From an optimization exercise on the open Yosys and OpenROAD flow, aimed at small area, a short achievable clock period and few clock cycles; shortcuts taken in it are not production practice.
In this exercise RTL edits were held to simulation tests only and were not proved equivalent to the original.
Some runs may be left out. An edit can pass the tests and still lose a function that they never use.

**design/flow/config.mk**
```make
export PLATFORM = sky130hd
export DESIGN_NAME = MyDesign
export DESIGN_NICKNAME = MyDesign
export VERILOG_FILES = /design/flow/design.v
export SDC_FILE = /design/flow/constraint.sdc
export NUM_CORES = 8
export LEC_CHECK = 0
export ABC_AREA = 1
export CAP_MARGIN = 30
export CORE_MARGIN = 2
export CORE_UTILIZATION = 35
export CTS_CLUSTER_DIAMETER = 105
export CTS_CLUSTER_SIZE = 24
export PLACE_DENSITY = 0.45
export SLEW_MARGIN = 30
```
**design/flow/constraint.sdc**
```tcl
create_clock -name core_clock -period 30.0 [get_ports {clock}]
set_input_delay 6.0000 -clock core_clock [delete_from_list [all_inputs] [get_ports {clock}]]
set_output_delay 6.0000 -clock core_clock [all_outputs]
set_load 0.01 [all_outputs]
```
**design/flow/design.v**
```verilog
module fmul2 (clock, a, b, en2, z, zn);
input         clock;
input  [31:0] a, b;
input         en2;
output reg [31:0] z;
output     [31:0] zn;       
wire [7:0]  ea = a[30:23], eb = b[30:23];
wire        za = (ea == 8'd0), zb = (eb == 8'd0);
wire        ia = (ea == 8'hff), ib = (eb == 8'hff);
wire        na = ia & (a[22:0] != 23'd0), nb = ib & (b[22:0] != 23'd0);
wire [1:0]  cls = (na | nb | (ia & zb) | (ib & za)) ? 2'd3 :
                  (ia | ib) ? 2'd2 : (za | zb) ? 2'd1 : 2'd0;
wire [47:0] ps, pc;
mant_mul mm (.a({1'b1, a[22:0]}), .b({1'b1, b[22:0]}), .s(ps), .c(pc));
reg [47:0] s1, c1;
wire [9:0]  ek0 = {2'b0, ea} + {2'b0, eb} - 10'd127;
wire [9:0]  ek1 = {2'b0, ea} + {2'b0, eb} - 10'd126;
wire [9:0]  ek2 = {2'b0, ea} + {2'b0, eb} - 10'd125;
wire [2:0]  zk = {ek2[9] | (~ek2[8] & (ek2[7:0] == 8'd0)), ek1[9] | (~ek1[8] & (ek1[7:0] == 8'd0)), ek0[9] | (~ek0[8] & (ek0[7:0] == 8'd0))};
wire [2:0]  ik = {~ek2[9] & (ek2[8] | (ek2[7:0] == 8'hff)), ~ek1[9] & (ek1[8] | (ek1[7:0] == 8'hff)), ~ek0[9] & (ek0[8] | (ek0[7:0] == 8'hff))};
reg [7:0]  x0, x1, x2;
reg [2:0]  zk1, ik1;
reg        sz1;
reg [1:0]  cl1;
always @(posedge clock) begin
	s1 <= ps; c1 <= pc;
	x0 <= ek0[7:0]; x1 <= ek1[7:0]; x2 <= ek2[7:0]; zk1 <= zk; ik1 <= ik;
	sz1 <= a[31] ^ b[31];
	cl1 <= cls;
end
wire [21:0] lsum;
wire        co1;
ksadd #(.N(22)) lo (.a(s1[21:0]), .b(c1[21:0]), .ci(1'b0), .s(lsum), .co(co1));
wire [21:0] zx = (s1[21:0] ^ c1[21:0]) ^ {(s1[20:0] | c1[20:0]), 1'b0};
wire        lz1 = (zx == 22'd0);
wire [25:0] p;
wire        pco;
ksadd #(.N(26)) hi (.a(s1[47:22]), .b(c1[47:22]), .ci(co1), .s(p), .co(pco));
wire        n1 = p[25];
wire [23:0] m0 = n1 ? p[25:2] : p[24:1];
wire        g  = n1 ? p[1] : p[0];
wire        st = n1 ? (p[0] | ~lz1) : ~lz1;
wire        up = g & (st | m0[0]);
wire [23:0] mi;
wire        mco;
ksinc #(.N(24)) inc (.a(m0), .ci(up), .s(mi), .co(mco));
wire [22:0] mf = mco ? 23'd0 : mi[22:0];
wire        k2 = n1 & mco, k0 = ~n1 & ~mco, k1 = ~k2 & ~k0;
wire        ez = (k0 & zk1[0]) | (k1 & zk1[1]) | (k2 & zk1[2]);
wire        ei = (k0 & ik1[0]) | (k1 & ik1[1]) | (k2 & ik1[2]);
wire [7:0]  ex = ({8{k0}} & x0) | ({8{k1}} & x1) | ({8{k2}} & x2);
reg  [31:0] zr;
always @(*) begin
	if (cl1 == 2'd3)                       zr = 32'h7fc00000;
	else if (cl1 == 2'd2)                  zr = {sz1, 8'hff, 23'd0};
	else if (cl1 == 2'd1)                  zr = {sz1, 31'd0};
	else if (ez)                           zr = {sz1, 31'd0};
	else if (ei)                           zr = {sz1, 8'hff, 23'd0};
	else                                   zr = {sz1, ex, mf};
end
assign zn = zr;
always @(posedge clock) if (en2) z <= zr;
endmodule
module fsub2 (clock, a, b, en2, z, zn);
input         clock;
input  [31:0] a, b;
input         en2;
output reg [31:0] z;
output     [31:0] zn;       
wire        sa = a[31], sb = ~b[31];
wire [7:0]  ea = a[30:23], eb = b[30:23];
wire        za = (ea == 8'd0), zb = (eb == 8'd0);
wire        ia = (ea == 8'hff), ib = (eb == 8'hff);
wire        na = ia & (a[22:0] != 23'd0), nb = ib & (b[22:0] != 23'd0);
wire [8:0]  dab = {1'b0, ea} - {1'b0, eb};
wire [7:0]  dba = eb - ea;
wire        egt = ~dab[8] & (dab[7:0] != 8'd0);      
wire        elt = dab[8];                             
wire        mlt = a[22:0] < b[22:0];                  
wire        swap = elt | (~egt & mlt);
wire        sl = swap ? sb : sa;
wire [7:0]  el = elt ? eb : ea;
wire [7:0]  d  = elt ? dba : dab[7:0];
wire [23:0] mx = elt ? {1'b1, b[22:0]} : {1'b1, a[22:0]};
wire [23:0] my = elt ? {1'b1, a[22:0]} : {1'b1, b[22:0]};
wire        sub = sa ^ sb;
wire        big = (d > 8'd26);
wire [4:0]  dc = d[4:0];
wire [26:0] yx = {my, 3'b000};
wire [26:0] ysh = yx >> dc;
wire [26:0] ymask = ~(27'h7ffffff << dc);
wire        ystk = (yx & ymask) != 27'd0;
wire [26:0] ay = big ? 27'd1 : {ysh[26:1], ysh[0] | ystk};
wire [26:0] lx = {mx, 3'b000};
wire [27:0] sumf = sub ? ({1'b0, lx} - {1'b0, ay}) : ({1'b0, lx} + {1'b0, ay});
wire [23:0] mdr = {1'b1, b[22:0]} - {1'b1, a[22:0]};
wire        rev = ~egt & ~elt & sub & mlt;
wire [27:0] sum = rev ? {1'b0, mdr, 3'b000} : sumf;
reg  [31:0] spv;
reg         spf;
always @(*) begin
	spf = 1'b1;
	if (na | nb | (ia & ib & (sa ^ sb))) spv = 32'h7fc00000;
	else if (ia)        spv = {sa, 8'hff, 23'd0};
	else if (ib)        spv = {sb, 8'hff, 23'd0};
	else if (za & zb)   spv = {sa & sb, 31'd0};
	else if (za)        spv = {sb, b[30:0]};
	else if (zb)        spv = a;
	else begin          spv = 32'd0; spf = 1'b0; end
end
reg [27:0] sum1;
reg [7:0]  el1;
reg        sl1, spf1;
reg [31:0] spv1;
always @(posedge clock) begin
	sum1 <= sum; el1 <= el; sl1 <= sl; spf1 <= spf; spv1 <= spv;
end
wire [31:0] lzx = {sum1[26:0], 1'b1, 4'b0000};
wire [15:0] z1;  wire [15:0] c1z;           
wire [7:0]  z2;  wire [15:0] c2z;           
wire [3:0]  z3;  wire [11:0] c3z;           
wire [1:0]  z4;  wire [7:0]  c4z;           
genvar gi;
generate for (gi = 0; gi < 16; gi = gi + 1) begin : l1
	assign z1[gi]  = ~(lzx[2*gi+1] | lzx[2*gi]);
	assign c1z[gi] = ~lzx[2*gi+1];
end
for (gi = 0; gi < 8; gi = gi + 1) begin : l2
	assign z2[gi] = z1[2*gi+1] & z1[2*gi];
	assign c2z[2*gi+1:2*gi] = z1[2*gi+1] ? {1'b1, c1z[2*gi]} : {1'b0, c1z[2*gi+1]};
end
for (gi = 0; gi < 4; gi = gi + 1) begin : l3
	assign z3[gi] = z2[2*gi+1] & z2[2*gi];
	assign c3z[3*gi+2:3*gi] = z2[2*gi+1] ? {1'b1, c2z[4*gi+1:4*gi]} : {1'b0, c2z[4*gi+3:4*gi+2]};
end
for (gi = 0; gi < 2; gi = gi + 1) begin : l4
	assign z4[gi] = z3[2*gi+1] & z3[2*gi];
	assign c4z[4*gi+3:4*gi] = z3[2*gi+1] ? {1'b1, c3z[6*gi+2:6*gi]} : {1'b0, c3z[6*gi+5:6*gi+3]};
end endgenerate
wire [4:0]  lz = z4[1] ? {1'b1, c4z[3:0]} : {1'b0, c4z[7:4]};
wire [26:0] nl = sum1[26:0] << lz;
wire [26:0] nr = {sum1[27:2], sum1[1] | sum1[0]};
wire [26:0] nm = sum1[27] ? nr : nl;
wire [9:0]  e1 = sum1[27] ? ({2'b0, el1} + 10'd1) : ({2'b0, el1} - {5'd0, lz});
wire        up = nm[2] & (nm[1] | nm[0] | nm[3]);
wire [24:0] mr = {1'b0, nm[26:3]} + {24'd0, up};
wire [9:0]  e2 = e1 + {9'd0, mr[24]};
wire [22:0] mf = mr[24] ? mr[23:1] : mr[22:0];
reg  [31:0] zr;
always @(*) begin
	if (spf1)                              zr = spv1;
	else if (sum1 == 28'd0)                zr = 32'd0;
	else if (e2[9] | (e2[8:0] == 9'd0))    zr = {sl1, 31'd0};
	else if (e2[8] | (e2[7:0] == 8'hff))   zr = {sl1, 8'hff, 23'd0};
	else                                   zr = {sl1, e2[7:0], mf};
end
assign zn = zr;
always @(posedge clock) if (en2) z <= zr;
endmodule
module ksadd (a, b, ci, s, co);
parameter N = 8;
input  [N-1:0] a, b;
input          ci;
output [N-1:0] s;
output         co;
localparam LV = 6;     
wire [N:0] g [0:LV];
wire [N:0] p [0:LV];
assign g[0] = {a & b, ci};
assign p[0] = {a ^ b, 1'b0};
genvar l, i;
generate for (l = 0; l < LV; l = l + 1) begin : lv
	for (i = 0; i <= N; i = i + 1) begin : bt
		if (i >= (1 << l)) begin : c
			assign g[l+1][i] = g[l][i] | (p[l][i] & g[l][i - (1 << l)]);
			assign p[l+1][i] = p[l][i] & p[l][i - (1 << l)];
		end else begin : n
			assign g[l+1][i] = g[l][i];
			assign p[l+1][i] = p[l][i];
		end
	end
end endgenerate
assign s = (a ^ b) ^ g[LV][N-1:0];
assign co = g[LV][N];
endmodule
module ksinc (a, ci, s, co);
parameter N = 8;
input  [N-1:0] a;
input          ci;
output [N-1:0] s;
output         co;
localparam LV = 6;     
wire [N:0] p [0:LV];
assign p[0] = {a, ci};
genvar l, i;
generate for (l = 0; l < LV; l = l + 1) begin : lv
	for (i = 0; i <= N; i = i + 1) begin : bt
		if (i >= (1 << l)) begin : c
			assign p[l+1][i] = p[l][i] & p[l][i - (1 << l)];
		end else begin : n
			assign p[l+1][i] = p[l][i];
		end
	end
end endgenerate
assign s = a ^ p[LV][N-1:0];
assign co = p[LV][N];
endmodule
module ksadd2 (a, b, s0, s1);
parameter N = 8;
input  [N-1:0] a, b;
output [N-1:0] s0, s1;
localparam LV = 6;     
wire [N-1:0] g [0:LV];
wire [N-1:0] p [0:LV];
assign g[0] = a & b;
assign p[0] = a ^ b;
genvar l, i;
generate for (l = 0; l < LV; l = l + 1) begin : lv
	for (i = 0; i < N; i = i + 1) begin : bt
		if (i >= (1 << l)) begin : c
			assign g[l+1][i] = g[l][i] | (p[l][i] & g[l][i - (1 << l)]);
			assign p[l+1][i] = p[l][i] & p[l][i - (1 << l)];
		end else begin : n
			assign g[l+1][i] = g[l][i];
			assign p[l+1][i] = p[l][i];
		end
	end
end endgenerate
assign s0 = (a ^ b) ^ {g[LV][N-2:0], 1'b0};
assign s1 = (a ^ b) ^ {g[LV][N-2:0] | p[LV][N-2:0], 1'b1};
endmodule
module mant_mul (input [23:0] a, input [23:0] b, output [47:0] s, output [47:0] c);
wire [25:0] bb = {2'b00, b};
wire [26:0] bx = {bb, 1'b0};
wire one0 = bx[1] ^ bx[0];
wire two0 = (bx[2] & ~bx[1] & ~bx[0]) | (~bx[2] & bx[1] & bx[0]);
wire neg0 = bx[2];
wire [24:0] pp0;
wire [24:0] ax0 = {1'b0, a};
wire [24:0] a20 = {a, 1'b0};
assign pp0 = ((ax0 & {25{one0}}) | (a20 & {25{two0}})) ^ {25{neg0}};
wire one1 = bx[3] ^ bx[2];
wire two1 = (bx[4] & ~bx[3] & ~bx[2]) | (~bx[4] & bx[3] & bx[2]);
wire neg1 = bx[4];
wire [24:0] pp1;
wire [24:0] ax1 = {1'b0, a};
wire [24:0] a21 = {a, 1'b0};
assign pp1 = ((ax1 & {25{one1}}) | (a21 & {25{two1}})) ^ {25{neg1}};
wire one2 = bx[5] ^ bx[4];
wire two2 = (bx[6] & ~bx[5] & ~bx[4]) | (~bx[6] & bx[5] & bx[4]);
wire neg2 = bx[6];
wire [24:0] pp2;
wire [24:0] ax2 = {1'b0, a};
wire [24:0] a22 = {a, 1'b0};
assign pp2 = ((ax2 & {25{one2}}) | (a22 & {25{two2}})) ^ {25{neg2}};
wire one3 = bx[7] ^ bx[6];
wire two3 = (bx[8] & ~bx[7] & ~bx[6]) | (~bx[8] & bx[7] & bx[6]);
wire neg3 = bx[8];
wire [24:0] pp3;
wire [24:0] ax3 = {1'b0, a};
wire [24:0] a23 = {a, 1'b0};
assign pp3 = ((ax3 & {25{one3}}) | (a23 & {25{two3}})) ^ {25{neg3}};
wire one4 = bx[9] ^ bx[8];
wire two4 = (bx[10] & ~bx[9] & ~bx[8]) | (~bx[10] & bx[9] & bx[8]);
wire neg4 = bx[10];
wire [24:0] pp4;
wire [24:0] ax4 = {1'b0, a};
wire [24:0] a24 = {a, 1'b0};
assign pp4 = ((ax4 & {25{one4}}) | (a24 & {25{two4}})) ^ {25{neg4}};
wire one5 = bx[11] ^ bx[10];
wire two5 = (bx[12] & ~bx[11] & ~bx[10]) | (~bx[12] & bx[11] & bx[10]);
wire neg5 = bx[12];
wire [24:0] pp5;
wire [24:0] ax5 = {1'b0, a};
wire [24:0] a25 = {a, 1'b0};
assign pp5 = ((ax5 & {25{one5}}) | (a25 & {25{two5}})) ^ {25{neg5}};
wire one6 = bx[13] ^ bx[12];
wire two6 = (bx[14] & ~bx[13] & ~bx[12]) | (~bx[14] & bx[13] & bx[12]);
wire neg6 = bx[14];
wire [24:0] pp6;
wire [24:0] ax6 = {1'b0, a};
wire [24:0] a26 = {a, 1'b0};
assign pp6 = ((ax6 & {25{one6}}) | (a26 & {25{two6}})) ^ {25{neg6}};
wire one7 = bx[15] ^ bx[14];
wire two7 = (bx[16] & ~bx[15] & ~bx[14]) | (~bx[16] & bx[15] & bx[14]);
wire neg7 = bx[16];
wire [24:0] pp7;
wire [24:0] ax7 = {1'b0, a};
wire [24:0] a27 = {a, 1'b0};
assign pp7 = ((ax7 & {25{one7}}) | (a27 & {25{two7}})) ^ {25{neg7}};
wire one8 = bx[17] ^ bx[16];
wire two8 = (bx[18] & ~bx[17] & ~bx[16]) | (~bx[18] & bx[17] & bx[16]);
wire neg8 = bx[18];
wire [24:0] pp8;
wire [24:0] ax8 = {1'b0, a};
wire [24:0] a28 = {a, 1'b0};
assign pp8 = ((ax8 & {25{one8}}) | (a28 & {25{two8}})) ^ {25{neg8}};
wire one9 = bx[19] ^ bx[18];
wire two9 = (bx[20] & ~bx[19] & ~bx[18]) | (~bx[20] & bx[19] & bx[18]);
wire neg9 = bx[20];
wire [24:0] pp9;
wire [24:0] ax9 = {1'b0, a};
wire [24:0] a29 = {a, 1'b0};
assign pp9 = ((ax9 & {25{one9}}) | (a29 & {25{two9}})) ^ {25{neg9}};
wire one10 = bx[21] ^ bx[20];
wire two10 = (bx[22] & ~bx[21] & ~bx[20]) | (~bx[22] & bx[21] & bx[20]);
wire neg10 = bx[22];
wire [24:0] pp10;
wire [24:0] ax10 = {1'b0, a};
wire [24:0] a210 = {a, 1'b0};
assign pp10 = ((ax10 & {25{one10}}) | (a210 & {25{two10}})) ^ {25{neg10}};
wire one11 = bx[23] ^ bx[22];
wire two11 = (bx[24] & ~bx[23] & ~bx[22]) | (~bx[24] & bx[23] & bx[22]);
wire neg11 = bx[24];
wire [24:0] pp11;
wire [24:0] ax11 = {1'b0, a};
wire [24:0] a211 = {a, 1'b0};
assign pp11 = ((ax11 & {25{one11}}) | (a211 & {25{two11}})) ^ {25{neg11}};
wire one12 = bx[25] ^ bx[24];
wire two12 = (bx[26] & ~bx[25] & ~bx[24]) | (~bx[26] & bx[25] & bx[24]);
wire neg12 = bx[26];
wire [24:0] pp12;
wire [24:0] ax12 = {1'b0, a};
wire [24:0] a212 = {a, 1'b0};
assign pp12 = ((ax12 & {25{one12}}) | (a212 & {25{two12}})) ^ {25{neg12}};
wire w1 = pp0[24] ^ pp1[22];
wire w2 = pp0[24] & pp1[22];
wire w3 = ~neg0 ^ pp1[23] ^ pp2[21];
wire w4 = (~neg0 & pp1[23]) | (~neg0 & pp2[21]) | (pp1[23] & pp2[21]);
wire w5 = pp1[24] ^ pp2[22];
wire w6 = pp1[24] & pp2[22];
wire w7 = pp0[16] ^ pp1[14];
wire w8 = pp0[16] & pp1[14];
wire w9 = pp0[17] ^ pp1[15];
wire w10 = pp0[17] & pp1[15];
wire w11 = pp0[18] ^ pp1[16] ^ pp2[14];
wire w12 = (pp0[18] & pp1[16]) | (pp0[18] & pp2[14]) | (pp1[16] & pp2[14]);
wire w13 = pp3[12] ^ pp4[10];
wire w14 = pp3[12] & pp4[10];
wire w15 = pp0[19] ^ pp1[17] ^ pp2[15];
wire w16 = (pp0[19] & pp1[17]) | (pp0[19] & pp2[15]) | (pp1[17] & pp2[15]);
wire w17 = pp3[13] ^ pp4[11];
wire w18 = pp3[13] & pp4[11];
wire w19 = pp0[20] ^ pp1[18] ^ pp2[16];
wire w20 = (pp0[20] & pp1[18]) | (pp0[20] & pp2[16]) | (pp1[18] & pp2[16]);
wire w21 = pp3[14] ^ pp4[12] ^ pp5[10];
wire w22 = (pp3[14] & pp4[12]) | (pp3[14] & pp5[10]) | (pp4[12] & pp5[10]);
wire w23 = pp6[8] ^ pp7[6];
wire w24 = pp6[8] & pp7[6];
wire w25 = pp0[21] ^ pp1[19] ^ pp2[17];
wire w26 = (pp0[21] & pp1[19]) | (pp0[21] & pp2[17]) | (pp1[19] & pp2[17]);
wire w27 = pp3[15] ^ pp4[13] ^ pp5[11];
wire w28 = (pp3[15] & pp4[13]) | (pp3[15] & pp5[11]) | (pp4[13] & pp5[11]);
wire w29 = pp6[9] ^ pp7[7];
wire w30 = pp6[9] & pp7[7];
wire w31 = pp0[22] ^ pp1[20] ^ pp2[18];
wire w32 = (pp0[22] & pp1[20]) | (pp0[22] & pp2[18]) | (pp1[20] & pp2[18]);
wire w33 = pp3[16] ^ pp4[14] ^ pp5[12];
wire w34 = (pp3[16] & pp4[14]) | (pp3[16] & pp5[12]) | (pp4[14] & pp5[12]);
wire w35 = pp6[10] ^ pp7[8] ^ pp8[6];
wire w36 = (pp6[10] & pp7[8]) | (pp6[10] & pp8[6]) | (pp7[8] & pp8[6]);
wire w37 = pp9[4] ^ pp10[2];
wire w38 = pp9[4] & pp10[2];
wire w39 = pp0[23] ^ pp1[21] ^ pp2[19];
wire w40 = (pp0[23] & pp1[21]) | (pp0[23] & pp2[19]) | (pp1[21] & pp2[19]);
wire w41 = pp3[17] ^ pp4[15] ^ pp5[13];
wire w42 = (pp3[17] & pp4[15]) | (pp3[17] & pp5[13]) | (pp4[15] & pp5[13]);
wire w43 = pp6[11] ^ pp7[9] ^ pp8[7];
wire w44 = (pp6[11] & pp7[9]) | (pp6[11] & pp8[7]) | (pp7[9] & pp8[7]);
wire w45 = pp9[5] ^ pp10[3];
wire w46 = pp9[5] & pp10[3];
wire w47 = w1 ^ pp2[20] ^ pp3[18];
wire w48 = (w1 & pp2[20]) | (w1 & pp3[18]) | (pp2[20] & pp3[18]);
wire w49 = pp4[16] ^ pp5[14] ^ pp6[12];
wire w50 = (pp4[16] & pp5[14]) | (pp4[16] & pp6[12]) | (pp5[14] & pp6[12]);
wire w51 = pp7[10] ^ pp8[8] ^ pp9[6];
wire w52 = (pp7[10] & pp8[8]) | (pp7[10] & pp9[6]) | (pp8[8] & pp9[6]);
wire w53 = pp10[4] ^ pp11[2] ^ pp12[0];
wire w54 = (pp10[4] & pp11[2]) | (pp10[4] & pp12[0]) | (pp11[2] & pp12[0]);
wire w55 = w2 ^ w3 ^ pp3[19];
wire w56 = (w2 & w3) | (w2 & pp3[19]) | (w3 & pp3[19]);
wire w57 = pp4[17] ^ pp5[15] ^ pp6[13];
wire w58 = (pp4[17] & pp5[15]) | (pp4[17] & pp6[13]) | (pp5[15] & pp6[13]);
wire w59 = pp7[11] ^ pp8[9] ^ pp9[7];
wire w60 = (pp7[11] & pp8[9]) | (pp7[11] & pp9[7]) | (pp8[9] & pp9[7]);
wire w61 = pp10[5] ^ pp11[3] ^ pp12[1];
wire w62 = (pp10[5] & pp11[3]) | (pp10[5] & pp12[1]) | (pp11[3] & pp12[1]);
wire w63 = w4 ^ w5 ^ pp3[20];
wire w64 = (w4 & w5) | (w4 & pp3[20]) | (w5 & pp3[20]);
wire w65 = pp4[18] ^ pp5[16] ^ pp6[14];
wire w66 = (pp4[18] & pp5[16]) | (pp4[18] & pp6[14]) | (pp5[16] & pp6[14]);
wire w67 = pp7[12] ^ pp8[10] ^ pp9[8];
wire w68 = (pp7[12] & pp8[10]) | (pp7[12] & pp9[8]) | (pp8[10] & pp9[8]);
wire w69 = pp10[6] ^ pp11[4] ^ pp12[2];
wire w70 = (pp10[6] & pp11[4]) | (pp10[6] & pp12[2]) | (pp11[4] & pp12[2]);
wire w71 = w6 ^ ~neg1 ^ pp2[23];
wire w72 = (w6 & ~neg1) | (w6 & pp2[23]) | (~neg1 & pp2[23]);
wire w73 = pp3[21] ^ pp4[19] ^ pp5[17];
wire w74 = (pp3[21] & pp4[19]) | (pp3[21] & pp5[17]) | (pp4[19] & pp5[17]);
wire w75 = pp6[15] ^ pp7[13] ^ pp8[11];
wire w76 = (pp6[15] & pp7[13]) | (pp6[15] & pp8[11]) | (pp7[13] & pp8[11]);
wire w77 = pp9[9] ^ pp10[7] ^ pp11[5];
wire w78 = (pp9[9] & pp10[7]) | (pp9[9] & pp11[5]) | (pp10[7] & pp11[5]);
wire w79 = pp2[24] ^ pp3[22] ^ pp4[20];
wire w80 = (pp2[24] & pp3[22]) | (pp2[24] & pp4[20]) | (pp3[22] & pp4[20]);
wire w81 = pp5[18] ^ pp6[16] ^ pp7[14];
wire w82 = (pp5[18] & pp6[16]) | (pp5[18] & pp7[14]) | (pp6[16] & pp7[14]);
wire w83 = pp8[12] ^ pp9[10] ^ pp10[8];
wire w84 = (pp8[12] & pp9[10]) | (pp8[12] & pp10[8]) | (pp9[10] & pp10[8]);
wire w85 = pp11[6] ^ pp12[4];
wire w86 = pp11[6] & pp12[4];
wire w87 = ~neg2 ^ pp3[23] ^ pp4[21];
wire w88 = (~neg2 & pp3[23]) | (~neg2 & pp4[21]) | (pp3[23] & pp4[21]);
wire w89 = pp5[19] ^ pp6[17] ^ pp7[15];
wire w90 = (pp5[19] & pp6[17]) | (pp5[19] & pp7[15]) | (pp6[17] & pp7[15]);
wire w91 = pp8[13] ^ pp9[11] ^ pp10[9];
wire w92 = (pp8[13] & pp9[11]) | (pp8[13] & pp10[9]) | (pp9[11] & pp10[9]);
wire w93 = pp3[24] ^ pp4[22] ^ pp5[20];
wire w94 = (pp3[24] & pp4[22]) | (pp3[24] & pp5[20]) | (pp4[22] & pp5[20]);
wire w95 = pp6[18] ^ pp7[16] ^ pp8[14];
wire w96 = (pp6[18] & pp7[16]) | (pp6[18] & pp8[14]) | (pp7[16] & pp8[14]);
wire w97 = pp9[12] ^ pp10[10];
wire w98 = pp9[12] & pp10[10];
wire w99 = ~neg3 ^ pp4[23] ^ pp5[21];
wire w100 = (~neg3 & pp4[23]) | (~neg3 & pp5[21]) | (pp4[23] & pp5[21]);
wire w101 = pp6[19] ^ pp7[17] ^ pp8[15];
wire w102 = (pp6[19] & pp7[17]) | (pp6[19] & pp8[15]) | (pp7[17] & pp8[15]);
wire w103 = pp4[24] ^ pp5[22] ^ pp6[20];
wire w104 = (pp4[24] & pp5[22]) | (pp4[24] & pp6[20]) | (pp5[22] & pp6[20]);
wire w105 = pp7[18] ^ pp8[16];
wire w106 = pp7[18] & pp8[16];
wire w107 = ~neg4 ^ pp5[23] ^ pp6[21];
wire w108 = (~neg4 & pp5[23]) | (~neg4 & pp6[21]) | (pp5[23] & pp6[21]);
wire w109 = pp5[24] ^ pp6[22];
wire w110 = pp5[24] & pp6[22];
wire w111 = pp0[10] ^ pp1[8];
wire w112 = pp0[10] & pp1[8];
wire w113 = pp0[11] ^ pp1[9];
wire w114 = pp0[11] & pp1[9];
wire w115 = pp0[12] ^ pp1[10] ^ pp2[8];
wire w116 = (pp0[12] & pp1[10]) | (pp0[12] & pp2[8]) | (pp1[10] & pp2[8]);
wire w117 = pp3[6] ^ pp4[4];
wire w118 = pp3[6] & pp4[4];
wire w119 = pp0[13] ^ pp1[11] ^ pp2[9];
wire w120 = (pp0[13] & pp1[11]) | (pp0[13] & pp2[9]) | (pp1[11] & pp2[9]);
wire w121 = pp3[7] ^ pp4[5];
wire w122 = pp3[7] & pp4[5];
wire w123 = pp0[14] ^ pp1[12] ^ pp2[10];
wire w124 = (pp0[14] & pp1[12]) | (pp0[14] & pp2[10]) | (pp1[12] & pp2[10]);
wire w125 = pp3[8] ^ pp4[6] ^ pp5[4];
wire w126 = (pp3[8] & pp4[6]) | (pp3[8] & pp5[4]) | (pp4[6] & pp5[4]);
wire w127 = pp6[2] ^ pp7[0];
wire w128 = pp6[2] & pp7[0];
wire w129 = pp0[15] ^ pp1[13] ^ pp2[11];
wire w130 = (pp0[15] & pp1[13]) | (pp0[15] & pp2[11]) | (pp1[13] & pp2[11]);
wire w131 = pp3[9] ^ pp4[7] ^ pp5[5];
wire w132 = (pp3[9] & pp4[7]) | (pp3[9] & pp5[5]) | (pp4[7] & pp5[5]);
wire w133 = pp6[3] ^ pp7[1];
wire w134 = pp6[3] & pp7[1];
wire w135 = w7 ^ pp2[12] ^ pp3[10];
wire w136 = (w7 & pp2[12]) | (w7 & pp3[10]) | (pp2[12] & pp3[10]);
wire w137 = pp4[8] ^ pp5[6] ^ pp6[4];
wire w138 = (pp4[8] & pp5[6]) | (pp4[8] & pp6[4]) | (pp5[6] & pp6[4]);
wire w139 = pp7[2] ^ pp8[0] ^ neg8;
wire w140 = (pp7[2] & pp8[0]) | (pp7[2] & neg8) | (pp8[0] & neg8);
wire w141 = w8 ^ w9 ^ pp2[13];
wire w142 = (w8 & w9) | (w8 & pp2[13]) | (w9 & pp2[13]);
wire w143 = pp3[11] ^ pp4[9] ^ pp5[7];
wire w144 = (pp3[11] & pp4[9]) | (pp3[11] & pp5[7]) | (pp4[9] & pp5[7]);
wire w145 = pp6[5] ^ pp7[3] ^ pp8[1];
wire w146 = (pp6[5] & pp7[3]) | (pp6[5] & pp8[1]) | (pp7[3] & pp8[1]);
wire w147 = w10 ^ w11 ^ w13;
wire w148 = (w10 & w11) | (w10 & w13) | (w11 & w13);
wire w149 = pp5[8] ^ pp6[6] ^ pp7[4];
wire w150 = (pp5[8] & pp6[6]) | (pp5[8] & pp7[4]) | (pp6[6] & pp7[4]);
wire w151 = pp8[2] ^ pp9[0] ^ neg9;
wire w152 = (pp8[2] & pp9[0]) | (pp8[2] & neg9) | (pp9[0] & neg9);
wire w153 = w12 ^ w14 ^ w15;
wire w154 = (w12 & w14) | (w12 & w15) | (w14 & w15);
wire w155 = w17 ^ pp5[9] ^ pp6[7];
wire w156 = (w17 & pp5[9]) | (w17 & pp6[7]) | (pp5[9] & pp6[7]);
wire w157 = pp7[5] ^ pp8[3] ^ pp9[1];
wire w158 = (pp7[5] & pp8[3]) | (pp7[5] & pp9[1]) | (pp8[3] & pp9[1]);
wire w159 = w16 ^ w18 ^ w19;
wire w160 = (w16 & w18) | (w16 & w19) | (w18 & w19);
wire w161 = w21 ^ w23 ^ pp8[4];
wire w162 = (w21 & w23) | (w21 & pp8[4]) | (w23 & pp8[4]);
wire w163 = pp9[2] ^ pp10[0] ^ neg10;
wire w164 = (pp9[2] & pp10[0]) | (pp9[2] & neg10) | (pp10[0] & neg10);
wire w165 = w20 ^ w22 ^ w24;
wire w166 = (w20 & w22) | (w20 & w24) | (w22 & w24);
wire w167 = w25 ^ w27 ^ w29;
wire w168 = (w25 & w27) | (w25 & w29) | (w27 & w29);
wire w169 = pp8[5] ^ pp9[3] ^ pp10[1];
wire w170 = (pp8[5] & pp9[3]) | (pp8[5] & pp10[1]) | (pp9[3] & pp10[1]);
wire w171 = w26 ^ w28 ^ w30;
wire w172 = (w26 & w28) | (w26 & w30) | (w28 & w30);
wire w173 = w31 ^ w33 ^ w35;
wire w174 = (w31 & w33) | (w31 & w35) | (w33 & w35);
wire w175 = w37 ^ pp11[0] ^ neg11;
wire w176 = (w37 & pp11[0]) | (w37 & neg11) | (pp11[0] & neg11);
wire w177 = w32 ^ w34 ^ w36;
wire w178 = (w32 & w34) | (w32 & w36) | (w34 & w36);
wire w179 = w38 ^ w39 ^ w41;
wire w180 = (w38 & w39) | (w38 & w41) | (w39 & w41);
wire w181 = w43 ^ w45 ^ pp11[1];
wire w182 = (w43 & w45) | (w43 & pp11[1]) | (w45 & pp11[1]);
wire w183 = w40 ^ w42 ^ w44;
wire w184 = (w40 & w42) | (w40 & w44) | (w42 & w44);
wire w185 = w46 ^ w47 ^ w49;
wire w186 = (w46 & w47) | (w46 & w49) | (w47 & w49);
wire w187 = w51 ^ w53 ^ neg12;
wire w188 = (w51 & w53) | (w51 & neg12) | (w53 & neg12);
wire w189 = w48 ^ w50 ^ w52;
wire w190 = (w48 & w50) | (w48 & w52) | (w50 & w52);
wire w191 = w54 ^ w55 ^ w57;
wire w192 = (w54 & w55) | (w54 & w57) | (w55 & w57);
wire w193 = w59 ^ w61 ^ 1'b1;
wire w194 = (w59 & w61) | (w59 & 1'b1) | (w61 & 1'b1);
wire w195 = w56 ^ w58 ^ w60;
wire w196 = (w56 & w58) | (w56 & w60) | (w58 & w60);
wire w197 = w62 ^ w63 ^ w65;
wire w198 = (w62 & w63) | (w62 & w65) | (w63 & w65);
wire w199 = w67 ^ w69 ^ 1'b1;
wire w200 = (w67 & w69) | (w67 & 1'b1) | (w69 & 1'b1);
wire w201 = w64 ^ w66 ^ w68;
wire w202 = (w64 & w66) | (w64 & w68) | (w66 & w68);
wire w203 = w70 ^ w71 ^ w73;
wire w204 = (w70 & w71) | (w70 & w73) | (w71 & w73);
wire w205 = w75 ^ w77 ^ pp12[3];
wire w206 = (w75 & w77) | (w75 & pp12[3]) | (w77 & pp12[3]);
wire w207 = w72 ^ w74 ^ w76;
wire w208 = (w72 & w74) | (w72 & w76) | (w74 & w76);
wire w209 = w78 ^ w79 ^ w81;
wire w210 = (w78 & w79) | (w78 & w81) | (w79 & w81);
wire w211 = w83 ^ w85 ^ 1'b1;
wire w212 = (w83 & w85) | (w83 & 1'b1) | (w85 & 1'b1);
wire w213 = w80 ^ w82 ^ w84;
wire w214 = (w80 & w82) | (w80 & w84) | (w82 & w84);
wire w215 = w86 ^ w87 ^ w89;
wire w216 = (w86 & w87) | (w86 & w89) | (w87 & w89);
wire w217 = w91 ^ pp11[7] ^ pp12[5];
wire w218 = (w91 & pp11[7]) | (w91 & pp12[5]) | (pp11[7] & pp12[5]);
wire w219 = w88 ^ w90 ^ w92;
wire w220 = (w88 & w90) | (w88 & w92) | (w90 & w92);
wire w221 = w93 ^ w95 ^ w97;
wire w222 = (w93 & w95) | (w93 & w97) | (w95 & w97);
wire w223 = pp11[8] ^ pp12[6] ^ 1'b1;
wire w224 = (pp11[8] & pp12[6]) | (pp11[8] & 1'b1) | (pp12[6] & 1'b1);
wire w225 = w94 ^ w96 ^ w98;
wire w226 = (w94 & w96) | (w94 & w98) | (w96 & w98);
wire w227 = w99 ^ w101 ^ pp9[13];
wire w228 = (w99 & w101) | (w99 & pp9[13]) | (w101 & pp9[13]);
wire w229 = pp10[11] ^ pp11[9] ^ pp12[7];
wire w230 = (pp10[11] & pp11[9]) | (pp10[11] & pp12[7]) | (pp11[9] & pp12[7]);
wire w231 = w100 ^ w102 ^ w103;
wire w232 = (w100 & w102) | (w100 & w103) | (w102 & w103);
wire w233 = w105 ^ pp9[14] ^ pp10[12];
wire w234 = (w105 & pp9[14]) | (w105 & pp10[12]) | (pp9[14] & pp10[12]);
wire w235 = pp11[10] ^ pp12[8] ^ 1'b1;
wire w236 = (pp11[10] & pp12[8]) | (pp11[10] & 1'b1) | (pp12[8] & 1'b1);
wire w237 = w104 ^ w106 ^ w107;
wire w238 = (w104 & w106) | (w104 & w107) | (w106 & w107);
wire w239 = pp7[19] ^ pp8[17] ^ pp9[15];
wire w240 = (pp7[19] & pp8[17]) | (pp7[19] & pp9[15]) | (pp8[17] & pp9[15]);
wire w241 = pp10[13] ^ pp11[11] ^ pp12[9];
wire w242 = (pp10[13] & pp11[11]) | (pp10[13] & pp12[9]) | (pp11[11] & pp12[9]);
wire w243 = w108 ^ w109 ^ pp7[20];
wire w244 = (w108 & w109) | (w108 & pp7[20]) | (w109 & pp7[20]);
wire w245 = pp8[18] ^ pp9[16] ^ pp10[14];
wire w246 = (pp8[18] & pp9[16]) | (pp8[18] & pp10[14]) | (pp9[16] & pp10[14]);
wire w247 = pp11[12] ^ pp12[10] ^ 1'b1;
wire w248 = (pp11[12] & pp12[10]) | (pp11[12] & 1'b1) | (pp12[10] & 1'b1);
wire w249 = w110 ^ ~neg5 ^ pp6[23];
wire w250 = (w110 & ~neg5) | (w110 & pp6[23]) | (~neg5 & pp6[23]);
wire w251 = pp7[21] ^ pp8[19] ^ pp9[17];
wire w252 = (pp7[21] & pp8[19]) | (pp7[21] & pp9[17]) | (pp8[19] & pp9[17]);
wire w253 = pp10[15] ^ pp11[13] ^ pp12[11];
wire w254 = (pp10[15] & pp11[13]) | (pp10[15] & pp12[11]) | (pp11[13] & pp12[11]);
wire w255 = pp6[24] ^ pp7[22] ^ pp8[20];
wire w256 = (pp6[24] & pp7[22]) | (pp6[24] & pp8[20]) | (pp7[22] & pp8[20]);
wire w257 = pp9[18] ^ pp10[16] ^ pp11[14];
wire w258 = (pp9[18] & pp10[16]) | (pp9[18] & pp11[14]) | (pp10[16] & pp11[14]);
wire w259 = pp12[12] ^ 1'b1;
wire w260 = pp12[12] & 1'b1;
wire w261 = ~neg6 ^ pp7[23] ^ pp8[21];
wire w262 = (~neg6 & pp7[23]) | (~neg6 & pp8[21]) | (pp7[23] & pp8[21]);
wire w263 = pp9[19] ^ pp10[17] ^ pp11[15];
wire w264 = (pp9[19] & pp10[17]) | (pp9[19] & pp11[15]) | (pp10[17] & pp11[15]);
wire w265 = pp7[24] ^ pp8[22] ^ pp9[20];
wire w266 = (pp7[24] & pp8[22]) | (pp7[24] & pp9[20]) | (pp8[22] & pp9[20]);
wire w267 = pp10[18] ^ pp11[16];
wire w268 = pp10[18] & pp11[16];
wire w269 = ~neg7 ^ pp8[23] ^ pp9[21];
wire w270 = (~neg7 & pp8[23]) | (~neg7 & pp9[21]) | (pp8[23] & pp9[21]);
wire w271 = pp8[24] ^ pp9[22];
wire w272 = pp8[24] & pp9[22];
wire w273 = pp0[6] ^ pp1[4];
wire w274 = pp0[6] & pp1[4];
wire w275 = pp0[7] ^ pp1[5];
wire w276 = pp0[7] & pp1[5];
wire w277 = pp0[8] ^ pp1[6] ^ pp2[4];
wire w278 = (pp0[8] & pp1[6]) | (pp0[8] & pp2[4]) | (pp1[6] & pp2[4]);
wire w279 = pp3[2] ^ pp4[0];
wire w280 = pp3[2] & pp4[0];
wire w281 = pp0[9] ^ pp1[7] ^ pp2[5];
wire w282 = (pp0[9] & pp1[7]) | (pp0[9] & pp2[5]) | (pp1[7] & pp2[5]);
wire w283 = pp3[3] ^ pp4[1];
wire w284 = pp3[3] & pp4[1];
wire w285 = w111 ^ pp2[6] ^ pp3[4];
wire w286 = (w111 & pp2[6]) | (w111 & pp3[4]) | (pp2[6] & pp3[4]);
wire w287 = pp4[2] ^ pp5[0] ^ neg5;
wire w288 = (pp4[2] & pp5[0]) | (pp4[2] & neg5) | (pp5[0] & neg5);
wire w289 = w112 ^ w113 ^ pp2[7];
wire w290 = (w112 & w113) | (w112 & pp2[7]) | (w113 & pp2[7]);
wire w291 = pp3[5] ^ pp4[3] ^ pp5[1];
wire w292 = (pp3[5] & pp4[3]) | (pp3[5] & pp5[1]) | (pp4[3] & pp5[1]);
wire w293 = w114 ^ w115 ^ w117;
wire w294 = (w114 & w115) | (w114 & w117) | (w115 & w117);
wire w295 = pp5[2] ^ pp6[0] ^ neg6;
wire w296 = (pp5[2] & pp6[0]) | (pp5[2] & neg6) | (pp6[0] & neg6);
wire w297 = w116 ^ w118 ^ w119;
wire w298 = (w116 & w118) | (w116 & w119) | (w118 & w119);
wire w299 = w121 ^ pp5[3] ^ pp6[1];
wire w300 = (w121 & pp5[3]) | (w121 & pp6[1]) | (pp5[3] & pp6[1]);
wire w301 = w120 ^ w122 ^ w123;
wire w302 = (w120 & w122) | (w120 & w123) | (w122 & w123);
wire w303 = w125 ^ w127 ^ neg7;
wire w304 = (w125 & w127) | (w125 & neg7) | (w127 & neg7);
wire w305 = w124 ^ w126 ^ w128;
wire w306 = (w124 & w126) | (w124 & w128) | (w126 & w128);
wire w307 = w129 ^ w131 ^ w133;
wire w308 = (w129 & w131) | (w129 & w133) | (w131 & w133);
wire w309 = w130 ^ w132 ^ w134;
wire w310 = (w130 & w132) | (w130 & w134) | (w132 & w134);
wire w311 = w135 ^ w137 ^ w139;
wire w312 = (w135 & w137) | (w135 & w139) | (w137 & w139);
wire w313 = w136 ^ w138 ^ w140;
wire w314 = (w136 & w138) | (w136 & w140) | (w138 & w140);
wire w315 = w141 ^ w143 ^ w145;
wire w316 = (w141 & w143) | (w141 & w145) | (w143 & w145);
wire w317 = w142 ^ w144 ^ w146;
wire w318 = (w142 & w144) | (w142 & w146) | (w144 & w146);
wire w319 = w147 ^ w149 ^ w151;
wire w320 = (w147 & w149) | (w147 & w151) | (w149 & w151);
wire w321 = w148 ^ w150 ^ w152;
wire w322 = (w148 & w150) | (w148 & w152) | (w150 & w152);
wire w323 = w153 ^ w155 ^ w157;
wire w324 = (w153 & w155) | (w153 & w157) | (w155 & w157);
wire w325 = w154 ^ w156 ^ w158;
wire w326 = (w154 & w156) | (w154 & w158) | (w156 & w158);
wire w327 = w159 ^ w161 ^ w163;
wire w328 = (w159 & w161) | (w159 & w163) | (w161 & w163);
wire w329 = w160 ^ w162 ^ w164;
wire w330 = (w160 & w162) | (w160 & w164) | (w162 & w164);
wire w331 = w165 ^ w167 ^ w169;
wire w332 = (w165 & w167) | (w165 & w169) | (w167 & w169);
wire w333 = w166 ^ w168 ^ w170;
wire w334 = (w166 & w168) | (w166 & w170) | (w168 & w170);
wire w335 = w171 ^ w173 ^ w175;
wire w336 = (w171 & w173) | (w171 & w175) | (w173 & w175);
wire w337 = w172 ^ w174 ^ w176;
wire w338 = (w172 & w174) | (w172 & w176) | (w174 & w176);
wire w339 = w177 ^ w179 ^ w181;
wire w340 = (w177 & w179) | (w177 & w181) | (w179 & w181);
wire w341 = w178 ^ w180 ^ w182;
wire w342 = (w178 & w180) | (w178 & w182) | (w180 & w182);
wire w343 = w183 ^ w185 ^ w187;
wire w344 = (w183 & w185) | (w183 & w187) | (w185 & w187);
wire w345 = w184 ^ w186 ^ w188;
wire w346 = (w184 & w186) | (w184 & w188) | (w186 & w188);
wire w347 = w189 ^ w191 ^ w193;
wire w348 = (w189 & w191) | (w189 & w193) | (w191 & w193);
wire w349 = w190 ^ w192 ^ w194;
wire w350 = (w190 & w192) | (w190 & w194) | (w192 & w194);
wire w351 = w195 ^ w197 ^ w199;
wire w352 = (w195 & w197) | (w195 & w199) | (w197 & w199);
wire w353 = w196 ^ w198 ^ w200;
wire w354 = (w196 & w198) | (w196 & w200) | (w198 & w200);
wire w355 = w201 ^ w203 ^ w205;
wire w356 = (w201 & w203) | (w201 & w205) | (w203 & w205);
wire w357 = w202 ^ w204 ^ w206;
wire w358 = (w202 & w204) | (w202 & w206) | (w204 & w206);
wire w359 = w207 ^ w209 ^ w211;
wire w360 = (w207 & w209) | (w207 & w211) | (w209 & w211);
wire w361 = w208 ^ w210 ^ w212;
wire w362 = (w208 & w210) | (w208 & w212) | (w210 & w212);
wire w363 = w213 ^ w215 ^ w217;
wire w364 = (w213 & w215) | (w213 & w217) | (w215 & w217);
wire w365 = w214 ^ w216 ^ w218;
wire w366 = (w214 & w216) | (w214 & w218) | (w216 & w218);
wire w367 = w219 ^ w221 ^ w223;
wire w368 = (w219 & w221) | (w219 & w223) | (w221 & w223);
wire w369 = w220 ^ w222 ^ w224;
wire w370 = (w220 & w222) | (w220 & w224) | (w222 & w224);
wire w371 = w225 ^ w227 ^ w229;
wire w372 = (w225 & w227) | (w225 & w229) | (w227 & w229);
wire w373 = w226 ^ w228 ^ w230;
wire w374 = (w226 & w228) | (w226 & w230) | (w228 & w230);
wire w375 = w231 ^ w233 ^ w235;
wire w376 = (w231 & w233) | (w231 & w235) | (w233 & w235);
wire w377 = w232 ^ w234 ^ w236;
wire w378 = (w232 & w234) | (w232 & w236) | (w234 & w236);
wire w379 = w237 ^ w239 ^ w241;
wire w380 = (w237 & w239) | (w237 & w241) | (w239 & w241);
wire w381 = w238 ^ w240 ^ w242;
wire w382 = (w238 & w240) | (w238 & w242) | (w240 & w242);
wire w383 = w243 ^ w245 ^ w247;
wire w384 = (w243 & w245) | (w243 & w247) | (w245 & w247);
wire w385 = w244 ^ w246 ^ w248;
wire w386 = (w244 & w246) | (w244 & w248) | (w246 & w248);
wire w387 = w249 ^ w251 ^ w253;
wire w388 = (w249 & w251) | (w249 & w253) | (w251 & w253);
wire w389 = w250 ^ w252 ^ w254;
wire w390 = (w250 & w252) | (w250 & w254) | (w252 & w254);
wire w391 = w255 ^ w257 ^ w259;
wire w392 = (w255 & w257) | (w255 & w259) | (w257 & w259);
wire w393 = w256 ^ w258 ^ w260;
wire w394 = (w256 & w258) | (w256 & w260) | (w258 & w260);
wire w395 = w261 ^ w263 ^ pp12[13];
wire w396 = (w261 & w263) | (w261 & pp12[13]) | (w263 & pp12[13]);
wire w397 = w262 ^ w264 ^ w265;
wire w398 = (w262 & w264) | (w262 & w265) | (w264 & w265);
wire w399 = w267 ^ pp12[14] ^ 1'b1;
wire w400 = (w267 & pp12[14]) | (w267 & 1'b1) | (pp12[14] & 1'b1);
wire w401 = w266 ^ w268 ^ w269;
wire w402 = (w266 & w268) | (w266 & w269) | (w268 & w269);
wire w403 = pp10[19] ^ pp11[17] ^ pp12[15];
wire w404 = (pp10[19] & pp11[17]) | (pp10[19] & pp12[15]) | (pp11[17] & pp12[15]);
wire w405 = w270 ^ w271 ^ pp10[20];
wire w406 = (w270 & w271) | (w270 & pp10[20]) | (w271 & pp10[20]);
wire w407 = pp11[18] ^ pp12[16] ^ 1'b1;
wire w408 = (pp11[18] & pp12[16]) | (pp11[18] & 1'b1) | (pp12[16] & 1'b1);
wire w409 = w272 ^ ~neg8 ^ pp9[23];
wire w410 = (w272 & ~neg8) | (w272 & pp9[23]) | (~neg8 & pp9[23]);
wire w411 = pp10[21] ^ pp11[19] ^ pp12[17];
wire w412 = (pp10[21] & pp11[19]) | (pp10[21] & pp12[17]) | (pp11[19] & pp12[17]);
wire w413 = pp9[24] ^ pp10[22] ^ pp11[20];
wire w414 = (pp9[24] & pp10[22]) | (pp9[24] & pp11[20]) | (pp10[22] & pp11[20]);
wire w415 = pp12[18] ^ 1'b1;
wire w416 = pp12[18] & 1'b1;
wire w417 = ~neg9 ^ pp10[23] ^ pp11[21];
wire w418 = (~neg9 & pp10[23]) | (~neg9 & pp11[21]) | (pp10[23] & pp11[21]);
wire w419 = pp10[24] ^ pp11[22];
wire w420 = pp10[24] & pp11[22];
wire w421 = pp0[4] ^ pp1[2];
wire w422 = pp0[4] & pp1[2];
wire w423 = pp0[5] ^ pp1[3];
wire w424 = pp0[5] & pp1[3];
wire w425 = w273 ^ pp2[2] ^ pp3[0];
wire w426 = (w273 & pp2[2]) | (w273 & pp3[0]) | (pp2[2] & pp3[0]);
wire w427 = w274 ^ w275 ^ pp2[3];
wire w428 = (w274 & w275) | (w274 & pp2[3]) | (w275 & pp2[3]);
wire w429 = w276 ^ w277 ^ w279;
wire w430 = (w276 & w277) | (w276 & w279) | (w277 & w279);
wire w431 = w278 ^ w280 ^ w281;
wire w432 = (w278 & w280) | (w278 & w281) | (w280 & w281);
wire w433 = w282 ^ w284 ^ w285;
wire w434 = (w282 & w284) | (w282 & w285) | (w284 & w285);
wire w435 = w286 ^ w288 ^ w289;
wire w436 = (w286 & w288) | (w286 & w289) | (w288 & w289);
wire w437 = w290 ^ w292 ^ w293;
wire w438 = (w290 & w292) | (w290 & w293) | (w292 & w293);
wire w439 = w294 ^ w296 ^ w297;
wire w440 = (w294 & w296) | (w294 & w297) | (w296 & w297);
wire w441 = w298 ^ w300 ^ w301;
wire w442 = (w298 & w300) | (w298 & w301) | (w300 & w301);
wire w443 = w302 ^ w304 ^ w305;
wire w444 = (w302 & w304) | (w302 & w305) | (w304 & w305);
wire w445 = w306 ^ w308 ^ w309;
wire w446 = (w306 & w308) | (w306 & w309) | (w308 & w309);
wire w447 = w310 ^ w312 ^ w313;
wire w448 = (w310 & w312) | (w310 & w313) | (w312 & w313);
wire w449 = w314 ^ w316 ^ w317;
wire w450 = (w314 & w316) | (w314 & w317) | (w316 & w317);
wire w451 = w318 ^ w320 ^ w321;
wire w452 = (w318 & w320) | (w318 & w321) | (w320 & w321);
wire w453 = w322 ^ w324 ^ w325;
wire w454 = (w322 & w324) | (w322 & w325) | (w324 & w325);
wire w455 = w326 ^ w328 ^ w329;
wire w456 = (w326 & w328) | (w326 & w329) | (w328 & w329);
wire w457 = w330 ^ w332 ^ w333;
wire w458 = (w330 & w332) | (w330 & w333) | (w332 & w333);
wire w459 = w334 ^ w336 ^ w337;
wire w460 = (w334 & w336) | (w334 & w337) | (w336 & w337);
wire w461 = w338 ^ w340 ^ w341;
wire w462 = (w338 & w340) | (w338 & w341) | (w340 & w341);
wire w463 = w342 ^ w344 ^ w345;
wire w464 = (w342 & w344) | (w342 & w345) | (w344 & w345);
wire w465 = w346 ^ w348 ^ w349;
wire w466 = (w346 & w348) | (w346 & w349) | (w348 & w349);
wire w467 = w350 ^ w352 ^ w353;
wire w468 = (w350 & w352) | (w350 & w353) | (w352 & w353);
wire w469 = w354 ^ w356 ^ w357;
wire w470 = (w354 & w356) | (w354 & w357) | (w356 & w357);
wire w471 = w358 ^ w360 ^ w361;
wire w472 = (w358 & w360) | (w358 & w361) | (w360 & w361);
wire w473 = w362 ^ w364 ^ w365;
wire w474 = (w362 & w364) | (w362 & w365) | (w364 & w365);
wire w475 = w366 ^ w368 ^ w369;
wire w476 = (w366 & w368) | (w366 & w369) | (w368 & w369);
wire w477 = w370 ^ w372 ^ w373;
wire w478 = (w370 & w372) | (w370 & w373) | (w372 & w373);
wire w479 = w374 ^ w376 ^ w377;
wire w480 = (w374 & w376) | (w374 & w377) | (w376 & w377);
wire w481 = w378 ^ w380 ^ w381;
wire w482 = (w378 & w380) | (w378 & w381) | (w380 & w381);
wire w483 = w382 ^ w384 ^ w385;
wire w484 = (w382 & w384) | (w382 & w385) | (w384 & w385);
wire w485 = w386 ^ w388 ^ w389;
wire w486 = (w386 & w388) | (w386 & w389) | (w388 & w389);
wire w487 = w390 ^ w392 ^ w393;
wire w488 = (w390 & w392) | (w390 & w393) | (w392 & w393);
wire w489 = w394 ^ w396 ^ w397;
wire w490 = (w394 & w396) | (w394 & w397) | (w396 & w397);
wire w491 = w398 ^ w400 ^ w401;
wire w492 = (w398 & w400) | (w398 & w401) | (w400 & w401);
wire w493 = w402 ^ w404 ^ w405;
wire w494 = (w402 & w404) | (w402 & w405) | (w404 & w405);
wire w495 = w406 ^ w408 ^ w409;
wire w496 = (w406 & w408) | (w406 & w409) | (w408 & w409);
wire w497 = w410 ^ w412 ^ w413;
wire w498 = (w410 & w412) | (w410 & w413) | (w412 & w413);
wire w499 = w414 ^ w416 ^ w417;
wire w500 = (w414 & w416) | (w414 & w417) | (w416 & w417);
wire w501 = w418 ^ w419 ^ pp12[20];
wire w502 = (w418 & w419) | (w418 & pp12[20]) | (w419 & pp12[20]);
wire w503 = w420 ^ ~neg10 ^ pp11[23];
wire w504 = (w420 & ~neg10) | (w420 & pp11[23]) | (~neg10 & pp11[23]);
wire w505 = pp11[24] ^ pp12[22];
wire w506 = pp11[24] & pp12[22];
wire w507 = pp0[2] ^ pp1[0];
wire w508 = pp0[2] & pp1[0];
wire w509 = pp0[3] ^ pp1[1];
wire w510 = pp0[3] & pp1[1];
wire w511 = w421 ^ pp2[0] ^ neg2;
wire w512 = (w421 & pp2[0]) | (w421 & neg2) | (pp2[0] & neg2);
wire w513 = w422 ^ w423 ^ pp2[1];
wire w514 = (w422 & w423) | (w422 & pp2[1]) | (w423 & pp2[1]);
wire w515 = w424 ^ w425 ^ neg3;
wire w516 = (w424 & w425) | (w424 & neg3) | (w425 & neg3);
wire w517 = w426 ^ w427 ^ pp3[1];
wire w518 = (w426 & w427) | (w426 & pp3[1]) | (w427 & pp3[1]);
wire w519 = w428 ^ w429 ^ neg4;
wire w520 = (w428 & w429) | (w428 & neg4) | (w429 & neg4);
wire w521 = w430 ^ w431 ^ w283;
wire w522 = (w430 & w431) | (w430 & w283) | (w431 & w283);
wire w523 = w432 ^ w433 ^ w287;
wire w524 = (w432 & w433) | (w432 & w287) | (w433 & w287);
wire w525 = w434 ^ w435 ^ w291;
wire w526 = (w434 & w435) | (w434 & w291) | (w435 & w291);
wire w527 = w436 ^ w437 ^ w295;
wire w528 = (w436 & w437) | (w436 & w295) | (w437 & w295);
wire w529 = w438 ^ w439 ^ w299;
wire w530 = (w438 & w439) | (w438 & w299) | (w439 & w299);
wire w531 = w440 ^ w441 ^ w303;
wire w532 = (w440 & w441) | (w440 & w303) | (w441 & w303);
wire w533 = w442 ^ w443 ^ w307;
wire w534 = (w442 & w443) | (w442 & w307) | (w443 & w307);
wire w535 = w444 ^ w445 ^ w311;
wire w536 = (w444 & w445) | (w444 & w311) | (w445 & w311);
wire w537 = w446 ^ w447 ^ w315;
wire w538 = (w446 & w447) | (w446 & w315) | (w447 & w315);
wire w539 = w448 ^ w449 ^ w319;
wire w540 = (w448 & w449) | (w448 & w319) | (w449 & w319);
wire w541 = w450 ^ w451 ^ w323;
wire w542 = (w450 & w451) | (w450 & w323) | (w451 & w323);
wire w543 = w452 ^ w453 ^ w327;
wire w544 = (w452 & w453) | (w452 & w327) | (w453 & w327);
wire w545 = w454 ^ w455 ^ w331;
wire w546 = (w454 & w455) | (w454 & w331) | (w455 & w331);
wire w547 = w456 ^ w457 ^ w335;
wire w548 = (w456 & w457) | (w456 & w335) | (w457 & w335);
wire w549 = w458 ^ w459 ^ w339;
wire w550 = (w458 & w459) | (w458 & w339) | (w459 & w339);
wire w551 = w460 ^ w461 ^ w343;
wire w552 = (w460 & w461) | (w460 & w343) | (w461 & w343);
wire w553 = w462 ^ w463 ^ w347;
wire w554 = (w462 & w463) | (w462 & w347) | (w463 & w347);
wire w555 = w464 ^ w465 ^ w351;
wire w556 = (w464 & w465) | (w464 & w351) | (w465 & w351);
wire w557 = w466 ^ w467 ^ w355;
wire w558 = (w466 & w467) | (w466 & w355) | (w467 & w355);
wire w559 = w468 ^ w469 ^ w359;
wire w560 = (w468 & w469) | (w468 & w359) | (w469 & w359);
wire w561 = w470 ^ w471 ^ w363;
wire w562 = (w470 & w471) | (w470 & w363) | (w471 & w363);
wire w563 = w472 ^ w473 ^ w367;
wire w564 = (w472 & w473) | (w472 & w367) | (w473 & w367);
wire w565 = w474 ^ w475 ^ w371;
wire w566 = (w474 & w475) | (w474 & w371) | (w475 & w371);
wire w567 = w476 ^ w477 ^ w375;
wire w568 = (w476 & w477) | (w476 & w375) | (w477 & w375);
wire w569 = w478 ^ w479 ^ w379;
wire w570 = (w478 & w479) | (w478 & w379) | (w479 & w379);
wire w571 = w480 ^ w481 ^ w383;
wire w572 = (w480 & w481) | (w480 & w383) | (w481 & w383);
wire w573 = w482 ^ w483 ^ w387;
wire w574 = (w482 & w483) | (w482 & w387) | (w483 & w387);
wire w575 = w484 ^ w485 ^ w391;
wire w576 = (w484 & w485) | (w484 & w391) | (w485 & w391);
wire w577 = w486 ^ w487 ^ w395;
wire w578 = (w486 & w487) | (w486 & w395) | (w487 & w395);
wire w579 = w488 ^ w489 ^ w399;
wire w580 = (w488 & w489) | (w488 & w399) | (w489 & w399);
wire w581 = w490 ^ w491 ^ w403;
wire w582 = (w490 & w491) | (w490 & w403) | (w491 & w403);
wire w583 = w492 ^ w493 ^ w407;
wire w584 = (w492 & w493) | (w492 & w407) | (w493 & w407);
wire w585 = w494 ^ w495 ^ w411;
wire w586 = (w494 & w495) | (w494 & w411) | (w495 & w411);
wire w587 = w496 ^ w497 ^ w415;
wire w588 = (w496 & w497) | (w496 & w415) | (w497 & w415);
wire w589 = w498 ^ w499 ^ pp12[19];
wire w590 = (w498 & w499) | (w498 & pp12[19]) | (w499 & pp12[19]);
wire w591 = w500 ^ w501 ^ 1'b1;
wire w592 = (w500 & w501) | (w500 & 1'b1) | (w501 & 1'b1);
wire w593 = w502 ^ w503 ^ pp12[21];
wire w594 = (w502 & w503) | (w502 & pp12[21]) | (w503 & pp12[21]);
wire w595 = w504 ^ w505 ^ 1'b1;
wire w596 = (w504 & w505) | (w504 & 1'b1) | (w505 & 1'b1);
wire w597 = w506 ^ ~neg11 ^ pp12[23];
wire w598 = (w506 & ~neg11) | (w506 & pp12[23]) | (~neg11 & pp12[23]);
assign s[0] = pp0[0];
assign c[0] = neg0;
assign s[1] = pp0[1];
assign c[1] = 1'b0;
assign s[2] = w507;
assign c[2] = neg1;
assign s[3] = w508;
assign c[3] = w509;
assign s[4] = w510;
assign c[4] = w511;
assign s[5] = w512;
assign c[5] = w513;
assign s[6] = w514;
assign c[6] = w515;
assign s[7] = w516;
assign c[7] = w517;
assign s[8] = w518;
assign c[8] = w519;
assign s[9] = w520;
assign c[9] = w521;
assign s[10] = w522;
assign c[10] = w523;
assign s[11] = w524;
assign c[11] = w525;
assign s[12] = w526;
assign c[12] = w527;
assign s[13] = w528;
assign c[13] = w529;
assign s[14] = w530;
assign c[14] = w531;
assign s[15] = w532;
assign c[15] = w533;
assign s[16] = w534;
assign c[16] = w535;
assign s[17] = w536;
assign c[17] = w537;
assign s[18] = w538;
assign c[18] = w539;
assign s[19] = w540;
assign c[19] = w541;
assign s[20] = w542;
assign c[20] = w543;
assign s[21] = w544;
assign c[21] = w545;
assign s[22] = w546;
assign c[22] = w547;
assign s[23] = w548;
assign c[23] = w549;
assign s[24] = w550;
assign c[24] = w551;
assign s[25] = w552;
assign c[25] = w553;
assign s[26] = w554;
assign c[26] = w555;
assign s[27] = w556;
assign c[27] = w557;
assign s[28] = w558;
assign c[28] = w559;
assign s[29] = w560;
assign c[29] = w561;
assign s[30] = w562;
assign c[30] = w563;
assign s[31] = w564;
assign c[31] = w565;
assign s[32] = w566;
assign c[32] = w567;
assign s[33] = w568;
assign c[33] = w569;
assign s[34] = w570;
assign c[34] = w571;
assign s[35] = w572;
assign c[35] = w573;
assign s[36] = w574;
assign c[36] = w575;
assign s[37] = w576;
assign c[37] = w577;
assign s[38] = w578;
assign c[38] = w579;
assign s[39] = w580;
assign c[39] = w581;
assign s[40] = w582;
assign c[40] = w583;
assign s[41] = w584;
assign c[41] = w585;
assign s[42] = w586;
assign c[42] = w587;
assign s[43] = w588;
assign c[43] = w589;
assign s[44] = w590;
assign c[44] = w591;
assign s[45] = w592;
assign c[45] = w593;
assign s[46] = w594;
assign c[46] = w595;
assign s[47] = w596;
assign c[47] = w597;
endmodule
module dstep4 (r_in, d1, d2, d3, r_out, q);
input  [23:0] r_in;       
input  [23:0] d1;
input  [24:0] d2;
input  [25:0] d3;
output [23:0] r_out;
output [1:0]  q;
wire   [25:0] x = {r_in, 2'b00};
wire   [25:0] t1, t2, t3;
wire          g1, g2, g3;
ksadd #(.N(26)) a1 (.a(x), .b(~{2'b00, d1}), .ci(1'b1), .s(t1), .co(g1));
ksadd #(.N(26)) a2 (.a(x), .b(~{1'b0, d2}), .ci(1'b1), .s(t2), .co(g2));
ksadd #(.N(26)) a3 (.a(x), .b(~d3), .ci(1'b1), .s(t3), .co(g3));
assign q = g3 ? 2'd3 : g2 ? 2'd2 : g1 ? 2'd1 : 2'd0;
assign r_out = g3 ? t3[23:0] : g2 ? t2[23:0] : g1 ? t1[23:0] : x[23:0];
endmodule
module dstep2 (r_in, d1, r_out, q);
input  [23:0] r_in;       
input  [23:0] d1;
output [23:0] r_out;
output        q;
wire   [24:0] x = {r_in, 1'b0};
wire   [24:0] t1;
ksadd #(.N(25)) a1 (.a(x), .b(~{1'b0, d1}), .ci(1'b1), .s(t1), .co(q));
assign r_out = q ? t1[23:0] : x[23:0];
endmodule
module fdiv_it (clock, go, a, b, z);
input         clock, go;
input  [31:0] a, b;
output reg [31:0] z;
wire        sa = a[31], sb = b[31];
wire [7:0]  ea = a[30:23], eb = b[30:23];
wire        za = (ea == 8'd0), zb = (eb == 8'd0);
wire        ia = (ea == 8'hff), ib = (eb == 8'hff);
wire        na = ia & (a[22:0] != 23'd0), nb = ib & (b[22:0] != 23'd0);
wire [23:0] ma = {1'b1, a[22:0]};
wire [23:0] mb = {1'b1, b[22:0]};
wire [23:0] ltd;
wire        ge;
ksadd #(.N(24)) cmp (.a(ma), .b(~mb), .ci(1'b1), .s(ltd), .co(ge));
wire        lt = ~ge;
wire [9:0]  x0 = {2'b0, ea} - {2'b0, eb} + 10'd127 - {9'd0, lt};
wire [1:0]  c0 = (na | nb | (za & zb) | (ia & ib)) ? 2'd3 :
                 (ia | zb) ? 2'd2 :
                 (za | ib) ? 2'd1 : 2'd0;
wire [24:0] r1a, r1b;
wire        r1ac, r1bc;
ksadd #(.N(25)) sub1a (.a({1'b0, ma}), .b(~{1'b0, mb}), .ci(1'b1), .s(r1a), .co(r1ac));
ksadd #(.N(25)) sub1b (.a({ma, 1'b0}), .b(~{1'b0, mb}), .ci(1'b1), .s(r1b), .co(r1bc));
wire [24:0] r1 = lt ? r1b : r1a;
reg [23:0] r;
wire [23:0] d1 = mb;    
reg [25:0] d3;
reg [24:0] q;
reg [9:0]  x;
reg        s;
reg [1:0]  c;
reg [3:0]  n;
reg        rnd;
wire [23:0] ra, rb;
wire [1:0]  qa;
wire        qb;
dstep4 sa_ (r,  d1, {d1, 1'b0}, d3, ra, qa);
dstep2 sb_ (ra, d1, rb, qb);
always @(posedge clock) begin
	if (go) begin
		r <= r1[23:0]; d3 <= {1'b0, mb, 1'b0} + {2'b00, mb};
		q <= 25'd1;
		x <= x0; s <= sa ^ sb; c <= c0;
		n <= 4'd8;
	end else if (n != 4'd0) begin
		r <= rb; q <= {q[21:0], qa, qb};
		n <= n - 4'd1;
	end
	rnd <= (n == 4'd1) & ~go;
end
wire        stk = (r != 24'd0);
wire        up = q[0] & (stk | q[1]);
wire [24:0] mr = {1'b0, q[24:1]} + {24'd0, up};
wire [9:0]  xr = x + {9'd0, mr[24]};
wire [22:0] mf = mr[24] ? mr[23:1] : mr[22:0];
always @(posedge clock) if (rnd) begin
	if (c == 2'd3)                        z <= 32'h7fc00000;
	else if (c == 2'd2)                   z <= {s, 8'hff, 23'd0};
	else if (c == 2'd1)                   z <= {s, 31'd0};
	else if (xr[9] | (xr[8:0] == 9'd0))   z <= {s, 31'd0};
	else if (xr[8] | (xr[7:0] == 8'hff))  z <= {s, 8'hff, 23'd0};
	else                                  z <= {s, xr[7:0], mf};
end
endmodule
module MyDesign (clock, reset, go, rdAddress, wrAddress, WE, readbus, writebus, overflow, finished);
input         clock, reset, go;
input  [31:0] readbus;
output [6:0]  rdAddress, wrAddress;
output        WE, overflow, finished;
output [31:0] writebus;
reg  [7:0] t;
reg         run, finished, overflow, WE;
reg  [6:0]  rdAddress, wrAddress;
reg  [31:0] writebus;
wire [7:0] tn = go ? 8'd1 : run ? t + 8'd1 : 8'd0;
reg  [8:0] c_sel_M1_a;
wire [8:0] n_sel_M1_a;
reg  [7:0] c_sel_M1_b;
wire [7:0] n_sel_M1_b;
reg  [8:0] c_sel_M2_a;
wire [8:0] n_sel_M2_a;
reg  [10:0] c_sel_M2_b;
wire [10:0] n_sel_M2_b;
reg  [0:0] c_sel_S_a;
wire [0:0] n_sel_S_a;
reg  [0:0] c_sel_S_b;
wire [0:0] n_sel_S_b;
reg  [3:0] c_sel_D_a;
wire [3:0] n_sel_D_a;
reg  [0:0] c_sel_D_b;
wire [0:0] n_sel_D_b;
reg  [0:0] c_dgo;
wire [0:0] n_dgo;
wire [6:0] n_rd;
wire [8:0] r_sel_M1_a;
assign r_sel_M1_a[0] = (t == 8'd36);
assign r_sel_M1_a[1] = (t == 8'd49) | (t == 8'd50) | (t == 8'd58) | (t == 8'd59) | (t == 8'd69) | (t == 8'd70) | (t == 8'd82) | (t == 8'd83) | (t == 8'd97) | (t == 8'd98) | (t == 8'd117) | (t == 8'd122) | (t == 8'd123) | (t == 8'd141) | (t == 8'd142) | (t == 8'd146) | (t == 8'd147);
assign r_sel_M1_a[2] = (t == 8'd51) | (t == 8'd52) | (t == 8'd53) | (t == 8'd54) | (t == 8'd55) | (t == 8'd56) | (t == 8'd60) | (t == 8'd61) | (t == 8'd62) | (t == 8'd63) | (t == 8'd64) | (t == 8'd65) | (t == 8'd66) | (t == 8'd67) | (t == 8'd71) | (t == 8'd72) | (t == 8'd73) | (t == 8'd74) | (t == 8'd75) | (t == 8'd76) | (t == 8'd77) | (t == 8'd78) | (t == 8'd79) | (t == 8'd80) | (t == 8'd84) | (t == 8'd85) | (t == 8'd86) | (t == 8'd87) | (t == 8'd88) | (t == 8'd89) | (t == 8'd90) | (t == 8'd91) | (t == 8'd92) | (t == 8'd93) | (t == 8'd94) | (t == 8'd95) | (t == 8'd99) | (t == 8'd100) | (t == 8'd101) | (t == 8'd102) | (t == 8'd103) | (t == 8'd104) | (t == 8'd105) | (t == 8'd106) | (t == 8'd107) | (t == 8'd108) | (t == 8'd109) | (t == 8'd110) | (t == 8'd111) | (t == 8'd112) | (t == 8'd116) | (t == 8'd119) | (t == 8'd121) | (t == 8'd124) | (t == 8'd125) | (t == 8'd126) | (t == 8'd127) | (t == 8'd128) | (t == 8'd129) | (t == 8'd130) | (t == 8'd131) | (t == 8'd132) | (t == 8'd133) | (t == 8'd134) | (t == 8'd135) | (t == 8'd136) | (t == 8'd137) | (t == 8'd138) | (t == 8'd139) | (t == 8'd143) | (t == 8'd144);
assign r_sel_M1_a[3] = (t == 8'd118) | (t == 8'd120);
assign r_sel_M1_a[4] = (t == 8'd41);
assign r_sel_M1_a[5] = (t == 8'd37);
assign r_sel_M1_a[6] = (t == 8'd114);
assign r_sel_M1_a[7] = (t == 8'd3) | (t == 8'd5) | (t == 8'd9) | (t == 8'd13) | (t == 8'd17) | (t == 8'd21) | (t == 8'd25) | (t == 8'd29) | (t == 8'd33);
assign r_sel_M1_a[8] = (t == 8'd7) | (t == 8'd11) | (t == 8'd15) | (t == 8'd19) | (t == 8'd23) | (t == 8'd27) | (t == 8'd31) | (t == 8'd35);
assign n_sel_M1_a = run ? r_sel_M1_a : 9'd0;
wire [7:0] r_sel_M1_b;
assign r_sel_M1_b[0] = (t == 8'd36) | (t == 8'd56) | (t == 8'd67) | (t == 8'd80) | (t == 8'd95) | (t == 8'd112) | (t == 8'd121) | (t == 8'd139) | (t == 8'd144) | (t == 8'd147);
assign r_sel_M1_b[1] = (t == 8'd55) | (t == 8'd66) | (t == 8'd79) | (t == 8'd94) | (t == 8'd111) | (t == 8'd138) | (t == 8'd143) | (t == 8'd146);
assign r_sel_M1_b[2] = (t == 8'd116) | (t == 8'd118) | (t == 8'd120);
assign r_sel_M1_b[3] = (t == 8'd7) | (t == 8'd11) | (t == 8'd15) | (t == 8'd19) | (t == 8'd23) | (t == 8'd27) | (t == 8'd31) | (t == 8'd35);
assign r_sel_M1_b[4] = (t == 8'd37);
assign r_sel_M1_b[5] = (t == 8'd49) | (t == 8'd50) | (t == 8'd51) | (t == 8'd52) | (t == 8'd53) | (t == 8'd54) | (t == 8'd58) | (t == 8'd59) | (t == 8'd60) | (t == 8'd61) | (t == 8'd62) | (t == 8'd63) | (t == 8'd64) | (t == 8'd65) | (t == 8'd69) | (t == 8'd70) | (t == 8'd71) | (t == 8'd72) | (t == 8'd73) | (t == 8'd74) | (t == 8'd75) | (t == 8'd76) | (t == 8'd77) | (t == 8'd78) | (t == 8'd82) | (t == 8'd83) | (t == 8'd84) | (t == 8'd85) | (t == 8'd86) | (t == 8'd87) | (t == 8'd88) | (t == 8'd89) | (t == 8'd90) | (t == 8'd91) | (t == 8'd92) | (t == 8'd93) | (t == 8'd97) | (t == 8'd98) | (t == 8'd99) | (t == 8'd100) | (t == 8'd101) | (t == 8'd102) | (t == 8'd103) | (t == 8'd104) | (t == 8'd105) | (t == 8'd106) | (t == 8'd107) | (t == 8'd108) | (t == 8'd109) | (t == 8'd110) | (t == 8'd114) | (t == 8'd117) | (t == 8'd119) | (t == 8'd122) | (t == 8'd123) | (t == 8'd124) | (t == 8'd125) | (t == 8'd126) | (t == 8'd127) | (t == 8'd128) | (t == 8'd129) | (t == 8'd130) | (t == 8'd131) | (t == 8'd132) | (t == 8'd133) | (t == 8'd134) | (t == 8'd135) | (t == 8'd136) | (t == 8'd137) | (t == 8'd141) | (t == 8'd142);
assign r_sel_M1_b[6] = (t == 8'd3) | (t == 8'd5);
assign r_sel_M1_b[7] = (t == 8'd9) | (t == 8'd13) | (t == 8'd17) | (t == 8'd21) | (t == 8'd25) | (t == 8'd29) | (t == 8'd33) | (t == 8'd41);
assign n_sel_M1_b = run ? r_sel_M1_b : 8'd0;
wire [8:0] r_sel_M2_a;
assign r_sel_M2_a[0] = (t == 8'd50) | (t == 8'd59) | (t == 8'd70) | (t == 8'd83) | (t == 8'd98) | (t == 8'd117) | (t == 8'd123) | (t == 8'd142) | (t == 8'd147);
assign r_sel_M2_a[1] = (t == 8'd51) | (t == 8'd52) | (t == 8'd53) | (t == 8'd54) | (t == 8'd55) | (t == 8'd56) | (t == 8'd60) | (t == 8'd61) | (t == 8'd62) | (t == 8'd63) | (t == 8'd64) | (t == 8'd65) | (t == 8'd66) | (t == 8'd67) | (t == 8'd71) | (t == 8'd72) | (t == 8'd73) | (t == 8'd74) | (t == 8'd75) | (t == 8'd76) | (t == 8'd77) | (t == 8'd78) | (t == 8'd79) | (t == 8'd80) | (t == 8'd84) | (t == 8'd85) | (t == 8'd86) | (t == 8'd87) | (t == 8'd88) | (t == 8'd89) | (t == 8'd90) | (t == 8'd91) | (t == 8'd92) | (t == 8'd93) | (t == 8'd94) | (t == 8'd95) | (t == 8'd99) | (t == 8'd100) | (t == 8'd101) | (t == 8'd102) | (t == 8'd103) | (t == 8'd104) | (t == 8'd105) | (t == 8'd106) | (t == 8'd107) | (t == 8'd108) | (t == 8'd109) | (t == 8'd110) | (t == 8'd111) | (t == 8'd112) | (t == 8'd119) | (t == 8'd121) | (t == 8'd124) | (t == 8'd125) | (t == 8'd126) | (t == 8'd127) | (t == 8'd128) | (t == 8'd129) | (t == 8'd130) | (t == 8'd131) | (t == 8'd132) | (t == 8'd133) | (t == 8'd134) | (t == 8'd135) | (t == 8'd136) | (t == 8'd137) | (t == 8'd138) | (t == 8'd139) | (t == 8'd143) | (t == 8'd144);
assign r_sel_M2_a[2] = (t == 8'd116);
assign r_sel_M2_a[3] = (t == 8'd96);
assign r_sel_M2_a[4] = (t == 8'd57) | (t == 8'd81);
assign r_sel_M2_a[5] = (t == 8'd46) | (t == 8'd68);
assign r_sel_M2_a[6] = (t == 8'd1) | (t == 8'd6) | (t == 8'd7) | (t == 8'd10) | (t == 8'd11) | (t == 8'd14) | (t == 8'd15) | (t == 8'd18) | (t == 8'd19) | (t == 8'd22) | (t == 8'd23) | (t == 8'd26) | (t == 8'd27) | (t == 8'd30) | (t == 8'd31) | (t == 8'd35) | (t == 8'd36) | (t == 8'd40) | (t == 8'd48) | (t == 8'd114);
assign r_sel_M2_a[7] = (t == 8'd44) | (t == 8'd58) | (t == 8'd69) | (t == 8'd82) | (t == 8'd97);
assign r_sel_M2_a[8] = (t == 8'd118);
assign n_sel_M2_a = run ? r_sel_M2_a : 9'd0;
wire [10:0] r_sel_M2_b;
assign r_sel_M2_b[0] = (t == 8'd118);
assign r_sel_M2_b[1] = (t == 8'd36) | (t == 8'd55) | (t == 8'd56) | (t == 8'd66) | (t == 8'd67) | (t == 8'd79) | (t == 8'd80) | (t == 8'd94) | (t == 8'd95) | (t == 8'd111) | (t == 8'd112) | (t == 8'd116) | (t == 8'd121) | (t == 8'd138) | (t == 8'd139) | (t == 8'd143) | (t == 8'd144) | (t == 8'd147);
assign r_sel_M2_b[2] = (t == 8'd81) | (t == 8'd124) | (t == 8'd125);
assign r_sel_M2_b[3] = (t == 8'd68) | (t == 8'd96) | (t == 8'd99) | (t == 8'd100) | (t == 8'd126) | (t == 8'd127);
assign r_sel_M2_b[4] = (t == 8'd84) | (t == 8'd85) | (t == 8'd101) | (t == 8'd102) | (t == 8'd128) | (t == 8'd129);
assign r_sel_M2_b[5] = (t == 8'd71) | (t == 8'd72) | (t == 8'd86) | (t == 8'd87) | (t == 8'd103) | (t == 8'd104) | (t == 8'd130) | (t == 8'd131);
assign r_sel_M2_b[6] = (t == 8'd57) | (t == 8'd60) | (t == 8'd61) | (t == 8'd73) | (t == 8'd74) | (t == 8'd88) | (t == 8'd89) | (t == 8'd105) | (t == 8'd106) | (t == 8'd132) | (t == 8'd133);
assign r_sel_M2_b[7] = (t == 8'd51) | (t == 8'd52) | (t == 8'd62) | (t == 8'd63) | (t == 8'd75) | (t == 8'd76) | (t == 8'd90) | (t == 8'd91) | (t == 8'd107) | (t == 8'd108) | (t == 8'd117) | (t == 8'd134) | (t == 8'd135);
assign r_sel_M2_b[8] = (t == 8'd53) | (t == 8'd54) | (t == 8'd64) | (t == 8'd65) | (t == 8'd77) | (t == 8'd78) | (t == 8'd92) | (t == 8'd93) | (t == 8'd109) | (t == 8'd110) | (t == 8'd119) | (t == 8'd136) | (t == 8'd137) | (t == 8'd142);
assign r_sel_M2_b[9] = (t == 8'd1) | (t == 8'd6) | (t == 8'd10) | (t == 8'd14) | (t == 8'd18) | (t == 8'd22) | (t == 8'd26) | (t == 8'd30) | (t == 8'd114);
assign r_sel_M2_b[10] = (t == 8'd7) | (t == 8'd11) | (t == 8'd15) | (t == 8'd19) | (t == 8'd23) | (t == 8'd27) | (t == 8'd31) | (t == 8'd35) | (t == 8'd40) | (t == 8'd44) | (t == 8'd46) | (t == 8'd48) | (t == 8'd50) | (t == 8'd58) | (t == 8'd59) | (t == 8'd69) | (t == 8'd70) | (t == 8'd82) | (t == 8'd83) | (t == 8'd97) | (t == 8'd98) | (t == 8'd123);
assign n_sel_M2_b = run ? r_sel_M2_b : 11'd0;
wire [0:0] r_sel_S_a;
assign r_sel_S_a[0] = (t == 8'd5) | (t == 8'd9) | (t == 8'd13) | (t == 8'd17) | (t == 8'd21) | (t == 8'd25) | (t == 8'd29) | (t == 8'd33) | (t == 8'd37) | (t == 8'd38) | (t == 8'd42) | (t == 8'd46) | (t == 8'd50) | (t == 8'd60) | (t == 8'd71) | (t == 8'd84) | (t == 8'd99);
assign n_sel_S_a = run ? r_sel_S_a : 1'd0;
wire [0:0] r_sel_S_b;
assign r_sel_S_b[0] = (t == 8'd5) | (t == 8'd9) | (t == 8'd13) | (t == 8'd17) | (t == 8'd21) | (t == 8'd25) | (t == 8'd29) | (t == 8'd33) | (t == 8'd37) | (t == 8'd38) | (t == 8'd42) | (t == 8'd46) | (t == 8'd50) | (t == 8'd60) | (t == 8'd71) | (t == 8'd84) | (t == 8'd99);
assign n_sel_S_b = run ? r_sel_S_b : 1'd0;
wire [3:0] r_sel_D_a;
assign r_sel_D_a[0] = (t == 8'd112);
assign r_sel_D_a[1] = (t == 8'd39);
assign r_sel_D_a[2] = (t == 8'd48) | (t == 8'd57) | (t == 8'd68) | (t == 8'd81) | (t == 8'd96) | (t == 8'd122);
assign r_sel_D_a[3] = (t == 8'd133) | (t == 8'd142);
assign n_sel_D_a = run ? r_sel_D_a : 4'd0;
wire [0:0] r_sel_D_b;
assign r_sel_D_b[0] = (t == 8'd39) | (t == 8'd48) | (t == 8'd57) | (t == 8'd68) | (t == 8'd81) | (t == 8'd96) | (t == 8'd112) | (t == 8'd122) | (t == 8'd133) | (t == 8'd142);
assign n_sel_D_b = run ? r_sel_D_b : 1'd0;
wire [0:0] r_dgo;
assign r_dgo[0] = (t == 8'd39) | (t == 8'd48) | (t == 8'd57) | (t == 8'd68) | (t == 8'd81) | (t == 8'd96) | (t == 8'd112) | (t == 8'd122) | (t == 8'd133) | (t == 8'd142);
assign n_dgo = run ? r_dgo : 1'd0;
wire [6:0] r_rd;
assign r_rd[0] = (t == 8'd1) | (t == 8'd5) | (t == 8'd8) | (t == 8'd10) | (t == 8'd13) | (t == 8'd16) | (t == 8'd18) | (t == 8'd21) | (t == 8'd24) | (t == 8'd26) | (t == 8'd29) | (t == 8'd32) | (t == 8'd34) | (t == 8'd38) | (t == 8'd39) | (t == 8'd46) | (t == 8'd47) | (t == 8'd48) | (t == 8'd51) | (t == 8'd52) | (t == 8'd58) | (t == 8'd59) | (t == 8'd62) | (t == 8'd63) | (t == 8'd66) | (t == 8'd67) | (t == 8'd68) | (t == 8'd71) | (t == 8'd72) | (t == 8'd75) | (t == 8'd76) | (t == 8'd82) | (t == 8'd83) | (t == 8'd86) | (t == 8'd87) | (t == 8'd90) | (t == 8'd91) | (t == 8'd95) | (t == 8'd96) | (t == 8'd99) | (t == 8'd100) | (t == 8'd103) | (t == 8'd104) | (t == 8'd107) | (t == 8'd108) | (t == 8'd112) | (t == 8'd116) | (t == 8'd119) | (t == 8'd120) | (t == 8'd122) | (t == 8'd123) | (t == 8'd126) | (t == 8'd127) | (t == 8'd130) | (t == 8'd131) | (t == 8'd134) | (t == 8'd135) | (t == 8'd140);
assign r_rd[1] = (t == 8'd2) | (t == 8'd6) | (t == 8'd8) | (t == 8'd12) | (t == 8'd13) | (t == 8'd17) | (t == 8'd18) | (t == 8'd22) | (t == 8'd24) | (t == 8'd28) | (t == 8'd29) | (t == 8'd33) | (t == 8'd34) | (t == 8'd38) | (t == 8'd42) | (t == 8'd46) | (t == 8'd47) | (t == 8'd51) | (t == 8'd52) | (t == 8'd53) | (t == 8'd55) | (t == 8'd57) | (t == 8'd62) | (t == 8'd63) | (t == 8'd64) | (t == 8'd68) | (t == 8'd69) | (t == 8'd70) | (t == 8'd75) | (t == 8'd76) | (t == 8'd77) | (t == 8'd80) | (t == 8'd82) | (t == 8'd83) | (t == 8'd84) | (t == 8'd85) | (t == 8'd90) | (t == 8'd91) | (t == 8'd92) | (t == 8'd95) | (t == 8'd99) | (t == 8'd100) | (t == 8'd101) | (t == 8'd102) | (t == 8'd107) | (t == 8'd108) | (t == 8'd109) | (t == 8'd112) | (t == 8'd116) | (t == 8'd118) | (t == 8'd121) | (t == 8'd126) | (t == 8'd127) | (t == 8'd128) | (t == 8'd129) | (t == 8'd134) | (t == 8'd135) | (t == 8'd136) | (t == 8'd139) | (t == 8'd140) | (t == 8'd141);
assign r_rd[2] = (t == 8'd4) | (t == 8'd5) | (t == 8'd6) | (t == 8'd8) | (t == 8'd14) | (t == 8'd16) | (t == 8'd17) | (t == 8'd18) | (t == 8'd25) | (t == 8'd26) | (t == 8'd28) | (t == 8'd29) | (t == 8'd39) | (t == 8'd47) | (t == 8'd50) | (t == 8'd52) | (t == 8'd53) | (t == 8'd56) | (t == 8'd57) | (t == 8'd58) | (t == 8'd61) | (t == 8'd63) | (t == 8'd64) | (t == 8'd70) | (t == 8'd71) | (t == 8'd74) | (t == 8'd76) | (t == 8'd77) | (t == 8'd80) | (t == 8'd82) | (t == 8'd85) | (t == 8'd86) | (t == 8'd89) | (t == 8'd91) | (t == 8'd92) | (t == 8'd94) | (t == 8'd96) | (t == 8'd97) | (t == 8'd99) | (t == 8'd102) | (t == 8'd103) | (t == 8'd106) | (t == 8'd108) | (t == 8'd109) | (t == 8'd112) | (t == 8'd113) | (t == 8'd118) | (t == 8'd119) | (t == 8'd120) | (t == 8'd123) | (t == 8'd124) | (t == 8'd126) | (t == 8'd129) | (t == 8'd130) | (t == 8'd133) | (t == 8'd135) | (t == 8'd136) | (t == 8'd139) | (t == 8'd140) | (t == 8'd141);
assign r_rd[3] = (t == 8'd9) | (t == 8'd10) | (t == 8'd12) | (t == 8'd13) | (t == 8'd14) | (t == 8'd16) | (t == 8'd17) | (t == 8'd18) | (t == 8'd30) | (t == 8'd32) | (t == 8'd33) | (t == 8'd34) | (t == 8'd35) | (t == 8'd46) | (t == 8'd47) | (t == 8'd55) | (t == 8'd56) | (t == 8'd57) | (t == 8'd58) | (t == 8'd66) | (t == 8'd67) | (t == 8'd68) | (t == 8'd69) | (t == 8'd70) | (t == 8'd71) | (t == 8'd81) | (t == 8'd83) | (t == 8'd84) | (t == 8'd85) | (t == 8'd86) | (t == 8'd98) | (t == 8'd100) | (t == 8'd101) | (t == 8'd102) | (t == 8'd103) | (t == 8'd119) | (t == 8'd125) | (t == 8'd127) | (t == 8'd128) | (t == 8'd129) | (t == 8'd130) | (t == 8'd139);
assign r_rd[4] = (t == 8'd20) | (t == 8'd21) | (t == 8'd22) | (t == 8'd24) | (t == 8'd25) | (t == 8'd26) | (t == 8'd28) | (t == 8'd29) | (t == 8'd30) | (t == 8'd32) | (t == 8'd33) | (t == 8'd34) | (t == 8'd35) | (t == 8'd38) | (t == 8'd39) | (t == 8'd42) | (t == 8'd48) | (t == 8'd49) | (t == 8'd50) | (t == 8'd51) | (t == 8'd52) | (t == 8'd53) | (t == 8'd59) | (t == 8'd60) | (t == 8'd61) | (t == 8'd62) | (t == 8'd63) | (t == 8'd64) | (t == 8'd72) | (t == 8'd73) | (t == 8'd74) | (t == 8'd75) | (t == 8'd76) | (t == 8'd77) | (t == 8'd87) | (t == 8'd88) | (t == 8'd89) | (t == 8'd90) | (t == 8'd91) | (t == 8'd92) | (t == 8'd94) | (t == 8'd104) | (t == 8'd105) | (t == 8'd106) | (t == 8'd107) | (t == 8'd108) | (t == 8'd109) | (t == 8'd112) | (t == 8'd113) | (t == 8'd116) | (t == 8'd118) | (t == 8'd119) | (t == 8'd120) | (t == 8'd131) | (t == 8'd132) | (t == 8'd133) | (t == 8'd134) | (t == 8'd135) | (t == 8'd136) | (t == 8'd139) | (t == 8'd140) | (t == 8'd141);
assign r_rd[5] = (t == 8'd38) | (t == 8'd46) | (t == 8'd55) | (t == 8'd66) | (t == 8'd94) | (t == 8'd119) | (t == 8'd120) | (t == 8'd139);
assign r_rd[6] = (t == 8'd38) | (t == 8'd46) | (t == 8'd55) | (t == 8'd66) | (t == 8'd94) | (t == 8'd119) | (t == 8'd120) | (t == 8'd139);
assign n_rd = go ? 7'd3 : run ? r_rd : 7'd0;
wire [0:0] c_ld_B9;
assign c_ld_B9[0] = run & ((t == 8'd34));
wire [0:0] c_ld_C9;
assign c_ld_C9[0] = run & ((t == 8'd35));
wire [0:0] c_ld_H;
assign c_ld_H[0] = run & ((t == 8'd58) | (t == 8'd69) | (t == 8'd82) | (t == 8'd97) | (t == 8'd114) | (t == 8'd124) | (t == 8'd141) | (t == 8'd146) | (t == 8'd149));
wire [0:0] c_ld_PH10;
assign c_ld_PH10[0] = run & ((t == 8'd36));
wire [0:0] c_ld_PH2;
assign c_ld_PH2[0] = run & ((t == 8'd9) | (t == 8'd102));
wire [1:0] c_sel_PH2;
assign c_sel_PH2[0] = run & ((t == 8'd9));
assign c_sel_PH2[1] = run & ((t == 8'd102));
wire [0:0] c_ld_PH3;
assign c_ld_PH3[0] = run & ((t == 8'd13) | (t == 8'd87));
wire [1:0] c_sel_PH3;
assign c_sel_PH3[0] = run & ((t == 8'd13));
assign c_sel_PH3[1] = run & ((t == 8'd87));
wire [0:0] c_ld_PH4;
assign c_ld_PH4[0] = run & ((t == 8'd17) | (t == 8'd74));
wire [1:0] c_sel_PH4;
assign c_sel_PH4[0] = run & ((t == 8'd17));
assign c_sel_PH4[1] = run & ((t == 8'd74));
wire [0:0] c_ld_PH5;
assign c_ld_PH5[0] = run & ((t == 8'd21) | (t == 8'd63));
wire [1:0] c_sel_PH5;
assign c_sel_PH5[0] = run & ((t == 8'd21));
assign c_sel_PH5[1] = run & ((t == 8'd63));
wire [0:0] c_ld_PH6;
assign c_ld_PH6[0] = run & ((t == 8'd25) | (t == 8'd53));
wire [1:0] c_sel_PH6;
assign c_sel_PH6[0] = run & ((t == 8'd25));
assign c_sel_PH6[1] = run & ((t == 8'd53));
wire [0:0] c_ld_PH7;
assign c_ld_PH7[0] = run & ((t == 8'd29) | (t == 8'd49));
wire [1:0] c_sel_PH7;
assign c_sel_PH7[0] = run & ((t == 8'd29));
assign c_sel_PH7[1] = run & ((t == 8'd49));
wire [0:0] c_ld_PH8;
assign c_ld_PH8[0] = run & ((t == 8'd33) | (t == 8'd45));
wire [1:0] c_sel_PH8;
assign c_sel_PH8[0] = run & ((t == 8'd33));
assign c_sel_PH8[1] = run & ((t == 8'd45));
wire [0:0] c_ld_PH9;
assign c_ld_PH9[0] = run & ((t == 8'd41));
wire [0:0] c_ld_TH10;
assign c_ld_TH10[0] = run & ((t == 8'd39));
wire [0:0] c_ld_XR;
assign c_ld_XR[0] = run & ((t == 8'd5) | (t == 8'd9) | (t == 8'd13) | (t == 8'd17) | (t == 8'd21) | (t == 8'd25) | (t == 8'd29) | (t == 8'd33) | (t == 8'd37) | (t == 8'd38) | (t == 8'd39) | (t == 8'd43) | (t == 8'd48) | (t == 8'd59) | (t == 8'd70) | (t == 8'd83) | (t == 8'd98) | (t == 8'd117) | (t == 8'd121) | (t == 8'd141));
wire [3:0] c_sel_XR;
assign c_sel_XR[0] = run & ((t == 8'd5) | (t == 8'd9) | (t == 8'd13) | (t == 8'd17) | (t == 8'd21) | (t == 8'd25) | (t == 8'd29) | (t == 8'd33) | (t == 8'd37) | (t == 8'd38) | (t == 8'd39) | (t == 8'd43));
assign c_sel_XR[1] = run & ((t == 8'd117));
assign c_sel_XR[2] = run & ((t == 8'd48) | (t == 8'd59) | (t == 8'd70) | (t == 8'd83) | (t == 8'd98));
assign c_sel_XR[3] = run & ((t == 8'd121) | (t == 8'd141));
wire [0:0] c_en_M1;
assign c_en_M1[0] = run & ((t == 8'd5) | (t == 8'd7) | (t == 8'd9) | (t == 8'd11) | (t == 8'd13) | (t == 8'd15) | (t == 8'd17) | (t == 8'd19) | (t == 8'd21) | (t == 8'd23) | (t == 8'd25) | (t == 8'd27) | (t == 8'd29) | (t == 8'd31) | (t == 8'd33) | (t == 8'd35) | (t == 8'd37) | (t == 8'd38) | (t == 8'd39) | (t == 8'd43) | (t == 8'd51) | (t == 8'd52) | (t == 8'd53) | (t == 8'd54) | (t == 8'd55) | (t == 8'd56) | (t == 8'd57) | (t == 8'd58) | (t == 8'd60) | (t == 8'd61) | (t == 8'd62) | (t == 8'd63) | (t == 8'd64) | (t == 8'd65) | (t == 8'd66) | (t == 8'd67) | (t == 8'd68) | (t == 8'd69) | (t == 8'd71) | (t == 8'd72) | (t == 8'd73) | (t == 8'd74) | (t == 8'd75) | (t == 8'd76) | (t == 8'd77) | (t == 8'd78) | (t == 8'd79) | (t == 8'd80) | (t == 8'd81) | (t == 8'd82) | (t == 8'd84) | (t == 8'd85) | (t == 8'd86) | (t == 8'd87) | (t == 8'd88) | (t == 8'd89) | (t == 8'd90) | (t == 8'd91) | (t == 8'd92) | (t == 8'd93) | (t == 8'd94) | (t == 8'd95) | (t == 8'd96) | (t == 8'd97) | (t == 8'd99) | (t == 8'd100) | (t == 8'd101) | (t == 8'd102) | (t == 8'd103) | (t == 8'd104) | (t == 8'd105) | (t == 8'd106) | (t == 8'd107) | (t == 8'd108) | (t == 8'd109) | (t == 8'd110) | (t == 8'd111) | (t == 8'd112) | (t == 8'd113) | (t == 8'd114) | (t == 8'd116) | (t == 8'd118) | (t == 8'd119) | (t == 8'd120) | (t == 8'd121) | (t == 8'd122) | (t == 8'd123) | (t == 8'd124) | (t == 8'd125) | (t == 8'd126) | (t == 8'd127) | (t == 8'd128) | (t == 8'd129) | (t == 8'd130) | (t == 8'd131) | (t == 8'd132) | (t == 8'd133) | (t == 8'd134) | (t == 8'd135) | (t == 8'd136) | (t == 8'd137) | (t == 8'd138) | (t == 8'd139) | (t == 8'd140) | (t == 8'd141) | (t == 8'd143) | (t == 8'd144) | (t == 8'd145) | (t == 8'd146) | (t == 8'd148) | (t == 8'd149));
wire [0:0] c_en_M2;
assign c_en_M2[0] = run & ((t == 8'd3) | (t == 8'd8) | (t == 8'd9) | (t == 8'd12) | (t == 8'd13) | (t == 8'd16) | (t == 8'd17) | (t == 8'd20) | (t == 8'd21) | (t == 8'd24) | (t == 8'd25) | (t == 8'd28) | (t == 8'd29) | (t == 8'd32) | (t == 8'd33) | (t == 8'd37) | (t == 8'd38) | (t == 8'd42) | (t == 8'd46) | (t == 8'd48) | (t == 8'd50) | (t == 8'd52) | (t == 8'd53) | (t == 8'd54) | (t == 8'd55) | (t == 8'd56) | (t == 8'd57) | (t == 8'd58) | (t == 8'd59) | (t == 8'd60) | (t == 8'd61) | (t == 8'd62) | (t == 8'd63) | (t == 8'd64) | (t == 8'd65) | (t == 8'd66) | (t == 8'd67) | (t == 8'd68) | (t == 8'd69) | (t == 8'd70) | (t == 8'd71) | (t == 8'd72) | (t == 8'd73) | (t == 8'd74) | (t == 8'd75) | (t == 8'd76) | (t == 8'd77) | (t == 8'd78) | (t == 8'd79) | (t == 8'd80) | (t == 8'd81) | (t == 8'd82) | (t == 8'd83) | (t == 8'd84) | (t == 8'd85) | (t == 8'd86) | (t == 8'd87) | (t == 8'd88) | (t == 8'd89) | (t == 8'd90) | (t == 8'd91) | (t == 8'd92) | (t == 8'd93) | (t == 8'd94) | (t == 8'd95) | (t == 8'd96) | (t == 8'd97) | (t == 8'd98) | (t == 8'd99) | (t == 8'd100) | (t == 8'd101) | (t == 8'd102) | (t == 8'd103) | (t == 8'd104) | (t == 8'd105) | (t == 8'd106) | (t == 8'd107) | (t == 8'd108) | (t == 8'd109) | (t == 8'd110) | (t == 8'd111) | (t == 8'd112) | (t == 8'd113) | (t == 8'd114) | (t == 8'd116) | (t == 8'd118) | (t == 8'd119) | (t == 8'd120) | (t == 8'd121) | (t == 8'd123) | (t == 8'd125) | (t == 8'd126) | (t == 8'd127) | (t == 8'd128) | (t == 8'd129) | (t == 8'd130) | (t == 8'd131) | (t == 8'd132) | (t == 8'd133) | (t == 8'd134) | (t == 8'd135) | (t == 8'd136) | (t == 8'd137) | (t == 8'd138) | (t == 8'd139) | (t == 8'd140) | (t == 8'd141) | (t == 8'd144) | (t == 8'd145) | (t == 8'd146) | (t == 8'd149));
wire [0:0] c_en_S;
assign c_en_S[0] = run & ((t == 8'd7) | (t == 8'd11) | (t == 8'd15) | (t == 8'd19) | (t == 8'd23) | (t == 8'd27) | (t == 8'd31) | (t == 8'd35) | (t == 8'd39) | (t == 8'd40) | (t == 8'd44) | (t == 8'd48) | (t == 8'd52) | (t == 8'd62) | (t == 8'd73) | (t == 8'd86) | (t == 8'd101));
wire [0:0] c_we;
assign c_we[0] = run & ((t == 8'd8) | (t == 8'd12) | (t == 8'd16) | (t == 8'd20) | (t == 8'd24) | (t == 8'd28) | (t == 8'd32) | (t == 8'd36) | (t == 8'd53) | (t == 8'd54) | (t == 8'd55) | (t == 8'd56) | (t == 8'd57) | (t == 8'd58) | (t == 8'd59) | (t == 8'd60) | (t == 8'd61) | (t == 8'd62) | (t == 8'd63) | (t == 8'd64) | (t == 8'd65) | (t == 8'd66) | (t == 8'd67) | (t == 8'd68) | (t == 8'd69) | (t == 8'd70) | (t == 8'd71) | (t == 8'd72) | (t == 8'd73) | (t == 8'd74) | (t == 8'd75) | (t == 8'd76) | (t == 8'd77) | (t == 8'd78) | (t == 8'd79) | (t == 8'd80) | (t == 8'd81) | (t == 8'd82) | (t == 8'd83) | (t == 8'd84) | (t == 8'd85) | (t == 8'd86) | (t == 8'd87) | (t == 8'd88) | (t == 8'd89) | (t == 8'd90) | (t == 8'd91) | (t == 8'd92) | (t == 8'd93) | (t == 8'd94) | (t == 8'd95) | (t == 8'd96) | (t == 8'd97) | (t == 8'd98) | (t == 8'd99) | (t == 8'd100) | (t == 8'd101) | (t == 8'd102) | (t == 8'd103) | (t == 8'd104) | (t == 8'd105) | (t == 8'd106) | (t == 8'd107) | (t == 8'd108) | (t == 8'd109) | (t == 8'd110) | (t == 8'd111) | (t == 8'd112) | (t == 8'd113) | (t == 8'd114) | (t == 8'd115) | (t == 8'd116) | (t == 8'd117) | (t == 8'd119) | (t == 8'd120) | (t == 8'd121) | (t == 8'd122) | (t == 8'd123) | (t == 8'd124) | (t == 8'd125) | (t == 8'd126) | (t == 8'd127) | (t == 8'd128) | (t == 8'd129) | (t == 8'd130) | (t == 8'd131) | (t == 8'd132) | (t == 8'd133) | (t == 8'd134) | (t == 8'd135) | (t == 8'd136) | (t == 8'd137) | (t == 8'd138) | (t == 8'd139) | (t == 8'd140) | (t == 8'd141) | (t == 8'd142) | (t == 8'd143) | (t == 8'd144) | (t == 8'd145) | (t == 8'd146) | (t == 8'd147) | (t == 8'd148) | (t == 8'd149) | (t == 8'd150) | (t == 8'd151) | (t == 8'd152) | (t == 8'd153));
wire [6:0] c_wa;
assign c_wa[0] = run & ((t == 8'd8) | (t == 8'd16) | (t == 8'd20) | (t == 8'd28) | (t == 8'd32) | (t == 8'd53) | (t == 8'd54) | (t == 8'd56) | (t == 8'd57) | (t == 8'd58) | (t == 8'd60) | (t == 8'd61) | (t == 8'd64) | (t == 8'd68) | (t == 8'd71) | (t == 8'd73) | (t == 8'd74) | (t == 8'd76) | (t == 8'd77) | (t == 8'd78) | (t == 8'd80) | (t == 8'd81) | (t == 8'd82) | (t == 8'd84) | (t == 8'd85) | (t == 8'd88) | (t == 8'd92) | (t == 8'd96) | (t == 8'd99) | (t == 8'd101) | (t == 8'd102) | (t == 8'd104) | (t == 8'd105) | (t == 8'd106) | (t == 8'd108) | (t == 8'd109) | (t == 8'd110) | (t == 8'd112) | (t == 8'd113) | (t == 8'd114) | (t == 8'd116) | (t == 8'd117) | (t == 8'd122) | (t == 8'd125) | (t == 8'd128) | (t == 8'd132) | (t == 8'd136) | (t == 8'd140) | (t == 8'd143) | (t == 8'd145) | (t == 8'd146) | (t == 8'd148) | (t == 8'd149) | (t == 8'd151) | (t == 8'd153));
assign c_wa[1] = run & ((t == 8'd12) | (t == 8'd16) | (t == 8'd20) | (t == 8'd36) | (t == 8'd53) | (t == 8'd56) | (t == 8'd59) | (t == 8'd60) | (t == 8'd61) | (t == 8'd63) | (t == 8'd66) | (t == 8'd67) | (t == 8'd68) | (t == 8'd72) | (t == 8'd74) | (t == 8'd75) | (t == 8'd77) | (t == 8'd78) | (t == 8'd82) | (t == 8'd83) | (t == 8'd84) | (t == 8'd86) | (t == 8'd88) | (t == 8'd89) | (t == 8'd93) | (t == 8'd94) | (t == 8'd96) | (t == 8'd97) | (t == 8'd101) | (t == 8'd104) | (t == 8'd107) | (t == 8'd108) | (t == 8'd109) | (t == 8'd112) | (t == 8'd115) | (t == 8'd116) | (t == 8'd117) | (t == 8'd120) | (t == 8'd121) | (t == 8'd122) | (t == 8'd127) | (t == 8'd130) | (t == 8'd131) | (t == 8'd132) | (t == 8'd135) | (t == 8'd138) | (t == 8'd139) | (t == 8'd140) | (t == 8'd144) | (t == 8'd146) | (t == 8'd147) | (t == 8'd148) | (t == 8'd152) | (t == 8'd153));
assign c_wa[2] = run & ((t == 8'd24) | (t == 8'd28) | (t == 8'd32) | (t == 8'd36) | (t == 8'd54) | (t == 8'd55) | (t == 8'd56) | (t == 8'd57) | (t == 8'd59) | (t == 8'd60) | (t == 8'd65) | (t == 8'd67) | (t == 8'd70) | (t == 8'd71) | (t == 8'd73) | (t == 8'd74) | (t == 8'd75) | (t == 8'd77) | (t == 8'd80) | (t == 8'd82) | (t == 8'd87) | (t == 8'd89) | (t == 8'd90) | (t == 8'd92) | (t == 8'd94) | (t == 8'd95) | (t == 8'd96) | (t == 8'd97) | (t == 8'd101) | (t == 8'd106) | (t == 8'd108) | (t == 8'd111) | (t == 8'd113) | (t == 8'd114) | (t == 8'd115) | (t == 8'd116) | (t == 8'd117) | (t == 8'd120) | (t == 8'd122) | (t == 8'd123) | (t == 8'd126) | (t == 8'd127) | (t == 8'd128) | (t == 8'd130) | (t == 8'd132) | (t == 8'd133) | (t == 8'd135) | (t == 8'd141) | (t == 8'd142) | (t == 8'd143) | (t == 8'd144) | (t == 8'd149) | (t == 8'd150) | (t == 8'd151) | (t == 8'd152) | (t == 8'd153));
assign c_wa[3] = run & ((t == 8'd8) | (t == 8'd12) | (t == 8'd16) | (t == 8'd32) | (t == 8'd36) | (t == 8'd54) | (t == 8'd61) | (t == 8'd62) | (t == 8'd64) | (t == 8'd65) | (t == 8'd66) | (t == 8'd68) | (t == 8'd70) | (t == 8'd71) | (t == 8'd72) | (t == 8'd73) | (t == 8'd75) | (t == 8'd77) | (t == 8'd78) | (t == 8'd82) | (t == 8'd85) | (t == 8'd87) | (t == 8'd93) | (t == 8'd97) | (t == 8'd98) | (t == 8'd99) | (t == 8'd100) | (t == 8'd103) | (t == 8'd104) | (t == 8'd105) | (t == 8'd107) | (t == 8'd108) | (t == 8'd109) | (t == 8'd110) | (t == 8'd111) | (t == 8'd113) | (t == 8'd114) | (t == 8'd115) | (t == 8'd116) | (t == 8'd119) | (t == 8'd120) | (t == 8'd122) | (t == 8'd123) | (t == 8'd126) | (t == 8'd128) | (t == 8'd130) | (t == 8'd131) | (t == 8'd132) | (t == 8'd135) | (t == 8'd137) | (t == 8'd141) | (t == 8'd145) | (t == 8'd147) | (t == 8'd148) | (t == 8'd149) | (t == 8'd152) | (t == 8'd153));
assign c_wa[4] = run & ((t == 8'd20) | (t == 8'd24) | (t == 8'd28) | (t == 8'd32) | (t == 8'd36) | (t == 8'd53) | (t == 8'd54) | (t == 8'd55) | (t == 8'd57) | (t == 8'd58) | (t == 8'd59) | (t == 8'd60) | (t == 8'd61) | (t == 8'd63) | (t == 8'd65) | (t == 8'd69) | (t == 8'd72) | (t == 8'd73) | (t == 8'd75) | (t == 8'd76) | (t == 8'd77) | (t == 8'd78) | (t == 8'd85) | (t == 8'd86) | (t == 8'd87) | (t == 8'd88) | (t == 8'd90) | (t == 8'd91) | (t == 8'd92) | (t == 8'd93) | (t == 8'd94) | (t == 8'd96) | (t == 8'd98) | (t == 8'd99) | (t == 8'd100) | (t == 8'd102) | (t == 8'd104) | (t == 8'd110) | (t == 8'd117) | (t == 8'd120) | (t == 8'd121) | (t == 8'd122) | (t == 8'd123) | (t == 8'd126) | (t == 8'd128) | (t == 8'd129) | (t == 8'd130) | (t == 8'd131) | (t == 8'd132) | (t == 8'd137) | (t == 8'd144) | (t == 8'd146) | (t == 8'd149) | (t == 8'd150) | (t == 8'd151) | (t == 8'd152) | (t == 8'd153));
assign c_wa[5] = run & ((t == 8'd8) | (t == 8'd12) | (t == 8'd16) | (t == 8'd20) | (t == 8'd24) | (t == 8'd28) | (t == 8'd32) | (t == 8'd36) | (t == 8'd56) | (t == 8'd58) | (t == 8'd61) | (t == 8'd67) | (t == 8'd69) | (t == 8'd72) | (t == 8'd73) | (t == 8'd75) | (t == 8'd77) | (t == 8'd80) | (t == 8'd82) | (t == 8'd85) | (t == 8'd86) | (t == 8'd87) | (t == 8'd88) | (t == 8'd90) | (t == 8'd92) | (t == 8'd94) | (t == 8'd95) | (t == 8'd96) | (t == 8'd97) | (t == 8'd98) | (t == 8'd99) | (t == 8'd100) | (t == 8'd101) | (t == 8'd102) | (t == 8'd103) | (t == 8'd104) | (t == 8'd105) | (t == 8'd107) | (t == 8'd109) | (t == 8'd111) | (t == 8'd112) | (t == 8'd113) | (t == 8'd114) | (t == 8'd115) | (t == 8'd116) | (t == 8'd117) | (t == 8'd119) | (t == 8'd121) | (t == 8'd123) | (t == 8'd124) | (t == 8'd125) | (t == 8'd127) | (t == 8'd129) | (t == 8'd131) | (t == 8'd134) | (t == 8'd136) | (t == 8'd138) | (t == 8'd139) | (t == 8'd140) | (t == 8'd141) | (t == 8'd142) | (t == 8'd143) | (t == 8'd144) | (t == 8'd145) | (t == 8'd146) | (t == 8'd147) | (t == 8'd148) | (t == 8'd149) | (t == 8'd150) | (t == 8'd151) | (t == 8'd152) | (t == 8'd153));
assign c_wa[6] = run & ((t == 8'd8) | (t == 8'd12) | (t == 8'd16) | (t == 8'd20) | (t == 8'd24) | (t == 8'd28) | (t == 8'd32) | (t == 8'd36) | (t == 8'd53) | (t == 8'd54) | (t == 8'd55) | (t == 8'd56) | (t == 8'd57) | (t == 8'd58) | (t == 8'd59) | (t == 8'd60) | (t == 8'd61) | (t == 8'd62) | (t == 8'd63) | (t == 8'd64) | (t == 8'd65) | (t == 8'd66) | (t == 8'd67) | (t == 8'd68) | (t == 8'd69) | (t == 8'd70) | (t == 8'd71) | (t == 8'd72) | (t == 8'd74) | (t == 8'd76) | (t == 8'd78) | (t == 8'd79) | (t == 8'd80) | (t == 8'd81) | (t == 8'd82) | (t == 8'd83) | (t == 8'd84) | (t == 8'd85) | (t == 8'd89) | (t == 8'd91) | (t == 8'd93) | (t == 8'd95) | (t == 8'd97) | (t == 8'd100) | (t == 8'd106) | (t == 8'd108) | (t == 8'd110) | (t == 8'd112) | (t == 8'd114) | (t == 8'd117) | (t == 8'd119) | (t == 8'd120) | (t == 8'd121) | (t == 8'd122) | (t == 8'd123) | (t == 8'd124) | (t == 8'd125) | (t == 8'd133) | (t == 8'd135) | (t == 8'd137) | (t == 8'd139) | (t == 8'd141) | (t == 8'd144) | (t == 8'd145) | (t == 8'd146) | (t == 8'd147) | (t == 8'd148) | (t == 8'd149) | (t == 8'd150) | (t == 8'd151) | (t == 8'd152) | (t == 8'd153));
wire [0:0] c_neg;
assign c_neg[0] = run & ((t == 8'd54) | (t == 8'd55) | (t == 8'd58) | (t == 8'd59) | (t == 8'd63) | (t == 8'd64) | (t == 8'd67) | (t == 8'd68) | (t == 8'd71) | (t == 8'd72) | (t == 8'd74) | (t == 8'd75) | (t == 8'd78) | (t == 8'd79) | (t == 8'd82) | (t == 8'd83) | (t == 8'd87) | (t == 8'd88) | (t == 8'd91) | (t == 8'd92) | (t == 8'd95) | (t == 8'd96) | (t == 8'd99) | (t == 8'd100) | (t == 8'd102) | (t == 8'd103) | (t == 8'd106) | (t == 8'd107) | (t == 8'd110) | (t == 8'd111) | (t == 8'd114) | (t == 8'd115) | (t == 8'd119) | (t == 8'd122) | (t == 8'd123) | (t == 8'd125) | (t == 8'd127) | (t == 8'd128) | (t == 8'd131) | (t == 8'd132) | (t == 8'd135) | (t == 8'd136) | (t == 8'd139) | (t == 8'd140) | (t == 8'd143) | (t == 8'd144) | (t == 8'd146) | (t == 8'd147) | (t == 8'd151) | (t == 8'd152));
wire [4:0] c_sel_W;
assign c_sel_W[0] = run & ((t == 8'd153));
assign c_sel_W[1] = run & ((t == 8'd61) | (t == 8'd72) | (t == 8'd85) | (t == 8'd100) | (t == 8'd117) | (t == 8'd125) | (t == 8'd144) | (t == 8'd149) | (t == 8'd152));
assign c_sel_W[2] = run & ((t == 8'd60) | (t == 8'd71) | (t == 8'd84) | (t == 8'd99) | (t == 8'd116) | (t == 8'd119) | (t == 8'd121) | (t == 8'd123) | (t == 8'd143) | (t == 8'd148) | (t == 8'd151));
assign c_sel_W[3] = run & ((t == 8'd53) | (t == 8'd54) | (t == 8'd55) | (t == 8'd56) | (t == 8'd57) | (t == 8'd58) | (t == 8'd59) | (t == 8'd62) | (t == 8'd63) | (t == 8'd64) | (t == 8'd65) | (t == 8'd66) | (t == 8'd67) | (t == 8'd68) | (t == 8'd69) | (t == 8'd70) | (t == 8'd73) | (t == 8'd74) | (t == 8'd75) | (t == 8'd76) | (t == 8'd77) | (t == 8'd78) | (t == 8'd79) | (t == 8'd80) | (t == 8'd81) | (t == 8'd82) | (t == 8'd83) | (t == 8'd86) | (t == 8'd87) | (t == 8'd88) | (t == 8'd89) | (t == 8'd90) | (t == 8'd91) | (t == 8'd92) | (t == 8'd93) | (t == 8'd94) | (t == 8'd95) | (t == 8'd96) | (t == 8'd97) | (t == 8'd98) | (t == 8'd101) | (t == 8'd102) | (t == 8'd103) | (t == 8'd104) | (t == 8'd105) | (t == 8'd106) | (t == 8'd107) | (t == 8'd108) | (t == 8'd109) | (t == 8'd110) | (t == 8'd111) | (t == 8'd112) | (t == 8'd113) | (t == 8'd114) | (t == 8'd115) | (t == 8'd120) | (t == 8'd122) | (t == 8'd124) | (t == 8'd126) | (t == 8'd127) | (t == 8'd128) | (t == 8'd129) | (t == 8'd130) | (t == 8'd131) | (t == 8'd132) | (t == 8'd133) | (t == 8'd134) | (t == 8'd135) | (t == 8'd136) | (t == 8'd137) | (t == 8'd138) | (t == 8'd139) | (t == 8'd140) | (t == 8'd141) | (t == 8'd142) | (t == 8'd145) | (t == 8'd146) | (t == 8'd147) | (t == 8'd150));
assign c_sel_W[4] = run & ((t == 8'd8) | (t == 8'd12) | (t == 8'd16) | (t == 8'd20) | (t == 8'd24) | (t == 8'd28) | (t == 8'd32) | (t == 8'd36));
wire [0:0] c_ovck;
assign c_ovck[0] = run & ((t == 8'd40));
reg reset_q;
always @(posedge clock) reset_q <= reset;
always @(posedge clock) begin
	if (!reset_q) begin
		c_sel_M1_a <= 9'd0;
		c_sel_M1_b <= 8'd0;
		c_sel_M2_a <= 9'd0;
		c_sel_M2_b <= 11'd0;
		c_sel_S_a <= 1'd0;
		c_sel_S_b <= 1'd0;
		c_sel_D_a <= 4'd0;
		c_sel_D_b <= 1'd0;
		c_dgo <= 1'd0;
	end else begin
		c_sel_M1_a <= n_sel_M1_a;
		c_sel_M1_b <= n_sel_M1_b;
		c_sel_M2_a <= n_sel_M2_a;
		c_sel_M2_b <= n_sel_M2_b;
		c_sel_S_a <= n_sel_S_a;
		c_sel_S_b <= n_sel_S_b;
		c_sel_D_a <= n_sel_D_a;
		c_sel_D_b <= n_sel_D_b;
		c_dgo <= n_dgo;
	end
end
always @(posedge clock) begin
	if (!reset) begin
		t <= 8'd0; run <= 1'b0; finished <= 1'b0;
	end else begin
		t <= tn;
		if (go) begin run <= 1'b1; finished <= 1'b0; end
		else if (t == 8'd153) begin run <= 1'b0; finished <= 1'b1; end
	end
end
reg  [31:0] RB, RB2;
always @(posedge clock) begin RB <= readbus; RB2 <= RB; end
always @(posedge clock) rdAddress <= reset ? n_rd : 7'd0;
wire [31:0] M1, M2, S, D, M1n, M2n, Sn;
reg  [31:0] in_M1_a;
reg  [31:0] in_M1_b;
reg  [31:0] in_M2_a;
reg  [31:0] in_M2_b;
reg  [31:0] in_S_a;
reg  [31:0] in_S_b;
reg  [31:0] in_D_a;
reg  [31:0] in_D_b;
reg  [31:0] B9;
reg  [31:0] C9;
reg  [31:0] H;
reg  [31:0] PH10;
reg  [31:0] PH2;
reg  [31:0] PH3;
reg  [31:0] PH4;
reg  [31:0] PH5;
reg  [31:0] PH6;
reg  [31:0] PH7;
reg  [31:0] PH8;
reg  [31:0] PH9;
reg  [31:0] TH10;
reg  [31:0] XR;
wire [31:0] ONE = 32'h3f800000;
always @(*) in_M1_a = (C9 & {32{c_sel_M1_a[0]}}) | (D & {32{c_sel_M1_a[1]}}) | (M1 & {32{c_sel_M1_a[2]}}) | (M2 & {32{c_sel_M1_a[3]}}) | (PH7 & {32{c_sel_M1_a[4]}}) | (PH8 & {32{c_sel_M1_a[5]}}) | (PH9 & {32{c_sel_M1_a[6]}}) | (RB & {32{c_sel_M1_a[7]}}) | (RB2 & {32{c_sel_M1_a[8]}});
always @(*) in_M1_b = (B9 & {32{c_sel_M1_b[0]}}) | (C9 & {32{c_sel_M1_b[1]}}) | (D & {32{c_sel_M1_b[2]}}) | (M1 & {32{c_sel_M1_b[3]}}) | (PH10 & {32{c_sel_M1_b[4]}}) | (RB & {32{c_sel_M1_b[5]}}) | (RB2 & {32{c_sel_M1_b[6]}}) | (S & {32{c_sel_M1_b[7]}});
always @(*) in_M2_a = (D & {32{c_sel_M2_a[0]}}) | (M1 & {32{c_sel_M2_a[1]}}) | (M2 & {32{c_sel_M2_a[2]}}) | (PH2 & {32{c_sel_M2_a[3]}}) | (PH5 & {32{c_sel_M2_a[4]}}) | (PH6 & {32{c_sel_M2_a[5]}}) | (RB & {32{c_sel_M2_a[6]}}) | (RB2 & {32{c_sel_M2_a[7]}}) | (XR & {32{c_sel_M2_a[8]}});
always @(*) in_M2_b = (C9 & {32{c_sel_M2_b[0]}}) | (PH10 & {32{c_sel_M2_b[1]}}) | (PH3 & {32{c_sel_M2_b[2]}}) | (PH4 & {32{c_sel_M2_b[3]}}) | (PH5 & {32{c_sel_M2_b[4]}}) | (PH6 & {32{c_sel_M2_b[5]}}) | (PH7 & {32{c_sel_M2_b[6]}}) | (PH8 & {32{c_sel_M2_b[7]}}) | (PH9 & {32{c_sel_M2_b[8]}}) | (RB2 & {32{c_sel_M2_b[9]}}) | (S & {32{c_sel_M2_b[10]}});
always @(*) in_S_a = M2;
always @(*) in_S_b = XR;
always @(*) in_D_a = (ONE & {32{c_sel_D_a[0]}}) | (RB & {32{c_sel_D_a[1]}}) | (RB2 & {32{c_sel_D_a[2]}}) | (XR & {32{c_sel_D_a[3]}});
always @(*) in_D_b = TH10;
fmul2 u_m1 (.clock(clock), .a(in_M1_a), .b(in_M1_b), .en2(c_en_M1), .z(M1), .zn(M1n));
fmul2 u_m2 (.clock(clock), .a(in_M2_a), .b(in_M2_b), .en2(c_en_M2), .z(M2), .zn(M2n));
fsub2 u_s (.clock(clock), .a(in_S_a), .b(in_S_b), .en2(c_en_S), .z(S), .zn(Sn));
fdiv_it u_d (.clock(clock), .go(c_dgo), .a(in_D_a), .b(in_D_b), .z(D));
always @(posedge clock) begin
	if (c_ld_B9) B9 <= RB;
	if (c_ld_C9) C9 <= RB;
	if (c_ld_H) H <= M1;
	if (c_ld_PH10) PH10 <= RB;
	if (c_ld_PH2) PH2 <= (M2 & {32{c_sel_PH2[0]}}) | (S & {32{c_sel_PH2[1]}});
	if (c_ld_PH3) PH3 <= (M2 & {32{c_sel_PH3[0]}}) | (S & {32{c_sel_PH3[1]}});
	if (c_ld_PH4) PH4 <= (M2 & {32{c_sel_PH4[0]}}) | (S & {32{c_sel_PH4[1]}});
	if (c_ld_PH5) PH5 <= (M2 & {32{c_sel_PH5[0]}}) | (S & {32{c_sel_PH5[1]}});
	if (c_ld_PH6) PH6 <= (M2 & {32{c_sel_PH6[0]}}) | (S & {32{c_sel_PH6[1]}});
	if (c_ld_PH7) PH7 <= (M2 & {32{c_sel_PH7[0]}}) | (S & {32{c_sel_PH7[1]}});
	if (c_ld_PH8) PH8 <= (M2 & {32{c_sel_PH8[0]}}) | (S & {32{c_sel_PH8[1]}});
	if (c_ld_PH9) PH9 <= S;
	if (c_ld_TH10) TH10 <= Sn;
	if (c_ld_XR) XR <= (M1n & {32{c_sel_XR[0]}}) | (M2 & {32{c_sel_XR[1]}}) | (M2n & {32{c_sel_XR[2]}}) | (RB & {32{c_sel_XR[3]}});
end
reg [31:0] wv;
always @(*) wv = (D & {32{c_sel_W[0]}}) | (H & {32{c_sel_W[1]}}) | (M1 & {32{c_sel_W[2]}}) | (M2 & {32{c_sel_W[3]}}) | (S & {32{c_sel_W[4]}});
always @(posedge clock) begin
	WE <= reset & reset_q & c_we;
	wrAddress <= c_wa;
	writebus <= {wv[31] ^ c_neg, wv[30:0]};
end
always @(posedge clock) begin
	if (!reset || go) overflow <= 1'b0;
	else if (c_ovck && S[30:23] == 8'd0) overflow <= 1'b1;
end
endmodule
```
**design/flow/run.sh**
```bash
#!/bin/bash
# synth_recipe.tcl (not shown) runs the flow's synth.tcl, then flattens the netlist and writes it again
# the make line also repeats each setting of config.mk as NAME=value (left out here)
make -C /OpenROAD-flow-scripts/flow DESIGN_CONFIG=/design/flow/config.mk WORK_HOME=/design/flow/orfs CLKGATE_MAP_FILE= SYNTH_SCRIPT=/design/flow/synth_recipe.tcl finish
```
==> metrics.cfg, run 1 <==
[yosys]
synth_fp_nets = 14390
synth-xor-area-share_pct = 6.993
yosysWarningCount = 9
synthAdderAreaFrac_pct = 17.00
post-synth-top-count-cell = nand2_1
ys_seq_area_share_pct = 29.01
synth_top_area_share_pct = 18.87
synth_top_family_by_area = simple AND/OR/NAND/NOR gates
yosys-top-cells-count = nand2_1, inv_1, nor2_1, o22ai_1, xor2_1
syn_avg_cell_area_um2 = 7.662
synth-simple-area-share_pct = 20.33
synth_edf_count = 639
syn-instance-count = 13270
synth_cell_type_count = 80
synth_mux_area_share_pct = 0.06152
syn-cell-area_um2 = 101700
async_flop_share_pct = 0
yosysTopAreaCell = edfxtp_1

[clocking]
clk_pin_slew_ns = 0.09
cts_tree = built
clock_sinks = 1154
postCtsSetupBuffers = 0
clock_path_buffers = 4
root_buffer = clkbuf_16
postCtsHoldBufs = 0

[global_route]
antenna_found_initial = 46
grt_pass1_wl_um = 771600
grt_max_degree = 61

[timing]
max_slew_margin_pct = 16.25
min_period_ns = 7.945
finalSetupViolCount = 0
worst_slack_ns = 22.05
period_share_pct = 26.48
slew_viol_final = 0
setup_tns_ns = 0
fmax_ghz = 0.1259
finalHoldViolCount = 0

[critical_path]
crit_required_ns = 24.00
critPathKind = flip-flop to output pin
crit_family = buffers and inverters
cp-start-kind = flip-flop
cp.arrival_ns = 1.95
cp_max_fo = 1
cp_num_buf_inv = 1

[route]
first_pass_iters = 9
antenna_left = 0
first_iter_violations = 14160
post-route-drc-count = 0
viasPerCell = 5.992

[place]
hpwlAfterDp_um = 419700
gp_congestion = 1.030
port_buffers = 83
dp_slack_ns = 22.19

[cells_and_area]
nFillCells = 30120
num-nets-final = 14320
drive_gt1_share_pct = 5.794

[floorplan]
die_x_um = 543.0
num_rows = 197
chipHeight_um = 543.0
die_area_um2 = 294900
core_area_um2 = 288600

[outcome]
outcome = complete, no violations

Testbench counts for the RTL of run 1, summed over its fixed seeds: cycles 9,864.
## run 1: per-stage QoR
stage / cells / utilization, % / hold slack [ns] / area (um^2)
6_report: 17170 / 38.58 / 0.4714 / 111300
5_1_grt: 17160 / 38.57 / 0.5217 / 111300
4_1_cts: 17150 / 38.54 / 0.4742 / 111200
3_5_place_dp: 17000 / 37.52 / 0.4525 / 108300
3_3_place_gp: 16990 / 37.48 / 0.4568 / 108200
2_1_floorplan: 13270 / - / 0.3909 / 101700
## run 1: layout by cell type (no fill, tap or decap), types with 34 or more instances in the layout
cell,Yosys,routed
inv_1,1945,1937
nor3_1,154,149
nor4_1,166,132
xor2_1,696,695
inv_2,30,39
clkinv_1,58,59
o21ai_1,58,66
edfxtp_1,639,639
fa_1,499,499
nand3_1,560,560
nor4_2,8,34
a221oi_1,96,95
o211ai_1,110,110
buf_4,12,377
o21ai_0,579,569
nand4_1,218,218
nor2_1,986,972
a22o_1,49,49
o22ai_1,823,823
a31oi_1,64,62
a21oi_1,588,586
dfxtp_1,515,509
o221ai_1,56,55
a211oi_1,72,71
xnor2_1,116,114
clkbuf_16,0,86
clkdlybuf4s50_1,0,83
ha_1,583,583
o2111ai_1,75,75
nand2_1,2556,2551
## run 1: cell families after synthesis
kind of cell | count (synthesis)
XOR/XNOR | 812
AO/OA/AOI/OAI | 2753
flip-flops | 1154
multiplexers | 6
buffers and inverters | 2653
AND/OR/NAND/NOR | 4812
adder cells (fa/ha/maj) | 1082
## run 1: layout make-up
class | instances | area, um^2 | area share [%]
Antenna cell | 13 | 32.53 | 0.02922
Timing Repair Buffer | 467 | 3739 | 3.358
Tap cell | 3880 | 4855 | 4.360
Multi-Input combinational cell | 9465 | 62630 | 56.25
Sequential cell | 1154 | 29510 | 26.50
Inverter | 2034 | 7640 | 6.861
Clock inverter | 57 | 739.5 | 0.6641
Clock buffer | 95 | 2206 | 1.981
## run 1: routing by layer
metal | share of wire [%] | GRT usage (%)
met5 | 0.045 | 0.2959
met4 | 6.5 | 19.79
met3 | 11 | 9.467
met2 | 43 | 55.33
met1 | 40 | 47.61
## run 1: worst paths after layout
| kind | from | endpoint | cells after the start |
|---|---|---|---|
| worst min register to register | overflow | overflow | 2 |
| worst max-delay path | rdAddress[2] | rdAddress[2] | 1 |
| worst min-delay path | overflow | overflow | 2 |
| worst max register to register | c_sel_M1_b[1] | u_m1.c1[27] | 22 |
## run 1: state kept, by name, indices dropped and copies added (netlist names), 47 cells and up
register / cells
u_m1.s1: 48
u_m1.c1: 47
u_m2.s1: 48
u_m2.c1: 47
## run 1: worst min-delay path, stage by stage (launching register included)
cell and delay [ns]:
dfxtp_1 0.32, inv_1 0.05, a21oi_1 0.06
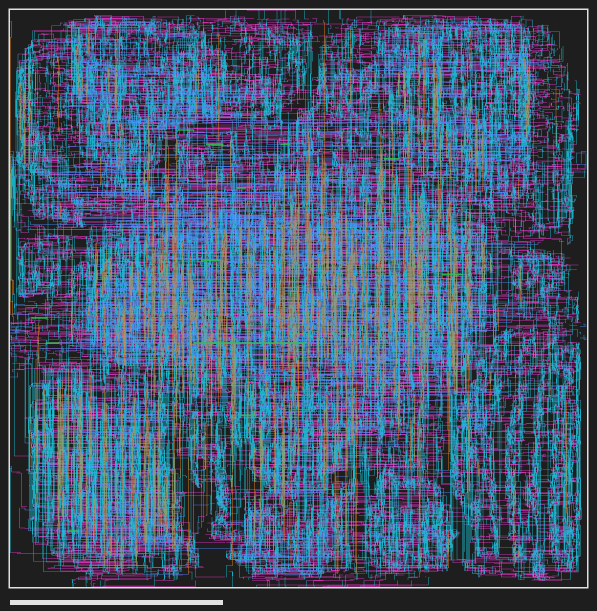
(run_1/layers.png)
Scale bar: 200 um.
Key: blue = M3 [wire length 60.0 mm]; orange = M4 [wire length 36.2 mm]; cyan = M2 [wire length 236 mm]; green = M5 [wire length 248 um]; magenta = M1 [wire length 222 mm]
per-cell routed wire length: 32.32 um
Routed WL: 554800 um
Total GRT Usage: 36.63%
vias post-DR: 102800

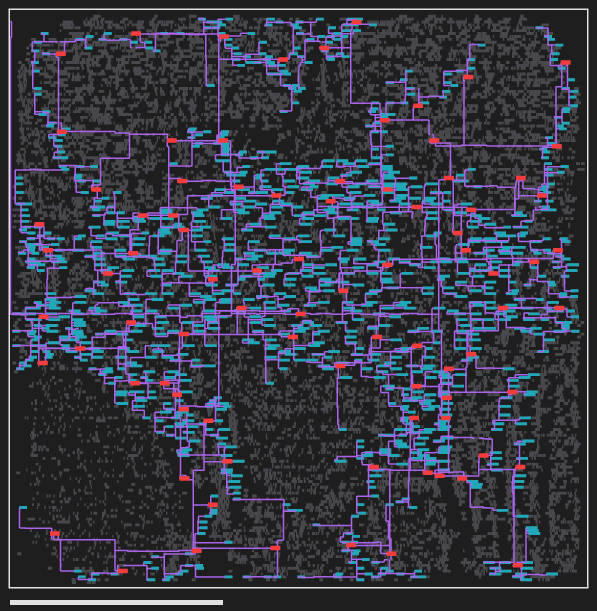
(run_1/clock_wires.png)
Scale bar: 200 um.
Key: red = clock-net drivers [count 85]; cyan = flip-flops [count 1154]; purple = clock wires [length 18800 um]
There are 86 routed clock nets.
skew final: 0.09436 ns
clock latency on the worst-skew pair: 0.91 ns

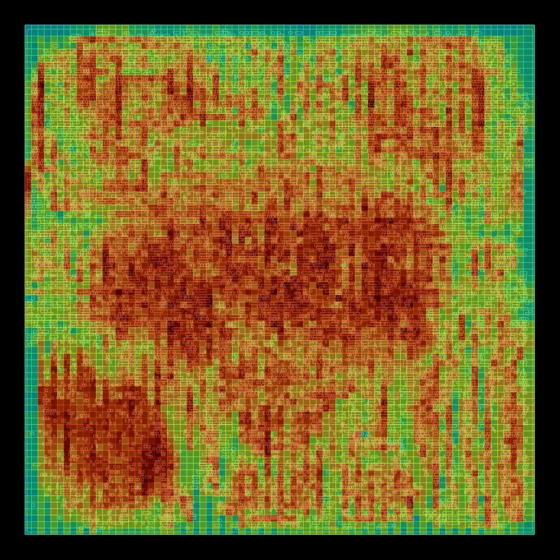
(run_1/congestion_map.png)
routing usage on met2: 55.33%
utilization after layout: 38.58%
M3 GR Usage: 9.467%
gr busiest metal: met2

==> inputs of run 2 (changes only) <==
--- a/design/flow/config.mk
+++ b/design/flow/config.mk
@@ -10,6 +10,6 @@
 export CORE_MARGIN = 2
 export CORE_UTILIZATION = 35
-export CTS_CLUSTER_DIAMETER = 105
-export CTS_CLUSTER_SIZE = 24
+export CTS_CLUSTER_DIAMETER = 150
+export CTS_CLUSTER_SIZE = 20
 export PLACE_DENSITY = 0.45
 export SLEW_MARGIN = 30
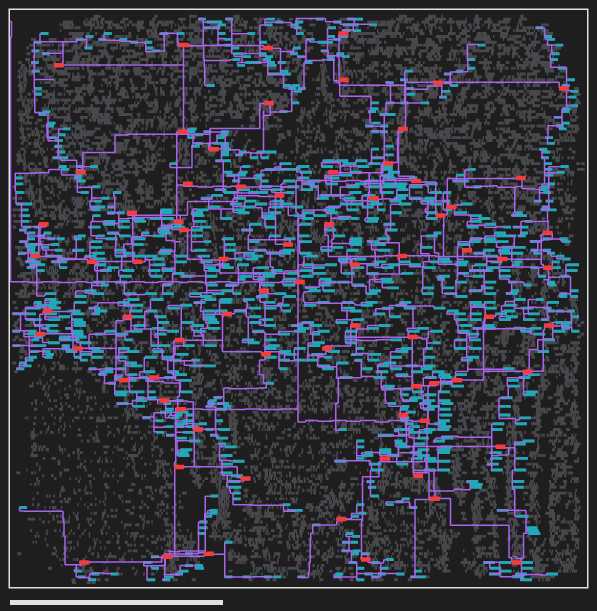
(run_2/clock_wires.png)
Scale bar: 200 um.
Key: red = clock-net drivers [count 75]; purple = clock wires [length 18800 um]; cyan = flip-flops [count 1154]
There are 76 routed clock nets.

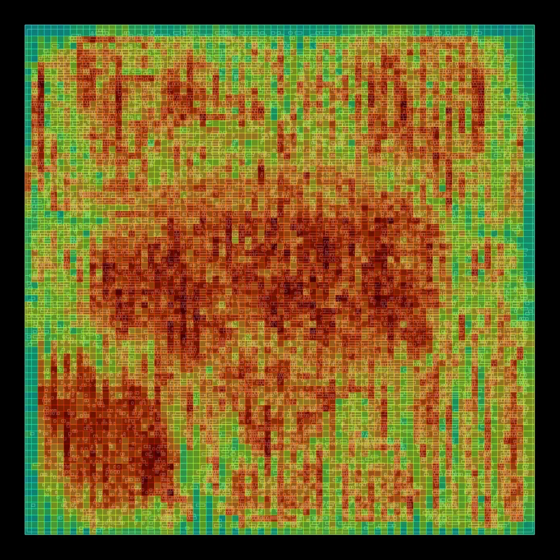
(run_2/congestion_map.png)
routing usage on met2: 55.32%
GRT met1 Usage: 47.51%
per-cell routed wire length: 32.36 um
M3 GR Usage: 9.775%

==> run 2 against run 1 <==
Sequential share of layout area is 0.18 points higher; via count hardly changed; count of clock-buffer cells in the layout is 23 higher; critical path depth stayed put; register-to-register slack better by 0.03 ns; flip-flop and latch count stayed put; largest cell class unchanged; highest routed layer unchanged.
==> metrics.cfg, run 2 <==
[place]
placed_cell_area_um2 = 108300  ; unchanged
port_buffers = 83  ; unchanged
gp_congestion = 1.030  ; unchanged
hpwlAfterDp_um = 419700  ; unchanged

[cells_and_area]
drive_gt1_share_pct = 5.404  ; -0.39 points
fin_area_um2 = 110600  ; -0.66%
postLayoutCoreUtil_pct = 38.32  ; -0.25 points
area_growth_pct = 8.768
largestRegisters = u_m1.s1 x48, u_m2.s1 x48
nFillCells = 30180  ; +0.22%
layout_common_cells = nand2_1, inv_1, nor2_1
mostFrequentLayoutCell = nand2_1
num-nets-final = 14310  ; -0.077%

[yosys]
async_flop_share_pct = 0  ; unchanged
synth_ff_type = edfxtp_1
yosys-top-cells-count = nand2_1, inv_1, nor2_1, o22ai_1, xor2_1
ys_ff_latch = 1154
synth_top_area_share_pct = 18.87  ; unchanged
synth_fp_nets = 14390  ; unchanged
syn-instance-count = 13270  ; unchanged
syn_avg_cell_area_um2 = 7.662  ; unchanged
ys_seq_area_share_pct = 29.01  ; unchanged
synth_cell_type_count = 80  ; unchanged
synth_edf_count = 639  ; unchanged
yosysTopAreaCell = edfxtp_1
syn-cell-area_um2 = 101700  ; unchanged
yosysWarningCount = 9  ; unchanged
synthTopCellsByArea = edfxtp_1, dfxtp_1, fa_1
post-synth-top-count-cell = nand2_1

[critical_path]
slowest_stage = clkdlybuf4s50_1
cp_cell_sequence = clkdlybuf4s50_1
cp_num_buf_inv = 1  ; unchanged
crit_family = buffers and inverters
cp.arrival_ns = 1.93  ; -0.02 ns
critPathKind = flip-flop to output pin
cp_max_fo = 1  ; unchanged
r2r-start = c_sel_M1_b[1]
rr_worst_depth = 22  ; unchanged
crit_cells = 1  ; unchanged
crit_path_end_kind = output pin
crit_path_end = rdAddress[2]
r2r_slack_ns = 22.39
crit_required_ns = 24.00  ; about the same
startpoint = rdAddress[2]
critical_path.max_stage_delay_ns = 0.64
r2r-end = u_m1.c1[26]
cp-start-kind = flip-flop

[floorplan]
core_area_um2 = 288600  ; unchanged
initial_core_util_pct = 35.23
ios = 84
chipHeight_um = 543.0  ; unchanged
num_rows = 197  ; unchanged
die_area_um2 = 294900  ; unchanged
die_x_um = 543.0  ; unchanged

[clocking]
clock_path_buffers = 4  ; unchanged
root_buffer = clkbuf_16
postCtsSetupBuffers = 0  ; unchanged
clock_sinks = 1154  ; unchanged
cts_made_buffers = 75
postCtsHoldBufs = 0  ; unchanged
h-tree-depth = 3
clk_pin_slew_ns = 0.09  ; about the same
clk_latency_ns = 0.88  ; -0.03 ns
cts_resized = 0
cts_tree = built

[route]
first_iter_violations = 14240  ; +0.58%
first_pass_iters = 9  ; unchanged
antenna_left = 0  ; unchanged
routed_wl_um = 554900  ; about the same
vias = 102900  ; +0.033%
viasPerCell = 6.001  ; +0.15%
post-route-drc-count = 0  ; unchanged

[timing]
finalHoldViolCount = 0  ; unchanged
period_share_pct = 26.45  ; -0.037 points
worst_slew_pin_slew_ns = 1.154
setup_tns_ns = 0  ; unchanged
slew_viol_final = 0  ; unchanged
fmax_ghz = 0.1260  ; +0.14%
finalSetupViolCount = 0  ; unchanged
max_slew_margin_pct = 23.06  ; +6.8 points
finClkSkew_ns = 0.09281  ; -0.001548 ns
whs_ns = 0.4692  ; -0.002200 ns
min_period_ns = 7.934  ; -0.01120 ns
rsz0062_at_grt = no

[outcome]
outcome = complete, no violations

[worst_hold_path]
min_path_type = flip-flop to flip-flop

[global_route]
grt-ovfl-total = 0
grtUsageTotal_pct = 36.62  ; about the same
grt_pass1_wl_um = 771100  ; about the same
antenna_found_initial = 41  ; -11%
grt_max_degree = 61  ; unchanged
grt_pass1_vias = 99870

[job]
drv_cap = 0

[run 2: kinds of logic (layout without fill, tap and decap cells)]
group | Yosys count | in the layout | synth area share (%)
XOR/XNOR | 812 | 812 | 6.993
multiplexers | 6 | 6 | 0.06152
buffers and inverters | 2653 | 2630 | 9.967
other | 0 | 16 | 0
flip-flops | 1154 | 1154 | 29.01
adder cells (fa/ha/maj) | 1082 | 1082 | 17.00
AO/OA/AOI/OAI | 2753 | 2753 | 16.65
AND/OR/NAND/NOR | 4812 | 4812 | 20.33
[run 2: worst min-delay path by stage]
stage	depth (start not counted)	from	endpoint	slack, ns
global route	0	u_s.z[1]	PH9[1]	0.52
finish	2	overflow	overflow	0.47
detailed placement	2	overflow	overflow	0.45
CTS	2	overflow	overflow	0.47
floorplan	0	RB[28]	RB2[28]	0.39
global placement	2	overflow	overflow	0.46
[run 2: cell type report]
| type | instances | area (um^2) | share of cell area [%] |
|---|---|---|---|
| diodes | 16 | 40.04 | 0.03620 |
| clock buffers | 118 | 2072 | 1.873 |
| clock inverters | 12 | 143.9 | 0.1301 |
| inverters | 2034 | 7640 | 6.907 |
| multi-input cells | 9465 | 62630 | 56.62 |
| flip-flops and latches | 1154 | 29510 | 26.68 |
| well taps | 3880 | 4855 | 4.389 |
| repair buffers | 466 | 3727 | 3.370 |
[run 2: metal layers]
metal | wire, um | up-vias | GRT usage (%) | part of all wire (%)
li1 | - | 44540 | - | -
met1 | 222600 | 50420 | 47.51 | 40
met2 | 235600 | 6442 | 55.32 | 42
met3 | 60510 | 1455 | 9.775 | 11
met4 | 35910 | 24 | 19.44 | 6.5
met5 | 257 | - | 0.2630 | 0.046
[run 2: stage by stage]
step	cells	setup slack, ns
3_5_place_dp	17000	22.19
5_1_grt	17130	21.65
2_1_floorplan	13270	23.08
3_3_place_gp	16990	22.25
4_1_cts	17130	21.99
6_report	17150	22.07
==> run_2/layers.png <==
Scale bar: 200 um.
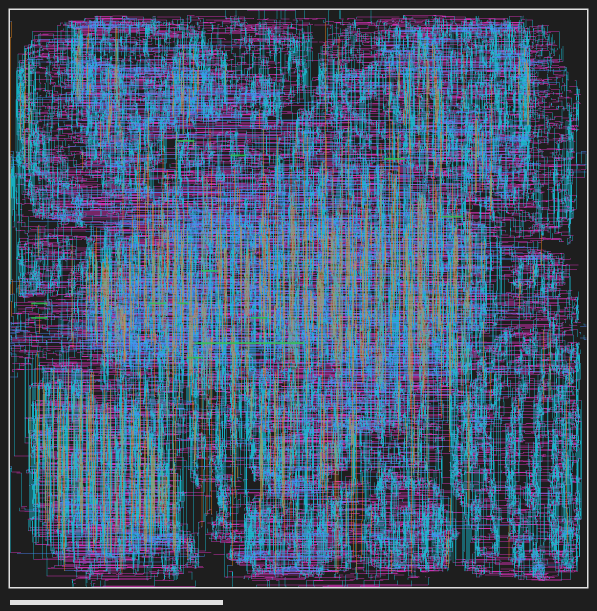

==> inputs of run 3 (changes only) <==
--- a/design/flow/config.mk
+++ b/design/flow/config.mk
@@ -10,5 +10,5 @@
 export CORE_MARGIN = 2
 export CORE_UTILIZATION = 35
-export CTS_CLUSTER_DIAMETER = 150
+export CTS_CLUSTER_DIAMETER = 200
 export CTS_CLUSTER_SIZE = 20
 export PLACE_DENSITY = 0.45
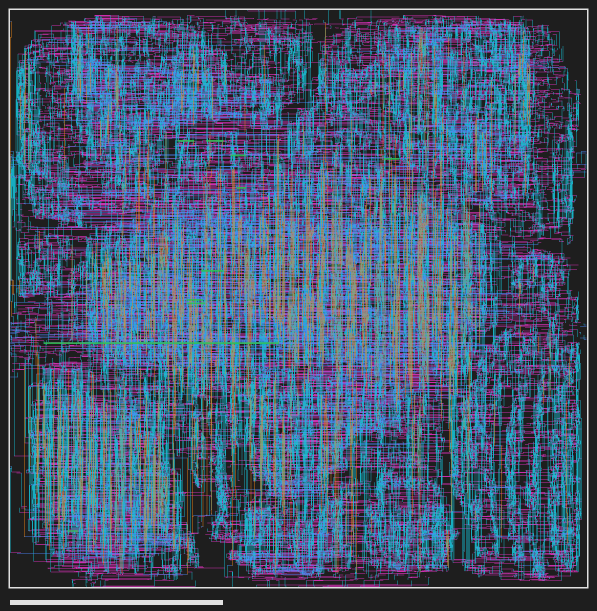
(run_3/layers.png)
Scale bar: 200 um.
Key: blue = M3 [wire length 57.6 mm]; green = M5 [wire length 339 um]; magenta = M1 [wire length 224 mm]; cyan = M2 [wire length 235 mm]; orange = M4 [wire length 36.6 mm]
Routed WL: 554100 um
vias post-DR: 102600
Total GRT Usage: 36.59%
per-cell routed wire length: 32.31 um

==> run 3 against run 2 <==
Count of clock-buffer cells in the layout is 5 lower; via count is 0.24% lower; global-route usage hardly changed; routed wire length is 0.15% lower; area after synthesis stayed put.
==> metrics.cfg, run 3 <==
[job]
drv_cap = 0  ; unchanged

[critical_path]
crit_required_ns = 24.00  ; about the same
critical_path.max_stage_delay_ns = 0.64  ; about the same
r2r-end = u_m1.c1[31]
crit_family = buffers and inverters
slowest_stage = clkdlybuf4s50_1
r2r-start = c_sel_M1_b[7]
cp.arrival_ns = 1.87  ; -0.06 ns
r2r_slack_ns = 22.33  ; -0.06 ns
cp-start-kind = flip-flop
crit_path_end = rdAddress[2]
rr_worst_depth = 21  ; -4.5%
cp_num_buf_inv = 1  ; unchanged
startpoint = rdAddress[2]
crit_path_end_kind = output pin
critPathKind = flip-flop to output pin
cp_cell_sequence = clkdlybuf4s50_1
crit_cells = 1  ; unchanged

[yosys]
synth_cell_type_count = 80  ; unchanged
synth_fp_nets = 14390  ; unchanged
synth_top_area_share_pct = 18.87  ; unchanged
synth_edf_count = 639  ; unchanged
syn-instance-count = 13270  ; unchanged
synth_ff_type = edfxtp_1
yosys-top-cells-count = nand2_1, inv_1, nor2_1, o22ai_1, xor2_1
post-synth-top-count-cell = nand2_1
async_flop_share_pct = 0  ; unchanged
yosysTopAreaCell = edfxtp_1
ys_ff_latch = 1154  ; unchanged
ys_seq_area_share_pct = 29.01  ; unchanged
syn-cell-area_um2 = 101700  ; unchanged
synthTopCellsByArea = edfxtp_1, dfxtp_1, fa_1
syn_avg_cell_area_um2 = 7.662  ; unchanged
yosysWarningCount = 9  ; unchanged

[cells_and_area]
nFillCells = 30200  ; +0.066%
multiInputGateArea_um2 = 62630  ; unchanged
largestRegisters = u_m1.s1 x48, u_m2.s1 x48
area_growth_pct = 8.551
fin_area_um2 = 110400  ; -0.20%
layout_common_cells = nand2_1, inv_1, nor2_1
postLayoutCoreUtil_pct = 38.25  ; -0.077 points
drive_gt1_share_pct = 5.295  ; -0.11 points
fin_cells = 17150  ; +0.0058%
seqCellArea_um2 = 29510  ; unchanged
mostFrequentLayoutCell = nand2_1
num-nets-final = 14310  ; -0.035%

[clocking]
h-tree-depth = 3  ; unchanged
cts_resized = 0  ; unchanged
postCtsSetupBuffers = 0  ; unchanged
postCtsHoldBufs = 0  ; unchanged
cts_made_buffers = 68  ; -9.3%
clk_latency_ns = 0.77  ; -0.11 ns
cts_tree = built
clock_path_buffers = 3  ; -1
clock_sinks = 1154  ; unchanged
root_buffer = clkbuf_16

[timing]
setup_tns_ns = 0  ; unchanged
fmax_ghz = 0.1270  ; +0.79%
period_share_pct = 26.24  ; -0.21 points
finalSetupViolCount = 0  ; unchanged
rsz0062_at_grt = no
worst_slew_pin_slew_ns = 1.213  ; +0.05854 ns
finClkSkew_ns = 0.05316  ; -0.03965 ns
whs_ns = 0.4721  ; +0.002909 ns
max_slew_margin_pct = 18.89  ; -4.2 points
finalHoldViolCount = 0  ; unchanged
min_period_ns = 7.872  ; -0.06180 ns
slew_viol_final = 0  ; unchanged
worst_slack_ns = 22.13  ; +0.06180 ns

[place]
dp_slack_ns = 22.19  ; unchanged
dpl.cell_count = 17000  ; unchanged
placed_cell_area_um2 = 108300  ; unchanged
gp_congestion = 1.030  ; unchanged
hpwlAfterDp_um = 419700  ; unchanged

[global_route]
grt_pass1_wl_um = 770300  ; -0.10%
grt_max_degree = 61  ; unchanged
grt_pass1_vias = 99750  ; -0.12%
grt-ovfl-total = 0  ; unchanged
antenna_found_initial = 42  ; +2.4%

[worst_hold_path]
min_path_type = flip-flop to flip-flop

[floorplan]
ios = 84  ; unchanged
chipHeight_um = 543.0  ; unchanged
die_area_um2 = 294900  ; unchanged
die_x_um = 543.0  ; unchanged
core_area_um2 = 288600  ; unchanged
initial_core_util_pct = 35.23  ; unchanged
num_rows = 197  ; unchanged

[route]
viasPerCell = 5.986  ; -0.25%
first_iter_violations = 13840  ; -2.9%
post-route-drc-count = 0  ; unchanged
antenna_left = 0  ; unchanged

[outcome]
outcome = complete, no violations

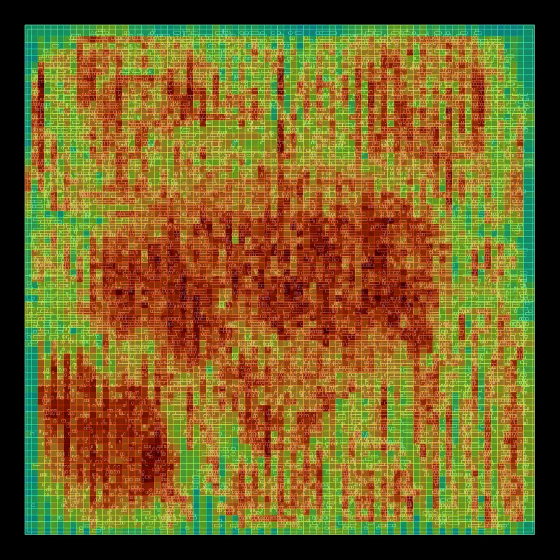
(run_3/congestion_map.png)
GRT met1 Usage: 47.74%
M3 GR Usage: 9.203%

-- run 3: cell types whose count changed in the layout (fill, tap and decap cells not counted), sizes merged --
| cell | before | now |
|---|---|---|
| inv | 1984 | 1978 |
| buf | 382 | 383 |
| diode | 16 | 28 |
| clkbuf | 119 | 115 |
| clkinv | 62 | 60 |
-- run 3: worst min path at each step --
stage,to,slack (ns),startpoint,depth (start not counted)
floorplan,RB2[28],0.39,RB[28],0
global placement,overflow,0.46,overflow,2
detailed placement,overflow,0.45,overflow,2
CTS,overflow,0.48,overflow,2
global route,overflow,0.53,overflow,2
finish,overflow,0.47,overflow,2
-- run 3: cells by family (layout without fill, tap and decap cells) --
| kind of cell | Yosys count | after routing | synth area share, % |
|---|---|---|---|
| buffers and inverters | 2653 | 2619 | 9.967 |
| muxes | 6 | 6 | 0.06152 |
| AOI/OAI and AO/OA | 2753 | 2753 | 16.65 |
| xor gates and xnor gates | 812 | 812 | 6.993 |
| DFF | 1154 | 1154 | 29.01 |
| adders and majority gates | 1082 | 1082 | 17.00 |
| and+or+nand+nor | 4812 | 4812 | 20.33 |
| other | 0 | 28 | 0 |
-- run 3: cell type report --
class | instances | area share (%)
inverters | 2034 | 6.921
repair buffers | 468 | 3.391
multi-input cells | 9465 | 56.73
clock inverters | 4 | 0.04194
flip-flops and latches | 1154 | 26.73
well taps | 3880 | 4.398
diodes | 28 | 0.06347
clock buffers | 113 | 1.723
-- run 3: routing by layer --
metal	wire (um)	vias to the layer above	GRT usage (%)
li1	-	44550	-
met1	224500	50310	47.74
met2	235000	6311	55.15
met3	57600	1448	9.203
met4	36620	20	20.02
met5	338	-	0
==> run_3/clock_wires.png <==
Scale bar: 200 um.
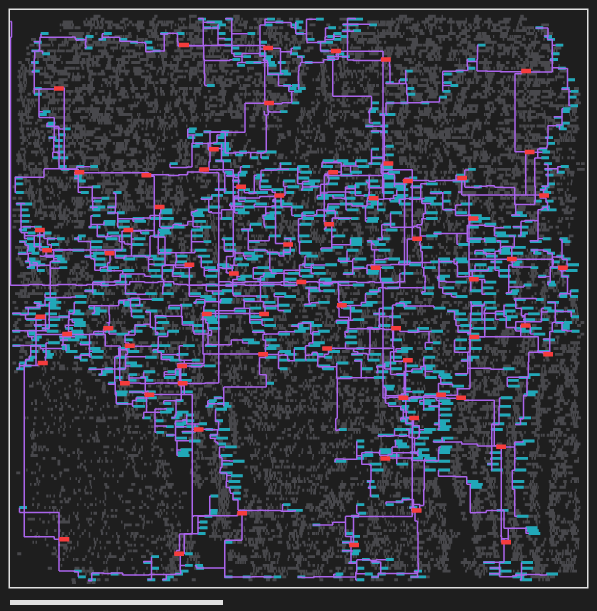

==> inputs of run 4 (changes only) <==
--- a/design/flow/config.mk
+++ b/design/flow/config.mk
@@ -7,9 +7,9 @@
 export LEC_CHECK = 0
 export ABC_AREA = 1
-export CAP_MARGIN = 30
+export CAP_MARGIN = 25
 export CORE_MARGIN = 2
 export CORE_UTILIZATION = 35
-export CTS_CLUSTER_DIAMETER = 200
+export CTS_CLUSTER_DIAMETER = 150
 export CTS_CLUSTER_SIZE = 20
 export PLACE_DENSITY = 0.45
-export SLEW_MARGIN = 30
+export SLEW_MARGIN = 25
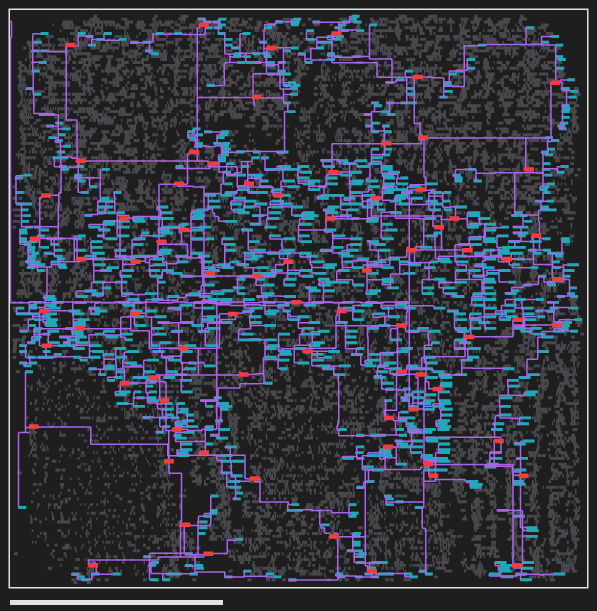
(run_4/clock_wires.png)
Scale bar: 200 um.
Key: cyan = flip-flops [count 1154]; red = clock-net drivers [count 76]; purple = clock wires [length 19000 um]
Position of the flops: spread over the die. There are 77 routed clock nets.
clock latency on the worst-skew pair: 0.86 ns
skew final: 0.05544 ns

==> run 4 against run 3 <==
Now fails the layout checks on max-capacitance violations, max-slew violations; clock skew up 0.0023 ns; first-iteration DRC count up 2.0%; critical path depth is the same; utilization grew 0.077 points; routed wire length up 0.17%; register-to-register slack lost 0.05 ns; sequential share of layout area down 0.053 points; area after synthesis unchanged; cell count barely moved; via count about the same; synthesized cell count unchanged; largest cell class unchanged.
==> metrics.cfg, run 4 <==
[global_route]
grt_pass1_vias = 99600  ; -0.15%
grt_pass1_wl_um = 771400  ; +0.14%
grtUsageTotal_pct = 36.63  ; +0.040 points
grt_max_degree = 61  ; unchanged
grt-ovfl-total = 0  ; unchanged
antenna_found_initial = 44  ; +4.8%

[job]
drv_cap = 1  ; +1

[floorplan]
ios = 84  ; unchanged
die_area_um2 = 294900  ; unchanged
initial_core_util_pct = 35.23  ; unchanged
num_rows = 197  ; unchanged
die_x_um = 543.0  ; unchanged
chipHeight_um = 543.0  ; unchanged
core_area_um2 = 288600  ; unchanged

[yosys]
synthTopCellsByArea = edfxtp_1, dfxtp_1, fa_1
post-synth-top-count-cell = nand2_1
yosys-top-cells-count = nand2_1, inv_1, nor2_1, o22ai_1, xor2_1
ys_ff_latch = 1154  ; unchanged
syn_avg_cell_area_um2 = 7.662  ; unchanged
syn-cell-area_um2 = 101700  ; unchanged
async_flop_share_pct = 0  ; unchanged
synth_cell_type_count = 80  ; unchanged
synth_top_area_share_pct = 18.87  ; unchanged

[place]
hpwlAfterDp_um = 419300  ; -0.10%
placed_cell_area_um2 = 108200  ; about the same
dpl.cell_count = 16990  ; -0.024%

[critical_path]
cp_num_buf_inv = 1  ; unchanged
cp-start-kind = flip-flop
critPathKind = flip-flop to output pin
crit_family = buffers and inverters
cp_cell_sequence = clkdlybuf4s50_1
crit_required_ns = 24.00  ; about the same
critical_path.max_stage_delay_ns = 0.63  ; about the same
slowest_stage = clkdlybuf4s50_1
crit_path_end_kind = output pin
cp.arrival_ns = 1.93  ; +0.06 ns

[route]
first_iter_violations = 14110  ; +2.0%
viasPerCell = 5.985  ; about the same
vias = 102600  ; -0.030%
antenna_left = 0  ; unchanged

[timing]
rsz0062_at_grt = no
setup_tns_ns = 0  ; unchanged
slew_viol_final = 13  ; +13
min_period_ns = 7.927  ; +0.05530 ns
finalSetupViolCount = 0  ; unchanged
fmax_ghz = 0.1261  ; -0.70%
finalHoldViolCount = 0  ; unchanged
worst_slew_pin_slew_ns = 1.564  ; +0.3518 ns
max_slew_margin_pct = -4.750  ; -24 points
whs_ns = 0.4740  ; +0.001913 ns
period_share_pct = 26.42  ; +0.18 points

[clocking]
clock_path_buffers = 4  ; +1
postCtsSetupBuffers = 0  ; unchanged
h-tree-depth = 3  ; unchanged
postCtsHoldBufs = 0  ; unchanged
cts_resized = 0  ; unchanged
cts_tree = built
cts_made_buffers = 76  ; +12%
root_buffer = clkbuf_16
clock_sinks = 1154  ; unchanged

[cells_and_area]
mostFrequentLayoutCell = nand2_1
layout_common_cells = nand2_1, inv_1, nor2_1
drive_gt1_share_pct = 5.286  ; -0.0096 points
largestRegisters = u_m1.s1 x48, u_m2.s1 x48
nFillCells = 30130  ; -0.23%
area_growth_pct = 8.768

[worst_hold_path]
min_path_type = flip-flop to flip-flop

[outcome]
violations = max-capacitance violations, max-slew violations
outcome = complete, but fails checks

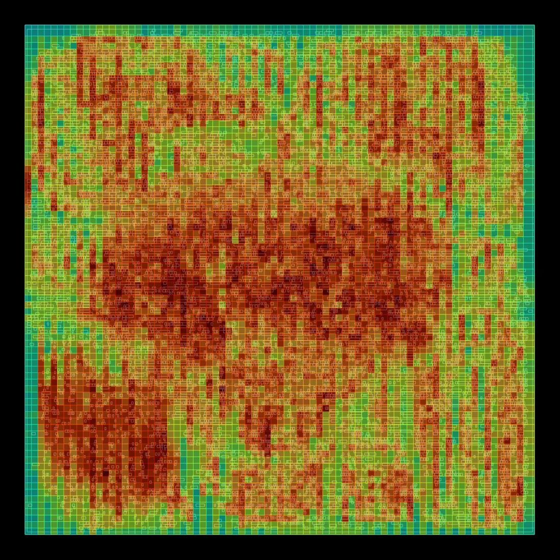
(run_4/congestion_map.png)
per-cell routed wire length: 32.37 um
utilization after layout: 38.32%
routing usage on met2: 54.79%
GRT met1 Usage: 47.85%

[run 4: cells by family (layout without fill, tap and decap cells)]
group	count (synthesis)	in the layout	synth area share, %
compound gates	2753	2753	16.65
xor+xnor	812	812	6.993
fa+ha+maj	1082	1082	17.00
buf+inv	2653	2624	9.967
flops	1154	1154	29.01
mux	6	6	0.06152
other cells	0	20	0
simple gates	4812	4812	20.33
[run 4: worst paths after layout]
check	start	end	slack, ns	depth (start not counted)
setup / recovery	rdAddress[2]	rdAddress[2]	22.07	1
setup reg to reg	u_m2.s1[4]	XR[24]	22.28	29
hold / removal	overflow	overflow	0.47	2
hold reg to reg	overflow	overflow	0.47	2
[run 4: area by class of cell]
type / instances / area, um^2 / share of cell area, %
diodes: 20 / 50.05 / 0.04525
clock buffers: 117 / 2077 / 1.878
clock inverters: 12 / 188.9 / 0.1708
flip-flops and latches: 1154 / 29510 / 26.68
multi-input cells: 9465 / 62590 / 56.59
repair buffers: 461 / 3704 / 3.348
well taps: 3880 / 4855 / 4.389
inverters: 2034 / 7640 / 6.907
[run 4: routing by layer]
layer	global-route usage, %	vias to the layer above	share of wire, %
li1	-	44520	-
met1	47.85	50400	40
met2	54.79	6212	42
met3	9.249	1457	11
met4	20.56	18	6.8
met5	0.8220	-	0.052
[run 4: through the flow]
step / setup WS [ns]
4_1_cts: 21.99
5_1_grt: 21.58
3_5_place_dp: 22.19
3_3_place_gp: 22.25
6_report: 22.07
2_1_floorplan: 23.08
==> run_4/layers.png <==
Scale bar: 200 um.
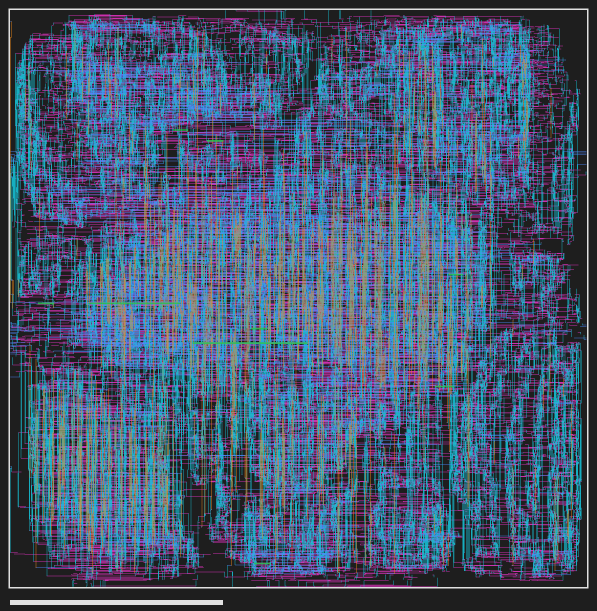

==> inputs of run 5 (changes only) <==
==> design/flow/config.mk (replaced) <==
export PLATFORM = sky130hd
export DESIGN_NAME = MyDesign
export DESIGN_NICKNAME = MyDesign
export VERILOG_FILES = /design/flow/design.v
export SDC_FILE = /design/flow/constraint.sdc
export NUM_CORES = 8
export LEC_CHECK = 0
export ABC_AREA = 1
export CAP_MARGIN = 20
export CORE_MARGIN = 2
export CORE_UTILIZATION = 45
export PLACE_DENSITY = 0.55
export SLEW_MARGIN = 20
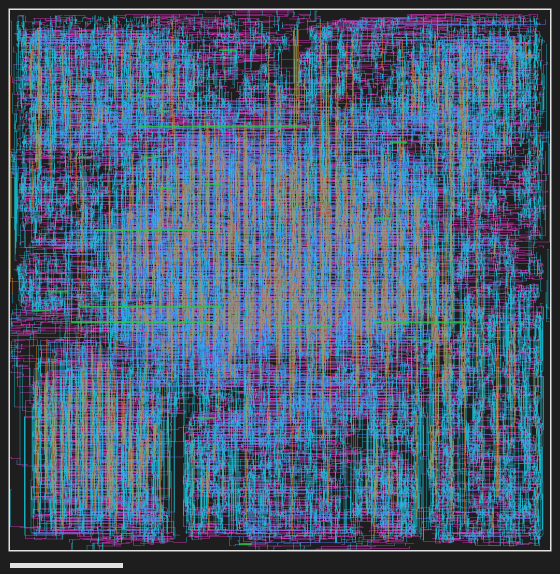
(run_5/layers.png)
Scale bar: 100 um.
Key: cyan = M2 [wire length 215 mm]; green = M5 [wire length 820 um]; blue = M3 [wire length 77.0 mm]; magenta = M1 [wire length 193 mm]; orange = M4 [wire length 47.9 mm]
Total GRT Usage: 45.10%
Routed WL: 533500 um
vias post-DR: 106700
per-cell routed wire length: 32.56 um

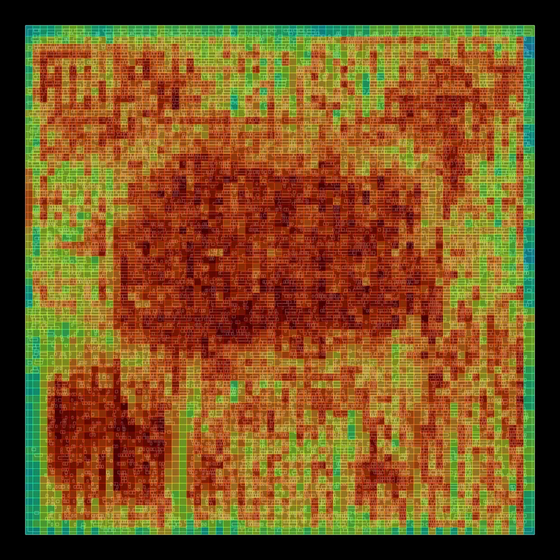
(run_5/congestion_map.png)
M3 GR Usage: 19.00%
routing usage on met2: 64.65%
GRT met1 Usage: 54.41%
utilization after layout: 49.87%

==> run 5 against run 4 <==
Now clean on timing, DRC and antenna; count of clock-buffer cells in the layout increased by 81; sequential share of layout area shrank 0.35 points; global-route usage rose by 8.5 points; fmax fell by 7.4%.
==> metrics.cfg, run 5 <==
[timing]
finalSetupViolCount = 0  ; unchanged
setup_tns_ns = 0  ; unchanged
rsz0062_at_grt = no
worst_slew_pin_slew_ns = 1.367  ; -0.1974 ns
finClkSkew_ns = 0.06419  ; +0.008748 ns
fmax_ghz = 0.1168  ; -7.4%
finalHoldViolCount = 0  ; unchanged
max_slew_margin_pct = 7.909  ; +13 points
slew_viol_final = 0  ; -13
period_share_pct = 28.55  ; +2.1 points
min_period_ns = 8.564  ; +0.6363 ns

[yosys]
syn-cell-area_um2 = 101700  ; unchanged
synth_top_area_share_pct = 18.87  ; unchanged
syn-instance-count = 13270
ys_seq_area_share_pct = 29.01
synth_fp_nets = 14390
ys_ff_latch = 1154  ; unchanged
synth_cell_type_count = 80  ; unchanged
post-synth-top-count-cell = nand2_1
async_flop_share_pct = 0  ; unchanged
yosys-top-cells-count = nand2_1, inv_1, nor2_1, o22ai_1, xor2_1
yosysWarningCount = 9
syn_avg_cell_area_um2 = 7.662  ; unchanged
yosysTopAreaCell = edfxtp_1
synth_edf_count = 639
synth_ff_type = edfxtp_1
synthTopCellsByArea = edfxtp_1, dfxtp_1, fa_1

[cells_and_area]
mostFrequentLayoutCell = nand2_1
multiInputGateArea_um2 = 62520  ; -0.12%
area_growth_pct = 10.18
seqCellArea_um2 = 29500  ; about the same
num-nets-final = 14350
nFillCells = 22160  ; -26%
drive_gt1_share_pct = 6.020  ; +0.73 points
largestRegisters = u_m1.s1 x48, u_m2.s1 x48
layout_common_cells = nand2_1, inv_1, nor2_1

[clocking]
postCtsSetupBuffers = 0  ; unchanged
h-tree-depth = 4  ; +1
postCtsHoldBufs = 0  ; unchanged
clk_pin_slew_ns = 0.06
clock_sinks = 1154  ; unchanged
clk_latency_ns = 0.90  ; +0.04 ns
cts_resized = 0  ; unchanged
root_buffer = clkbuf_16
cts_made_buffers = 145  ; +91%
clock_path_buffers = 3  ; -1
cts_tree = built

[place]
port_buffers = 83
gp_congestion = 1.131
hpwlAfterDp_um = 386600  ; -7.8%

[global_route]
grt_pass1_wl_um = 746400  ; -3.2%
grt_max_degree = 109  ; +79%
antenna_found_initial = 47  ; +6.8%
grt-ovfl-total = 0  ; unchanged
grt_pass1_vias = 101600  ; +2.0%

[route]
viasPerCell = 6.509  ; +8.7%
antenna_left = 0  ; unchanged
first_iter_violations = 16470  ; +17%
post-route-drc-count = 0
first_pass_iters = 17

[floorplan]
num_rows = 174  ; -12%
ios = 84  ; unchanged
core_area_um2 = 224700  ; -22%
initial_core_util_pct = 45.26  ; +10 points
chipHeight_um = 479.4  ; -12%
die_area_um2 = 229800  ; -22%
die_x_um = 479.4  ; -12%

[critical_path]
crit_required_ns = 30.74  ; +6.74 ns
critPathKind = flip-flop to flip-flop
slowest_stage = nor3_1
cp-start-kind = flip-flop
cp_common_cell = nand2_1
cp.arrival_ns = 9.31  ; +7.38 ns
critical_path.max_stage_delay_ns = 1.17  ; +0.54 ns
crit_path_end_kind = flip-flop
cp_max_fo = 32

[outcome]
outcome = complete, no violations

[worst_hold_path]
min_path_type = flip-flop to flip-flop

[job]
drv_cap = 0  ; -1

==> run 5: per-stage QoR <==
step                util [%]  setup slack (ns)  cells  hold slack [ns]  instance area, um^2
floorplan                  -             23.08  13270           0.3909               101700
finish                 49.87             21.44  16390           0.4580               112000
CTS                    49.81             21.90  16350           0.4602               111900
detailed placement     47.58             21.92  16080           0.4503               106900
global placement       47.53             22.04  16070           0.4585               106800
global route           49.83             20.89  16350           0.4855               112000
==> run 5: critical path, delay by kind of cell (launching register included) <==
kind            cells  cell delay [ns]
simple gates       24             5.76
fa+ha+maj           3             1.50
compound gates      3             0.48
buf+inv             3             0.35
flops               1             0.34
==> run 5: routing by layer <==
layer	vias to the layer above	wire, um	share of wire [%]	global-route usage (%)
met3	2386	77010	14	19.00
met2	8509	214800	40	64.65
met1	50970	193100	36	54.41
met5	-	819	0.15	2.009
met4	44	47870	9.0	31.16
li1	44760	-	-	-
==> run 5: path summary, 6_finish.rpt <==
| check | startpoint | endpoint | slack, ns | depth (start not counted) |
|---|---|---|---|---|
| hold reg to reg | overflow | overflow | 0.46 | 2 |
| hold / removal | overflow | overflow | 0.46 | 2 |
| setup reg to reg | u_m2.c1[9] | XR[16] | 21.44 | 33 |
| setup / recovery | u_m2.c1[9] | XR[16] | 21.44 | 33 |
==> run 5: area by class of cell <==
class	instances	share of cell area, %
multi-input cells	9465	55.80
repair buffers	435	3.165
diodes	40	0.08933
well taps	2992	3.341
clock inverters	69	0.7292
inverters	2034	6.818
clock buffers	198	3.731
flip-flops and latches	1154	26.33
==> run 5: cell families after synthesis <==
group / after synthesis / share of synthesized area, %
multiplexers: 6 / 0.06152
XOR/XNOR: 812 / 6.993
AND/OR/NAND/NOR: 4812 / 20.33
buffers and inverters: 2653 / 9.967
AO/OA/AOI/OAI: 2753 / 16.65
adder cells (fa/ha/maj): 1082 / 17.00
flip-flops: 1154 / 29.01
==> run_5/clock_wires.png <==
Scale bar: 100 um.
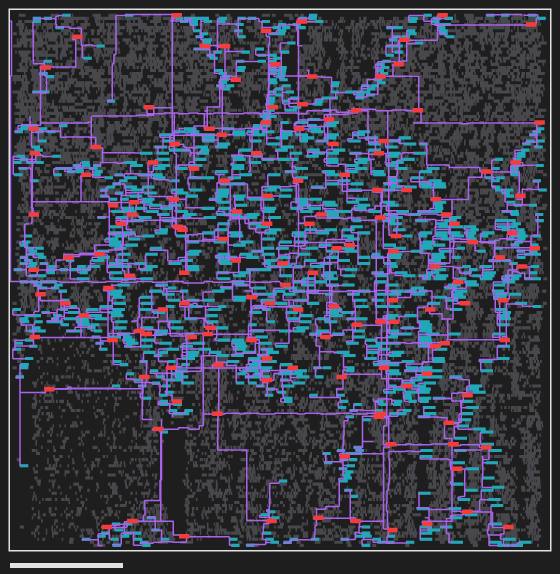

==> inputs of run 6 (changes only) <==
--- a/design/flow/design.v
+++ b/design/flow/design.v
@@ -82,6 +82,9 @@
 wire [7:0]  el = elt ? eb : ea;
 wire [7:0]  d  = elt ? dba : dab[7:0];
-wire [23:0] mx = elt ? {1'b1, b[22:0]} : {1'b1, a[22:0]};
-wire [23:0] my = elt ? {1'b1, a[22:0]} : {1'b1, b[22:0]};
+wire [23:0] ma = za ? 24'd0 : {1'b1, a[22:0]};
+wire [23:0] mb = zb ? 24'd0 : {1'b1, b[22:0]};
+wire [23:0] mx = elt ? mb : ma;
+wire [23:0] my = elt ? ma : mb;
+wire        zy = elt ? za : zb;
 wire        sub = sa ^ sb;
 wire        big = (d > 8'd26);
@@ -91,5 +94,5 @@
 wire [26:0] ymask = ~(27'h7ffffff << dc);
 wire        ystk = (yx & ymask) != 27'd0;
-wire [26:0] ay = big ? 27'd1 : {ysh[26:1], ysh[0] | ystk};
+wire [26:0] ay = big ? {26'd0, ~zy} : {ysh[26:1], ysh[0] | ystk};
 wire [26:0] lx = {mx, 3'b000};
 wire [27:0] sumf = sub ? ({1'b0, lx} - {1'b0, ay}) : ({1'b0, lx} + {1'b0, ay});
@@ -97,22 +100,13 @@
 wire        rev = ~egt & ~elt & sub & mlt;
 wire [27:0] sum = rev ? {1'b0, mdr, 3'b000} : sumf;
-reg  [31:0] spv;
-reg         spf;
-always @(*) begin
-	spf = 1'b1;
-	if (na | nb | (ia & ib & (sa ^ sb))) spv = 32'h7fc00000;
-	else if (ia)        spv = {sa, 8'hff, 23'd0};
-	else if (ib)        spv = {sb, 8'hff, 23'd0};
-	else if (za & zb)   spv = {sa & sb, 31'd0};
-	else if (za)        spv = {sb, b[30:0]};
-	else if (zb)        spv = a;
-	else begin          spv = 32'd0; spf = 1'b0; end
-end
+wire        spn = na | nb | (ia & ib & (sa ^ sb));
+wire        spf = spn | ia | ib | (za & zb);
+wire        spi = ia | ib;
+wire        sps = ia ? sa : ib ? sb : (sa & sb);
 reg [27:0] sum1;
 reg [7:0]  el1;
-reg        sl1, spf1;
-reg [31:0] spv1;
+reg        sl1, spf1, spn1, spi1, sps1;
 always @(posedge clock) begin
-	sum1 <= sum; el1 <= el; sl1 <= sl; spf1 <= spf; spv1 <= spv;
+	sum1 <= sum; el1 <= el; sl1 <= sl; spf1 <= spf; spn1 <= spn; spi1 <= spi; sps1 <= sps;
 end
 wire [31:0] lzx = {sum1[26:0], 1'b1, 4'b0000};
@@ -149,5 +143,5 @@
 reg  [31:0] zr;
 always @(*) begin
-	if (spf1)                              zr = spv1;
+	if (spf1)                              zr = spn1 ? 32'h7fc00000 : {sps1, {8{spi1}}, 23'd0};
 	else if (sum1 == 28'd0)                zr = 32'd0;
 	else if (e2[9] | (e2[8:0] == 9'd0))    zr = {sl1, 31'd0};
--- a/design/flow/config.mk
+++ b/design/flow/config.mk
@@ -7,7 +7,7 @@
 export LEC_CHECK = 0
 export ABC_AREA = 1
-export CAP_MARGIN = 20
+export CAP_MARGIN = 30
 export CORE_MARGIN = 2
-export CORE_UTILIZATION = 45
-export PLACE_DENSITY = 0.55
-export SLEW_MARGIN = 20
+export CORE_UTILIZATION = 35
+export PLACE_DENSITY = 0.45
+export SLEW_MARGIN = 30
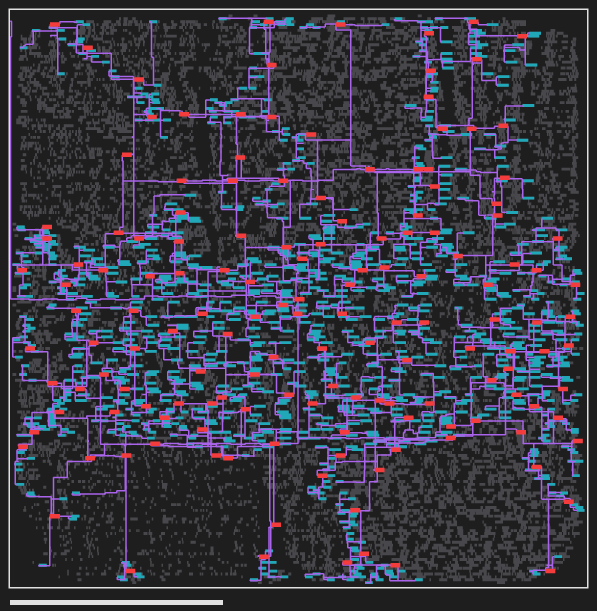
(run_6/clock_wires.png)
Scale bar: 200 um.
Key: red = clock-net drivers [count 150]; purple = clock wires [length 20.6 mm]; cyan = flip-flops [count 1125]
There are 151 routed clock nets.
skew final: 0.05367 ns
clock latency on the worst-skew pair: 0.89 ns

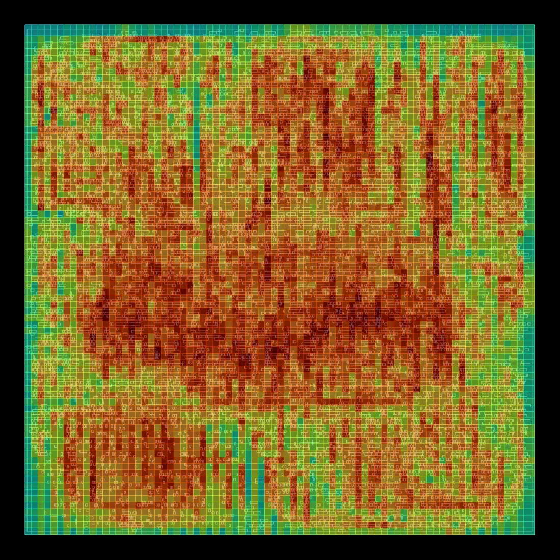
(run_6/congestion_map.png)
routing usage on met2: 55.72%
M3 GR Usage: 9.649%

==> run 6 against run 5 <==
Critical path type unchanged; utilization down 11 points; setup slack improved by 0.17 ns; synthesized cell count grew 0.75%; hold slack improved by 0.0072 ns; register-to-register slack improved by 0.17 ns; flip-flop and latch count is 29 lower; still clean; fmax increased by 2.0%; clock skew shrank 0.011 ns.
==> metrics.cfg, run 6 <==
[outcome]
outcome = complete, no violations

[timing]
rsz0062_at_grt = no
worst_slack_ns = 21.61  ; +0.1690 ns
whs_ns = 0.4651  ; +0.007167 ns
setup_tns_ns = 0  ; unchanged
min_period_ns = 8.395  ; -0.1690 ns
finalHoldViolCount = 0  ; unchanged
worst_slew_pin_slew_ns = 1.200  ; -0.1673 ns
finalSetupViolCount = 0  ; unchanged
max_slew_margin_pct = 19.18  ; +11 points
fmax_ghz = 0.1191  ; +2.0%
period_share_pct = 27.98  ; -0.56 points
slew_viol_final = 0  ; unchanged

[route]
first_pass_iters = 9  ; -8
first_iter_violations = 15010  ; -8.8%
viasPerCell = 6.073  ; -6.7%
antenna_left = 0  ; unchanged
routed_wl_um = 574100  ; +7.6%
post-route-drc-count = 0  ; unchanged
vias = 105000  ; -1.5%
wl_per_cell_um = 33.20  ; +2.0%

[cells_and_area]
area_growth_pct = 11.48
mostFrequentLayoutCell = nand2_1
drive_gt1_share_pct = 6.383  ; +0.36 points
largestRegisters = u_m1.s1 x48, u_m2.s1 x48
seqCellArea_um2 = 28920  ; -2.0%
layout_common_cells = nand2_1, inv_1, nor2_1
nFillCells = 29970  ; +35%
multiInputGateArea_um2 = 62820  ; +0.49%
fin_area_um2 = 113300  ; +1.1%
num-nets-final = 14490  ; +0.95%

[yosys]
ys_seq_area_share_pct = 28.47  ; -0.54 points
post-synth-top-count-cell = nand2_1
syn-instance-count = 13370  ; +0.75%
yosysWarningCount = 9  ; unchanged
synthTopCellsByArea = edfxtp_1, fa_1, nand2_1
synth_ff_type = edfxtp_1
ys_ff_latch = 1125  ; -2.5%
synth_cell_type_count = 79  ; -1.3%
synth_fp_nets = 14490  ; +0.70%
synth_edf_count = 639  ; unchanged
synth_top_area_share_pct = 18.89  ; +0.020 points
yosysTopAreaCell = edfxtp_1
yosys-top-cells-count = nand2_1, inv_1, nor2_1, o22ai_1, xor2_1
syn_avg_cell_area_um2 = 7.598  ; -0.84%
async_flop_share_pct = 0  ; unchanged
syn-cell-area_um2 = 101600  ; -0.10%

[critical_path]
critPathKind = flip-flop to flip-flop
cp_max_fo = 31  ; -3.1%
crit_path_end_kind = flip-flop
critical_path.max_stage_delay_ns = 0.83  ; -0.34 ns
cp.arrival_ns = 9.12  ; -0.19 ns
crit_required_ns = 30.72  ; -0.02 ns
cp_common_cell = nand2_1
slowest_stage = nand2_1
cp-start-kind = flip-flop

[clocking]
h-tree-depth = 4  ; unchanged
postCtsSetupBuffers = 0  ; unchanged
cts_resized = 0  ; unchanged
cts_made_buffers = 150  ; +3.4%
postCtsHoldBufs = 0  ; unchanged
root_buffer = clkbuf_16
clock_sinks = 1125  ; -2.5%
clk_pin_slew_ns = 0.06  ; about the same
cts_tree = built
clock_path_buffers = 4  ; +1

[place]
gp_congestion = 1.046  ; -7.6%
dp_slack_ns = 21.67  ; -0.2509 ns
hpwlAfterDp_um = 440800  ; +14%
port_buffers = 83  ; unchanged
placed_cell_area_um2 = 108000  ; +0.99%

[global_route]
antenna_found_initial = 45  ; -4.3%
grt-ovfl-total = 0  ; unchanged
grt_pass1_vias = 101300  ; -0.26%
grt_pass1_wl_um = 793300  ; +6.3%
grtUsageTotal_pct = 37.88  ; -7.2 points
grt_max_degree = 72  ; -34%

[floorplan]
initial_core_util_pct = 35.23  ; -10 points
num_rows = 197  ; +13%
die_area_um2 = 294600  ; +28%
die_x_um = 542.8  ; +13%
ios = 84  ; unchanged
core_area_um2 = 288400  ; +28%
chipHeight_um = 542.8  ; +13%

[job]
drv_cap = 0  ; unchanged

[worst_hold_path]
min_path_type = flip-flop to flip-flop

Testbench counts for the RTL of run 6, summed over its fixed seeds: cycles 9,864.
-- run 6: cell count changes after synthesis, moves of 24 or more --
cell       before   now
dfxtp_1       515   486
inv_1        1945  2014
nand2_1      2556  2622
nand3_1       560   609
nor2_1        986  1013
o2111ai_1      75    99
o21ai_0       579   517
o21ai_1        58    29
-- run 6: worst paths after layout --
path                                 end  slack, ns        start  depth (start not counted)
worst min register to register  overflow       0.47     overflow                          2
worst max register to register    XR[10]      21.61  u_m1.s1[19]                         31
worst max-delay path              XR[10]      21.61  u_m1.s1[19]                         31
worst min-delay path            overflow       0.47     overflow                          2
-- run 6: cells by family (layout without fill, tap and decap cells) --
group                      count (synthesis)  after routing  share of synthesized area, %
AOI/OAI and AO/OA                       2693           2693                         16.51
xor gates and xnor gates                 808            808                         6.966
adders and majority gates               1084           1084                         17.04
buffers and inverters                   2707           2825                         10.16
DFF                                     1125           1125                         28.47
other                                      0             23                             0
and+or+nand+nor                         4954           4954                         20.86
-- run 6: final cells by class --
cell class,instances,share of cell area [%]
Multi-Input combinational cell,9539,55.47
Sequential cell,1125,25.54
Inverter,2094,6.946
Tap cell,3781,4.177
Clock buffer,213,3.950
Timing Repair Buffer,459,3.334
Clock inverter,59,0.5347
Antenna cell,23,0.05082
-- run 6: through the flow --
step / utilization, % / instances
6_report: 39.27 / 17290
5_1_grt: 39.25 / 17270
4_1_cts: 39.20 / 17260
3_5_place_dp: 37.43 / 16990
3_3_place_gp: 37.35 / 16980
2_1_floorplan: - / 13370
-- run 6: layer usage --
layer / part of all wire [%] / track usage (%) / vias up
met5: 0.078 / 0 / -
met4: 6.3 / 19.65 / 42
met3: 11 / 9.649 / 1433
met2: 41 / 55.72 / 6729
met1: 41 / 50.89 / 51750
li1: - / - / 45060
-- run 6: worst max-delay path: cells and delay by family, from the launching register on --
| kind | cells | cell delay (ns) |
|---|---|---|
| compound gates | 4 | 1.10 |
| buf+inv | 3 | 0.24 |
| simple gates | 21 | 5.07 |
| flops | 1 | 0.34 |
| fa+ha+maj | 3 | 1.49 |
==> run_6/layers.png <==
Scale bar: 200 um.
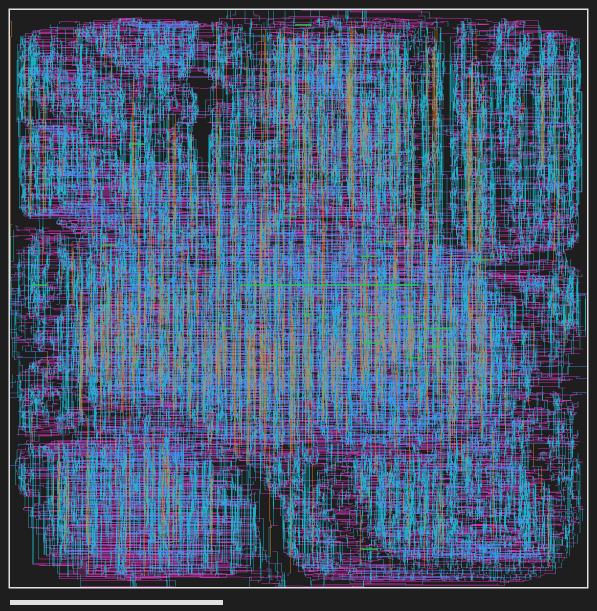

==> inputs of run 7 (changes only) <==
--- a/design/flow/config.mk
+++ b/design/flow/config.mk
@@ -10,4 +10,6 @@
 export CORE_MARGIN = 2
 export CORE_UTILIZATION = 35
+export CTS_CLUSTER_DIAMETER = 105
+export CTS_CLUSTER_SIZE = 20
 export PLACE_DENSITY = 0.45
 export SLEW_MARGIN = 30
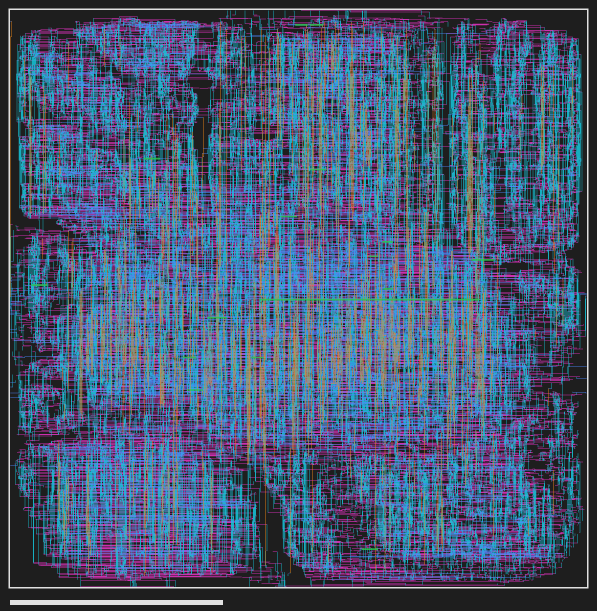
(run_7/layers.png)
Scale bar: 200 um.
Key: green = M5 [wire length 391 um]; blue = M3 [wire length 63.1 mm]; cyan = M2 [wire length 237 mm]; orange = M4 [wire length 35.7 mm]; magenta = M1 [wire length 236 mm]
Total GRT Usage: 37.75%
vias post-DR: 104500
per-cell routed wire length: 33.33 um
Routed WL: 572300 um

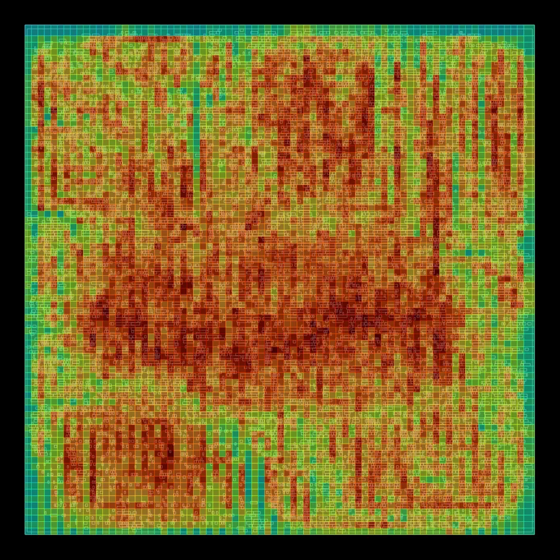
(run_7/congestion_map.png)
M3 GR Usage: 9.251%
routing usage on met2: 55.45%
utilization after layout: 38.54%

==> run 7 against run 6 <==
Largest cell class unchanged; clock skew increased by 0.051 ns; flip-flop and latch count unchanged; register-to-register slack improved by 0.14 ns; die area unchanged; area after synthesis unchanged; critical path depth decreased by 14; first-iteration DRC count decreased by 2.4%; utilization decreased by 0.73 points; critical endpoint is now u_m1.c1[26].
==> metrics.cfg, run 7 <==
[floorplan]
chipHeight_um = 542.8  ; unchanged
initial_core_util_pct = 35.23  ; unchanged
ios = 84  ; unchanged
die_area_um2 = 294600  ; unchanged
die_x_um = 542.8  ; unchanged
num_rows = 197  ; unchanged
core_area_um2 = 288400  ; unchanged

[yosys]
yosys-top-cells-count = nand2_1, inv_1, nor2_1, o22ai_1, xor2_1
synthTopCellsByArea = edfxtp_1, fa_1, nand2_1
async_flop_share_pct = 0  ; unchanged
synth_edf_count = 639  ; unchanged
ys_ff_latch = 1125  ; unchanged
ys_seq_area_share_pct = 28.47  ; unchanged
yosysTopAreaCell = edfxtp_1
synth_cell_type_count = 79  ; unchanged
syn_avg_cell_area_um2 = 7.598  ; unchanged
syn-instance-count = 13370  ; unchanged
syn-cell-area_um2 = 101600  ; unchanged
synth_ff_type = edfxtp_1
yosysWarningCount = 9  ; unchanged
synth_top_area_share_pct = 18.89  ; unchanged
synth_fp_nets = 14490  ; unchanged
post-synth-top-count-cell = nand2_1

[clocking]
cts_made_buffers = 88  ; -41%
root_buffer = clkbuf_16
clock_sinks = 1125  ; unchanged
postCtsSetupBuffers = 0  ; unchanged
clk_latency_ns = 0.90  ; about the same
postCtsHoldBufs = 0  ; unchanged
cts_tree = built
clk_pin_slew_ns = 0.09  ; +0.03 ns
clock_path_buffers = 4  ; unchanged
h-tree-depth = 3  ; -1
cts_resized = 0  ; unchanged

[place]
hpwlAfterDp_um = 440800  ; unchanged
gp_congestion = 1.046  ; unchanged
port_buffers = 83  ; unchanged

[global_route]
grt-ovfl-total = 0  ; unchanged
antenna_found_initial = 43  ; -4.4%
grt_max_degree = 72  ; unchanged
grt_pass1_vias = 100800  ; -0.50%
grt_pass1_wl_um = 790800  ; -0.32%

[cells_and_area]
layout_common_cells = nand2_1, inv_1, nor2_1
drive_gt1_share_pct = 5.646  ; -0.74 points
area_growth_pct = 9.417
num-nets-final = 14420  ; -0.46%
mostFrequentLayoutCell = nand2_1
largestRegisters = u_m1.s1 x48, u_m2.s1 x48

[timing]
period_share_pct = 27.51  ; -0.47 points
finalHoldViolCount = 0  ; unchanged
fmax_ghz = 0.1212  ; +1.7%
finalSetupViolCount = 0  ; unchanged
finClkSkew_ns = 0.1049  ; +0.05120 ns
min_period_ns = 8.253  ; -0.1417 ns
slew_viol_final = 0  ; unchanged
max_slew_margin_pct = 23.51  ; +4.3 points
rsz0062_at_grt = no
setup_tns_ns = 0  ; unchanged
whs_ns = 0.4616  ; -0.003513 ns
worst_slew_pin_slew_ns = 1.135  ; -0.06419 ns

[critical_path]
crit_path_end = u_m1.c1[26]
slowest_stage = clkinv_1
rr_worst_depth = 17  ; -45%
critical_path.max_stage_delay_ns = 1.07  ; +0.24 ns
critPathKind = flip-flop to flip-flop
cp-start-kind = flip-flop
crit_required_ns = 30.70  ; -0.02 ns
r2r-start = c_sel_M1_a[0]
startpoint = c_sel_M1_a[0]
cp_cell_sequence = buf_4, clkinv_1, o2111ai_1, a221oi_1, nand4_1, clkinv_1, o22ai_1, xor2_1, fa_1, fa_1, inv_1, fa_1, fa_1, inv_1, fa_1, inv_1, fa_1
r2r_slack_ns = 21.75  ; +0.14 ns
cp_common_cell = fa_1
crit_path_end_kind = flip-flop
cp_max_fo = 23  ; -26%
r2r-end = u_m1.c1[26]
cp.arrival_ns = 8.96  ; -0.16 ns

[outcome]
outcome = complete, no violations

[route]
first_iter_violations = 14660  ; -2.4%
post-route-drc-count = 0  ; unchanged
first_pass_iters = 7  ; -2
antenna_left = 0  ; unchanged
viasPerCell = 6.087  ; +0.24%

[job]
drv_cap = 0  ; unchanged

[worst_hold_path]
min_path_type = flip-flop to flip-flop

-- run 7: changes by cell type in the layout (fill, tap and decap cells not counted), sizes merged --
cell      delta
diode        -3
clkbuf      -95
clkinvlp     -4
clkinv      -17
inv          +5
buf          -4
bufinv       -2
-- run 7: logic make-up after synthesis --
logic type	synth area share [%]
fa+ha+maj	17.04
buf+inv	10.16
flops	28.47
simple gates	20.86
xor+xnor	6.966
compound gates	16.51
-- run 7: metrics by stage --
stage / area, um^2 / setup slack, ns / std cells / utilization [%]
after floorplan: 101600 / 23.24 / 13370 / -
after global placement: 107700 / 21.71 / 16980 / 37.35
after detailed placement: 108000 / 21.67 / 16990 / 37.43
after CTS: 111000 / 21.66 / 17150 / 38.49
after global routing: 111100 / 21.25 / 17150 / 38.53
final: 111200 / 21.75 / 17170 / 38.54
-- run 7: critical path: cells and delay by family, from the launching register on --
family          cells  cell delay [ns]
fa+ha+maj           6             2.91
flops               1             0.33
simple gates        1             0.62
compound gates      3             1.11
xor+xnor            1             0.22
buf+inv             6             2.83
-- run 7: layout make-up --
class | instances | area (um^2)
tap | 3781 | 4731
fill | 30120 | 177200
multi-input combinational | 9539 | 62820
sequential | 1125 | 28920
timing repair buffer | 455 | 3726
clock buffer | 118 | 2451
clock inverter | 41 | 590.6
antenna | 20 | 50.05
inverter | 2094 | 7866
-- run 7: per-layer routing --
layer  wire length, um  GRT usage (%)  up-vias  part of all wire (%)
met2            237300          55.45     6656                    41
met4             35650          19.78       32                   6.2
met3             63120          9.251     1338                    11
li1                  -              -    44860                     -
met5               391         0.4767        -                 0.068
met1            235800          50.90    51650                    41
-- run 7: worst min-delay path by stage --
stage,from,endpoint,slack (ns),cells after the start
after floorplan,RB[13],RB2[13],0.39,0
after global placement,overflow,overflow,0.45,2
after detailed placement,overflow,overflow,0.45,2
after CTS,overflow,overflow,0.46,2
after global routing,overflow,overflow,0.48,2
final,overflow,overflow,0.46,2
==> run_7/clock_wires.png <==
Scale bar: 200 um.
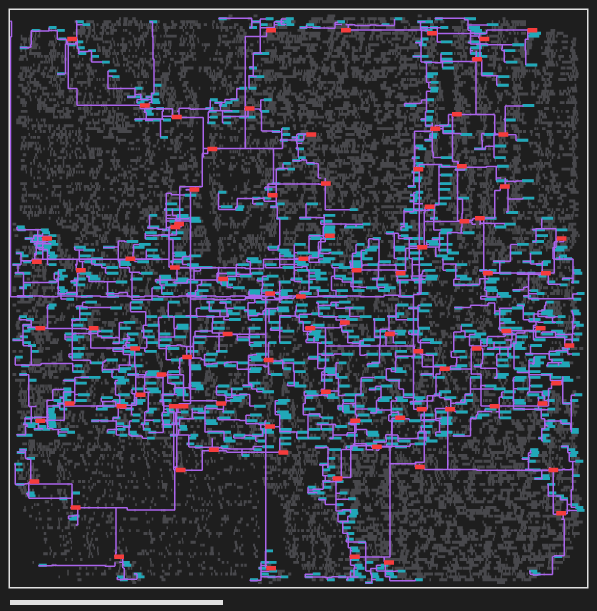

==> inputs of run 8 (changes only) <==
--- a/design/flow/config.mk
+++ b/design/flow/config.mk
@@ -10,5 +10,5 @@
 export CORE_MARGIN = 2
 export CORE_UTILIZATION = 35
-export CTS_CLUSTER_DIAMETER = 105
+export CTS_CLUSTER_DIAMETER = 200
 export CTS_CLUSTER_SIZE = 20
 export PLACE_DENSITY = 0.45
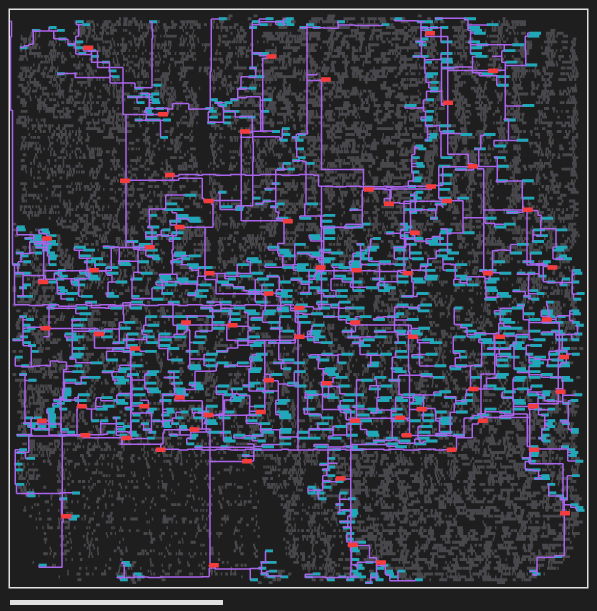
(run_8/clock_wires.png)
Scale bar: 200 um.
Key: cyan = flip-flops [count 1125]; purple = clock wires [length 18700 um]; red = clock-net drivers [count 72]
There are 73 routed clock nets.
clock latency on the worst-skew pair: 0.87 ns
skew final: 0.05897 ns

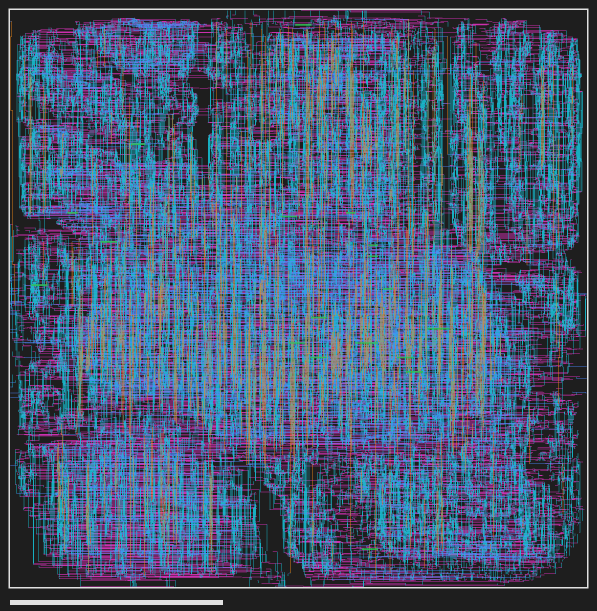
(run_8/layers.png)
Scale bar: 200 um.
Key: cyan = M2 [wire length 239 mm]; magenta = M1 [wire length 236 mm]; orange = M4 [wire length 34.8 mm]; green = M5 [wire length 229 um]; blue = M3 [wire length 62.4 mm]
vias post-DR: 104400
per-cell routed wire length: 33.38 um
Routed WL: 572100 um
Total GRT Usage: 37.76%

==> run 8 against run 7 <==
Still clean; cell count down 0.19%; global-route usage about the same; first-iteration DRC count is 1.3% higher; setup slack got worse by 0.18 ns; via count barely moved; clock skew down 0.046 ns; area after synthesis did not move; hold slack gained 0.0042 ns; critical path type unchanged.
==> metrics.cfg, run 8 <==
[cells_and_area]
num-nets-final = 14410  ; -0.11%
nFillCells = 30210  ; +0.28%
multiInputGateArea_um2 = 62820  ; about the same
seqCellArea_um2 = 28920  ; unchanged
area_growth_pct = 8.504
drive_gt1_share_pct = 5.242  ; -0.40 points
mostFrequentLayoutCell = nand2_1
largestRegisters = u_m1.s1 x48, u_m2.s1 x48
fin_area_um2 = 110200  ; -0.83%
layout_common_cells = nand2_1, inv_1, nor2_1

[floorplan]
chipHeight_um = 542.8  ; unchanged
die_x_um = 542.8  ; unchanged
num_rows = 197  ; unchanged
core_area_um2 = 288400  ; unchanged
die_area_um2 = 294600  ; unchanged
ios = 84  ; unchanged
initial_core_util_pct = 35.23  ; unchanged

[yosys]
post-synth-top-count-cell = nand2_1
synth_top_area_share_pct = 18.89  ; unchanged
synth_cell_type_count = 79  ; unchanged
ys_seq_area_share_pct = 28.47  ; unchanged
syn-instance-count = 13370  ; unchanged
ys_ff_latch = 1125  ; unchanged
synth_edf_count = 639  ; unchanged
synth_ff_type = edfxtp_1
yosysTopAreaCell = edfxtp_1
syn-cell-area_um2 = 101600  ; unchanged
synthTopCellsByArea = edfxtp_1, fa_1, nand2_1
syn_avg_cell_area_um2 = 7.598  ; unchanged
async_flop_share_pct = 0  ; unchanged
yosysWarningCount = 9  ; unchanged
synth_fp_nets = 14490  ; unchanged
yosys-top-cells-count = nand2_1, inv_1, nor2_1, o22ai_1, xor2_1

[critical_path]
r2r_slack_ns = 21.57  ; -0.18 ns
critical_path.max_stage_delay_ns = 0.85  ; -0.22 ns
cp_common_cell = nand2_1
crit_path_end_kind = flip-flop
critPathKind = flip-flop to flip-flop
cp.arrival_ns = 9.14  ; +0.18 ns
r2r-start = u_m1.s1[19]
cp-start-kind = flip-flop
cp_max_fo = 31  ; +35%
rr_worst_depth = 31  ; +14
r2r-end = XR[16]
slowest_stage = nand2_1
crit_required_ns = 30.71  ; about the same

[job]
drv_cap = 0  ; unchanged

[route]
post-route-drc-count = 0  ; unchanged
viasPerCell = 6.093  ; about the same
first_iter_violations = 14840  ; +1.3%
first_pass_iters = 8  ; +1
antenna_left = 0  ; unchanged

[timing]
slew_viol_final = 0  ; unchanged
rsz0062_at_grt = no
finalHoldViolCount = 0  ; unchanged
worst_slew_pin_slew_ns = 1.152  ; +0.01643 ns
fmax_ghz = 0.1186  ; -2.1%
min_period_ns = 8.433  ; +0.1794 ns
setup_tns_ns = 0  ; unchanged
max_slew_margin_pct = 22.57  ; -0.93 points
finalSetupViolCount = 0  ; unchanged
period_share_pct = 28.11  ; +0.60 points

[clocking]
cts_made_buffers = 72  ; -18%
root_buffer = clkbuf_16
clock_sinks = 1125  ; unchanged
postCtsSetupBuffers = 0  ; unchanged
postCtsHoldBufs = 0  ; unchanged
cts_tree = built
cts_resized = 0  ; unchanged
clock_path_buffers = 4  ; unchanged
h-tree-depth = 3  ; unchanged
clk_pin_slew_ns = 0.10  ; about the same

[global_route]
antenna_found_initial = 51  ; +19%
grt-ovfl-total = 0  ; unchanged
grt_pass1_vias = 100500  ; -0.30%
grt_pass1_wl_um = 790400  ; about the same
grt_max_degree = 72  ; unchanged

[place]
hpwlAfterDp_um = 440800  ; unchanged
gp_congestion = 1.046  ; unchanged
port_buffers = 83  ; unchanged
placed_cell_area_um2 = 108000  ; unchanged

[worst_hold_path]
min_path_type = flip-flop to flip-flop
hold_end = overflow
hold_depth = 2  ; unchanged
hold_path.startpoint = overflow

[outcome]
outcome = complete, no violations

==> run 8: through the flow <==
stage | cells | utilization [%] | hold slack (ns) | worst slack [ns]
floorplan | 13370 | - | 0.3911 | 23.24
global placement | 16980 | 37.35 | 0.4459 | 21.71
detailed placement | 16990 | 37.43 | 0.4528 | 21.67
CTS | 17110 | 38.16 | 0.4664 | 21.68
global route | 17120 | 38.20 | 0.4790 | 21.26
finish | 17140 | 38.22 | 0.4658 | 21.57
==> run 8: area by class of cell <==
cell class | count | area share (%)
antenna | 25 | 0.05676
clock buffer | 116 | 1.842
clock inverter | 6 | 0.06016
inverter | 2094 | 7.136
multi-input combinational | 9539 | 56.99
sequential | 1125 | 26.24
tap | 3781 | 4.292
timing repair buffer | 455 | 3.380
==> run 8: critical path: cells and delay by family (launching register included) <==
family | cells | cell delay, ns
compound gates | 4 | 1.07
fa+ha+maj | 3 | 1.49
simple gates | 21 | 5.13
flops | 1 | 0.35
buf+inv | 3 | 0.24
==> run 8: cells by family after synthesis <==
logic type	share of synthesized area [%]
compound gates	16.51
xor+xnor	6.966
fa+ha+maj	17.04
buf+inv	10.16
flops	28.47
simple gates	20.86
==> run 8: how the worst max path moves through the flow <==
stage	start	end
6_report	u_m1.s1[19]	XR[16]
5_1_grt	u_m1.s1[19]	XR[7]
4_1_cts	u_m2.s1[3]	XR[22]
3_5_place_dp	u_m2.s1[3]	XR[22]
3_3_place_gp	u_m2.s1[3]	XR[22]
2_1_floorplan	go	t[5]
==> run 8: layer usage <==
layer	vias to the layer above	part of all wire, %	track usage, %
li1	44780	-	-
met1	51640	41	51.19
met2	6645	42	55.60
met3	1344	11	9.007
met4	36	6.1	19.21
met5	-	0.040	0
==> run_8/congestion_map.png <==
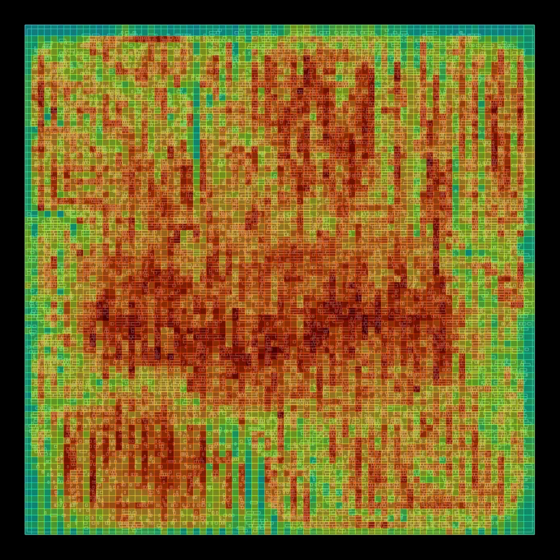

==> inputs of run 9 (changes only) <==
--- a/design/flow/design.v
+++ b/design/flow/design.v
@@ -34,7 +34,7 @@
 wire [21:0] zx = (s1[21:0] ^ c1[21:0]) ^ {(s1[20:0] | c1[20:0]), 1'b0};
 wire        lz1 = (zx == 22'd0);
-wire [25:0] p;
-wire        pco;
-ksadd #(.N(26)) hi (.a(s1[47:22]), .b(c1[47:22]), .ci(co1), .s(p), .co(pco));
+wire [25:0] p0, p1;
+ksadd2 #(.N(26)) hi (.a(s1[47:22]), .b(c1[47:22]), .s0(p0), .s1(p1));
+wire [25:0] p = co1 ? p1 : p0;
 wire        n1 = p[25];
 wire [23:0] m0 = n1 ? p[25:2] : p[24:1];
--- a/design/flow/config.mk
+++ b/design/flow/config.mk
@@ -10,6 +10,4 @@
 export CORE_MARGIN = 2
 export CORE_UTILIZATION = 35
-export CTS_CLUSTER_DIAMETER = 200
-export CTS_CLUSTER_SIZE = 20
 export PLACE_DENSITY = 0.45
 export SLEW_MARGIN = 30
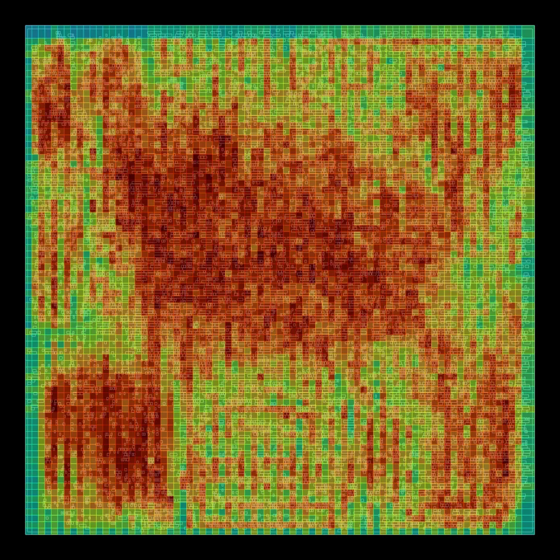
(run_9/congestion_map.png)
GRT met1 Usage: 46.59%
per-cell routed wire length: 32.94 um
routing usage on met2: 58.96%
utilization after layout: 39.25%

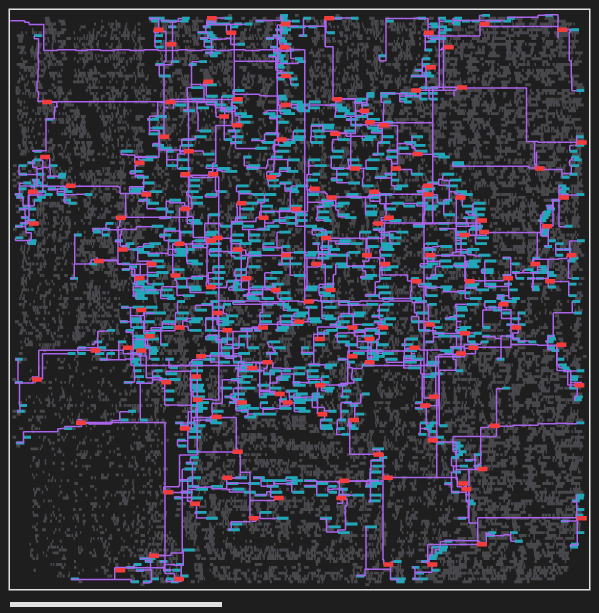
(run_9/clock_wires.png)
Scale bar: 200 um.
Key: red = clock-net drivers [count 153]; purple = clock wires [length 21.0 mm]; cyan = flip-flops [count 1125]
There are 154 routed clock nets.
skew final: 0.1015 ns
clock latency on the worst-skew pair: 0.91 ns

==> run 9 against run 8 <==
Still clean on timing, DRC and antenna; synthesized cell count grew 1.9%; cell count grew 3.1%; flip-flop and latch count is the same; area after synthesis grew 0.82%; critical path depth grew 3; clock skew grew 0.043 ns; register-to-register slack gained 0.43 ns; hold slack lost 0.0075 ns; die area grew 0.82%; critical path type unchanged; largest cell class unchanged.
==> metrics.cfg, run 9 <==
[floorplan]
core_area_um2 = 291100  ; +0.94%
initial_core_util_pct = 35.19  ; -0.040 points
num_rows = 198  ; +0.51%
ios = 84  ; unchanged
die_x_um = 545.0  ; +0.41%
chipHeight_um = 545.0  ; +0.41%
die_area_um2 = 297000  ; +0.82%

[critical_path]
cp_max_fo = 36  ; +16%
crit_path_end_kind = flip-flop
slowest_stage = nor3_2
critPathKind = flip-flop to flip-flop
r2r-start = u_m2.c1[19]
r2r_slack_ns = 22.00  ; +0.43 ns
r2r-end = XR[14]
critical_path.max_stage_delay_ns = 0.65  ; -0.20 ns
crit_required_ns = 30.76  ; +0.05 ns
rr_worst_depth = 34  ; +9.7%
cp.arrival_ns = 8.76  ; -0.38 ns
cp-start-kind = flip-flop
cp_common_cell = nand2_1

[job]
drv_cap = 0  ; unchanged

[cells_and_area]
fin_area_um2 = 114300  ; +3.6%
seqCellArea_um2 = 28950  ; about the same
multiInputGateArea_um2 = 63520  ; +1.1%
layout_common_cells = nand2_1, inv_1, nor2_1
num-nets-final = 14730  ; +2.3%
mostFrequentLayoutCell = nand2_1
area_growth_pct = 11.55
nFillCells = 30400  ; +0.63%
largestRegisters = u_m1.s1 x48, u_m2.s1 x48
drive_gt1_share_pct = 6.648  ; +1.4 points

[route]
viasPerCell = 5.969  ; -2.0%
first_pass_iters = 9  ; +1
antenna_left = 0  ; unchanged
vias = 105500  ; +1.0%
post-route-drc-count = 0  ; unchanged
routed_wl_um = 582200  ; +1.8%
first_iter_violations = 13840  ; -6.8%

[global_route]
grt_max_degree = 84  ; +17%
antenna_found_initial = 48  ; -5.9%
grt-ovfl-total = 0  ; unchanged
grt_pass1_vias = 101800  ; +1.3%
grt_pass1_wl_um = 801900  ; +1.5%
grtUsageTotal_pct = 38.25  ; +0.49 points

[timing]
worst_slack_ns = 22.00  ; +0.4306 ns
rsz0062_at_grt = no
period_share_pct = 26.67  ; -1.4 points
min_period_ns = 8.002  ; -0.4306 ns
fmax_ghz = 0.1250  ; +5.4%
slew_viol_final = 0  ; unchanged
max_slew_margin_pct = 19.27  ; -3.3 points
finalHoldViolCount = 0  ; unchanged
setup_tns_ns = 0  ; unchanged
finalSetupViolCount = 0  ; unchanged
worst_slew_pin_slew_ns = 1.198  ; +0.04643 ns

[worst_hold_path]
hold_depth = 0  ; -2
hold_end = RB2[31]
hold_path.startpoint = RB[31]
min_path_type = flip-flop to flip-flop

[yosys]
async_flop_share_pct = 0  ; unchanged
ys_seq_area_share_pct = 28.23  ; -0.23 points
syn_avg_cell_area_um2 = 7.516  ; -1.1%
yosysWarningCount = 10  ; +1
syn-cell-area_um2 = 102400  ; +0.82%
synth_edf_count = 639  ; unchanged
post-synth-top-count-cell = nand2_1
ys_ff_latch = 1125  ; unchanged
synth_fp_nets = 14750  ; +1.8%
synth_top_area_share_pct = 18.73  ; -0.15 points
synthTopCellsByArea = edfxtp_1, nand2_1, fa_1
yosysTopAreaCell = edfxtp_1
syn-instance-count = 13630  ; +1.9%
synth_cell_type_count = 76  ; -3.8%
yosys-top-cells-count = nand2_1, inv_1, nor2_1, o22ai_1, xor2_1
synth_ff_type = edfxtp_1

[clocking]
cts_tree = built
cts_made_buffers = 153  ; +110%
root_buffer = clkbuf_16
postCtsHoldBufs = 0  ; unchanged
clock_sinks = 1125  ; unchanged
clk_pin_slew_ns = 0.07  ; -0.03 ns
cts_resized = 0  ; unchanged
h-tree-depth = 4  ; +1
postCtsSetupBuffers = 0  ; unchanged
clock_path_buffers = 4  ; unchanged

[place]
gp_congestion = 1.053  ; +0.70%
dp_slack_ns = 22.05  ; +0.3801 ns
port_buffers = 83  ; unchanged
hpwlAfterDp_um = 432600  ; -1.9%
placed_cell_area_um2 = 109000  ; +0.96%

[outcome]
outcome = complete, no violations

Testbench counts for the RTL of run 9, summed over its fixed seeds: cycles 9,864.
## run 9: worst max-delay path by stage
stage / startpoint / to / slack [ns] / cells past startpoint
finish: u_m2.c1[19] / XR[14] / 22.00 / 34
global route: u_m2.c1[19] / XR[4] / 21.56 / 34
CTS: writebus[11] / writebus[11] / 22.02 / 1
detailed placement: u_m2.c1[21] / XR[4] / 22.05 / 33
global placement: u_m2.c1[21] / XR[2] / 20.79 / 31
floorplan: go / t[5] / 23.24 / 5
## run 9: logic make-up (layout without fill, tap and decap cells)
logic type | Yosys count | in the layout | synth area share, %
and+or+nand+nor | 5122 | 5122 | 21.41
buffers and inverters | 2782 | 2889 | 10.42
AOI/OAI and AO/OA | 2730 | 2730 | 16.34
DFF | 1125 | 1125 | 28.23
adders and majority gates | 1085 | 1085 | 16.89
xor gates and xnor gates | 780 | 780 | 6.670
muxes | 3 | 3 | 0.02932
other | 0 | 40 | 0
## run 9: final cells by class
cell class                      count  area share (%)
Clock inverter                     62          0.6166
Multi-Input combinational cell   9720           55.59
Timing Repair Buffer              444           3.139
Clock buffer                      213           3.821
Tap cell                         3900           4.271
Antenna cell                       40         0.08761
Inverter                         2170           7.136
Sequential cell                  1125           25.34
## run 9: worst max-delay path: cells and delay by family (launching register included)
family | cells | cell delay (ns)
buffers and inverters | 7 | 1.91
AO/OA/AOI/OAI | 1 | 0.13
AND/OR/NAND/NOR | 24 | 4.45
flip-flops | 1 | 0.44
adder cells (fa/ha/maj) | 2 | 0.86
## run 9: metrics by stage
| step | hold WS [ns] | cells |
|---|---|---|
| finish | 0.4583 | 17670 |
| global route | 0.4669 | 17640 |
| CTS | 0.4539 | 17630 |
| detailed placement | 0.4481 | 17360 |
| global placement | 0.4417 | 17350 |
| floorplan | 0.3909 | 13630 |
## run 9: per-layer routing
metal | track usage (%) | share of wire, % | vias to the layer above
met4 | 24.99 | 8.0 | 26
met2 | 58.96 | 43 | 6488
met3 | 10.69 | 11 | 1697
li1 | - | - | 45750
met5 | 0.5032 | 0.063 | -
met1 | 46.59 | 38 | 51540
==> run_9/layers.png <==
Scale bar: 200 um.
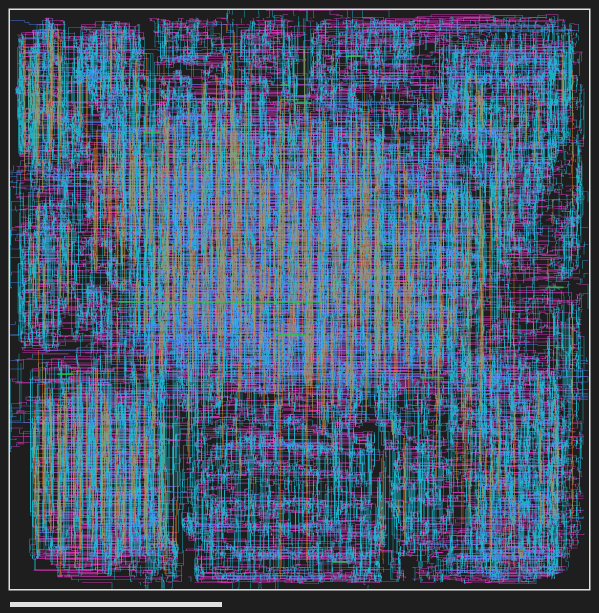

==> inputs of run 10 (changes only) <==
--- a/design/flow/config.mk
+++ b/design/flow/config.mk
@@ -10,4 +10,6 @@
 export CORE_MARGIN = 2
 export CORE_UTILIZATION = 35
+export CTS_CLUSTER_DIAMETER = 105
+export CTS_CLUSTER_SIZE = 20
 export PLACE_DENSITY = 0.45
 export SLEW_MARGIN = 30
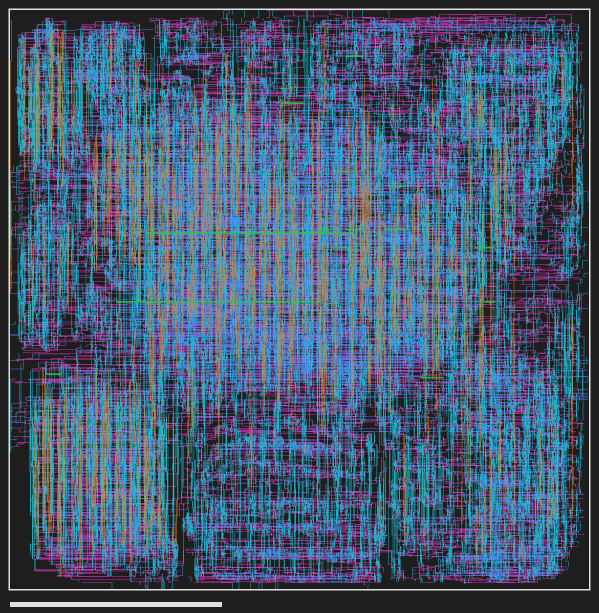
(run_10/layers.png)
Scale bar: 200 um.
Key: cyan = M2 [wire length 251 mm]; magenta = M1 [wire length 222 mm]; green = M5 [wire length 593 um]; blue = M3 [wire length 60.5 mm]; orange = M4 [wire length 46.3 mm]
Routed WL: 579700 um
per-cell routed wire length: 33.03 um

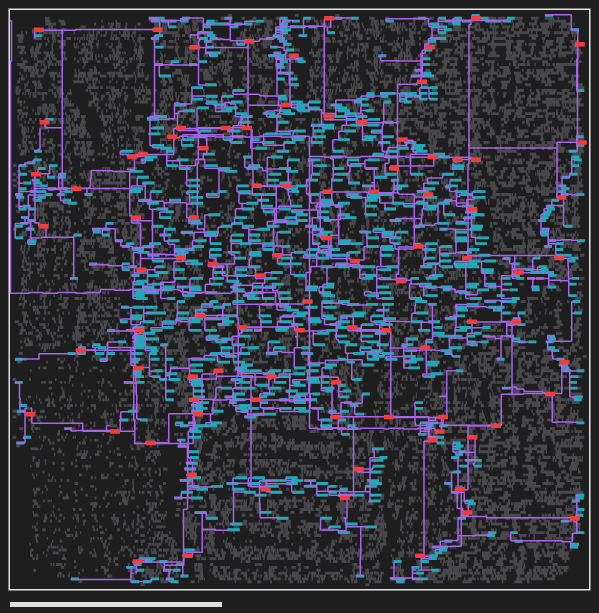
(run_10/clock_wires.png)
Scale bar: 200 um.
Key: red = clock-net drivers [count 92]; purple = clock wires [length 19100 um]; cyan = flip-flops [count 1125]
There are 93 routed clock nets.
skew final: 0.08860 ns
clock latency on the worst-skew pair: 0.92 ns

==> run 10 against run 9 <==
Still clean on timing, DRC and antenna; setup slack gained 0.048 ns; final area shrank 1.7%; first-iteration DRC count shrank 1.1%; global-route usage shrank 0.14 points; fmax grew 0.60%; via count shrank 0.36%; sequential share of layout area grew 0.44 points.
==> metrics.cfg, run 10 <==
[timing]
period_share_pct = 26.51  ; -0.16 points
setup_tns_ns = 0  ; unchanged
max_slew_margin_pct = 20.78  ; +1.5 points
worst_slew_pin_slew_ns = 1.178  ; -0.01979 ns
min_period_ns = 7.954  ; -0.04780 ns
finalHoldViolCount = 0  ; unchanged
whs_ns = 0.4659  ; +0.007630 ns
slew_viol_final = 0  ; unchanged
fmax_ghz = 0.1257  ; +0.60%
finalSetupViolCount = 0  ; unchanged
rsz0062_at_grt = no

[yosys]
synth_fp_nets = 14750  ; unchanged
syn-cell-area_um2 = 102400  ; unchanged
ys_seq_area_share_pct = 28.23  ; unchanged
synth_ff_type = edfxtp_1
yosysTopAreaCell = edfxtp_1
yosys-top-cells-count = nand2_1, inv_1, nor2_1, o22ai_1, xor2_1
post-synth-top-count-cell = nand2_1
yosysWarningCount = 10  ; unchanged
syn-instance-count = 13630  ; unchanged
synth_top_area_share_pct = 18.73  ; unchanged
synthTopCellsByArea = edfxtp_1, nand2_1, fa_1
ys_ff_latch = 1125  ; unchanged
syn_avg_cell_area_um2 = 7.516  ; unchanged
synth_edf_count = 639  ; unchanged
synth_cell_type_count = 76  ; unchanged
async_flop_share_pct = 0  ; unchanged

[critical_path]
cp.arrival_ns = 1.95  ; -6.81 ns
critPathKind = flip-flop to output pin
cp_max_fo = 2  ; -94%
critical_path.max_stage_delay_ns = 0.60  ; -0.05 ns
cp_cell_sequence = clkdlybuf4s50_1
cp_num_buf_inv = 1  ; -6
crit_required_ns = 24.00  ; -6.76 ns
crit_path_end_kind = output pin
slowest_stage = clkdlybuf4s50_1
cp-start-kind = flip-flop
crit_family = buffers and inverters

[place]
hpwlAfterDp_um = 432600  ; unchanged
port_buffers = 83  ; unchanged
gp_congestion = 1.053  ; unchanged
placed_cell_area_um2 = 109000  ; unchanged

[worst_hold_path]
min_path_type = flip-flop to flip-flop

[cells_and_area]
area_growth_pct = 9.628
layout_common_cells = nand2_1, inv_1, nor2_1
num-nets-final = 14670  ; -0.43%
drive_gt1_share_pct = 6.086  ; -0.56 points
postLayoutCoreUtil_pct = 38.57  ; -0.68 points
mostFrequentLayoutCell = nand2_1
fin_area_um2 = 112300  ; -1.7%
largestRegisters = u_m1.s1 x48, u_m2.s1 x48

[clocking]
postCtsSetupBuffers = 0  ; unchanged
clock_sinks = 1125  ; unchanged
h-tree-depth = 3  ; -1
postCtsHoldBufs = 0  ; unchanged
clock_path_buffers = 4  ; unchanged
cts_tree = built
root_buffer = clkbuf_16
clk_pin_slew_ns = 0.09  ; +0.02 ns
cts_resized = 0  ; unchanged
cts_made_buffers = 92  ; -40%

[outcome]
outcome = complete, no violations

[global_route]
grt_pass1_wl_um = 798700  ; -0.40%
grt-ovfl-total = 0  ; unchanged
grt_max_degree = 84  ; unchanged
grt_pass1_vias = 101300  ; -0.45%
grtUsageTotal_pct = 38.11  ; -0.14 points
antenna_found_initial = 49  ; +2.1%

[job]
drv_cap = 0  ; unchanged

[route]
antenna_left = 0  ; unchanged
post-route-drc-count = 0  ; unchanged
viasPerCell = 5.988  ; +0.33%
vias = 105100  ; -0.36%
first_pass_iters = 6  ; -3
first_iter_violations = 13680  ; -1.1%

[floorplan]
die_area_um2 = 297000  ; unchanged
initial_core_util_pct = 35.19  ; unchanged
ios = 84  ; unchanged
chipHeight_um = 545.0  ; unchanged
num_rows = 198  ; unchanged
core_area_um2 = 291100  ; unchanged
die_x_um = 545.0  ; unchanged

run 10: cell counts after synthesis:
No cell type changed its count.
run 10: final timing paths:
path / from / endpoint / slack, ns / depth (start not counted)
worst max-delay path: overflow / overflow / 22.05 / 1
worst min-delay path: RB[31] / RB2[31] / 0.47 / 0
worst max register to register: u_m2.c1[19] / XR[14] / 22.10 / 34
worst min register to register: RB[31] / RB2[31] / 0.47 / 0
run 10: logic make-up (layout without fill, tap and decap cells):
logic type,Yosys count,after routing,synth area share (%)
other,0,32,0
adder cells (fa/ha/maj),1085,1085,16.89
AO/OA/AOI/OAI,2730,2730,16.34
buffers and inverters,2782,2776,10.42
AND/OR/NAND/NOR,5122,5122,21.41
multiplexers,3,3,0.02932
XOR/XNOR,780,780,6.670
flip-flops,1125,1125,28.23
run 10: cell type report:
| type | instances | area [um^2] |
|---|---|---|
| antenna | 32 | 80.08 |
| clock buffer | 118 | 2512 |
| clock inverter | 46 | 631.9 |
| fill | 30550 | 178800 |
| inverter | 2170 | 8153 |
| multi-input combinational | 9720 | 63510 |
| sequential | 1125 | 28950 |
| tap | 3900 | 4880 |
| timing repair buffer | 442 | 3567 |
run 10: per-stage QoR:
step,setup slack [ns],instances
floorplan,23.24,13630
global placement,20.79,17350
detailed placement,22.05,17360
CTS,21.99,17520
global route,21.60,17530
finish,22.05,17550
run 10: per-layer routing:
layer / share of wire [%] / global-route usage [%]
met3: 10 / 10.56
met4: 8.0 / 24.58
met2: 43 / 58.85
met5: 0.10 / 0.4545
met1: 38 / 46.51
==> run_10/congestion_map.png <==
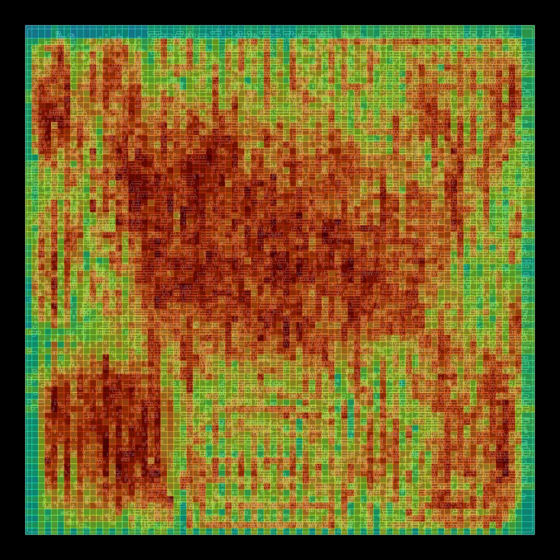

==> inputs of run 11 (changes only) <==
--- a/design/flow/config.mk
+++ b/design/flow/config.mk
@@ -7,5 +7,5 @@
 export LEC_CHECK = 0
 export ABC_AREA = 1
-export CAP_MARGIN = 30
+export CAP_MARGIN = 50
 export CORE_MARGIN = 2
 export CORE_UTILIZATION = 35
@@ -13,3 +13,3 @@
 export CTS_CLUSTER_SIZE = 20
 export PLACE_DENSITY = 0.45
-export SLEW_MARGIN = 30
+export SLEW_MARGIN = 80
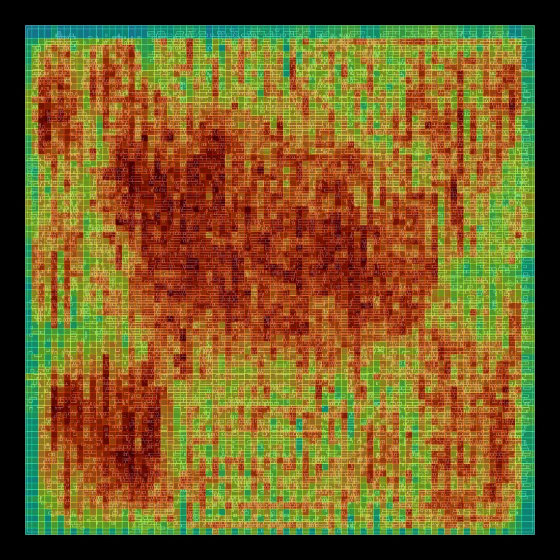
(run_11/congestion_map.png)
Total GRT Usage: 38.53%
M3 GR Usage: 10.15%
GRT met1 Usage: 47.23%
routing usage on met2: 60.05%
utilization after layout: 44.47%

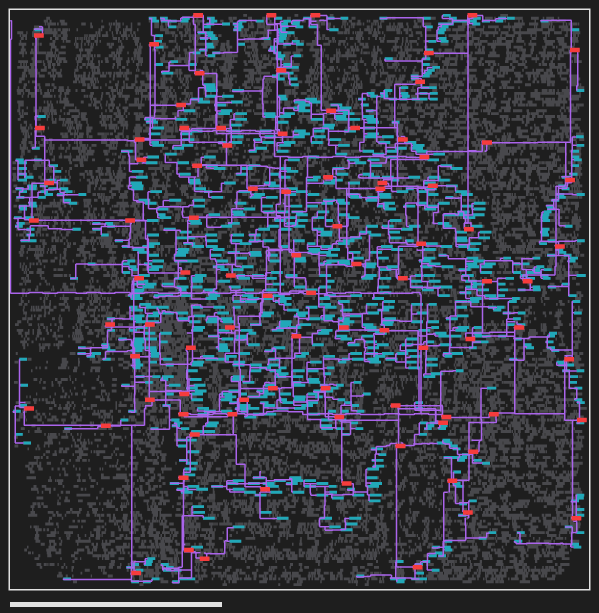
(run_11/clock_wires.png)
Scale bar: 200 um.
Key: cyan = flip-flops [count 1125]; purple = clock wires [length 19500 um]; red = clock-net drivers [count 90]
There are 91 routed clock nets.
clock latency on the worst-skew pair: 0.97 ns
skew final: 0.1160 ns

==> run 11 against run 10 <==
Still clean on timing, DRC and antenna; non-clock buffer count increased by 802; largest cell class unchanged; routed wire length increased by 1.2%; clock skew increased by 0.027 ns; flip-flop and latch count unchanged; count of clock-buffer cells in the layout increased by 1.
==> metrics.cfg, run 11 <==
[timing]
finalHoldViolCount = 0  ; unchanged
slew_viol_final = 0  ; unchanged
min_period_ns = 8.112  ; +0.1581 ns
worst_slew_pin_slew_ns = 0.3621  ; -0.8164 ns
period_share_pct = 27.04  ; +0.53 points
setup_tns_ns = 0  ; unchanged
max_slew_margin_pct = 75.80  ; +55 points
fmax_ghz = 0.1233  ; -1.9%
finalSetupViolCount = 0  ; unchanged
rsz0062_at_grt = no

[floorplan]
core_area_um2 = 291100  ; unchanged
num_rows = 198  ; unchanged
die_x_um = 545.0  ; unchanged
die_area_um2 = 297000  ; unchanged
chipHeight_um = 545.0  ; unchanged
ios = 84  ; unchanged
initial_core_util_pct = 35.19  ; unchanged

[route]
viasPerCell = 5.930  ; -0.97%
first_pass_iters = 10  ; +4
routed_wl_um = 586500  ; +1.2%
vias = 108700  ; +3.4%
post-route-drc-count = 0  ; unchanged
antenna_left = 0  ; unchanged
wl_per_cell_um = 31.99  ; -3.1%
first_iter_violations = 13670  ; -0.12%

[yosys]
synth_top_area_share_pct = 18.73  ; unchanged
synth_cell_type_count = 76  ; unchanged
post-synth-top-count-cell = nand2_1
syn_avg_cell_area_um2 = 7.516  ; unchanged
ys_seq_area_share_pct = 28.23  ; unchanged
yosysTopAreaCell = edfxtp_1
yosys-top-cells-count = nand2_1, inv_1, nor2_1, o22ai_1, xor2_1
synth_edf_count = 639  ; unchanged
synthTopCellsByArea = edfxtp_1, nand2_1, fa_1
ys_ff_latch = 1125  ; unchanged
syn-instance-count = 13630  ; unchanged
synth_ff_type = edfxtp_1
syn-cell-area_um2 = 102400  ; unchanged
async_flop_share_pct = 0  ; unchanged
synth_fp_nets = 14750  ; unchanged
yosysWarningCount = 10  ; unchanged

[cells_and_area]
fin_area_um2 = 129400  ; +15%
num-nets-final = 15470  ; +5.5%
drive_gt1_share_pct = 18.02  ; +12 points
layout_common_cells = nand2_1, inv_1, o22ai_1
nFillCells = 29130  ; -4.6%
largestRegisters = u_m1.s1 x48, u_m2.s1 x48
mostFrequentLayoutCell = nand2_1
area_growth_pct = 26.38

[job]
drv_cap = 0  ; unchanged

[critical_path]
cp_max_fo = 24  ; +22
critical_path.max_stage_delay_ns = 0.56  ; -0.04 ns
cp_common_cell = nand2_1
cp.arrival_ns = 8.92  ; +6.97 ns
r2r-end = u_s.sum1[25]
critPathKind = flip-flop to flip-flop
r2r_slack_ns = 21.89  ; -0.21 ns
rr_worst_depth = 42  ; +24%
crit_required_ns = 30.81  ; +6.81 ns
r2r-start = u_m2.z[23]
slowest_stage = clkdlybuf4s50_1
crit_path_end_kind = flip-flop
cp-start-kind = flip-flop

[clocking]
clock_path_buffers = 4  ; unchanged
cts_made_buffers = 90  ; -2.2%
root_buffer = clkbuf_16
postCtsSetupBuffers = 0  ; unchanged
cts_resized = 0  ; unchanged
h-tree-depth = 3  ; unchanged
clock_sinks = 1125  ; unchanged
cts_tree = built
clk_pin_slew_ns = 0.09  ; about the same
postCtsHoldBufs = 0  ; unchanged

[place]
gp_congestion = 1.053  ; unchanged
placed_cell_area_um2 = 124700  ; +14%
port_buffers = 83  ; unchanged
hpwlAfterDp_um = 463500  ; +7.1%

[worst_hold_path]
min_path_type = flip-flop to flip-flop
hold_end = RB2[31]
hold_depth = 0  ; unchanged
hold_path.startpoint = RB[31]

[global_route]
grt-ovfl-total = 0  ; unchanged
grt_pass1_vias = 105900  ; +4.5%
grt_max_degree = 34  ; -60%
top_usage_layer = met2
grt_pass1_wl_um = 812900  ; +1.8%
antenna_found_initial = 35  ; -29%

[outcome]
outcome = complete, no violations

-- run 11: worst max-delay path, delay by kind of cell, from the launching register on --
kind            cells  cell delay (ns)
buf+inv            13             3.07
fa+ha+maj           3             0.91
simple gates       18             2.03
flops               1             0.40
compound gates      8             1.52
-- run 11: cell type report --
class | count | area, um^2 | share of cell area, %
Antenna cell | 14 | 35.03 | 0.02706
Clock inverter | 43 | 540.5 | 0.4176
Inverter | 2170 | 8574 | 6.624
Tap cell | 3900 | 4880 | 3.770
Sequential cell | 1125 | 29060 | 22.45
Multi-Input combinational cell | 9720 | 71080 | 54.91
Timing Repair Buffer | 1244 | 12850 | 9.930
Clock buffer | 119 | 2422 | 1.871
-- run 11: per-stage QoR --
step	hold slack, ns	instances	worst slack [ns]	util, %
6_report	0.4259	18340	21.89	44.47
2_1_floorplan	0.3909	13630	23.24	-
4_1_cts	0.4447	18270	22.00	43.85
3_3_place_gp	0.4417	17350	20.79	37.37
5_1_grt	0.4320	18320	21.36	44.46
3_5_place_dp	0.4363	18110	22.12	42.84
-- run 11: worst max path at each step --
stage / cells past startpoint / slack [ns] / to / start
2_1_floorplan: 5 / 23.24 / t[5] / go
4_1_cts: 1 / 22.00 / writebus[8] / writebus[8]
3_5_place_dp: 42 / 22.12 / u_s.sum1[25] / u_m2.z[23]
6_report: 42 / 21.89 / u_s.sum1[25] / u_m2.z[23]
5_1_grt: 42 / 21.36 / u_s.sum1[25] / u_m2.z[23]
3_3_place_gp: 31 / 20.79 / XR[2] / u_m2.c1[21]
-- run 11: cell families (layout without fill, tap and decap cells) --
group	after synthesis	count (layout)	share of synthesized area, %
AOI/OAI and AO/OA	2730	2730	16.34
xor gates and xnor gates	780	780	6.670
adders and majority gates	1085	1085	16.89
buffers and inverters	2782	3576	10.42
DFF	1125	1125	28.23
muxes	3	3	0.02932
other	0	14	0
and+or+nand+nor	5122	5122	21.41
-- run 11: layer usage --
layer	vias up	share of wire [%]
li1	47190	-
met1	53090	38
met2	6619	44
met3	1800	10
met4	28	7.9
met5	-	0.053
==> run_11/layers.png <==
Scale bar: 200 um.
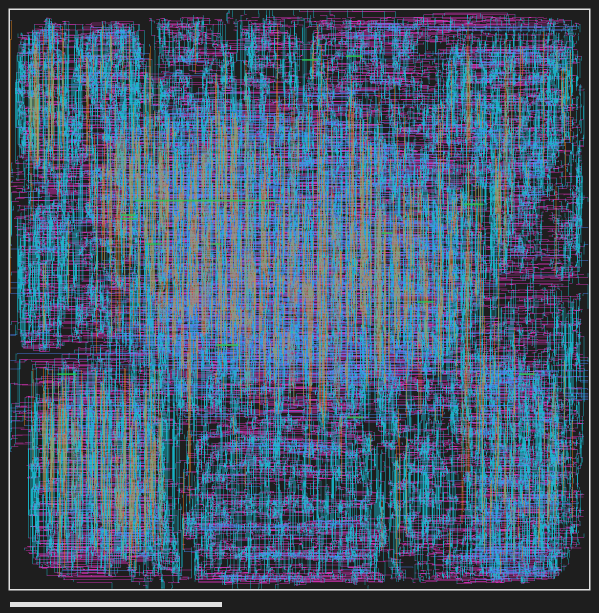

==> inputs of run 12 (changes only) <==
--- a/design/flow/design.v
+++ b/design/flow/design.v
@@ -38,11 +38,15 @@
 wire [25:0] p = co1 ? p1 : p0;
 wire        n1 = p[25];
-wire [23:0] m0 = n1 ? p[25:2] : p[24:1];
-wire        g  = n1 ? p[1] : p[0];
-wire        st = n1 ? (p[0] | ~lz1) : ~lz1;
-wire        up = g & (st | m0[0]);
-wire [23:0] mi;
-wire        mco;
-ksinc #(.N(24)) inc (.a(m0), .ci(up), .s(mi), .co(mco));
+wire        up1 = p[0] & (~lz1 | p[1]);                
+wire        up2 = p[1] & (p[0] | ~lz1 | p[2]);         
+wire [23:0] i2, i1;
+wire        c2, c1i;
+ksinc #(.N(24)) inc2 (.a(p[25:2]), .ci(1'b1), .s(i2), .co(c2));
+ksinc #(.N(24)) inc1 (.a(p[24:1]), .ci(1'b1), .s(i1), .co(c1i));
+wire [23:0] r1m = up1 ? i1 : p[24:1];
+wire [23:0] r2m = up2 ? i2 : p[25:2];
+wire        mc1 = up1 & c1i, mc2 = up2 & c2;
+wire [23:0] mi = n1 ? r2m : r1m;
+wire        mco = n1 ? mc2 : mc1;
 wire [22:0] mf = mco ? 23'd0 : mi[22:0];
 wire        k2 = n1 & mco, k0 = ~n1 & ~mco, k1 = ~k2 & ~k0;
--- a/design/flow/config.mk
+++ b/design/flow/config.mk
@@ -7,5 +7,5 @@
 export LEC_CHECK = 0
 export ABC_AREA = 1
-export CAP_MARGIN = 50
+export CAP_MARGIN = 30
 export CORE_MARGIN = 2
 export CORE_UTILIZATION = 35
@@ -13,3 +13,3 @@
 export CTS_CLUSTER_SIZE = 20
 export PLACE_DENSITY = 0.45
-export SLEW_MARGIN = 80
+export SLEW_MARGIN = 30
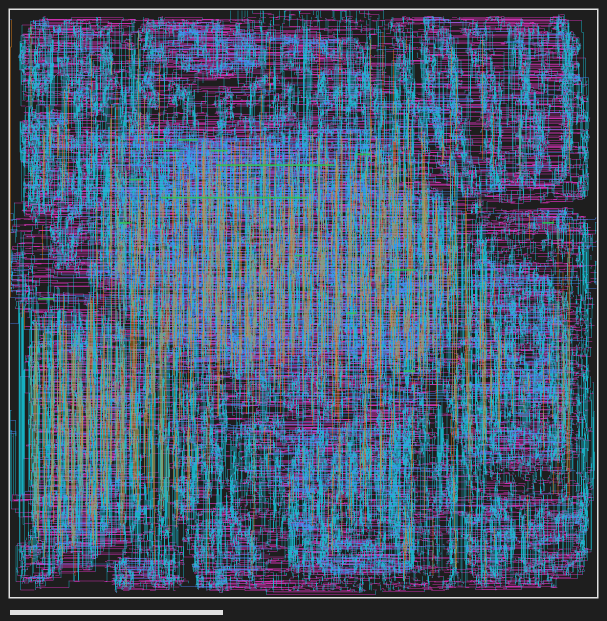
(run_12/layers.png)
Scale bar: 200 um.
Key: green = M5 [wire length 411 um]; magenta = M1 [wire length 234 mm]; orange = M4 [wire length 46.1 mm]; blue = M3 [wire length 60.4 mm]; cyan = M2 [wire length 259 mm]
vias post-DR: 109500
Routed WL: 599500 um
per-cell routed wire length: 32.99 um

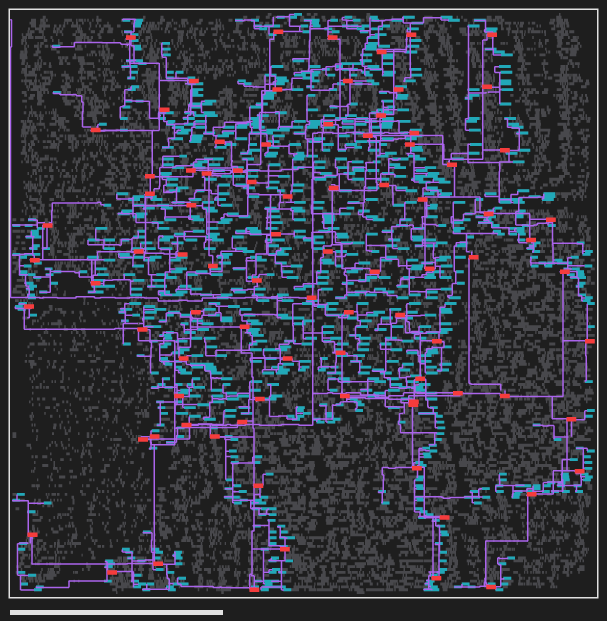
(run_12/clock_wires.png)
Scale bar: 200 um.
Key: red = clock-net drivers [count 87]; cyan = flip-flops [count 1125]; purple = clock wires [length 18700 um]
There are 88 routed clock nets. Position of the flops: spread over the die.

==> run 12 against run 11 <==
Global-route usage down 0.65 points; clock skew is 0.052 ns lower; setup slack better by 0.015 ns; critical path depth is 7 lower; sequential share of layout area rose by 2.7 points; fmax rose by 0.18%; flip-flop and latch count unchanged; area after synthesis rose by 2.7%; utilization decreased by 6.1 points.
==> metrics.cfg, run 12 <==
[worst_hold_path]
hold_path.startpoint = overflow
min_path_type = flip-flop to flip-flop

[timing]
finalSetupViolCount = 0  ; unchanged
setup_tns_ns = 0  ; unchanged
rsz0062_at_grt = no
slew_viol_final = 0  ; unchanged
min_period_ns = 8.098  ; -0.01470 ns
finClkSkew_ns = 0.06361  ; -0.05243 ns
max_slew_margin_pct = 18.00  ; -58 points
worst_slew_pin_slew_ns = 1.220  ; +0.8577 ns
finalHoldViolCount = 0  ; unchanged

[cells_and_area]
area_growth_pct = 9.200
largestRegisters = u_m1.s1 x48, u_m2.s1 x48
num-nets-final = 15240  ; -1.5%
layout_common_cells = nand2_1, inv_1, nor2_1
fin_area_um2 = 114900  ; -11%
postLayoutCoreUtil_pct = 38.35  ; -6.1 points
drive_gt1_share_pct = 6.316  ; -12 points
nFillCells = 31580  ; +8.4%
mostFrequentLayoutCell = nand2_1

[critical_path]
crit_path_end_kind = flip-flop
cp-start-kind = flip-flop
critPathKind = flip-flop to flip-flop
cp.arrival_ns = 8.69  ; -0.23 ns
critical_path.max_stage_delay_ns = 0.64  ; +0.08 ns
cp_max_fo = 26  ; +8.3%
crit_required_ns = 30.59  ; -0.22 ns
startpoint = TH10[0]
r2r-start = TH10[0]

[place]
gp_congestion = 1.047  ; -0.59%
port_buffers = 83  ; unchanged
placed_cell_area_um2 = 111800  ; -10%

[clocking]
clk_pin_slew_ns = 0.10  ; about the same
cts_tree = built
clk_latency_ns = 0.89  ; -0.08 ns
postCtsHoldBufs = 0  ; unchanged
postCtsSetupBuffers = 0  ; unchanged
cts_resized = 0  ; unchanged
cts_made_buffers = 87  ; -3.3%
h-tree-depth = 3  ; unchanged
root_buffer = clkbuf_16
clock_path_buffers = 4  ; unchanged

[global_route]
grt-ovfl-total = 0  ; unchanged
grtUsageTotal_pct = 37.88  ; -0.65 points
grt_max_degree = 80  ; +140%
grt_pass1_wl_um = 826600  ; +1.7%
antenna_found_initial = 44  ; +26%
grt_pass1_vias = 104800  ; -1.1%

[yosys]
ys_seq_area_share_pct = 27.49  ; -0.75 points
async_flop_share_pct = 0  ; unchanged
post-synth-top-count-cell = nand2_1
syn-cell-area_um2 = 105200  ; +2.7%
syn-instance-count = 14200  ; +4.2%
synth_fp_nets = 15310  ; +3.9%
yosys-top-cells-count = nand2_1, inv_1, nor2_1, o22ai_1, nand3_1
synth_ff_type = edfxtp_1
yosysTopAreaCell = edfxtp_1
synth_edf_count = 639  ; unchanged
yosysWarningCount = 10  ; unchanged
synth_cell_type_count = 79  ; +3.9%
synthTopCellsByArea = edfxtp_1, nand2_1, fa_1
syn_avg_cell_area_um2 = 7.411  ; -1.4%

[floorplan]
initial_core_util_pct = 35.12  ; -0.063 points
ios = 84  ; unchanged
core_area_um2 = 299500  ; +2.9%
chipHeight_um = 552.2  ; +1.3%
die_x_um = 552.2  ; +1.3%
die_area_um2 = 305000  ; +2.7%
num_rows = 201  ; +1.5%

[route]
route.met2.wl_um = 258600  ; +1.0%
antenna_left = 0  ; unchanged
dr_wl_met3_um = 60370  ; -1.7%
top_layer_used = met5
viasPerCell = 6.028  ; +1.7%
first_iter_violations = 13710  ; +0.32%

[job]
drv_cap = 0  ; unchanged

[outcome]
outcome = complete, no violations

Testbench counts for the RTL of run 12, summed over its fixed seeds: cycles 9,864.
## run 12: cell types whose count changed in the layout (fill, tap and decap cells not counted), sizes merged, moves of 81 or more
cell   before   now
nand3     578   761
buf      1033   391
nand2    2810  2911
nor2     1053  1161
inv      2133  2214
nand4     223   305
## run 12: area by class of cell
class	instances	area, um^2	area share [%]
clock buffer	111	2394	2.084
sequential	1125	28930	25.18
multi-input combinational	10200	65790	57.27
inverter	2235	8398	7.310
tap	3958	4952	4.311
timing repair buffer	474	3834	3.337
antenna	27	67.56	0.05881
clock inverter	43	519.2	0.4520
## run 12: routing by layer
layer	GRT usage, %	up-vias
met4	23.90	30
met1	47.51	53560
met5	0.5470	-
met2	58.33	6913
li1	-	47410
met3	9.030	1624
## run 12: path summary, 6_finish.rpt
path,to,slack [ns],cells past startpoint
worst min register to register,overflow,0.47,2
worst max register to register,u_d.r[17],21.90,35
worst min-delay path,overflow,0.47,2
worst max-delay path,u_d.r[17],21.90,35
## run 12: cell families (layout without fill, tap and decap cells)
family | Yosys count | after routing | share of synthesized area, %
AO/OA/AOI/OAI | 2661 | 2661 | 15.35
XOR/XNOR | 757 | 757 | 6.317
adder cells (fa/ha/maj) | 1085 | 1085 | 16.45
buffers and inverters | 2872 | 2863 | 10.48
flip-flops | 1125 | 1125 | 27.49
multiplexers | 4 | 4 | 0.03806
other | 0 | 27 | 0
AND/OR/NAND/NOR | 5691 | 5691 | 23.88
## run 12: stage by stage
stage / hold slack, ns / worst slack (ns)
after floorplan: 0.3911 / 23.24
final: 0.4651 / 21.90
after CTS: 0.4674 / 21.67
after detailed placement: 0.4497 / 21.71
after global routing: 0.4986 / 21.17
after global placement: 0.4556 / 21.54
## run 12: critical path: cells and delay by family (launching register included)
kind / cells / cell delay [ns]
adder cells (fa/ha/maj): 2 / 0.80
flip-flops: 1 / 0.64
AND/OR/NAND/NOR: 16 / 1.98
AO/OA/AOI/OAI: 10 / 2.60
buffers and inverters: 7 / 1.76
==> run_12/congestion_map.png <==
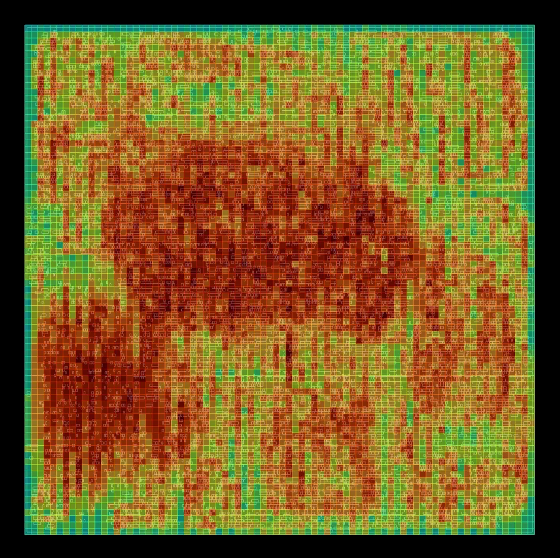

==> inputs of run 13 (changes only) <==
--- a/design/flow/config.mk
+++ b/design/flow/config.mk
@@ -10,6 +10,4 @@
 export CORE_MARGIN = 2
 export CORE_UTILIZATION = 35
-export CTS_CLUSTER_DIAMETER = 105
-export CTS_CLUSTER_SIZE = 20
 export PLACE_DENSITY = 0.45
 export SLEW_MARGIN = 30
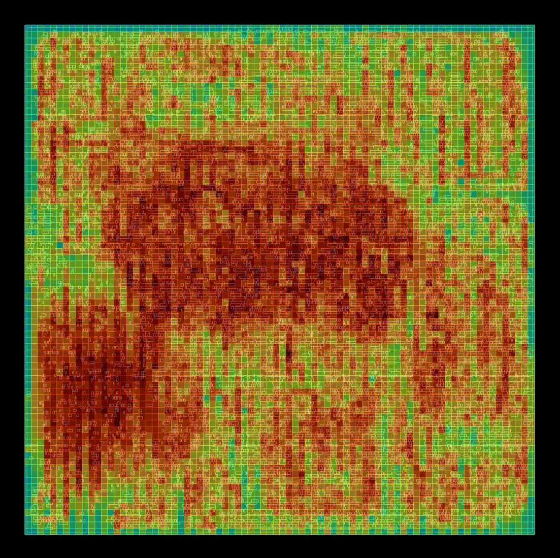
(run_13/congestion_map.png)
Total GRT Usage: 38.02%
utilization after layout: 39.07%

==> run 13 against run 12 <==
Sequential share of layout area is 0.46 points lower; area after synthesis stayed put; setup slack better by 0.040 ns; still clean on timing, DRC and antenna; routed wire length is 0.49% higher; fmax is 0.49% higher; highest routed layer unchanged; clock skew is 0.0013 ns lower.
==> metrics.cfg, run 13 <==
[critical_path]
r2r_slack_ns = 21.94  ; +0.04 ns
r2r-start = TH10[0]
cp_max_fo = 26  ; unchanged
startpoint = TH10[0]
slowest_stage = clkinv_1
cp-start-kind = flip-flop
cp.arrival_ns = 8.66  ; -0.03 ns
critical_path.max_stage_delay_ns = 0.64  ; about the same
critPathKind = flip-flop to flip-flop
crit_path_end_kind = flip-flop
cp_common_cell = nand2_1
crit_path_end = u_d.r[12]
rr_worst_depth = 35  ; unchanged
crit_required_ns = 30.61  ; +0.02 ns
r2r-end = u_d.r[12]

[worst_hold_path]
min_path_type = flip-flop to flip-flop

[floorplan]
die_x_um = 552.2  ; unchanged
chipHeight_um = 552.2  ; unchanged
ios = 84  ; unchanged
core_area_um2 = 299500  ; unchanged
num_rows = 201  ; unchanged
die_area_um2 = 305000  ; unchanged
initial_core_util_pct = 35.12  ; unchanged

[yosys]
syn_avg_cell_area_um2 = 7.411  ; unchanged
yosysTopAreaCell = edfxtp_1
async_flop_share_pct = 0  ; unchanged
ys_ff_latch = 1125
synth_cell_type_count = 79  ; unchanged
syn-cell-area_um2 = 105200  ; unchanged
synth_edf_count = 639  ; unchanged
syn-instance-count = 14200  ; unchanged
yosys-top-cells-count = nand2_1, inv_1, nor2_1, o22ai_1, nand3_1
synth_fp_nets = 15310  ; unchanged
yosysWarningCount = 10  ; unchanged
synthTopCellsByArea = edfxtp_1, nand2_1, fa_1
post-synth-top-count-cell = nand2_1
ys_seq_area_share_pct = 27.49  ; unchanged
synth_top_area_share_pct = 18.24
synth_ff_type = edfxtp_1

[timing]
slew_viol_final = 0  ; unchanged
min_period_ns = 8.058  ; -0.03980 ns
fmax_ghz = 0.1241
worst_slack_ns = 21.94  ; +0.03980 ns
period_share_pct = 26.86
finalSetupViolCount = 0  ; unchanged
whs_ns = 0.4627  ; -0.002352 ns
setup_tns_ns = 0  ; unchanged
finClkSkew_ns = 0.06232  ; -0.001289 ns
worst_slew_pin_slew_ns = 1.166  ; -0.05415 ns
rsz0062_at_grt = no
max_slew_margin_pct = 21.47  ; +3.5 points
finalHoldViolCount = 0  ; unchanged

[clocking]
cts_tree = built
h-tree-depth = 4  ; +1
cts_resized = 0  ; unchanged
postCtsHoldBufs = 0  ; unchanged
root_buffer = clkbuf_16
postCtsSetupBuffers = 0  ; unchanged
clock_sinks = 1125
clock_path_buffers = 4  ; unchanged
clk_pin_slew_ns = 0.06  ; -0.04 ns
cts_made_buffers = 151  ; +74%
clk_latency_ns = 0.89  ; about the same

[place]
dpl.cell_count = 17990
hpwlAfterDp_um = 454300
dp_slack_ns = 21.71  ; unchanged
placed_cell_area_um2 = 111800  ; unchanged
port_buffers = 83  ; unchanged
gp_congestion = 1.047  ; unchanged

[route]
viasPerCell = 6.025  ; about the same
antenna_left = 0  ; unchanged
post-route-drc-count = 0
first_pass_iters = 9
first_iter_violations = 14240  ; +3.9%

[outcome]
outcome = complete, no violations

[global_route]
grt_pass1_vias = 105700  ; +0.88%
grt_max_degree = 80  ; unchanged
grt_pass1_wl_um = 830000  ; +0.41%
grt-ovfl-total = 0  ; unchanged
antenna_found_initial = 45  ; +2.3%

[job]
drv_cap = 0  ; unchanged

[cells_and_area]
drive_gt1_share_pct = 6.920  ; +0.60 points
area_growth_pct = 11.23
layout_common_cells = nand2_1, inv_1, nor2_1
mostFrequentLayoutCell = nand2_1
num-nets-final = 15310  ; +0.43%
largestRegisters = u_m1.s1 x48, u_m2.s1 x48
multiInputGateArea_um2 = 65790  ; about the same
seqCellArea_um2 = 28930  ; unchanged
nFillCells = 31450  ; -0.41%
fin_area_um2 = 117000  ; +1.9%
fin_cells = 18300

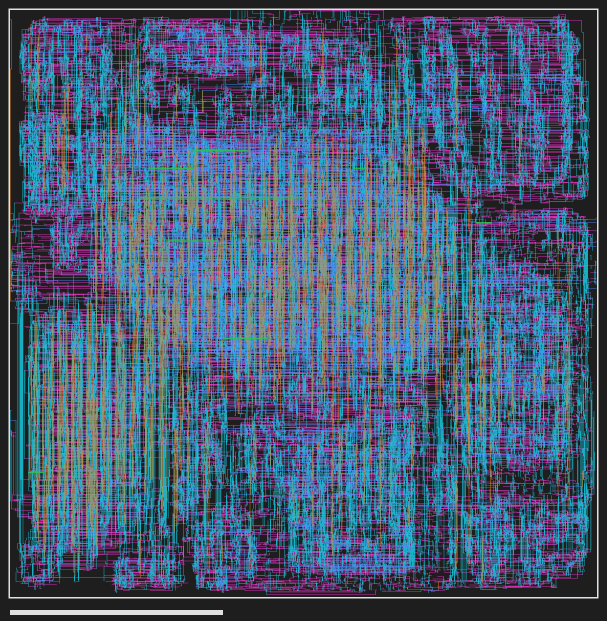
(run_13/layers.png)
Scale bar: 200 um.
Key: blue = M3 [wire length 61.4 mm]; cyan = M2 [wire length 259 mm]; orange = M4 [wire length 47.1 mm]; green = M5 [wire length 440 um]; magenta = M1 [wire length 235 mm]
vias post-DR: 110300
Routed WL: 602500 um
per-cell routed wire length: 32.92 um

[run 13: cell counts after synthesis]
Identical to the previous run, type by type.
[run 13: how the worst min path moves through the flow]
stage / start / end / slack (ns) / cells after the start
after CTS: overflow / overflow / 0.46 / 2
after global placement: overflow / overflow / 0.46 / 2
after global routing: overflow / overflow / 0.49 / 2
after detailed placement: overflow / overflow / 0.45 / 2
final: overflow / overflow / 0.46 / 2
after floorplan: RB[23] / RB2[23] / 0.39 / 0
[run 13: metal layers]
| metal | wire length, um | GRT usage (%) | part of all wire (%) |
|---|---|---|---|
| met1 | 234700 | 47.47 | 39 |
| met2 | 258800 | 58.24 | 43 |
| met3 | 61350 | 9.511 | 10 |
| met4 | 47110 | 24.54 | 7.8 |
| met5 | 440 | 0.2969 | 0.073 |
[run 13: worst max-delay path, delay by kind of cell, from the launching register on]
family                     cells  cell delay [ns]
buffers and inverters          7             1.75
and+or+nand+nor               16             2.03
AOI/OAI and AO/OA             10             2.59
adders and majority gates      2             0.80
DFF                            1             0.61
[run 13: final cells by class]
type,instances,share of cell area [%]
antenna,35,0.07485
clock buffer,208,3.620
clock inverter,65,0.6587
inverter,2235,7.177
multi-input combinational,10200,56.23
sequential,1125,24.72
tap,3958,4.232
timing repair buffer,475,3.289
[run 13: logic make-up (layout without fill, tap and decap cells)]
kind of cell               Yosys count  after routing  share of synthesized area [%]
adders and majority gates         1085           1085                          16.45
xor gates and xnor gates           757            757                          6.317
AOI/OAI and AO/OA                 2661           2661                          15.35
muxes                                4              4                        0.03806
DFF                               1125           1125                          27.49
other                                0             35                              0
and+or+nand+nor                   5691           5691                          23.88
buffers and inverters             2872           2983                          10.48
==> run_13/clock_wires.png <==
Scale bar: 200 um.
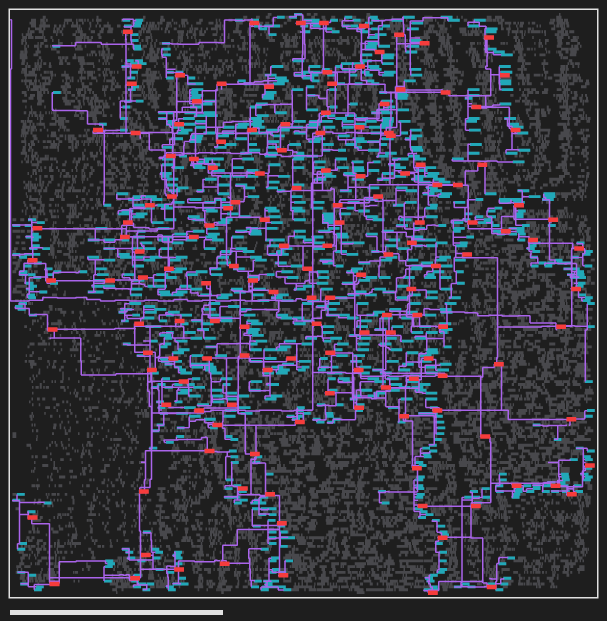

==> inputs of run 14 (changes only) <==
--- a/design/flow/design.v
+++ b/design/flow/design.v
@@ -77,6 +77,9 @@
 wire        ia = (ea == 8'hff), ib = (eb == 8'hff);
 wire        na = ia & (a[22:0] != 23'd0), nb = ib & (b[22:0] != 23'd0);
-wire [8:0]  dab = {1'b0, ea} - {1'b0, eb};
-wire [7:0]  dba = eb - ea;
+wire [8:0]  dab;
+wire [7:0]  dba;
+wire        dco, dco2;
+ksadd #(.N(9)) xab (.a({1'b0, ea}), .b(~{1'b0, eb}), .ci(1'b1), .s(dab), .co(dco));
+ksadd #(.N(8)) xba (.a(eb), .b(~ea), .ci(1'b1), .s(dba), .co(dco2));
 wire        egt = ~dab[8] & (dab[7:0] != 8'd0);      
 wire        elt = dab[8];                             
@@ -85,20 +88,23 @@
 wire        sl = swap ? sb : sa;
 wire [7:0]  el = elt ? eb : ea;
-wire [7:0]  d  = elt ? dba : dab[7:0];
 wire [23:0] ma = za ? 24'd0 : {1'b1, a[22:0]};
 wire [23:0] mb = zb ? 24'd0 : {1'b1, b[22:0]};
 wire [23:0] mx = elt ? mb : ma;
-wire [23:0] my = elt ? ma : mb;
-wire        zy = elt ? za : zb;
 wire        sub = sa ^ sb;
-wire        big = (d > 8'd26);
-wire [4:0]  dc = d[4:0];
-wire [26:0] yx = {my, 3'b000};
-wire [26:0] ysh = yx >> dc;
-wire [26:0] ymask = ~(27'h7ffffff << dc);
-wire        ystk = (yx & ymask) != 27'd0;
-wire [26:0] ay = big ? {26'd0, ~zy} : {ysh[26:1], ysh[0] | ystk};
+wire [26:0] bx = {mb, 3'b000};
+wire [26:0] ax = {ma, 3'b000};
+wire [4:0]  dcb = dab[4:0], dca = dba[4:0];
+wire        bigb = (dab[7:0] > 8'd26), biga = (dba > 8'd26);
+wire [26:0] bsh = bx >> dcb;
+wire [26:0] ash = ax >> dca;
+wire        bstk = (bx & ~(27'h7ffffff << dcb)) != 27'd0;
+wire        astk = (ax & ~(27'h7ffffff << dca)) != 27'd0;
+wire [26:0] ayb = bigb ? {26'd0, ~zb} : {bsh[26:1], bsh[0] | bstk};
+wire [26:0] aya = biga ? {26'd0, ~za} : {ash[26:1], ash[0] | astk};
+wire [26:0] ay = elt ? aya : ayb;
 wire [26:0] lx = {mx, 3'b000};
-wire [27:0] sumf = sub ? ({1'b0, lx} - {1'b0, ay}) : ({1'b0, lx} + {1'b0, ay});
+wire [27:0] sumf;
+wire        sco;
+ksadd #(.N(28)) sadd (.a({1'b0, lx}), .b(sub ? ~{1'b0, ay} : {1'b0, ay}), .ci(sub), .s(sumf), .co(sco));
 wire [23:0] mdr = {1'b1, b[22:0]} - {1'b1, a[22:0]};
 wire        rev = ~egt & ~elt & sub & mlt;
@@ -1067,6 +1073,5 @@
 ksadd #(.N(25)) sub1b (.a({ma, 1'b0}), .b(~{1'b0, mb}), .ci(1'b1), .s(r1b), .co(r1bc));
 wire [24:0] r1 = lt ? r1b : r1a;
-reg [23:0] r;
-wire [23:0] d1 = mb;    
+reg [23:0] r, d1;
 reg [25:0] d3;
 reg [24:0] q;
@@ -1083,5 +1088,5 @@
 always @(posedge clock) begin
 	if (go) begin
-		r <= r1[23:0]; d3 <= {1'b0, mb, 1'b0} + {2'b00, mb};
+		r <= r1[23:0]; d1 <= mb; d3 <= {1'b0, mb, 1'b0} + {2'b00, mb};
 		q <= 25'd1;
 		x <= x0; s <= sa ^ sb; c <= c0;
--- a/design/flow/config.mk
+++ b/design/flow/config.mk
@@ -7,7 +7,9 @@
 export LEC_CHECK = 0
 export ABC_AREA = 1
-export CAP_MARGIN = 30
+export CAP_MARGIN = 50
 export CORE_MARGIN = 2
 export CORE_UTILIZATION = 35
+export CTS_CLUSTER_DIAMETER = 105
+export CTS_CLUSTER_SIZE = 20
 export PLACE_DENSITY = 0.45
-export SLEW_MARGIN = 30
+export SLEW_MARGIN = 80
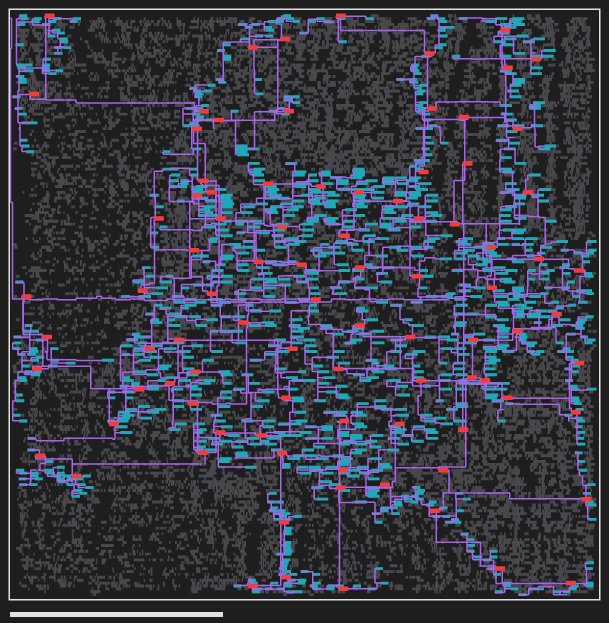
(run_14/clock_wires.png)
Scale bar: 200 um.
Key: cyan = flip-flops [count 1147]; red = clock-net drivers [count 90]; purple = clock wires [length 18800 um]
There are 91 routed clock nets.
skew final: 0.07110 ns
clock latency on the worst-skew pair: 0.91 ns

==> run 14 against run 13 <==
Still clean; count of clock-buffer cells in the layout shrank 93; fmax grew 2.8%; synthesized cell count grew 0.39%; final area grew 15%; largest cell class unchanged.
==> metrics.cfg, run 14 <==
[route]
first_pass_iters = 9  ; unchanged
viasPerCell = 5.980  ; -0.75%
routed_wl_um = 622900  ; +3.4%
antenna_left = 0  ; unchanged
vias = 114600  ; +3.9%
post-route-drc-count = 0  ; unchanged
first_iter_violations = 14670  ; +3.0%

[floorplan]
ios = 84  ; unchanged
core_area_um2 = 300000  ; +0.17%
die_x_um = 553.5  ; +0.23%
die_area_um2 = 306400  ; +0.45%
num_rows = 201  ; unchanged
chipHeight_um = 553.5  ; +0.23%
initial_core_util_pct = 35.22  ; +0.10 points

[clocking]
h-tree-depth = 3  ; -1
clock_sinks = 1147  ; +2.0%
cts_resized = 0  ; unchanged
clk_pin_slew_ns = 0.09  ; +0.03 ns
root_buffer = clkbuf_16
cts_tree = built
clock_path_buffers = 4  ; unchanged
postCtsHoldBufs = 0  ; unchanged
cts_made_buffers = 90  ; -40%
postCtsSetupBuffers = 0  ; unchanged

[critical_path]
critical_path.max_stage_delay_ns = 0.57  ; -0.07 ns
cp_max_fo = 2  ; -92%
cp-start-kind = flip-flop
r2r-start = u_s.sum1[12]
crit_path_end_kind = output pin
critPathKind = flip-flop to output pin
r2r-end = u_s.z[17]
slowest_stage = clkdlybuf4s50_1
r2r_slack_ns = 23.15  ; +1.21 ns
crit_required_ns = 24.00  ; -6.61 ns
crit_family = buffers and inverters
cp_num_buf_inv = 1  ; -6
cp.arrival_ns = 1.84  ; -6.82 ns
cp_cell_sequence = clkdlybuf4s50_1
rr_worst_depth = 35  ; unchanged

[timing]
fmax_ghz = 0.1275  ; +2.8%
finalSetupViolCount = 0  ; unchanged
worst_slew_pin_slew_ns = 0.3677  ; -0.7980 ns
min_period_ns = 7.841  ; -0.2171 ns
period_share_pct = 26.14  ; -0.72 points
setup_tns_ns = 0  ; unchanged
rsz0062_at_grt = no
finalHoldViolCount = 0  ; unchanged
max_slew_margin_pct = 75.48  ; +54 points
slew_viol_final = 0  ; unchanged

[global_route]
grtUsageTotal_pct = 39.48  ; +1.5 points
grt-ovfl-total = 0  ; unchanged
antenna_found_initial = 48  ; +6.7%
grt_pass1_vias = 111200  ; +5.2%
grt_max_degree = 39  ; -51%
grt_pass1_wl_um = 864800  ; +4.2%

[worst_hold_path]
hold_end = RB2[25]
hold_path.startpoint = RB[25]
min_path_type = flip-flop to flip-flop
hold_depth = 0  ; -2

[yosys]
async_flop_share_pct = 0  ; unchanged
syn-instance-count = 14250  ; +0.39%
synth_edf_count = 661  ; +3.4%
synth_ff_type = edfxtp_1
syn_avg_cell_area_um2 = 7.416  ; about the same
synth_cell_type_count = 80  ; +1.3%
synth_top_area_share_pct = 18.78  ; +0.54 points
synthTopCellsByArea = edfxtp_1, nand2_1, fa_1
ys_ff_latch = 1147  ; +2.0%
post-synth-top-count-cell = nand2_1
yosysTopAreaCell = edfxtp_1
syn-cell-area_um2 = 105700  ; +0.46%
yosys-top-cells-count = nand2_1, inv_1, nor2_1, o22ai_1, nand3_1
ys_seq_area_share_pct = 27.99  ; +0.50 points
yosysWarningCount = 13  ; +3
synth_fp_nets = 15340  ; +0.20%

[job]
drv_cap = 0  ; unchanged

[place]
gp_congestion = 1.045  ; -0.21%
hpwlAfterDp_um = 494900  ; +8.9%
port_buffers = 83  ; unchanged

[outcome]
outcome = complete, no violations

[cells_and_area]
layout_common_cells = nand2_1, inv_1, nor2_1
nFillCells = 30130  ; -4.2%
drive_gt1_share_pct = 18.82  ; +12 points
seqCellArea_um2 = 29690  ; +2.6%
area_growth_pct = 26.93
num-nets-final = 16200  ; +5.9%
multiInputGateArea_um2 = 74030  ; +13%
largestRegisters = u_m1.s1 x48, u_m2.s1 x48
mostFrequentLayoutCell = nand2_1

Testbench counts for the RTL of run 14, summed over its fixed seeds: cycles 9,864.
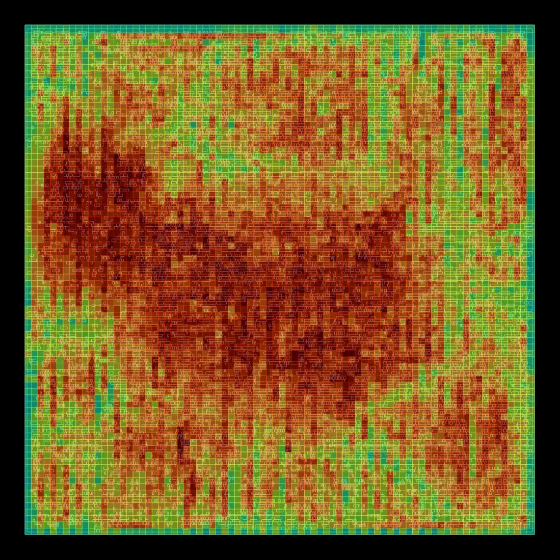
(run_14/congestion_map.png)
utilization after layout: 44.71%
GRT met1 Usage: 49.55%
per-cell routed wire length: 32.51 um
M3 GR Usage: 9.343%

[run 14: changes by cell type in the layout (fill, tap and decap cells not counted), sizes merged, moves of 41 or more]
cell	previous run	this run
buf	392	1174
clkbuf	208	148
clkdlybuf4s18	0	41
clkdlybuf4s50	83	124
inv	2204	2124
nand2	2911	2973
nand3	761	804
o21ai	680	615
o22ai	813	880
xor2	660	716
[run 14: routing by layer]
metal  global-route usage, %  up-vias  part of all wire, %
li1                        -    49600                    -
met2                   60.31     7024                   43
met4                   26.13       36                  8.2
met1                   49.55    56030                   39
met3                   9.343     1888                   10
met5                       0        -                0.040
[run 14: final cells by class]
| class | count | area share, % |
|---|---|---|
| antenna | 24 | 0.04477 |
| clock buffer | 115 | 1.820 |
| clock inverter | 46 | 0.4393 |
| inverter | 2183 | 6.439 |
| multi-input combinational | 10280 | 55.19 |
| sequential | 1147 | 22.13 |
| tap | 3958 | 3.692 |
| timing repair buffer | 1409 | 10.25 |
[run 14: cells by family after synthesis]
group	share of synthesized area, %
fa+ha+maj	16.05
mux	0.01894
compound gates	15.22
buf+inv	10.26
simple gates	23.72
flops	27.99
xor+xnor	6.746
[run 14: worst max-delay path by stage]
stage,startpoint,slack (ns),to,cells past startpoint
final,rdAddress[5],22.16,rdAddress[5],1
after global routing,rdAddress[5],22.08,rdAddress[5],1
after CTS,rdAddress[5],22.06,rdAddress[5],1
after detailed placement,go,22.46,t[5],6
after global placement,go,21.91,rdAddress[2],6
after floorplan,go,23.24,t[5],5
[run 14: worst reg2reg max path, delay by kind of cell, from the launching register on]
kind            cells  cell delay [ns]
simple gates       23             3.95
buf+inv             6             1.16
fa+ha+maj           3             0.64
flops               1             0.35
compound gates      2             0.31
xor+xnor            1             0.24
[run 14: through the flow]
stage                     hold WS (ns)  setup WS (ns)  utilization [%]  cell area [um^2]  std cells
after floorplan                 0.3911          23.24                -            105700      14250
after global placement          0.4431          21.91            37.40            112200      18050
after detailed placement        0.4310          22.46            43.03            129100      18920
after CTS                       0.4239          22.06            44.04            132100      19080
after global routing            0.4339          22.08            44.69            134100      19140
final                           0.4351          22.16            44.71            134100      19160

[port drivers added, routing unchanged]
Ports are ideal in the flow. The routed layouts listed here were re-timed in OpenROAD. Step 1: set_driving_cell puts a clkbuf_16 on clock and a buf_2 on each other input, an assumption about the parent block. Step 2 moves the port delays by t, midway between the first and last clock arrival at a register: inputs arrive t later, outputs are due t later. That takes back most of the time a late clock gives input paths. Slacks: ideal ports / drivers / drivers and shift; pairs: ideal ports / drivers.
| run | t (ns) | setup slack, ns | worst setup path at the end |
|---|---|---|---|
| run 1 | 0.971 | 22.055 / 21.942 / 22.150 | input to register |
| run 2 | 0.946 | 22.066 / 21.958 / 22.150 | input to register |
| run 3 | 0.853 | 22.128 / 22.020 / 22.195 | input to register |
| run 4 | 0.943 | 22.072 / 21.964 / 22.204 | input to register |
| run 5 | 0.968 | 21.436 / 21.436 / 21.436 | register to register |
| run 6 | 0.968 | 21.605 / 21.605 / 21.605 | register to register |
| run 7 | 0.949 | 21.747 / 21.747 / 21.747 | register to register |
| run 8 | 0.952 | 21.568 / 21.568 / 21.568 | register to register |
| run 9 | 0.982 | 21.998 / 21.950 / 21.998 | register to register |
| run 10 | 0.984 | 22.046 / 21.935 / 22.055 | input to register |
| run 11 | 1.024 | 21.888 / 21.862 / 21.888 | register to register |
| run 12 | 0.968 | 21.903 / 21.903 / 21.730 | input to register |
| run 13 | 0.963 | 21.942 / 21.942 / 21.717 | input to register |
| run 14 | 0.988 | 22.159 / 22.046 / 22.478 | input to register |
For run 13, which loses most, drivers alone change the setup slack by 0.000 ns; drivers and shift together by -0.225 ns.
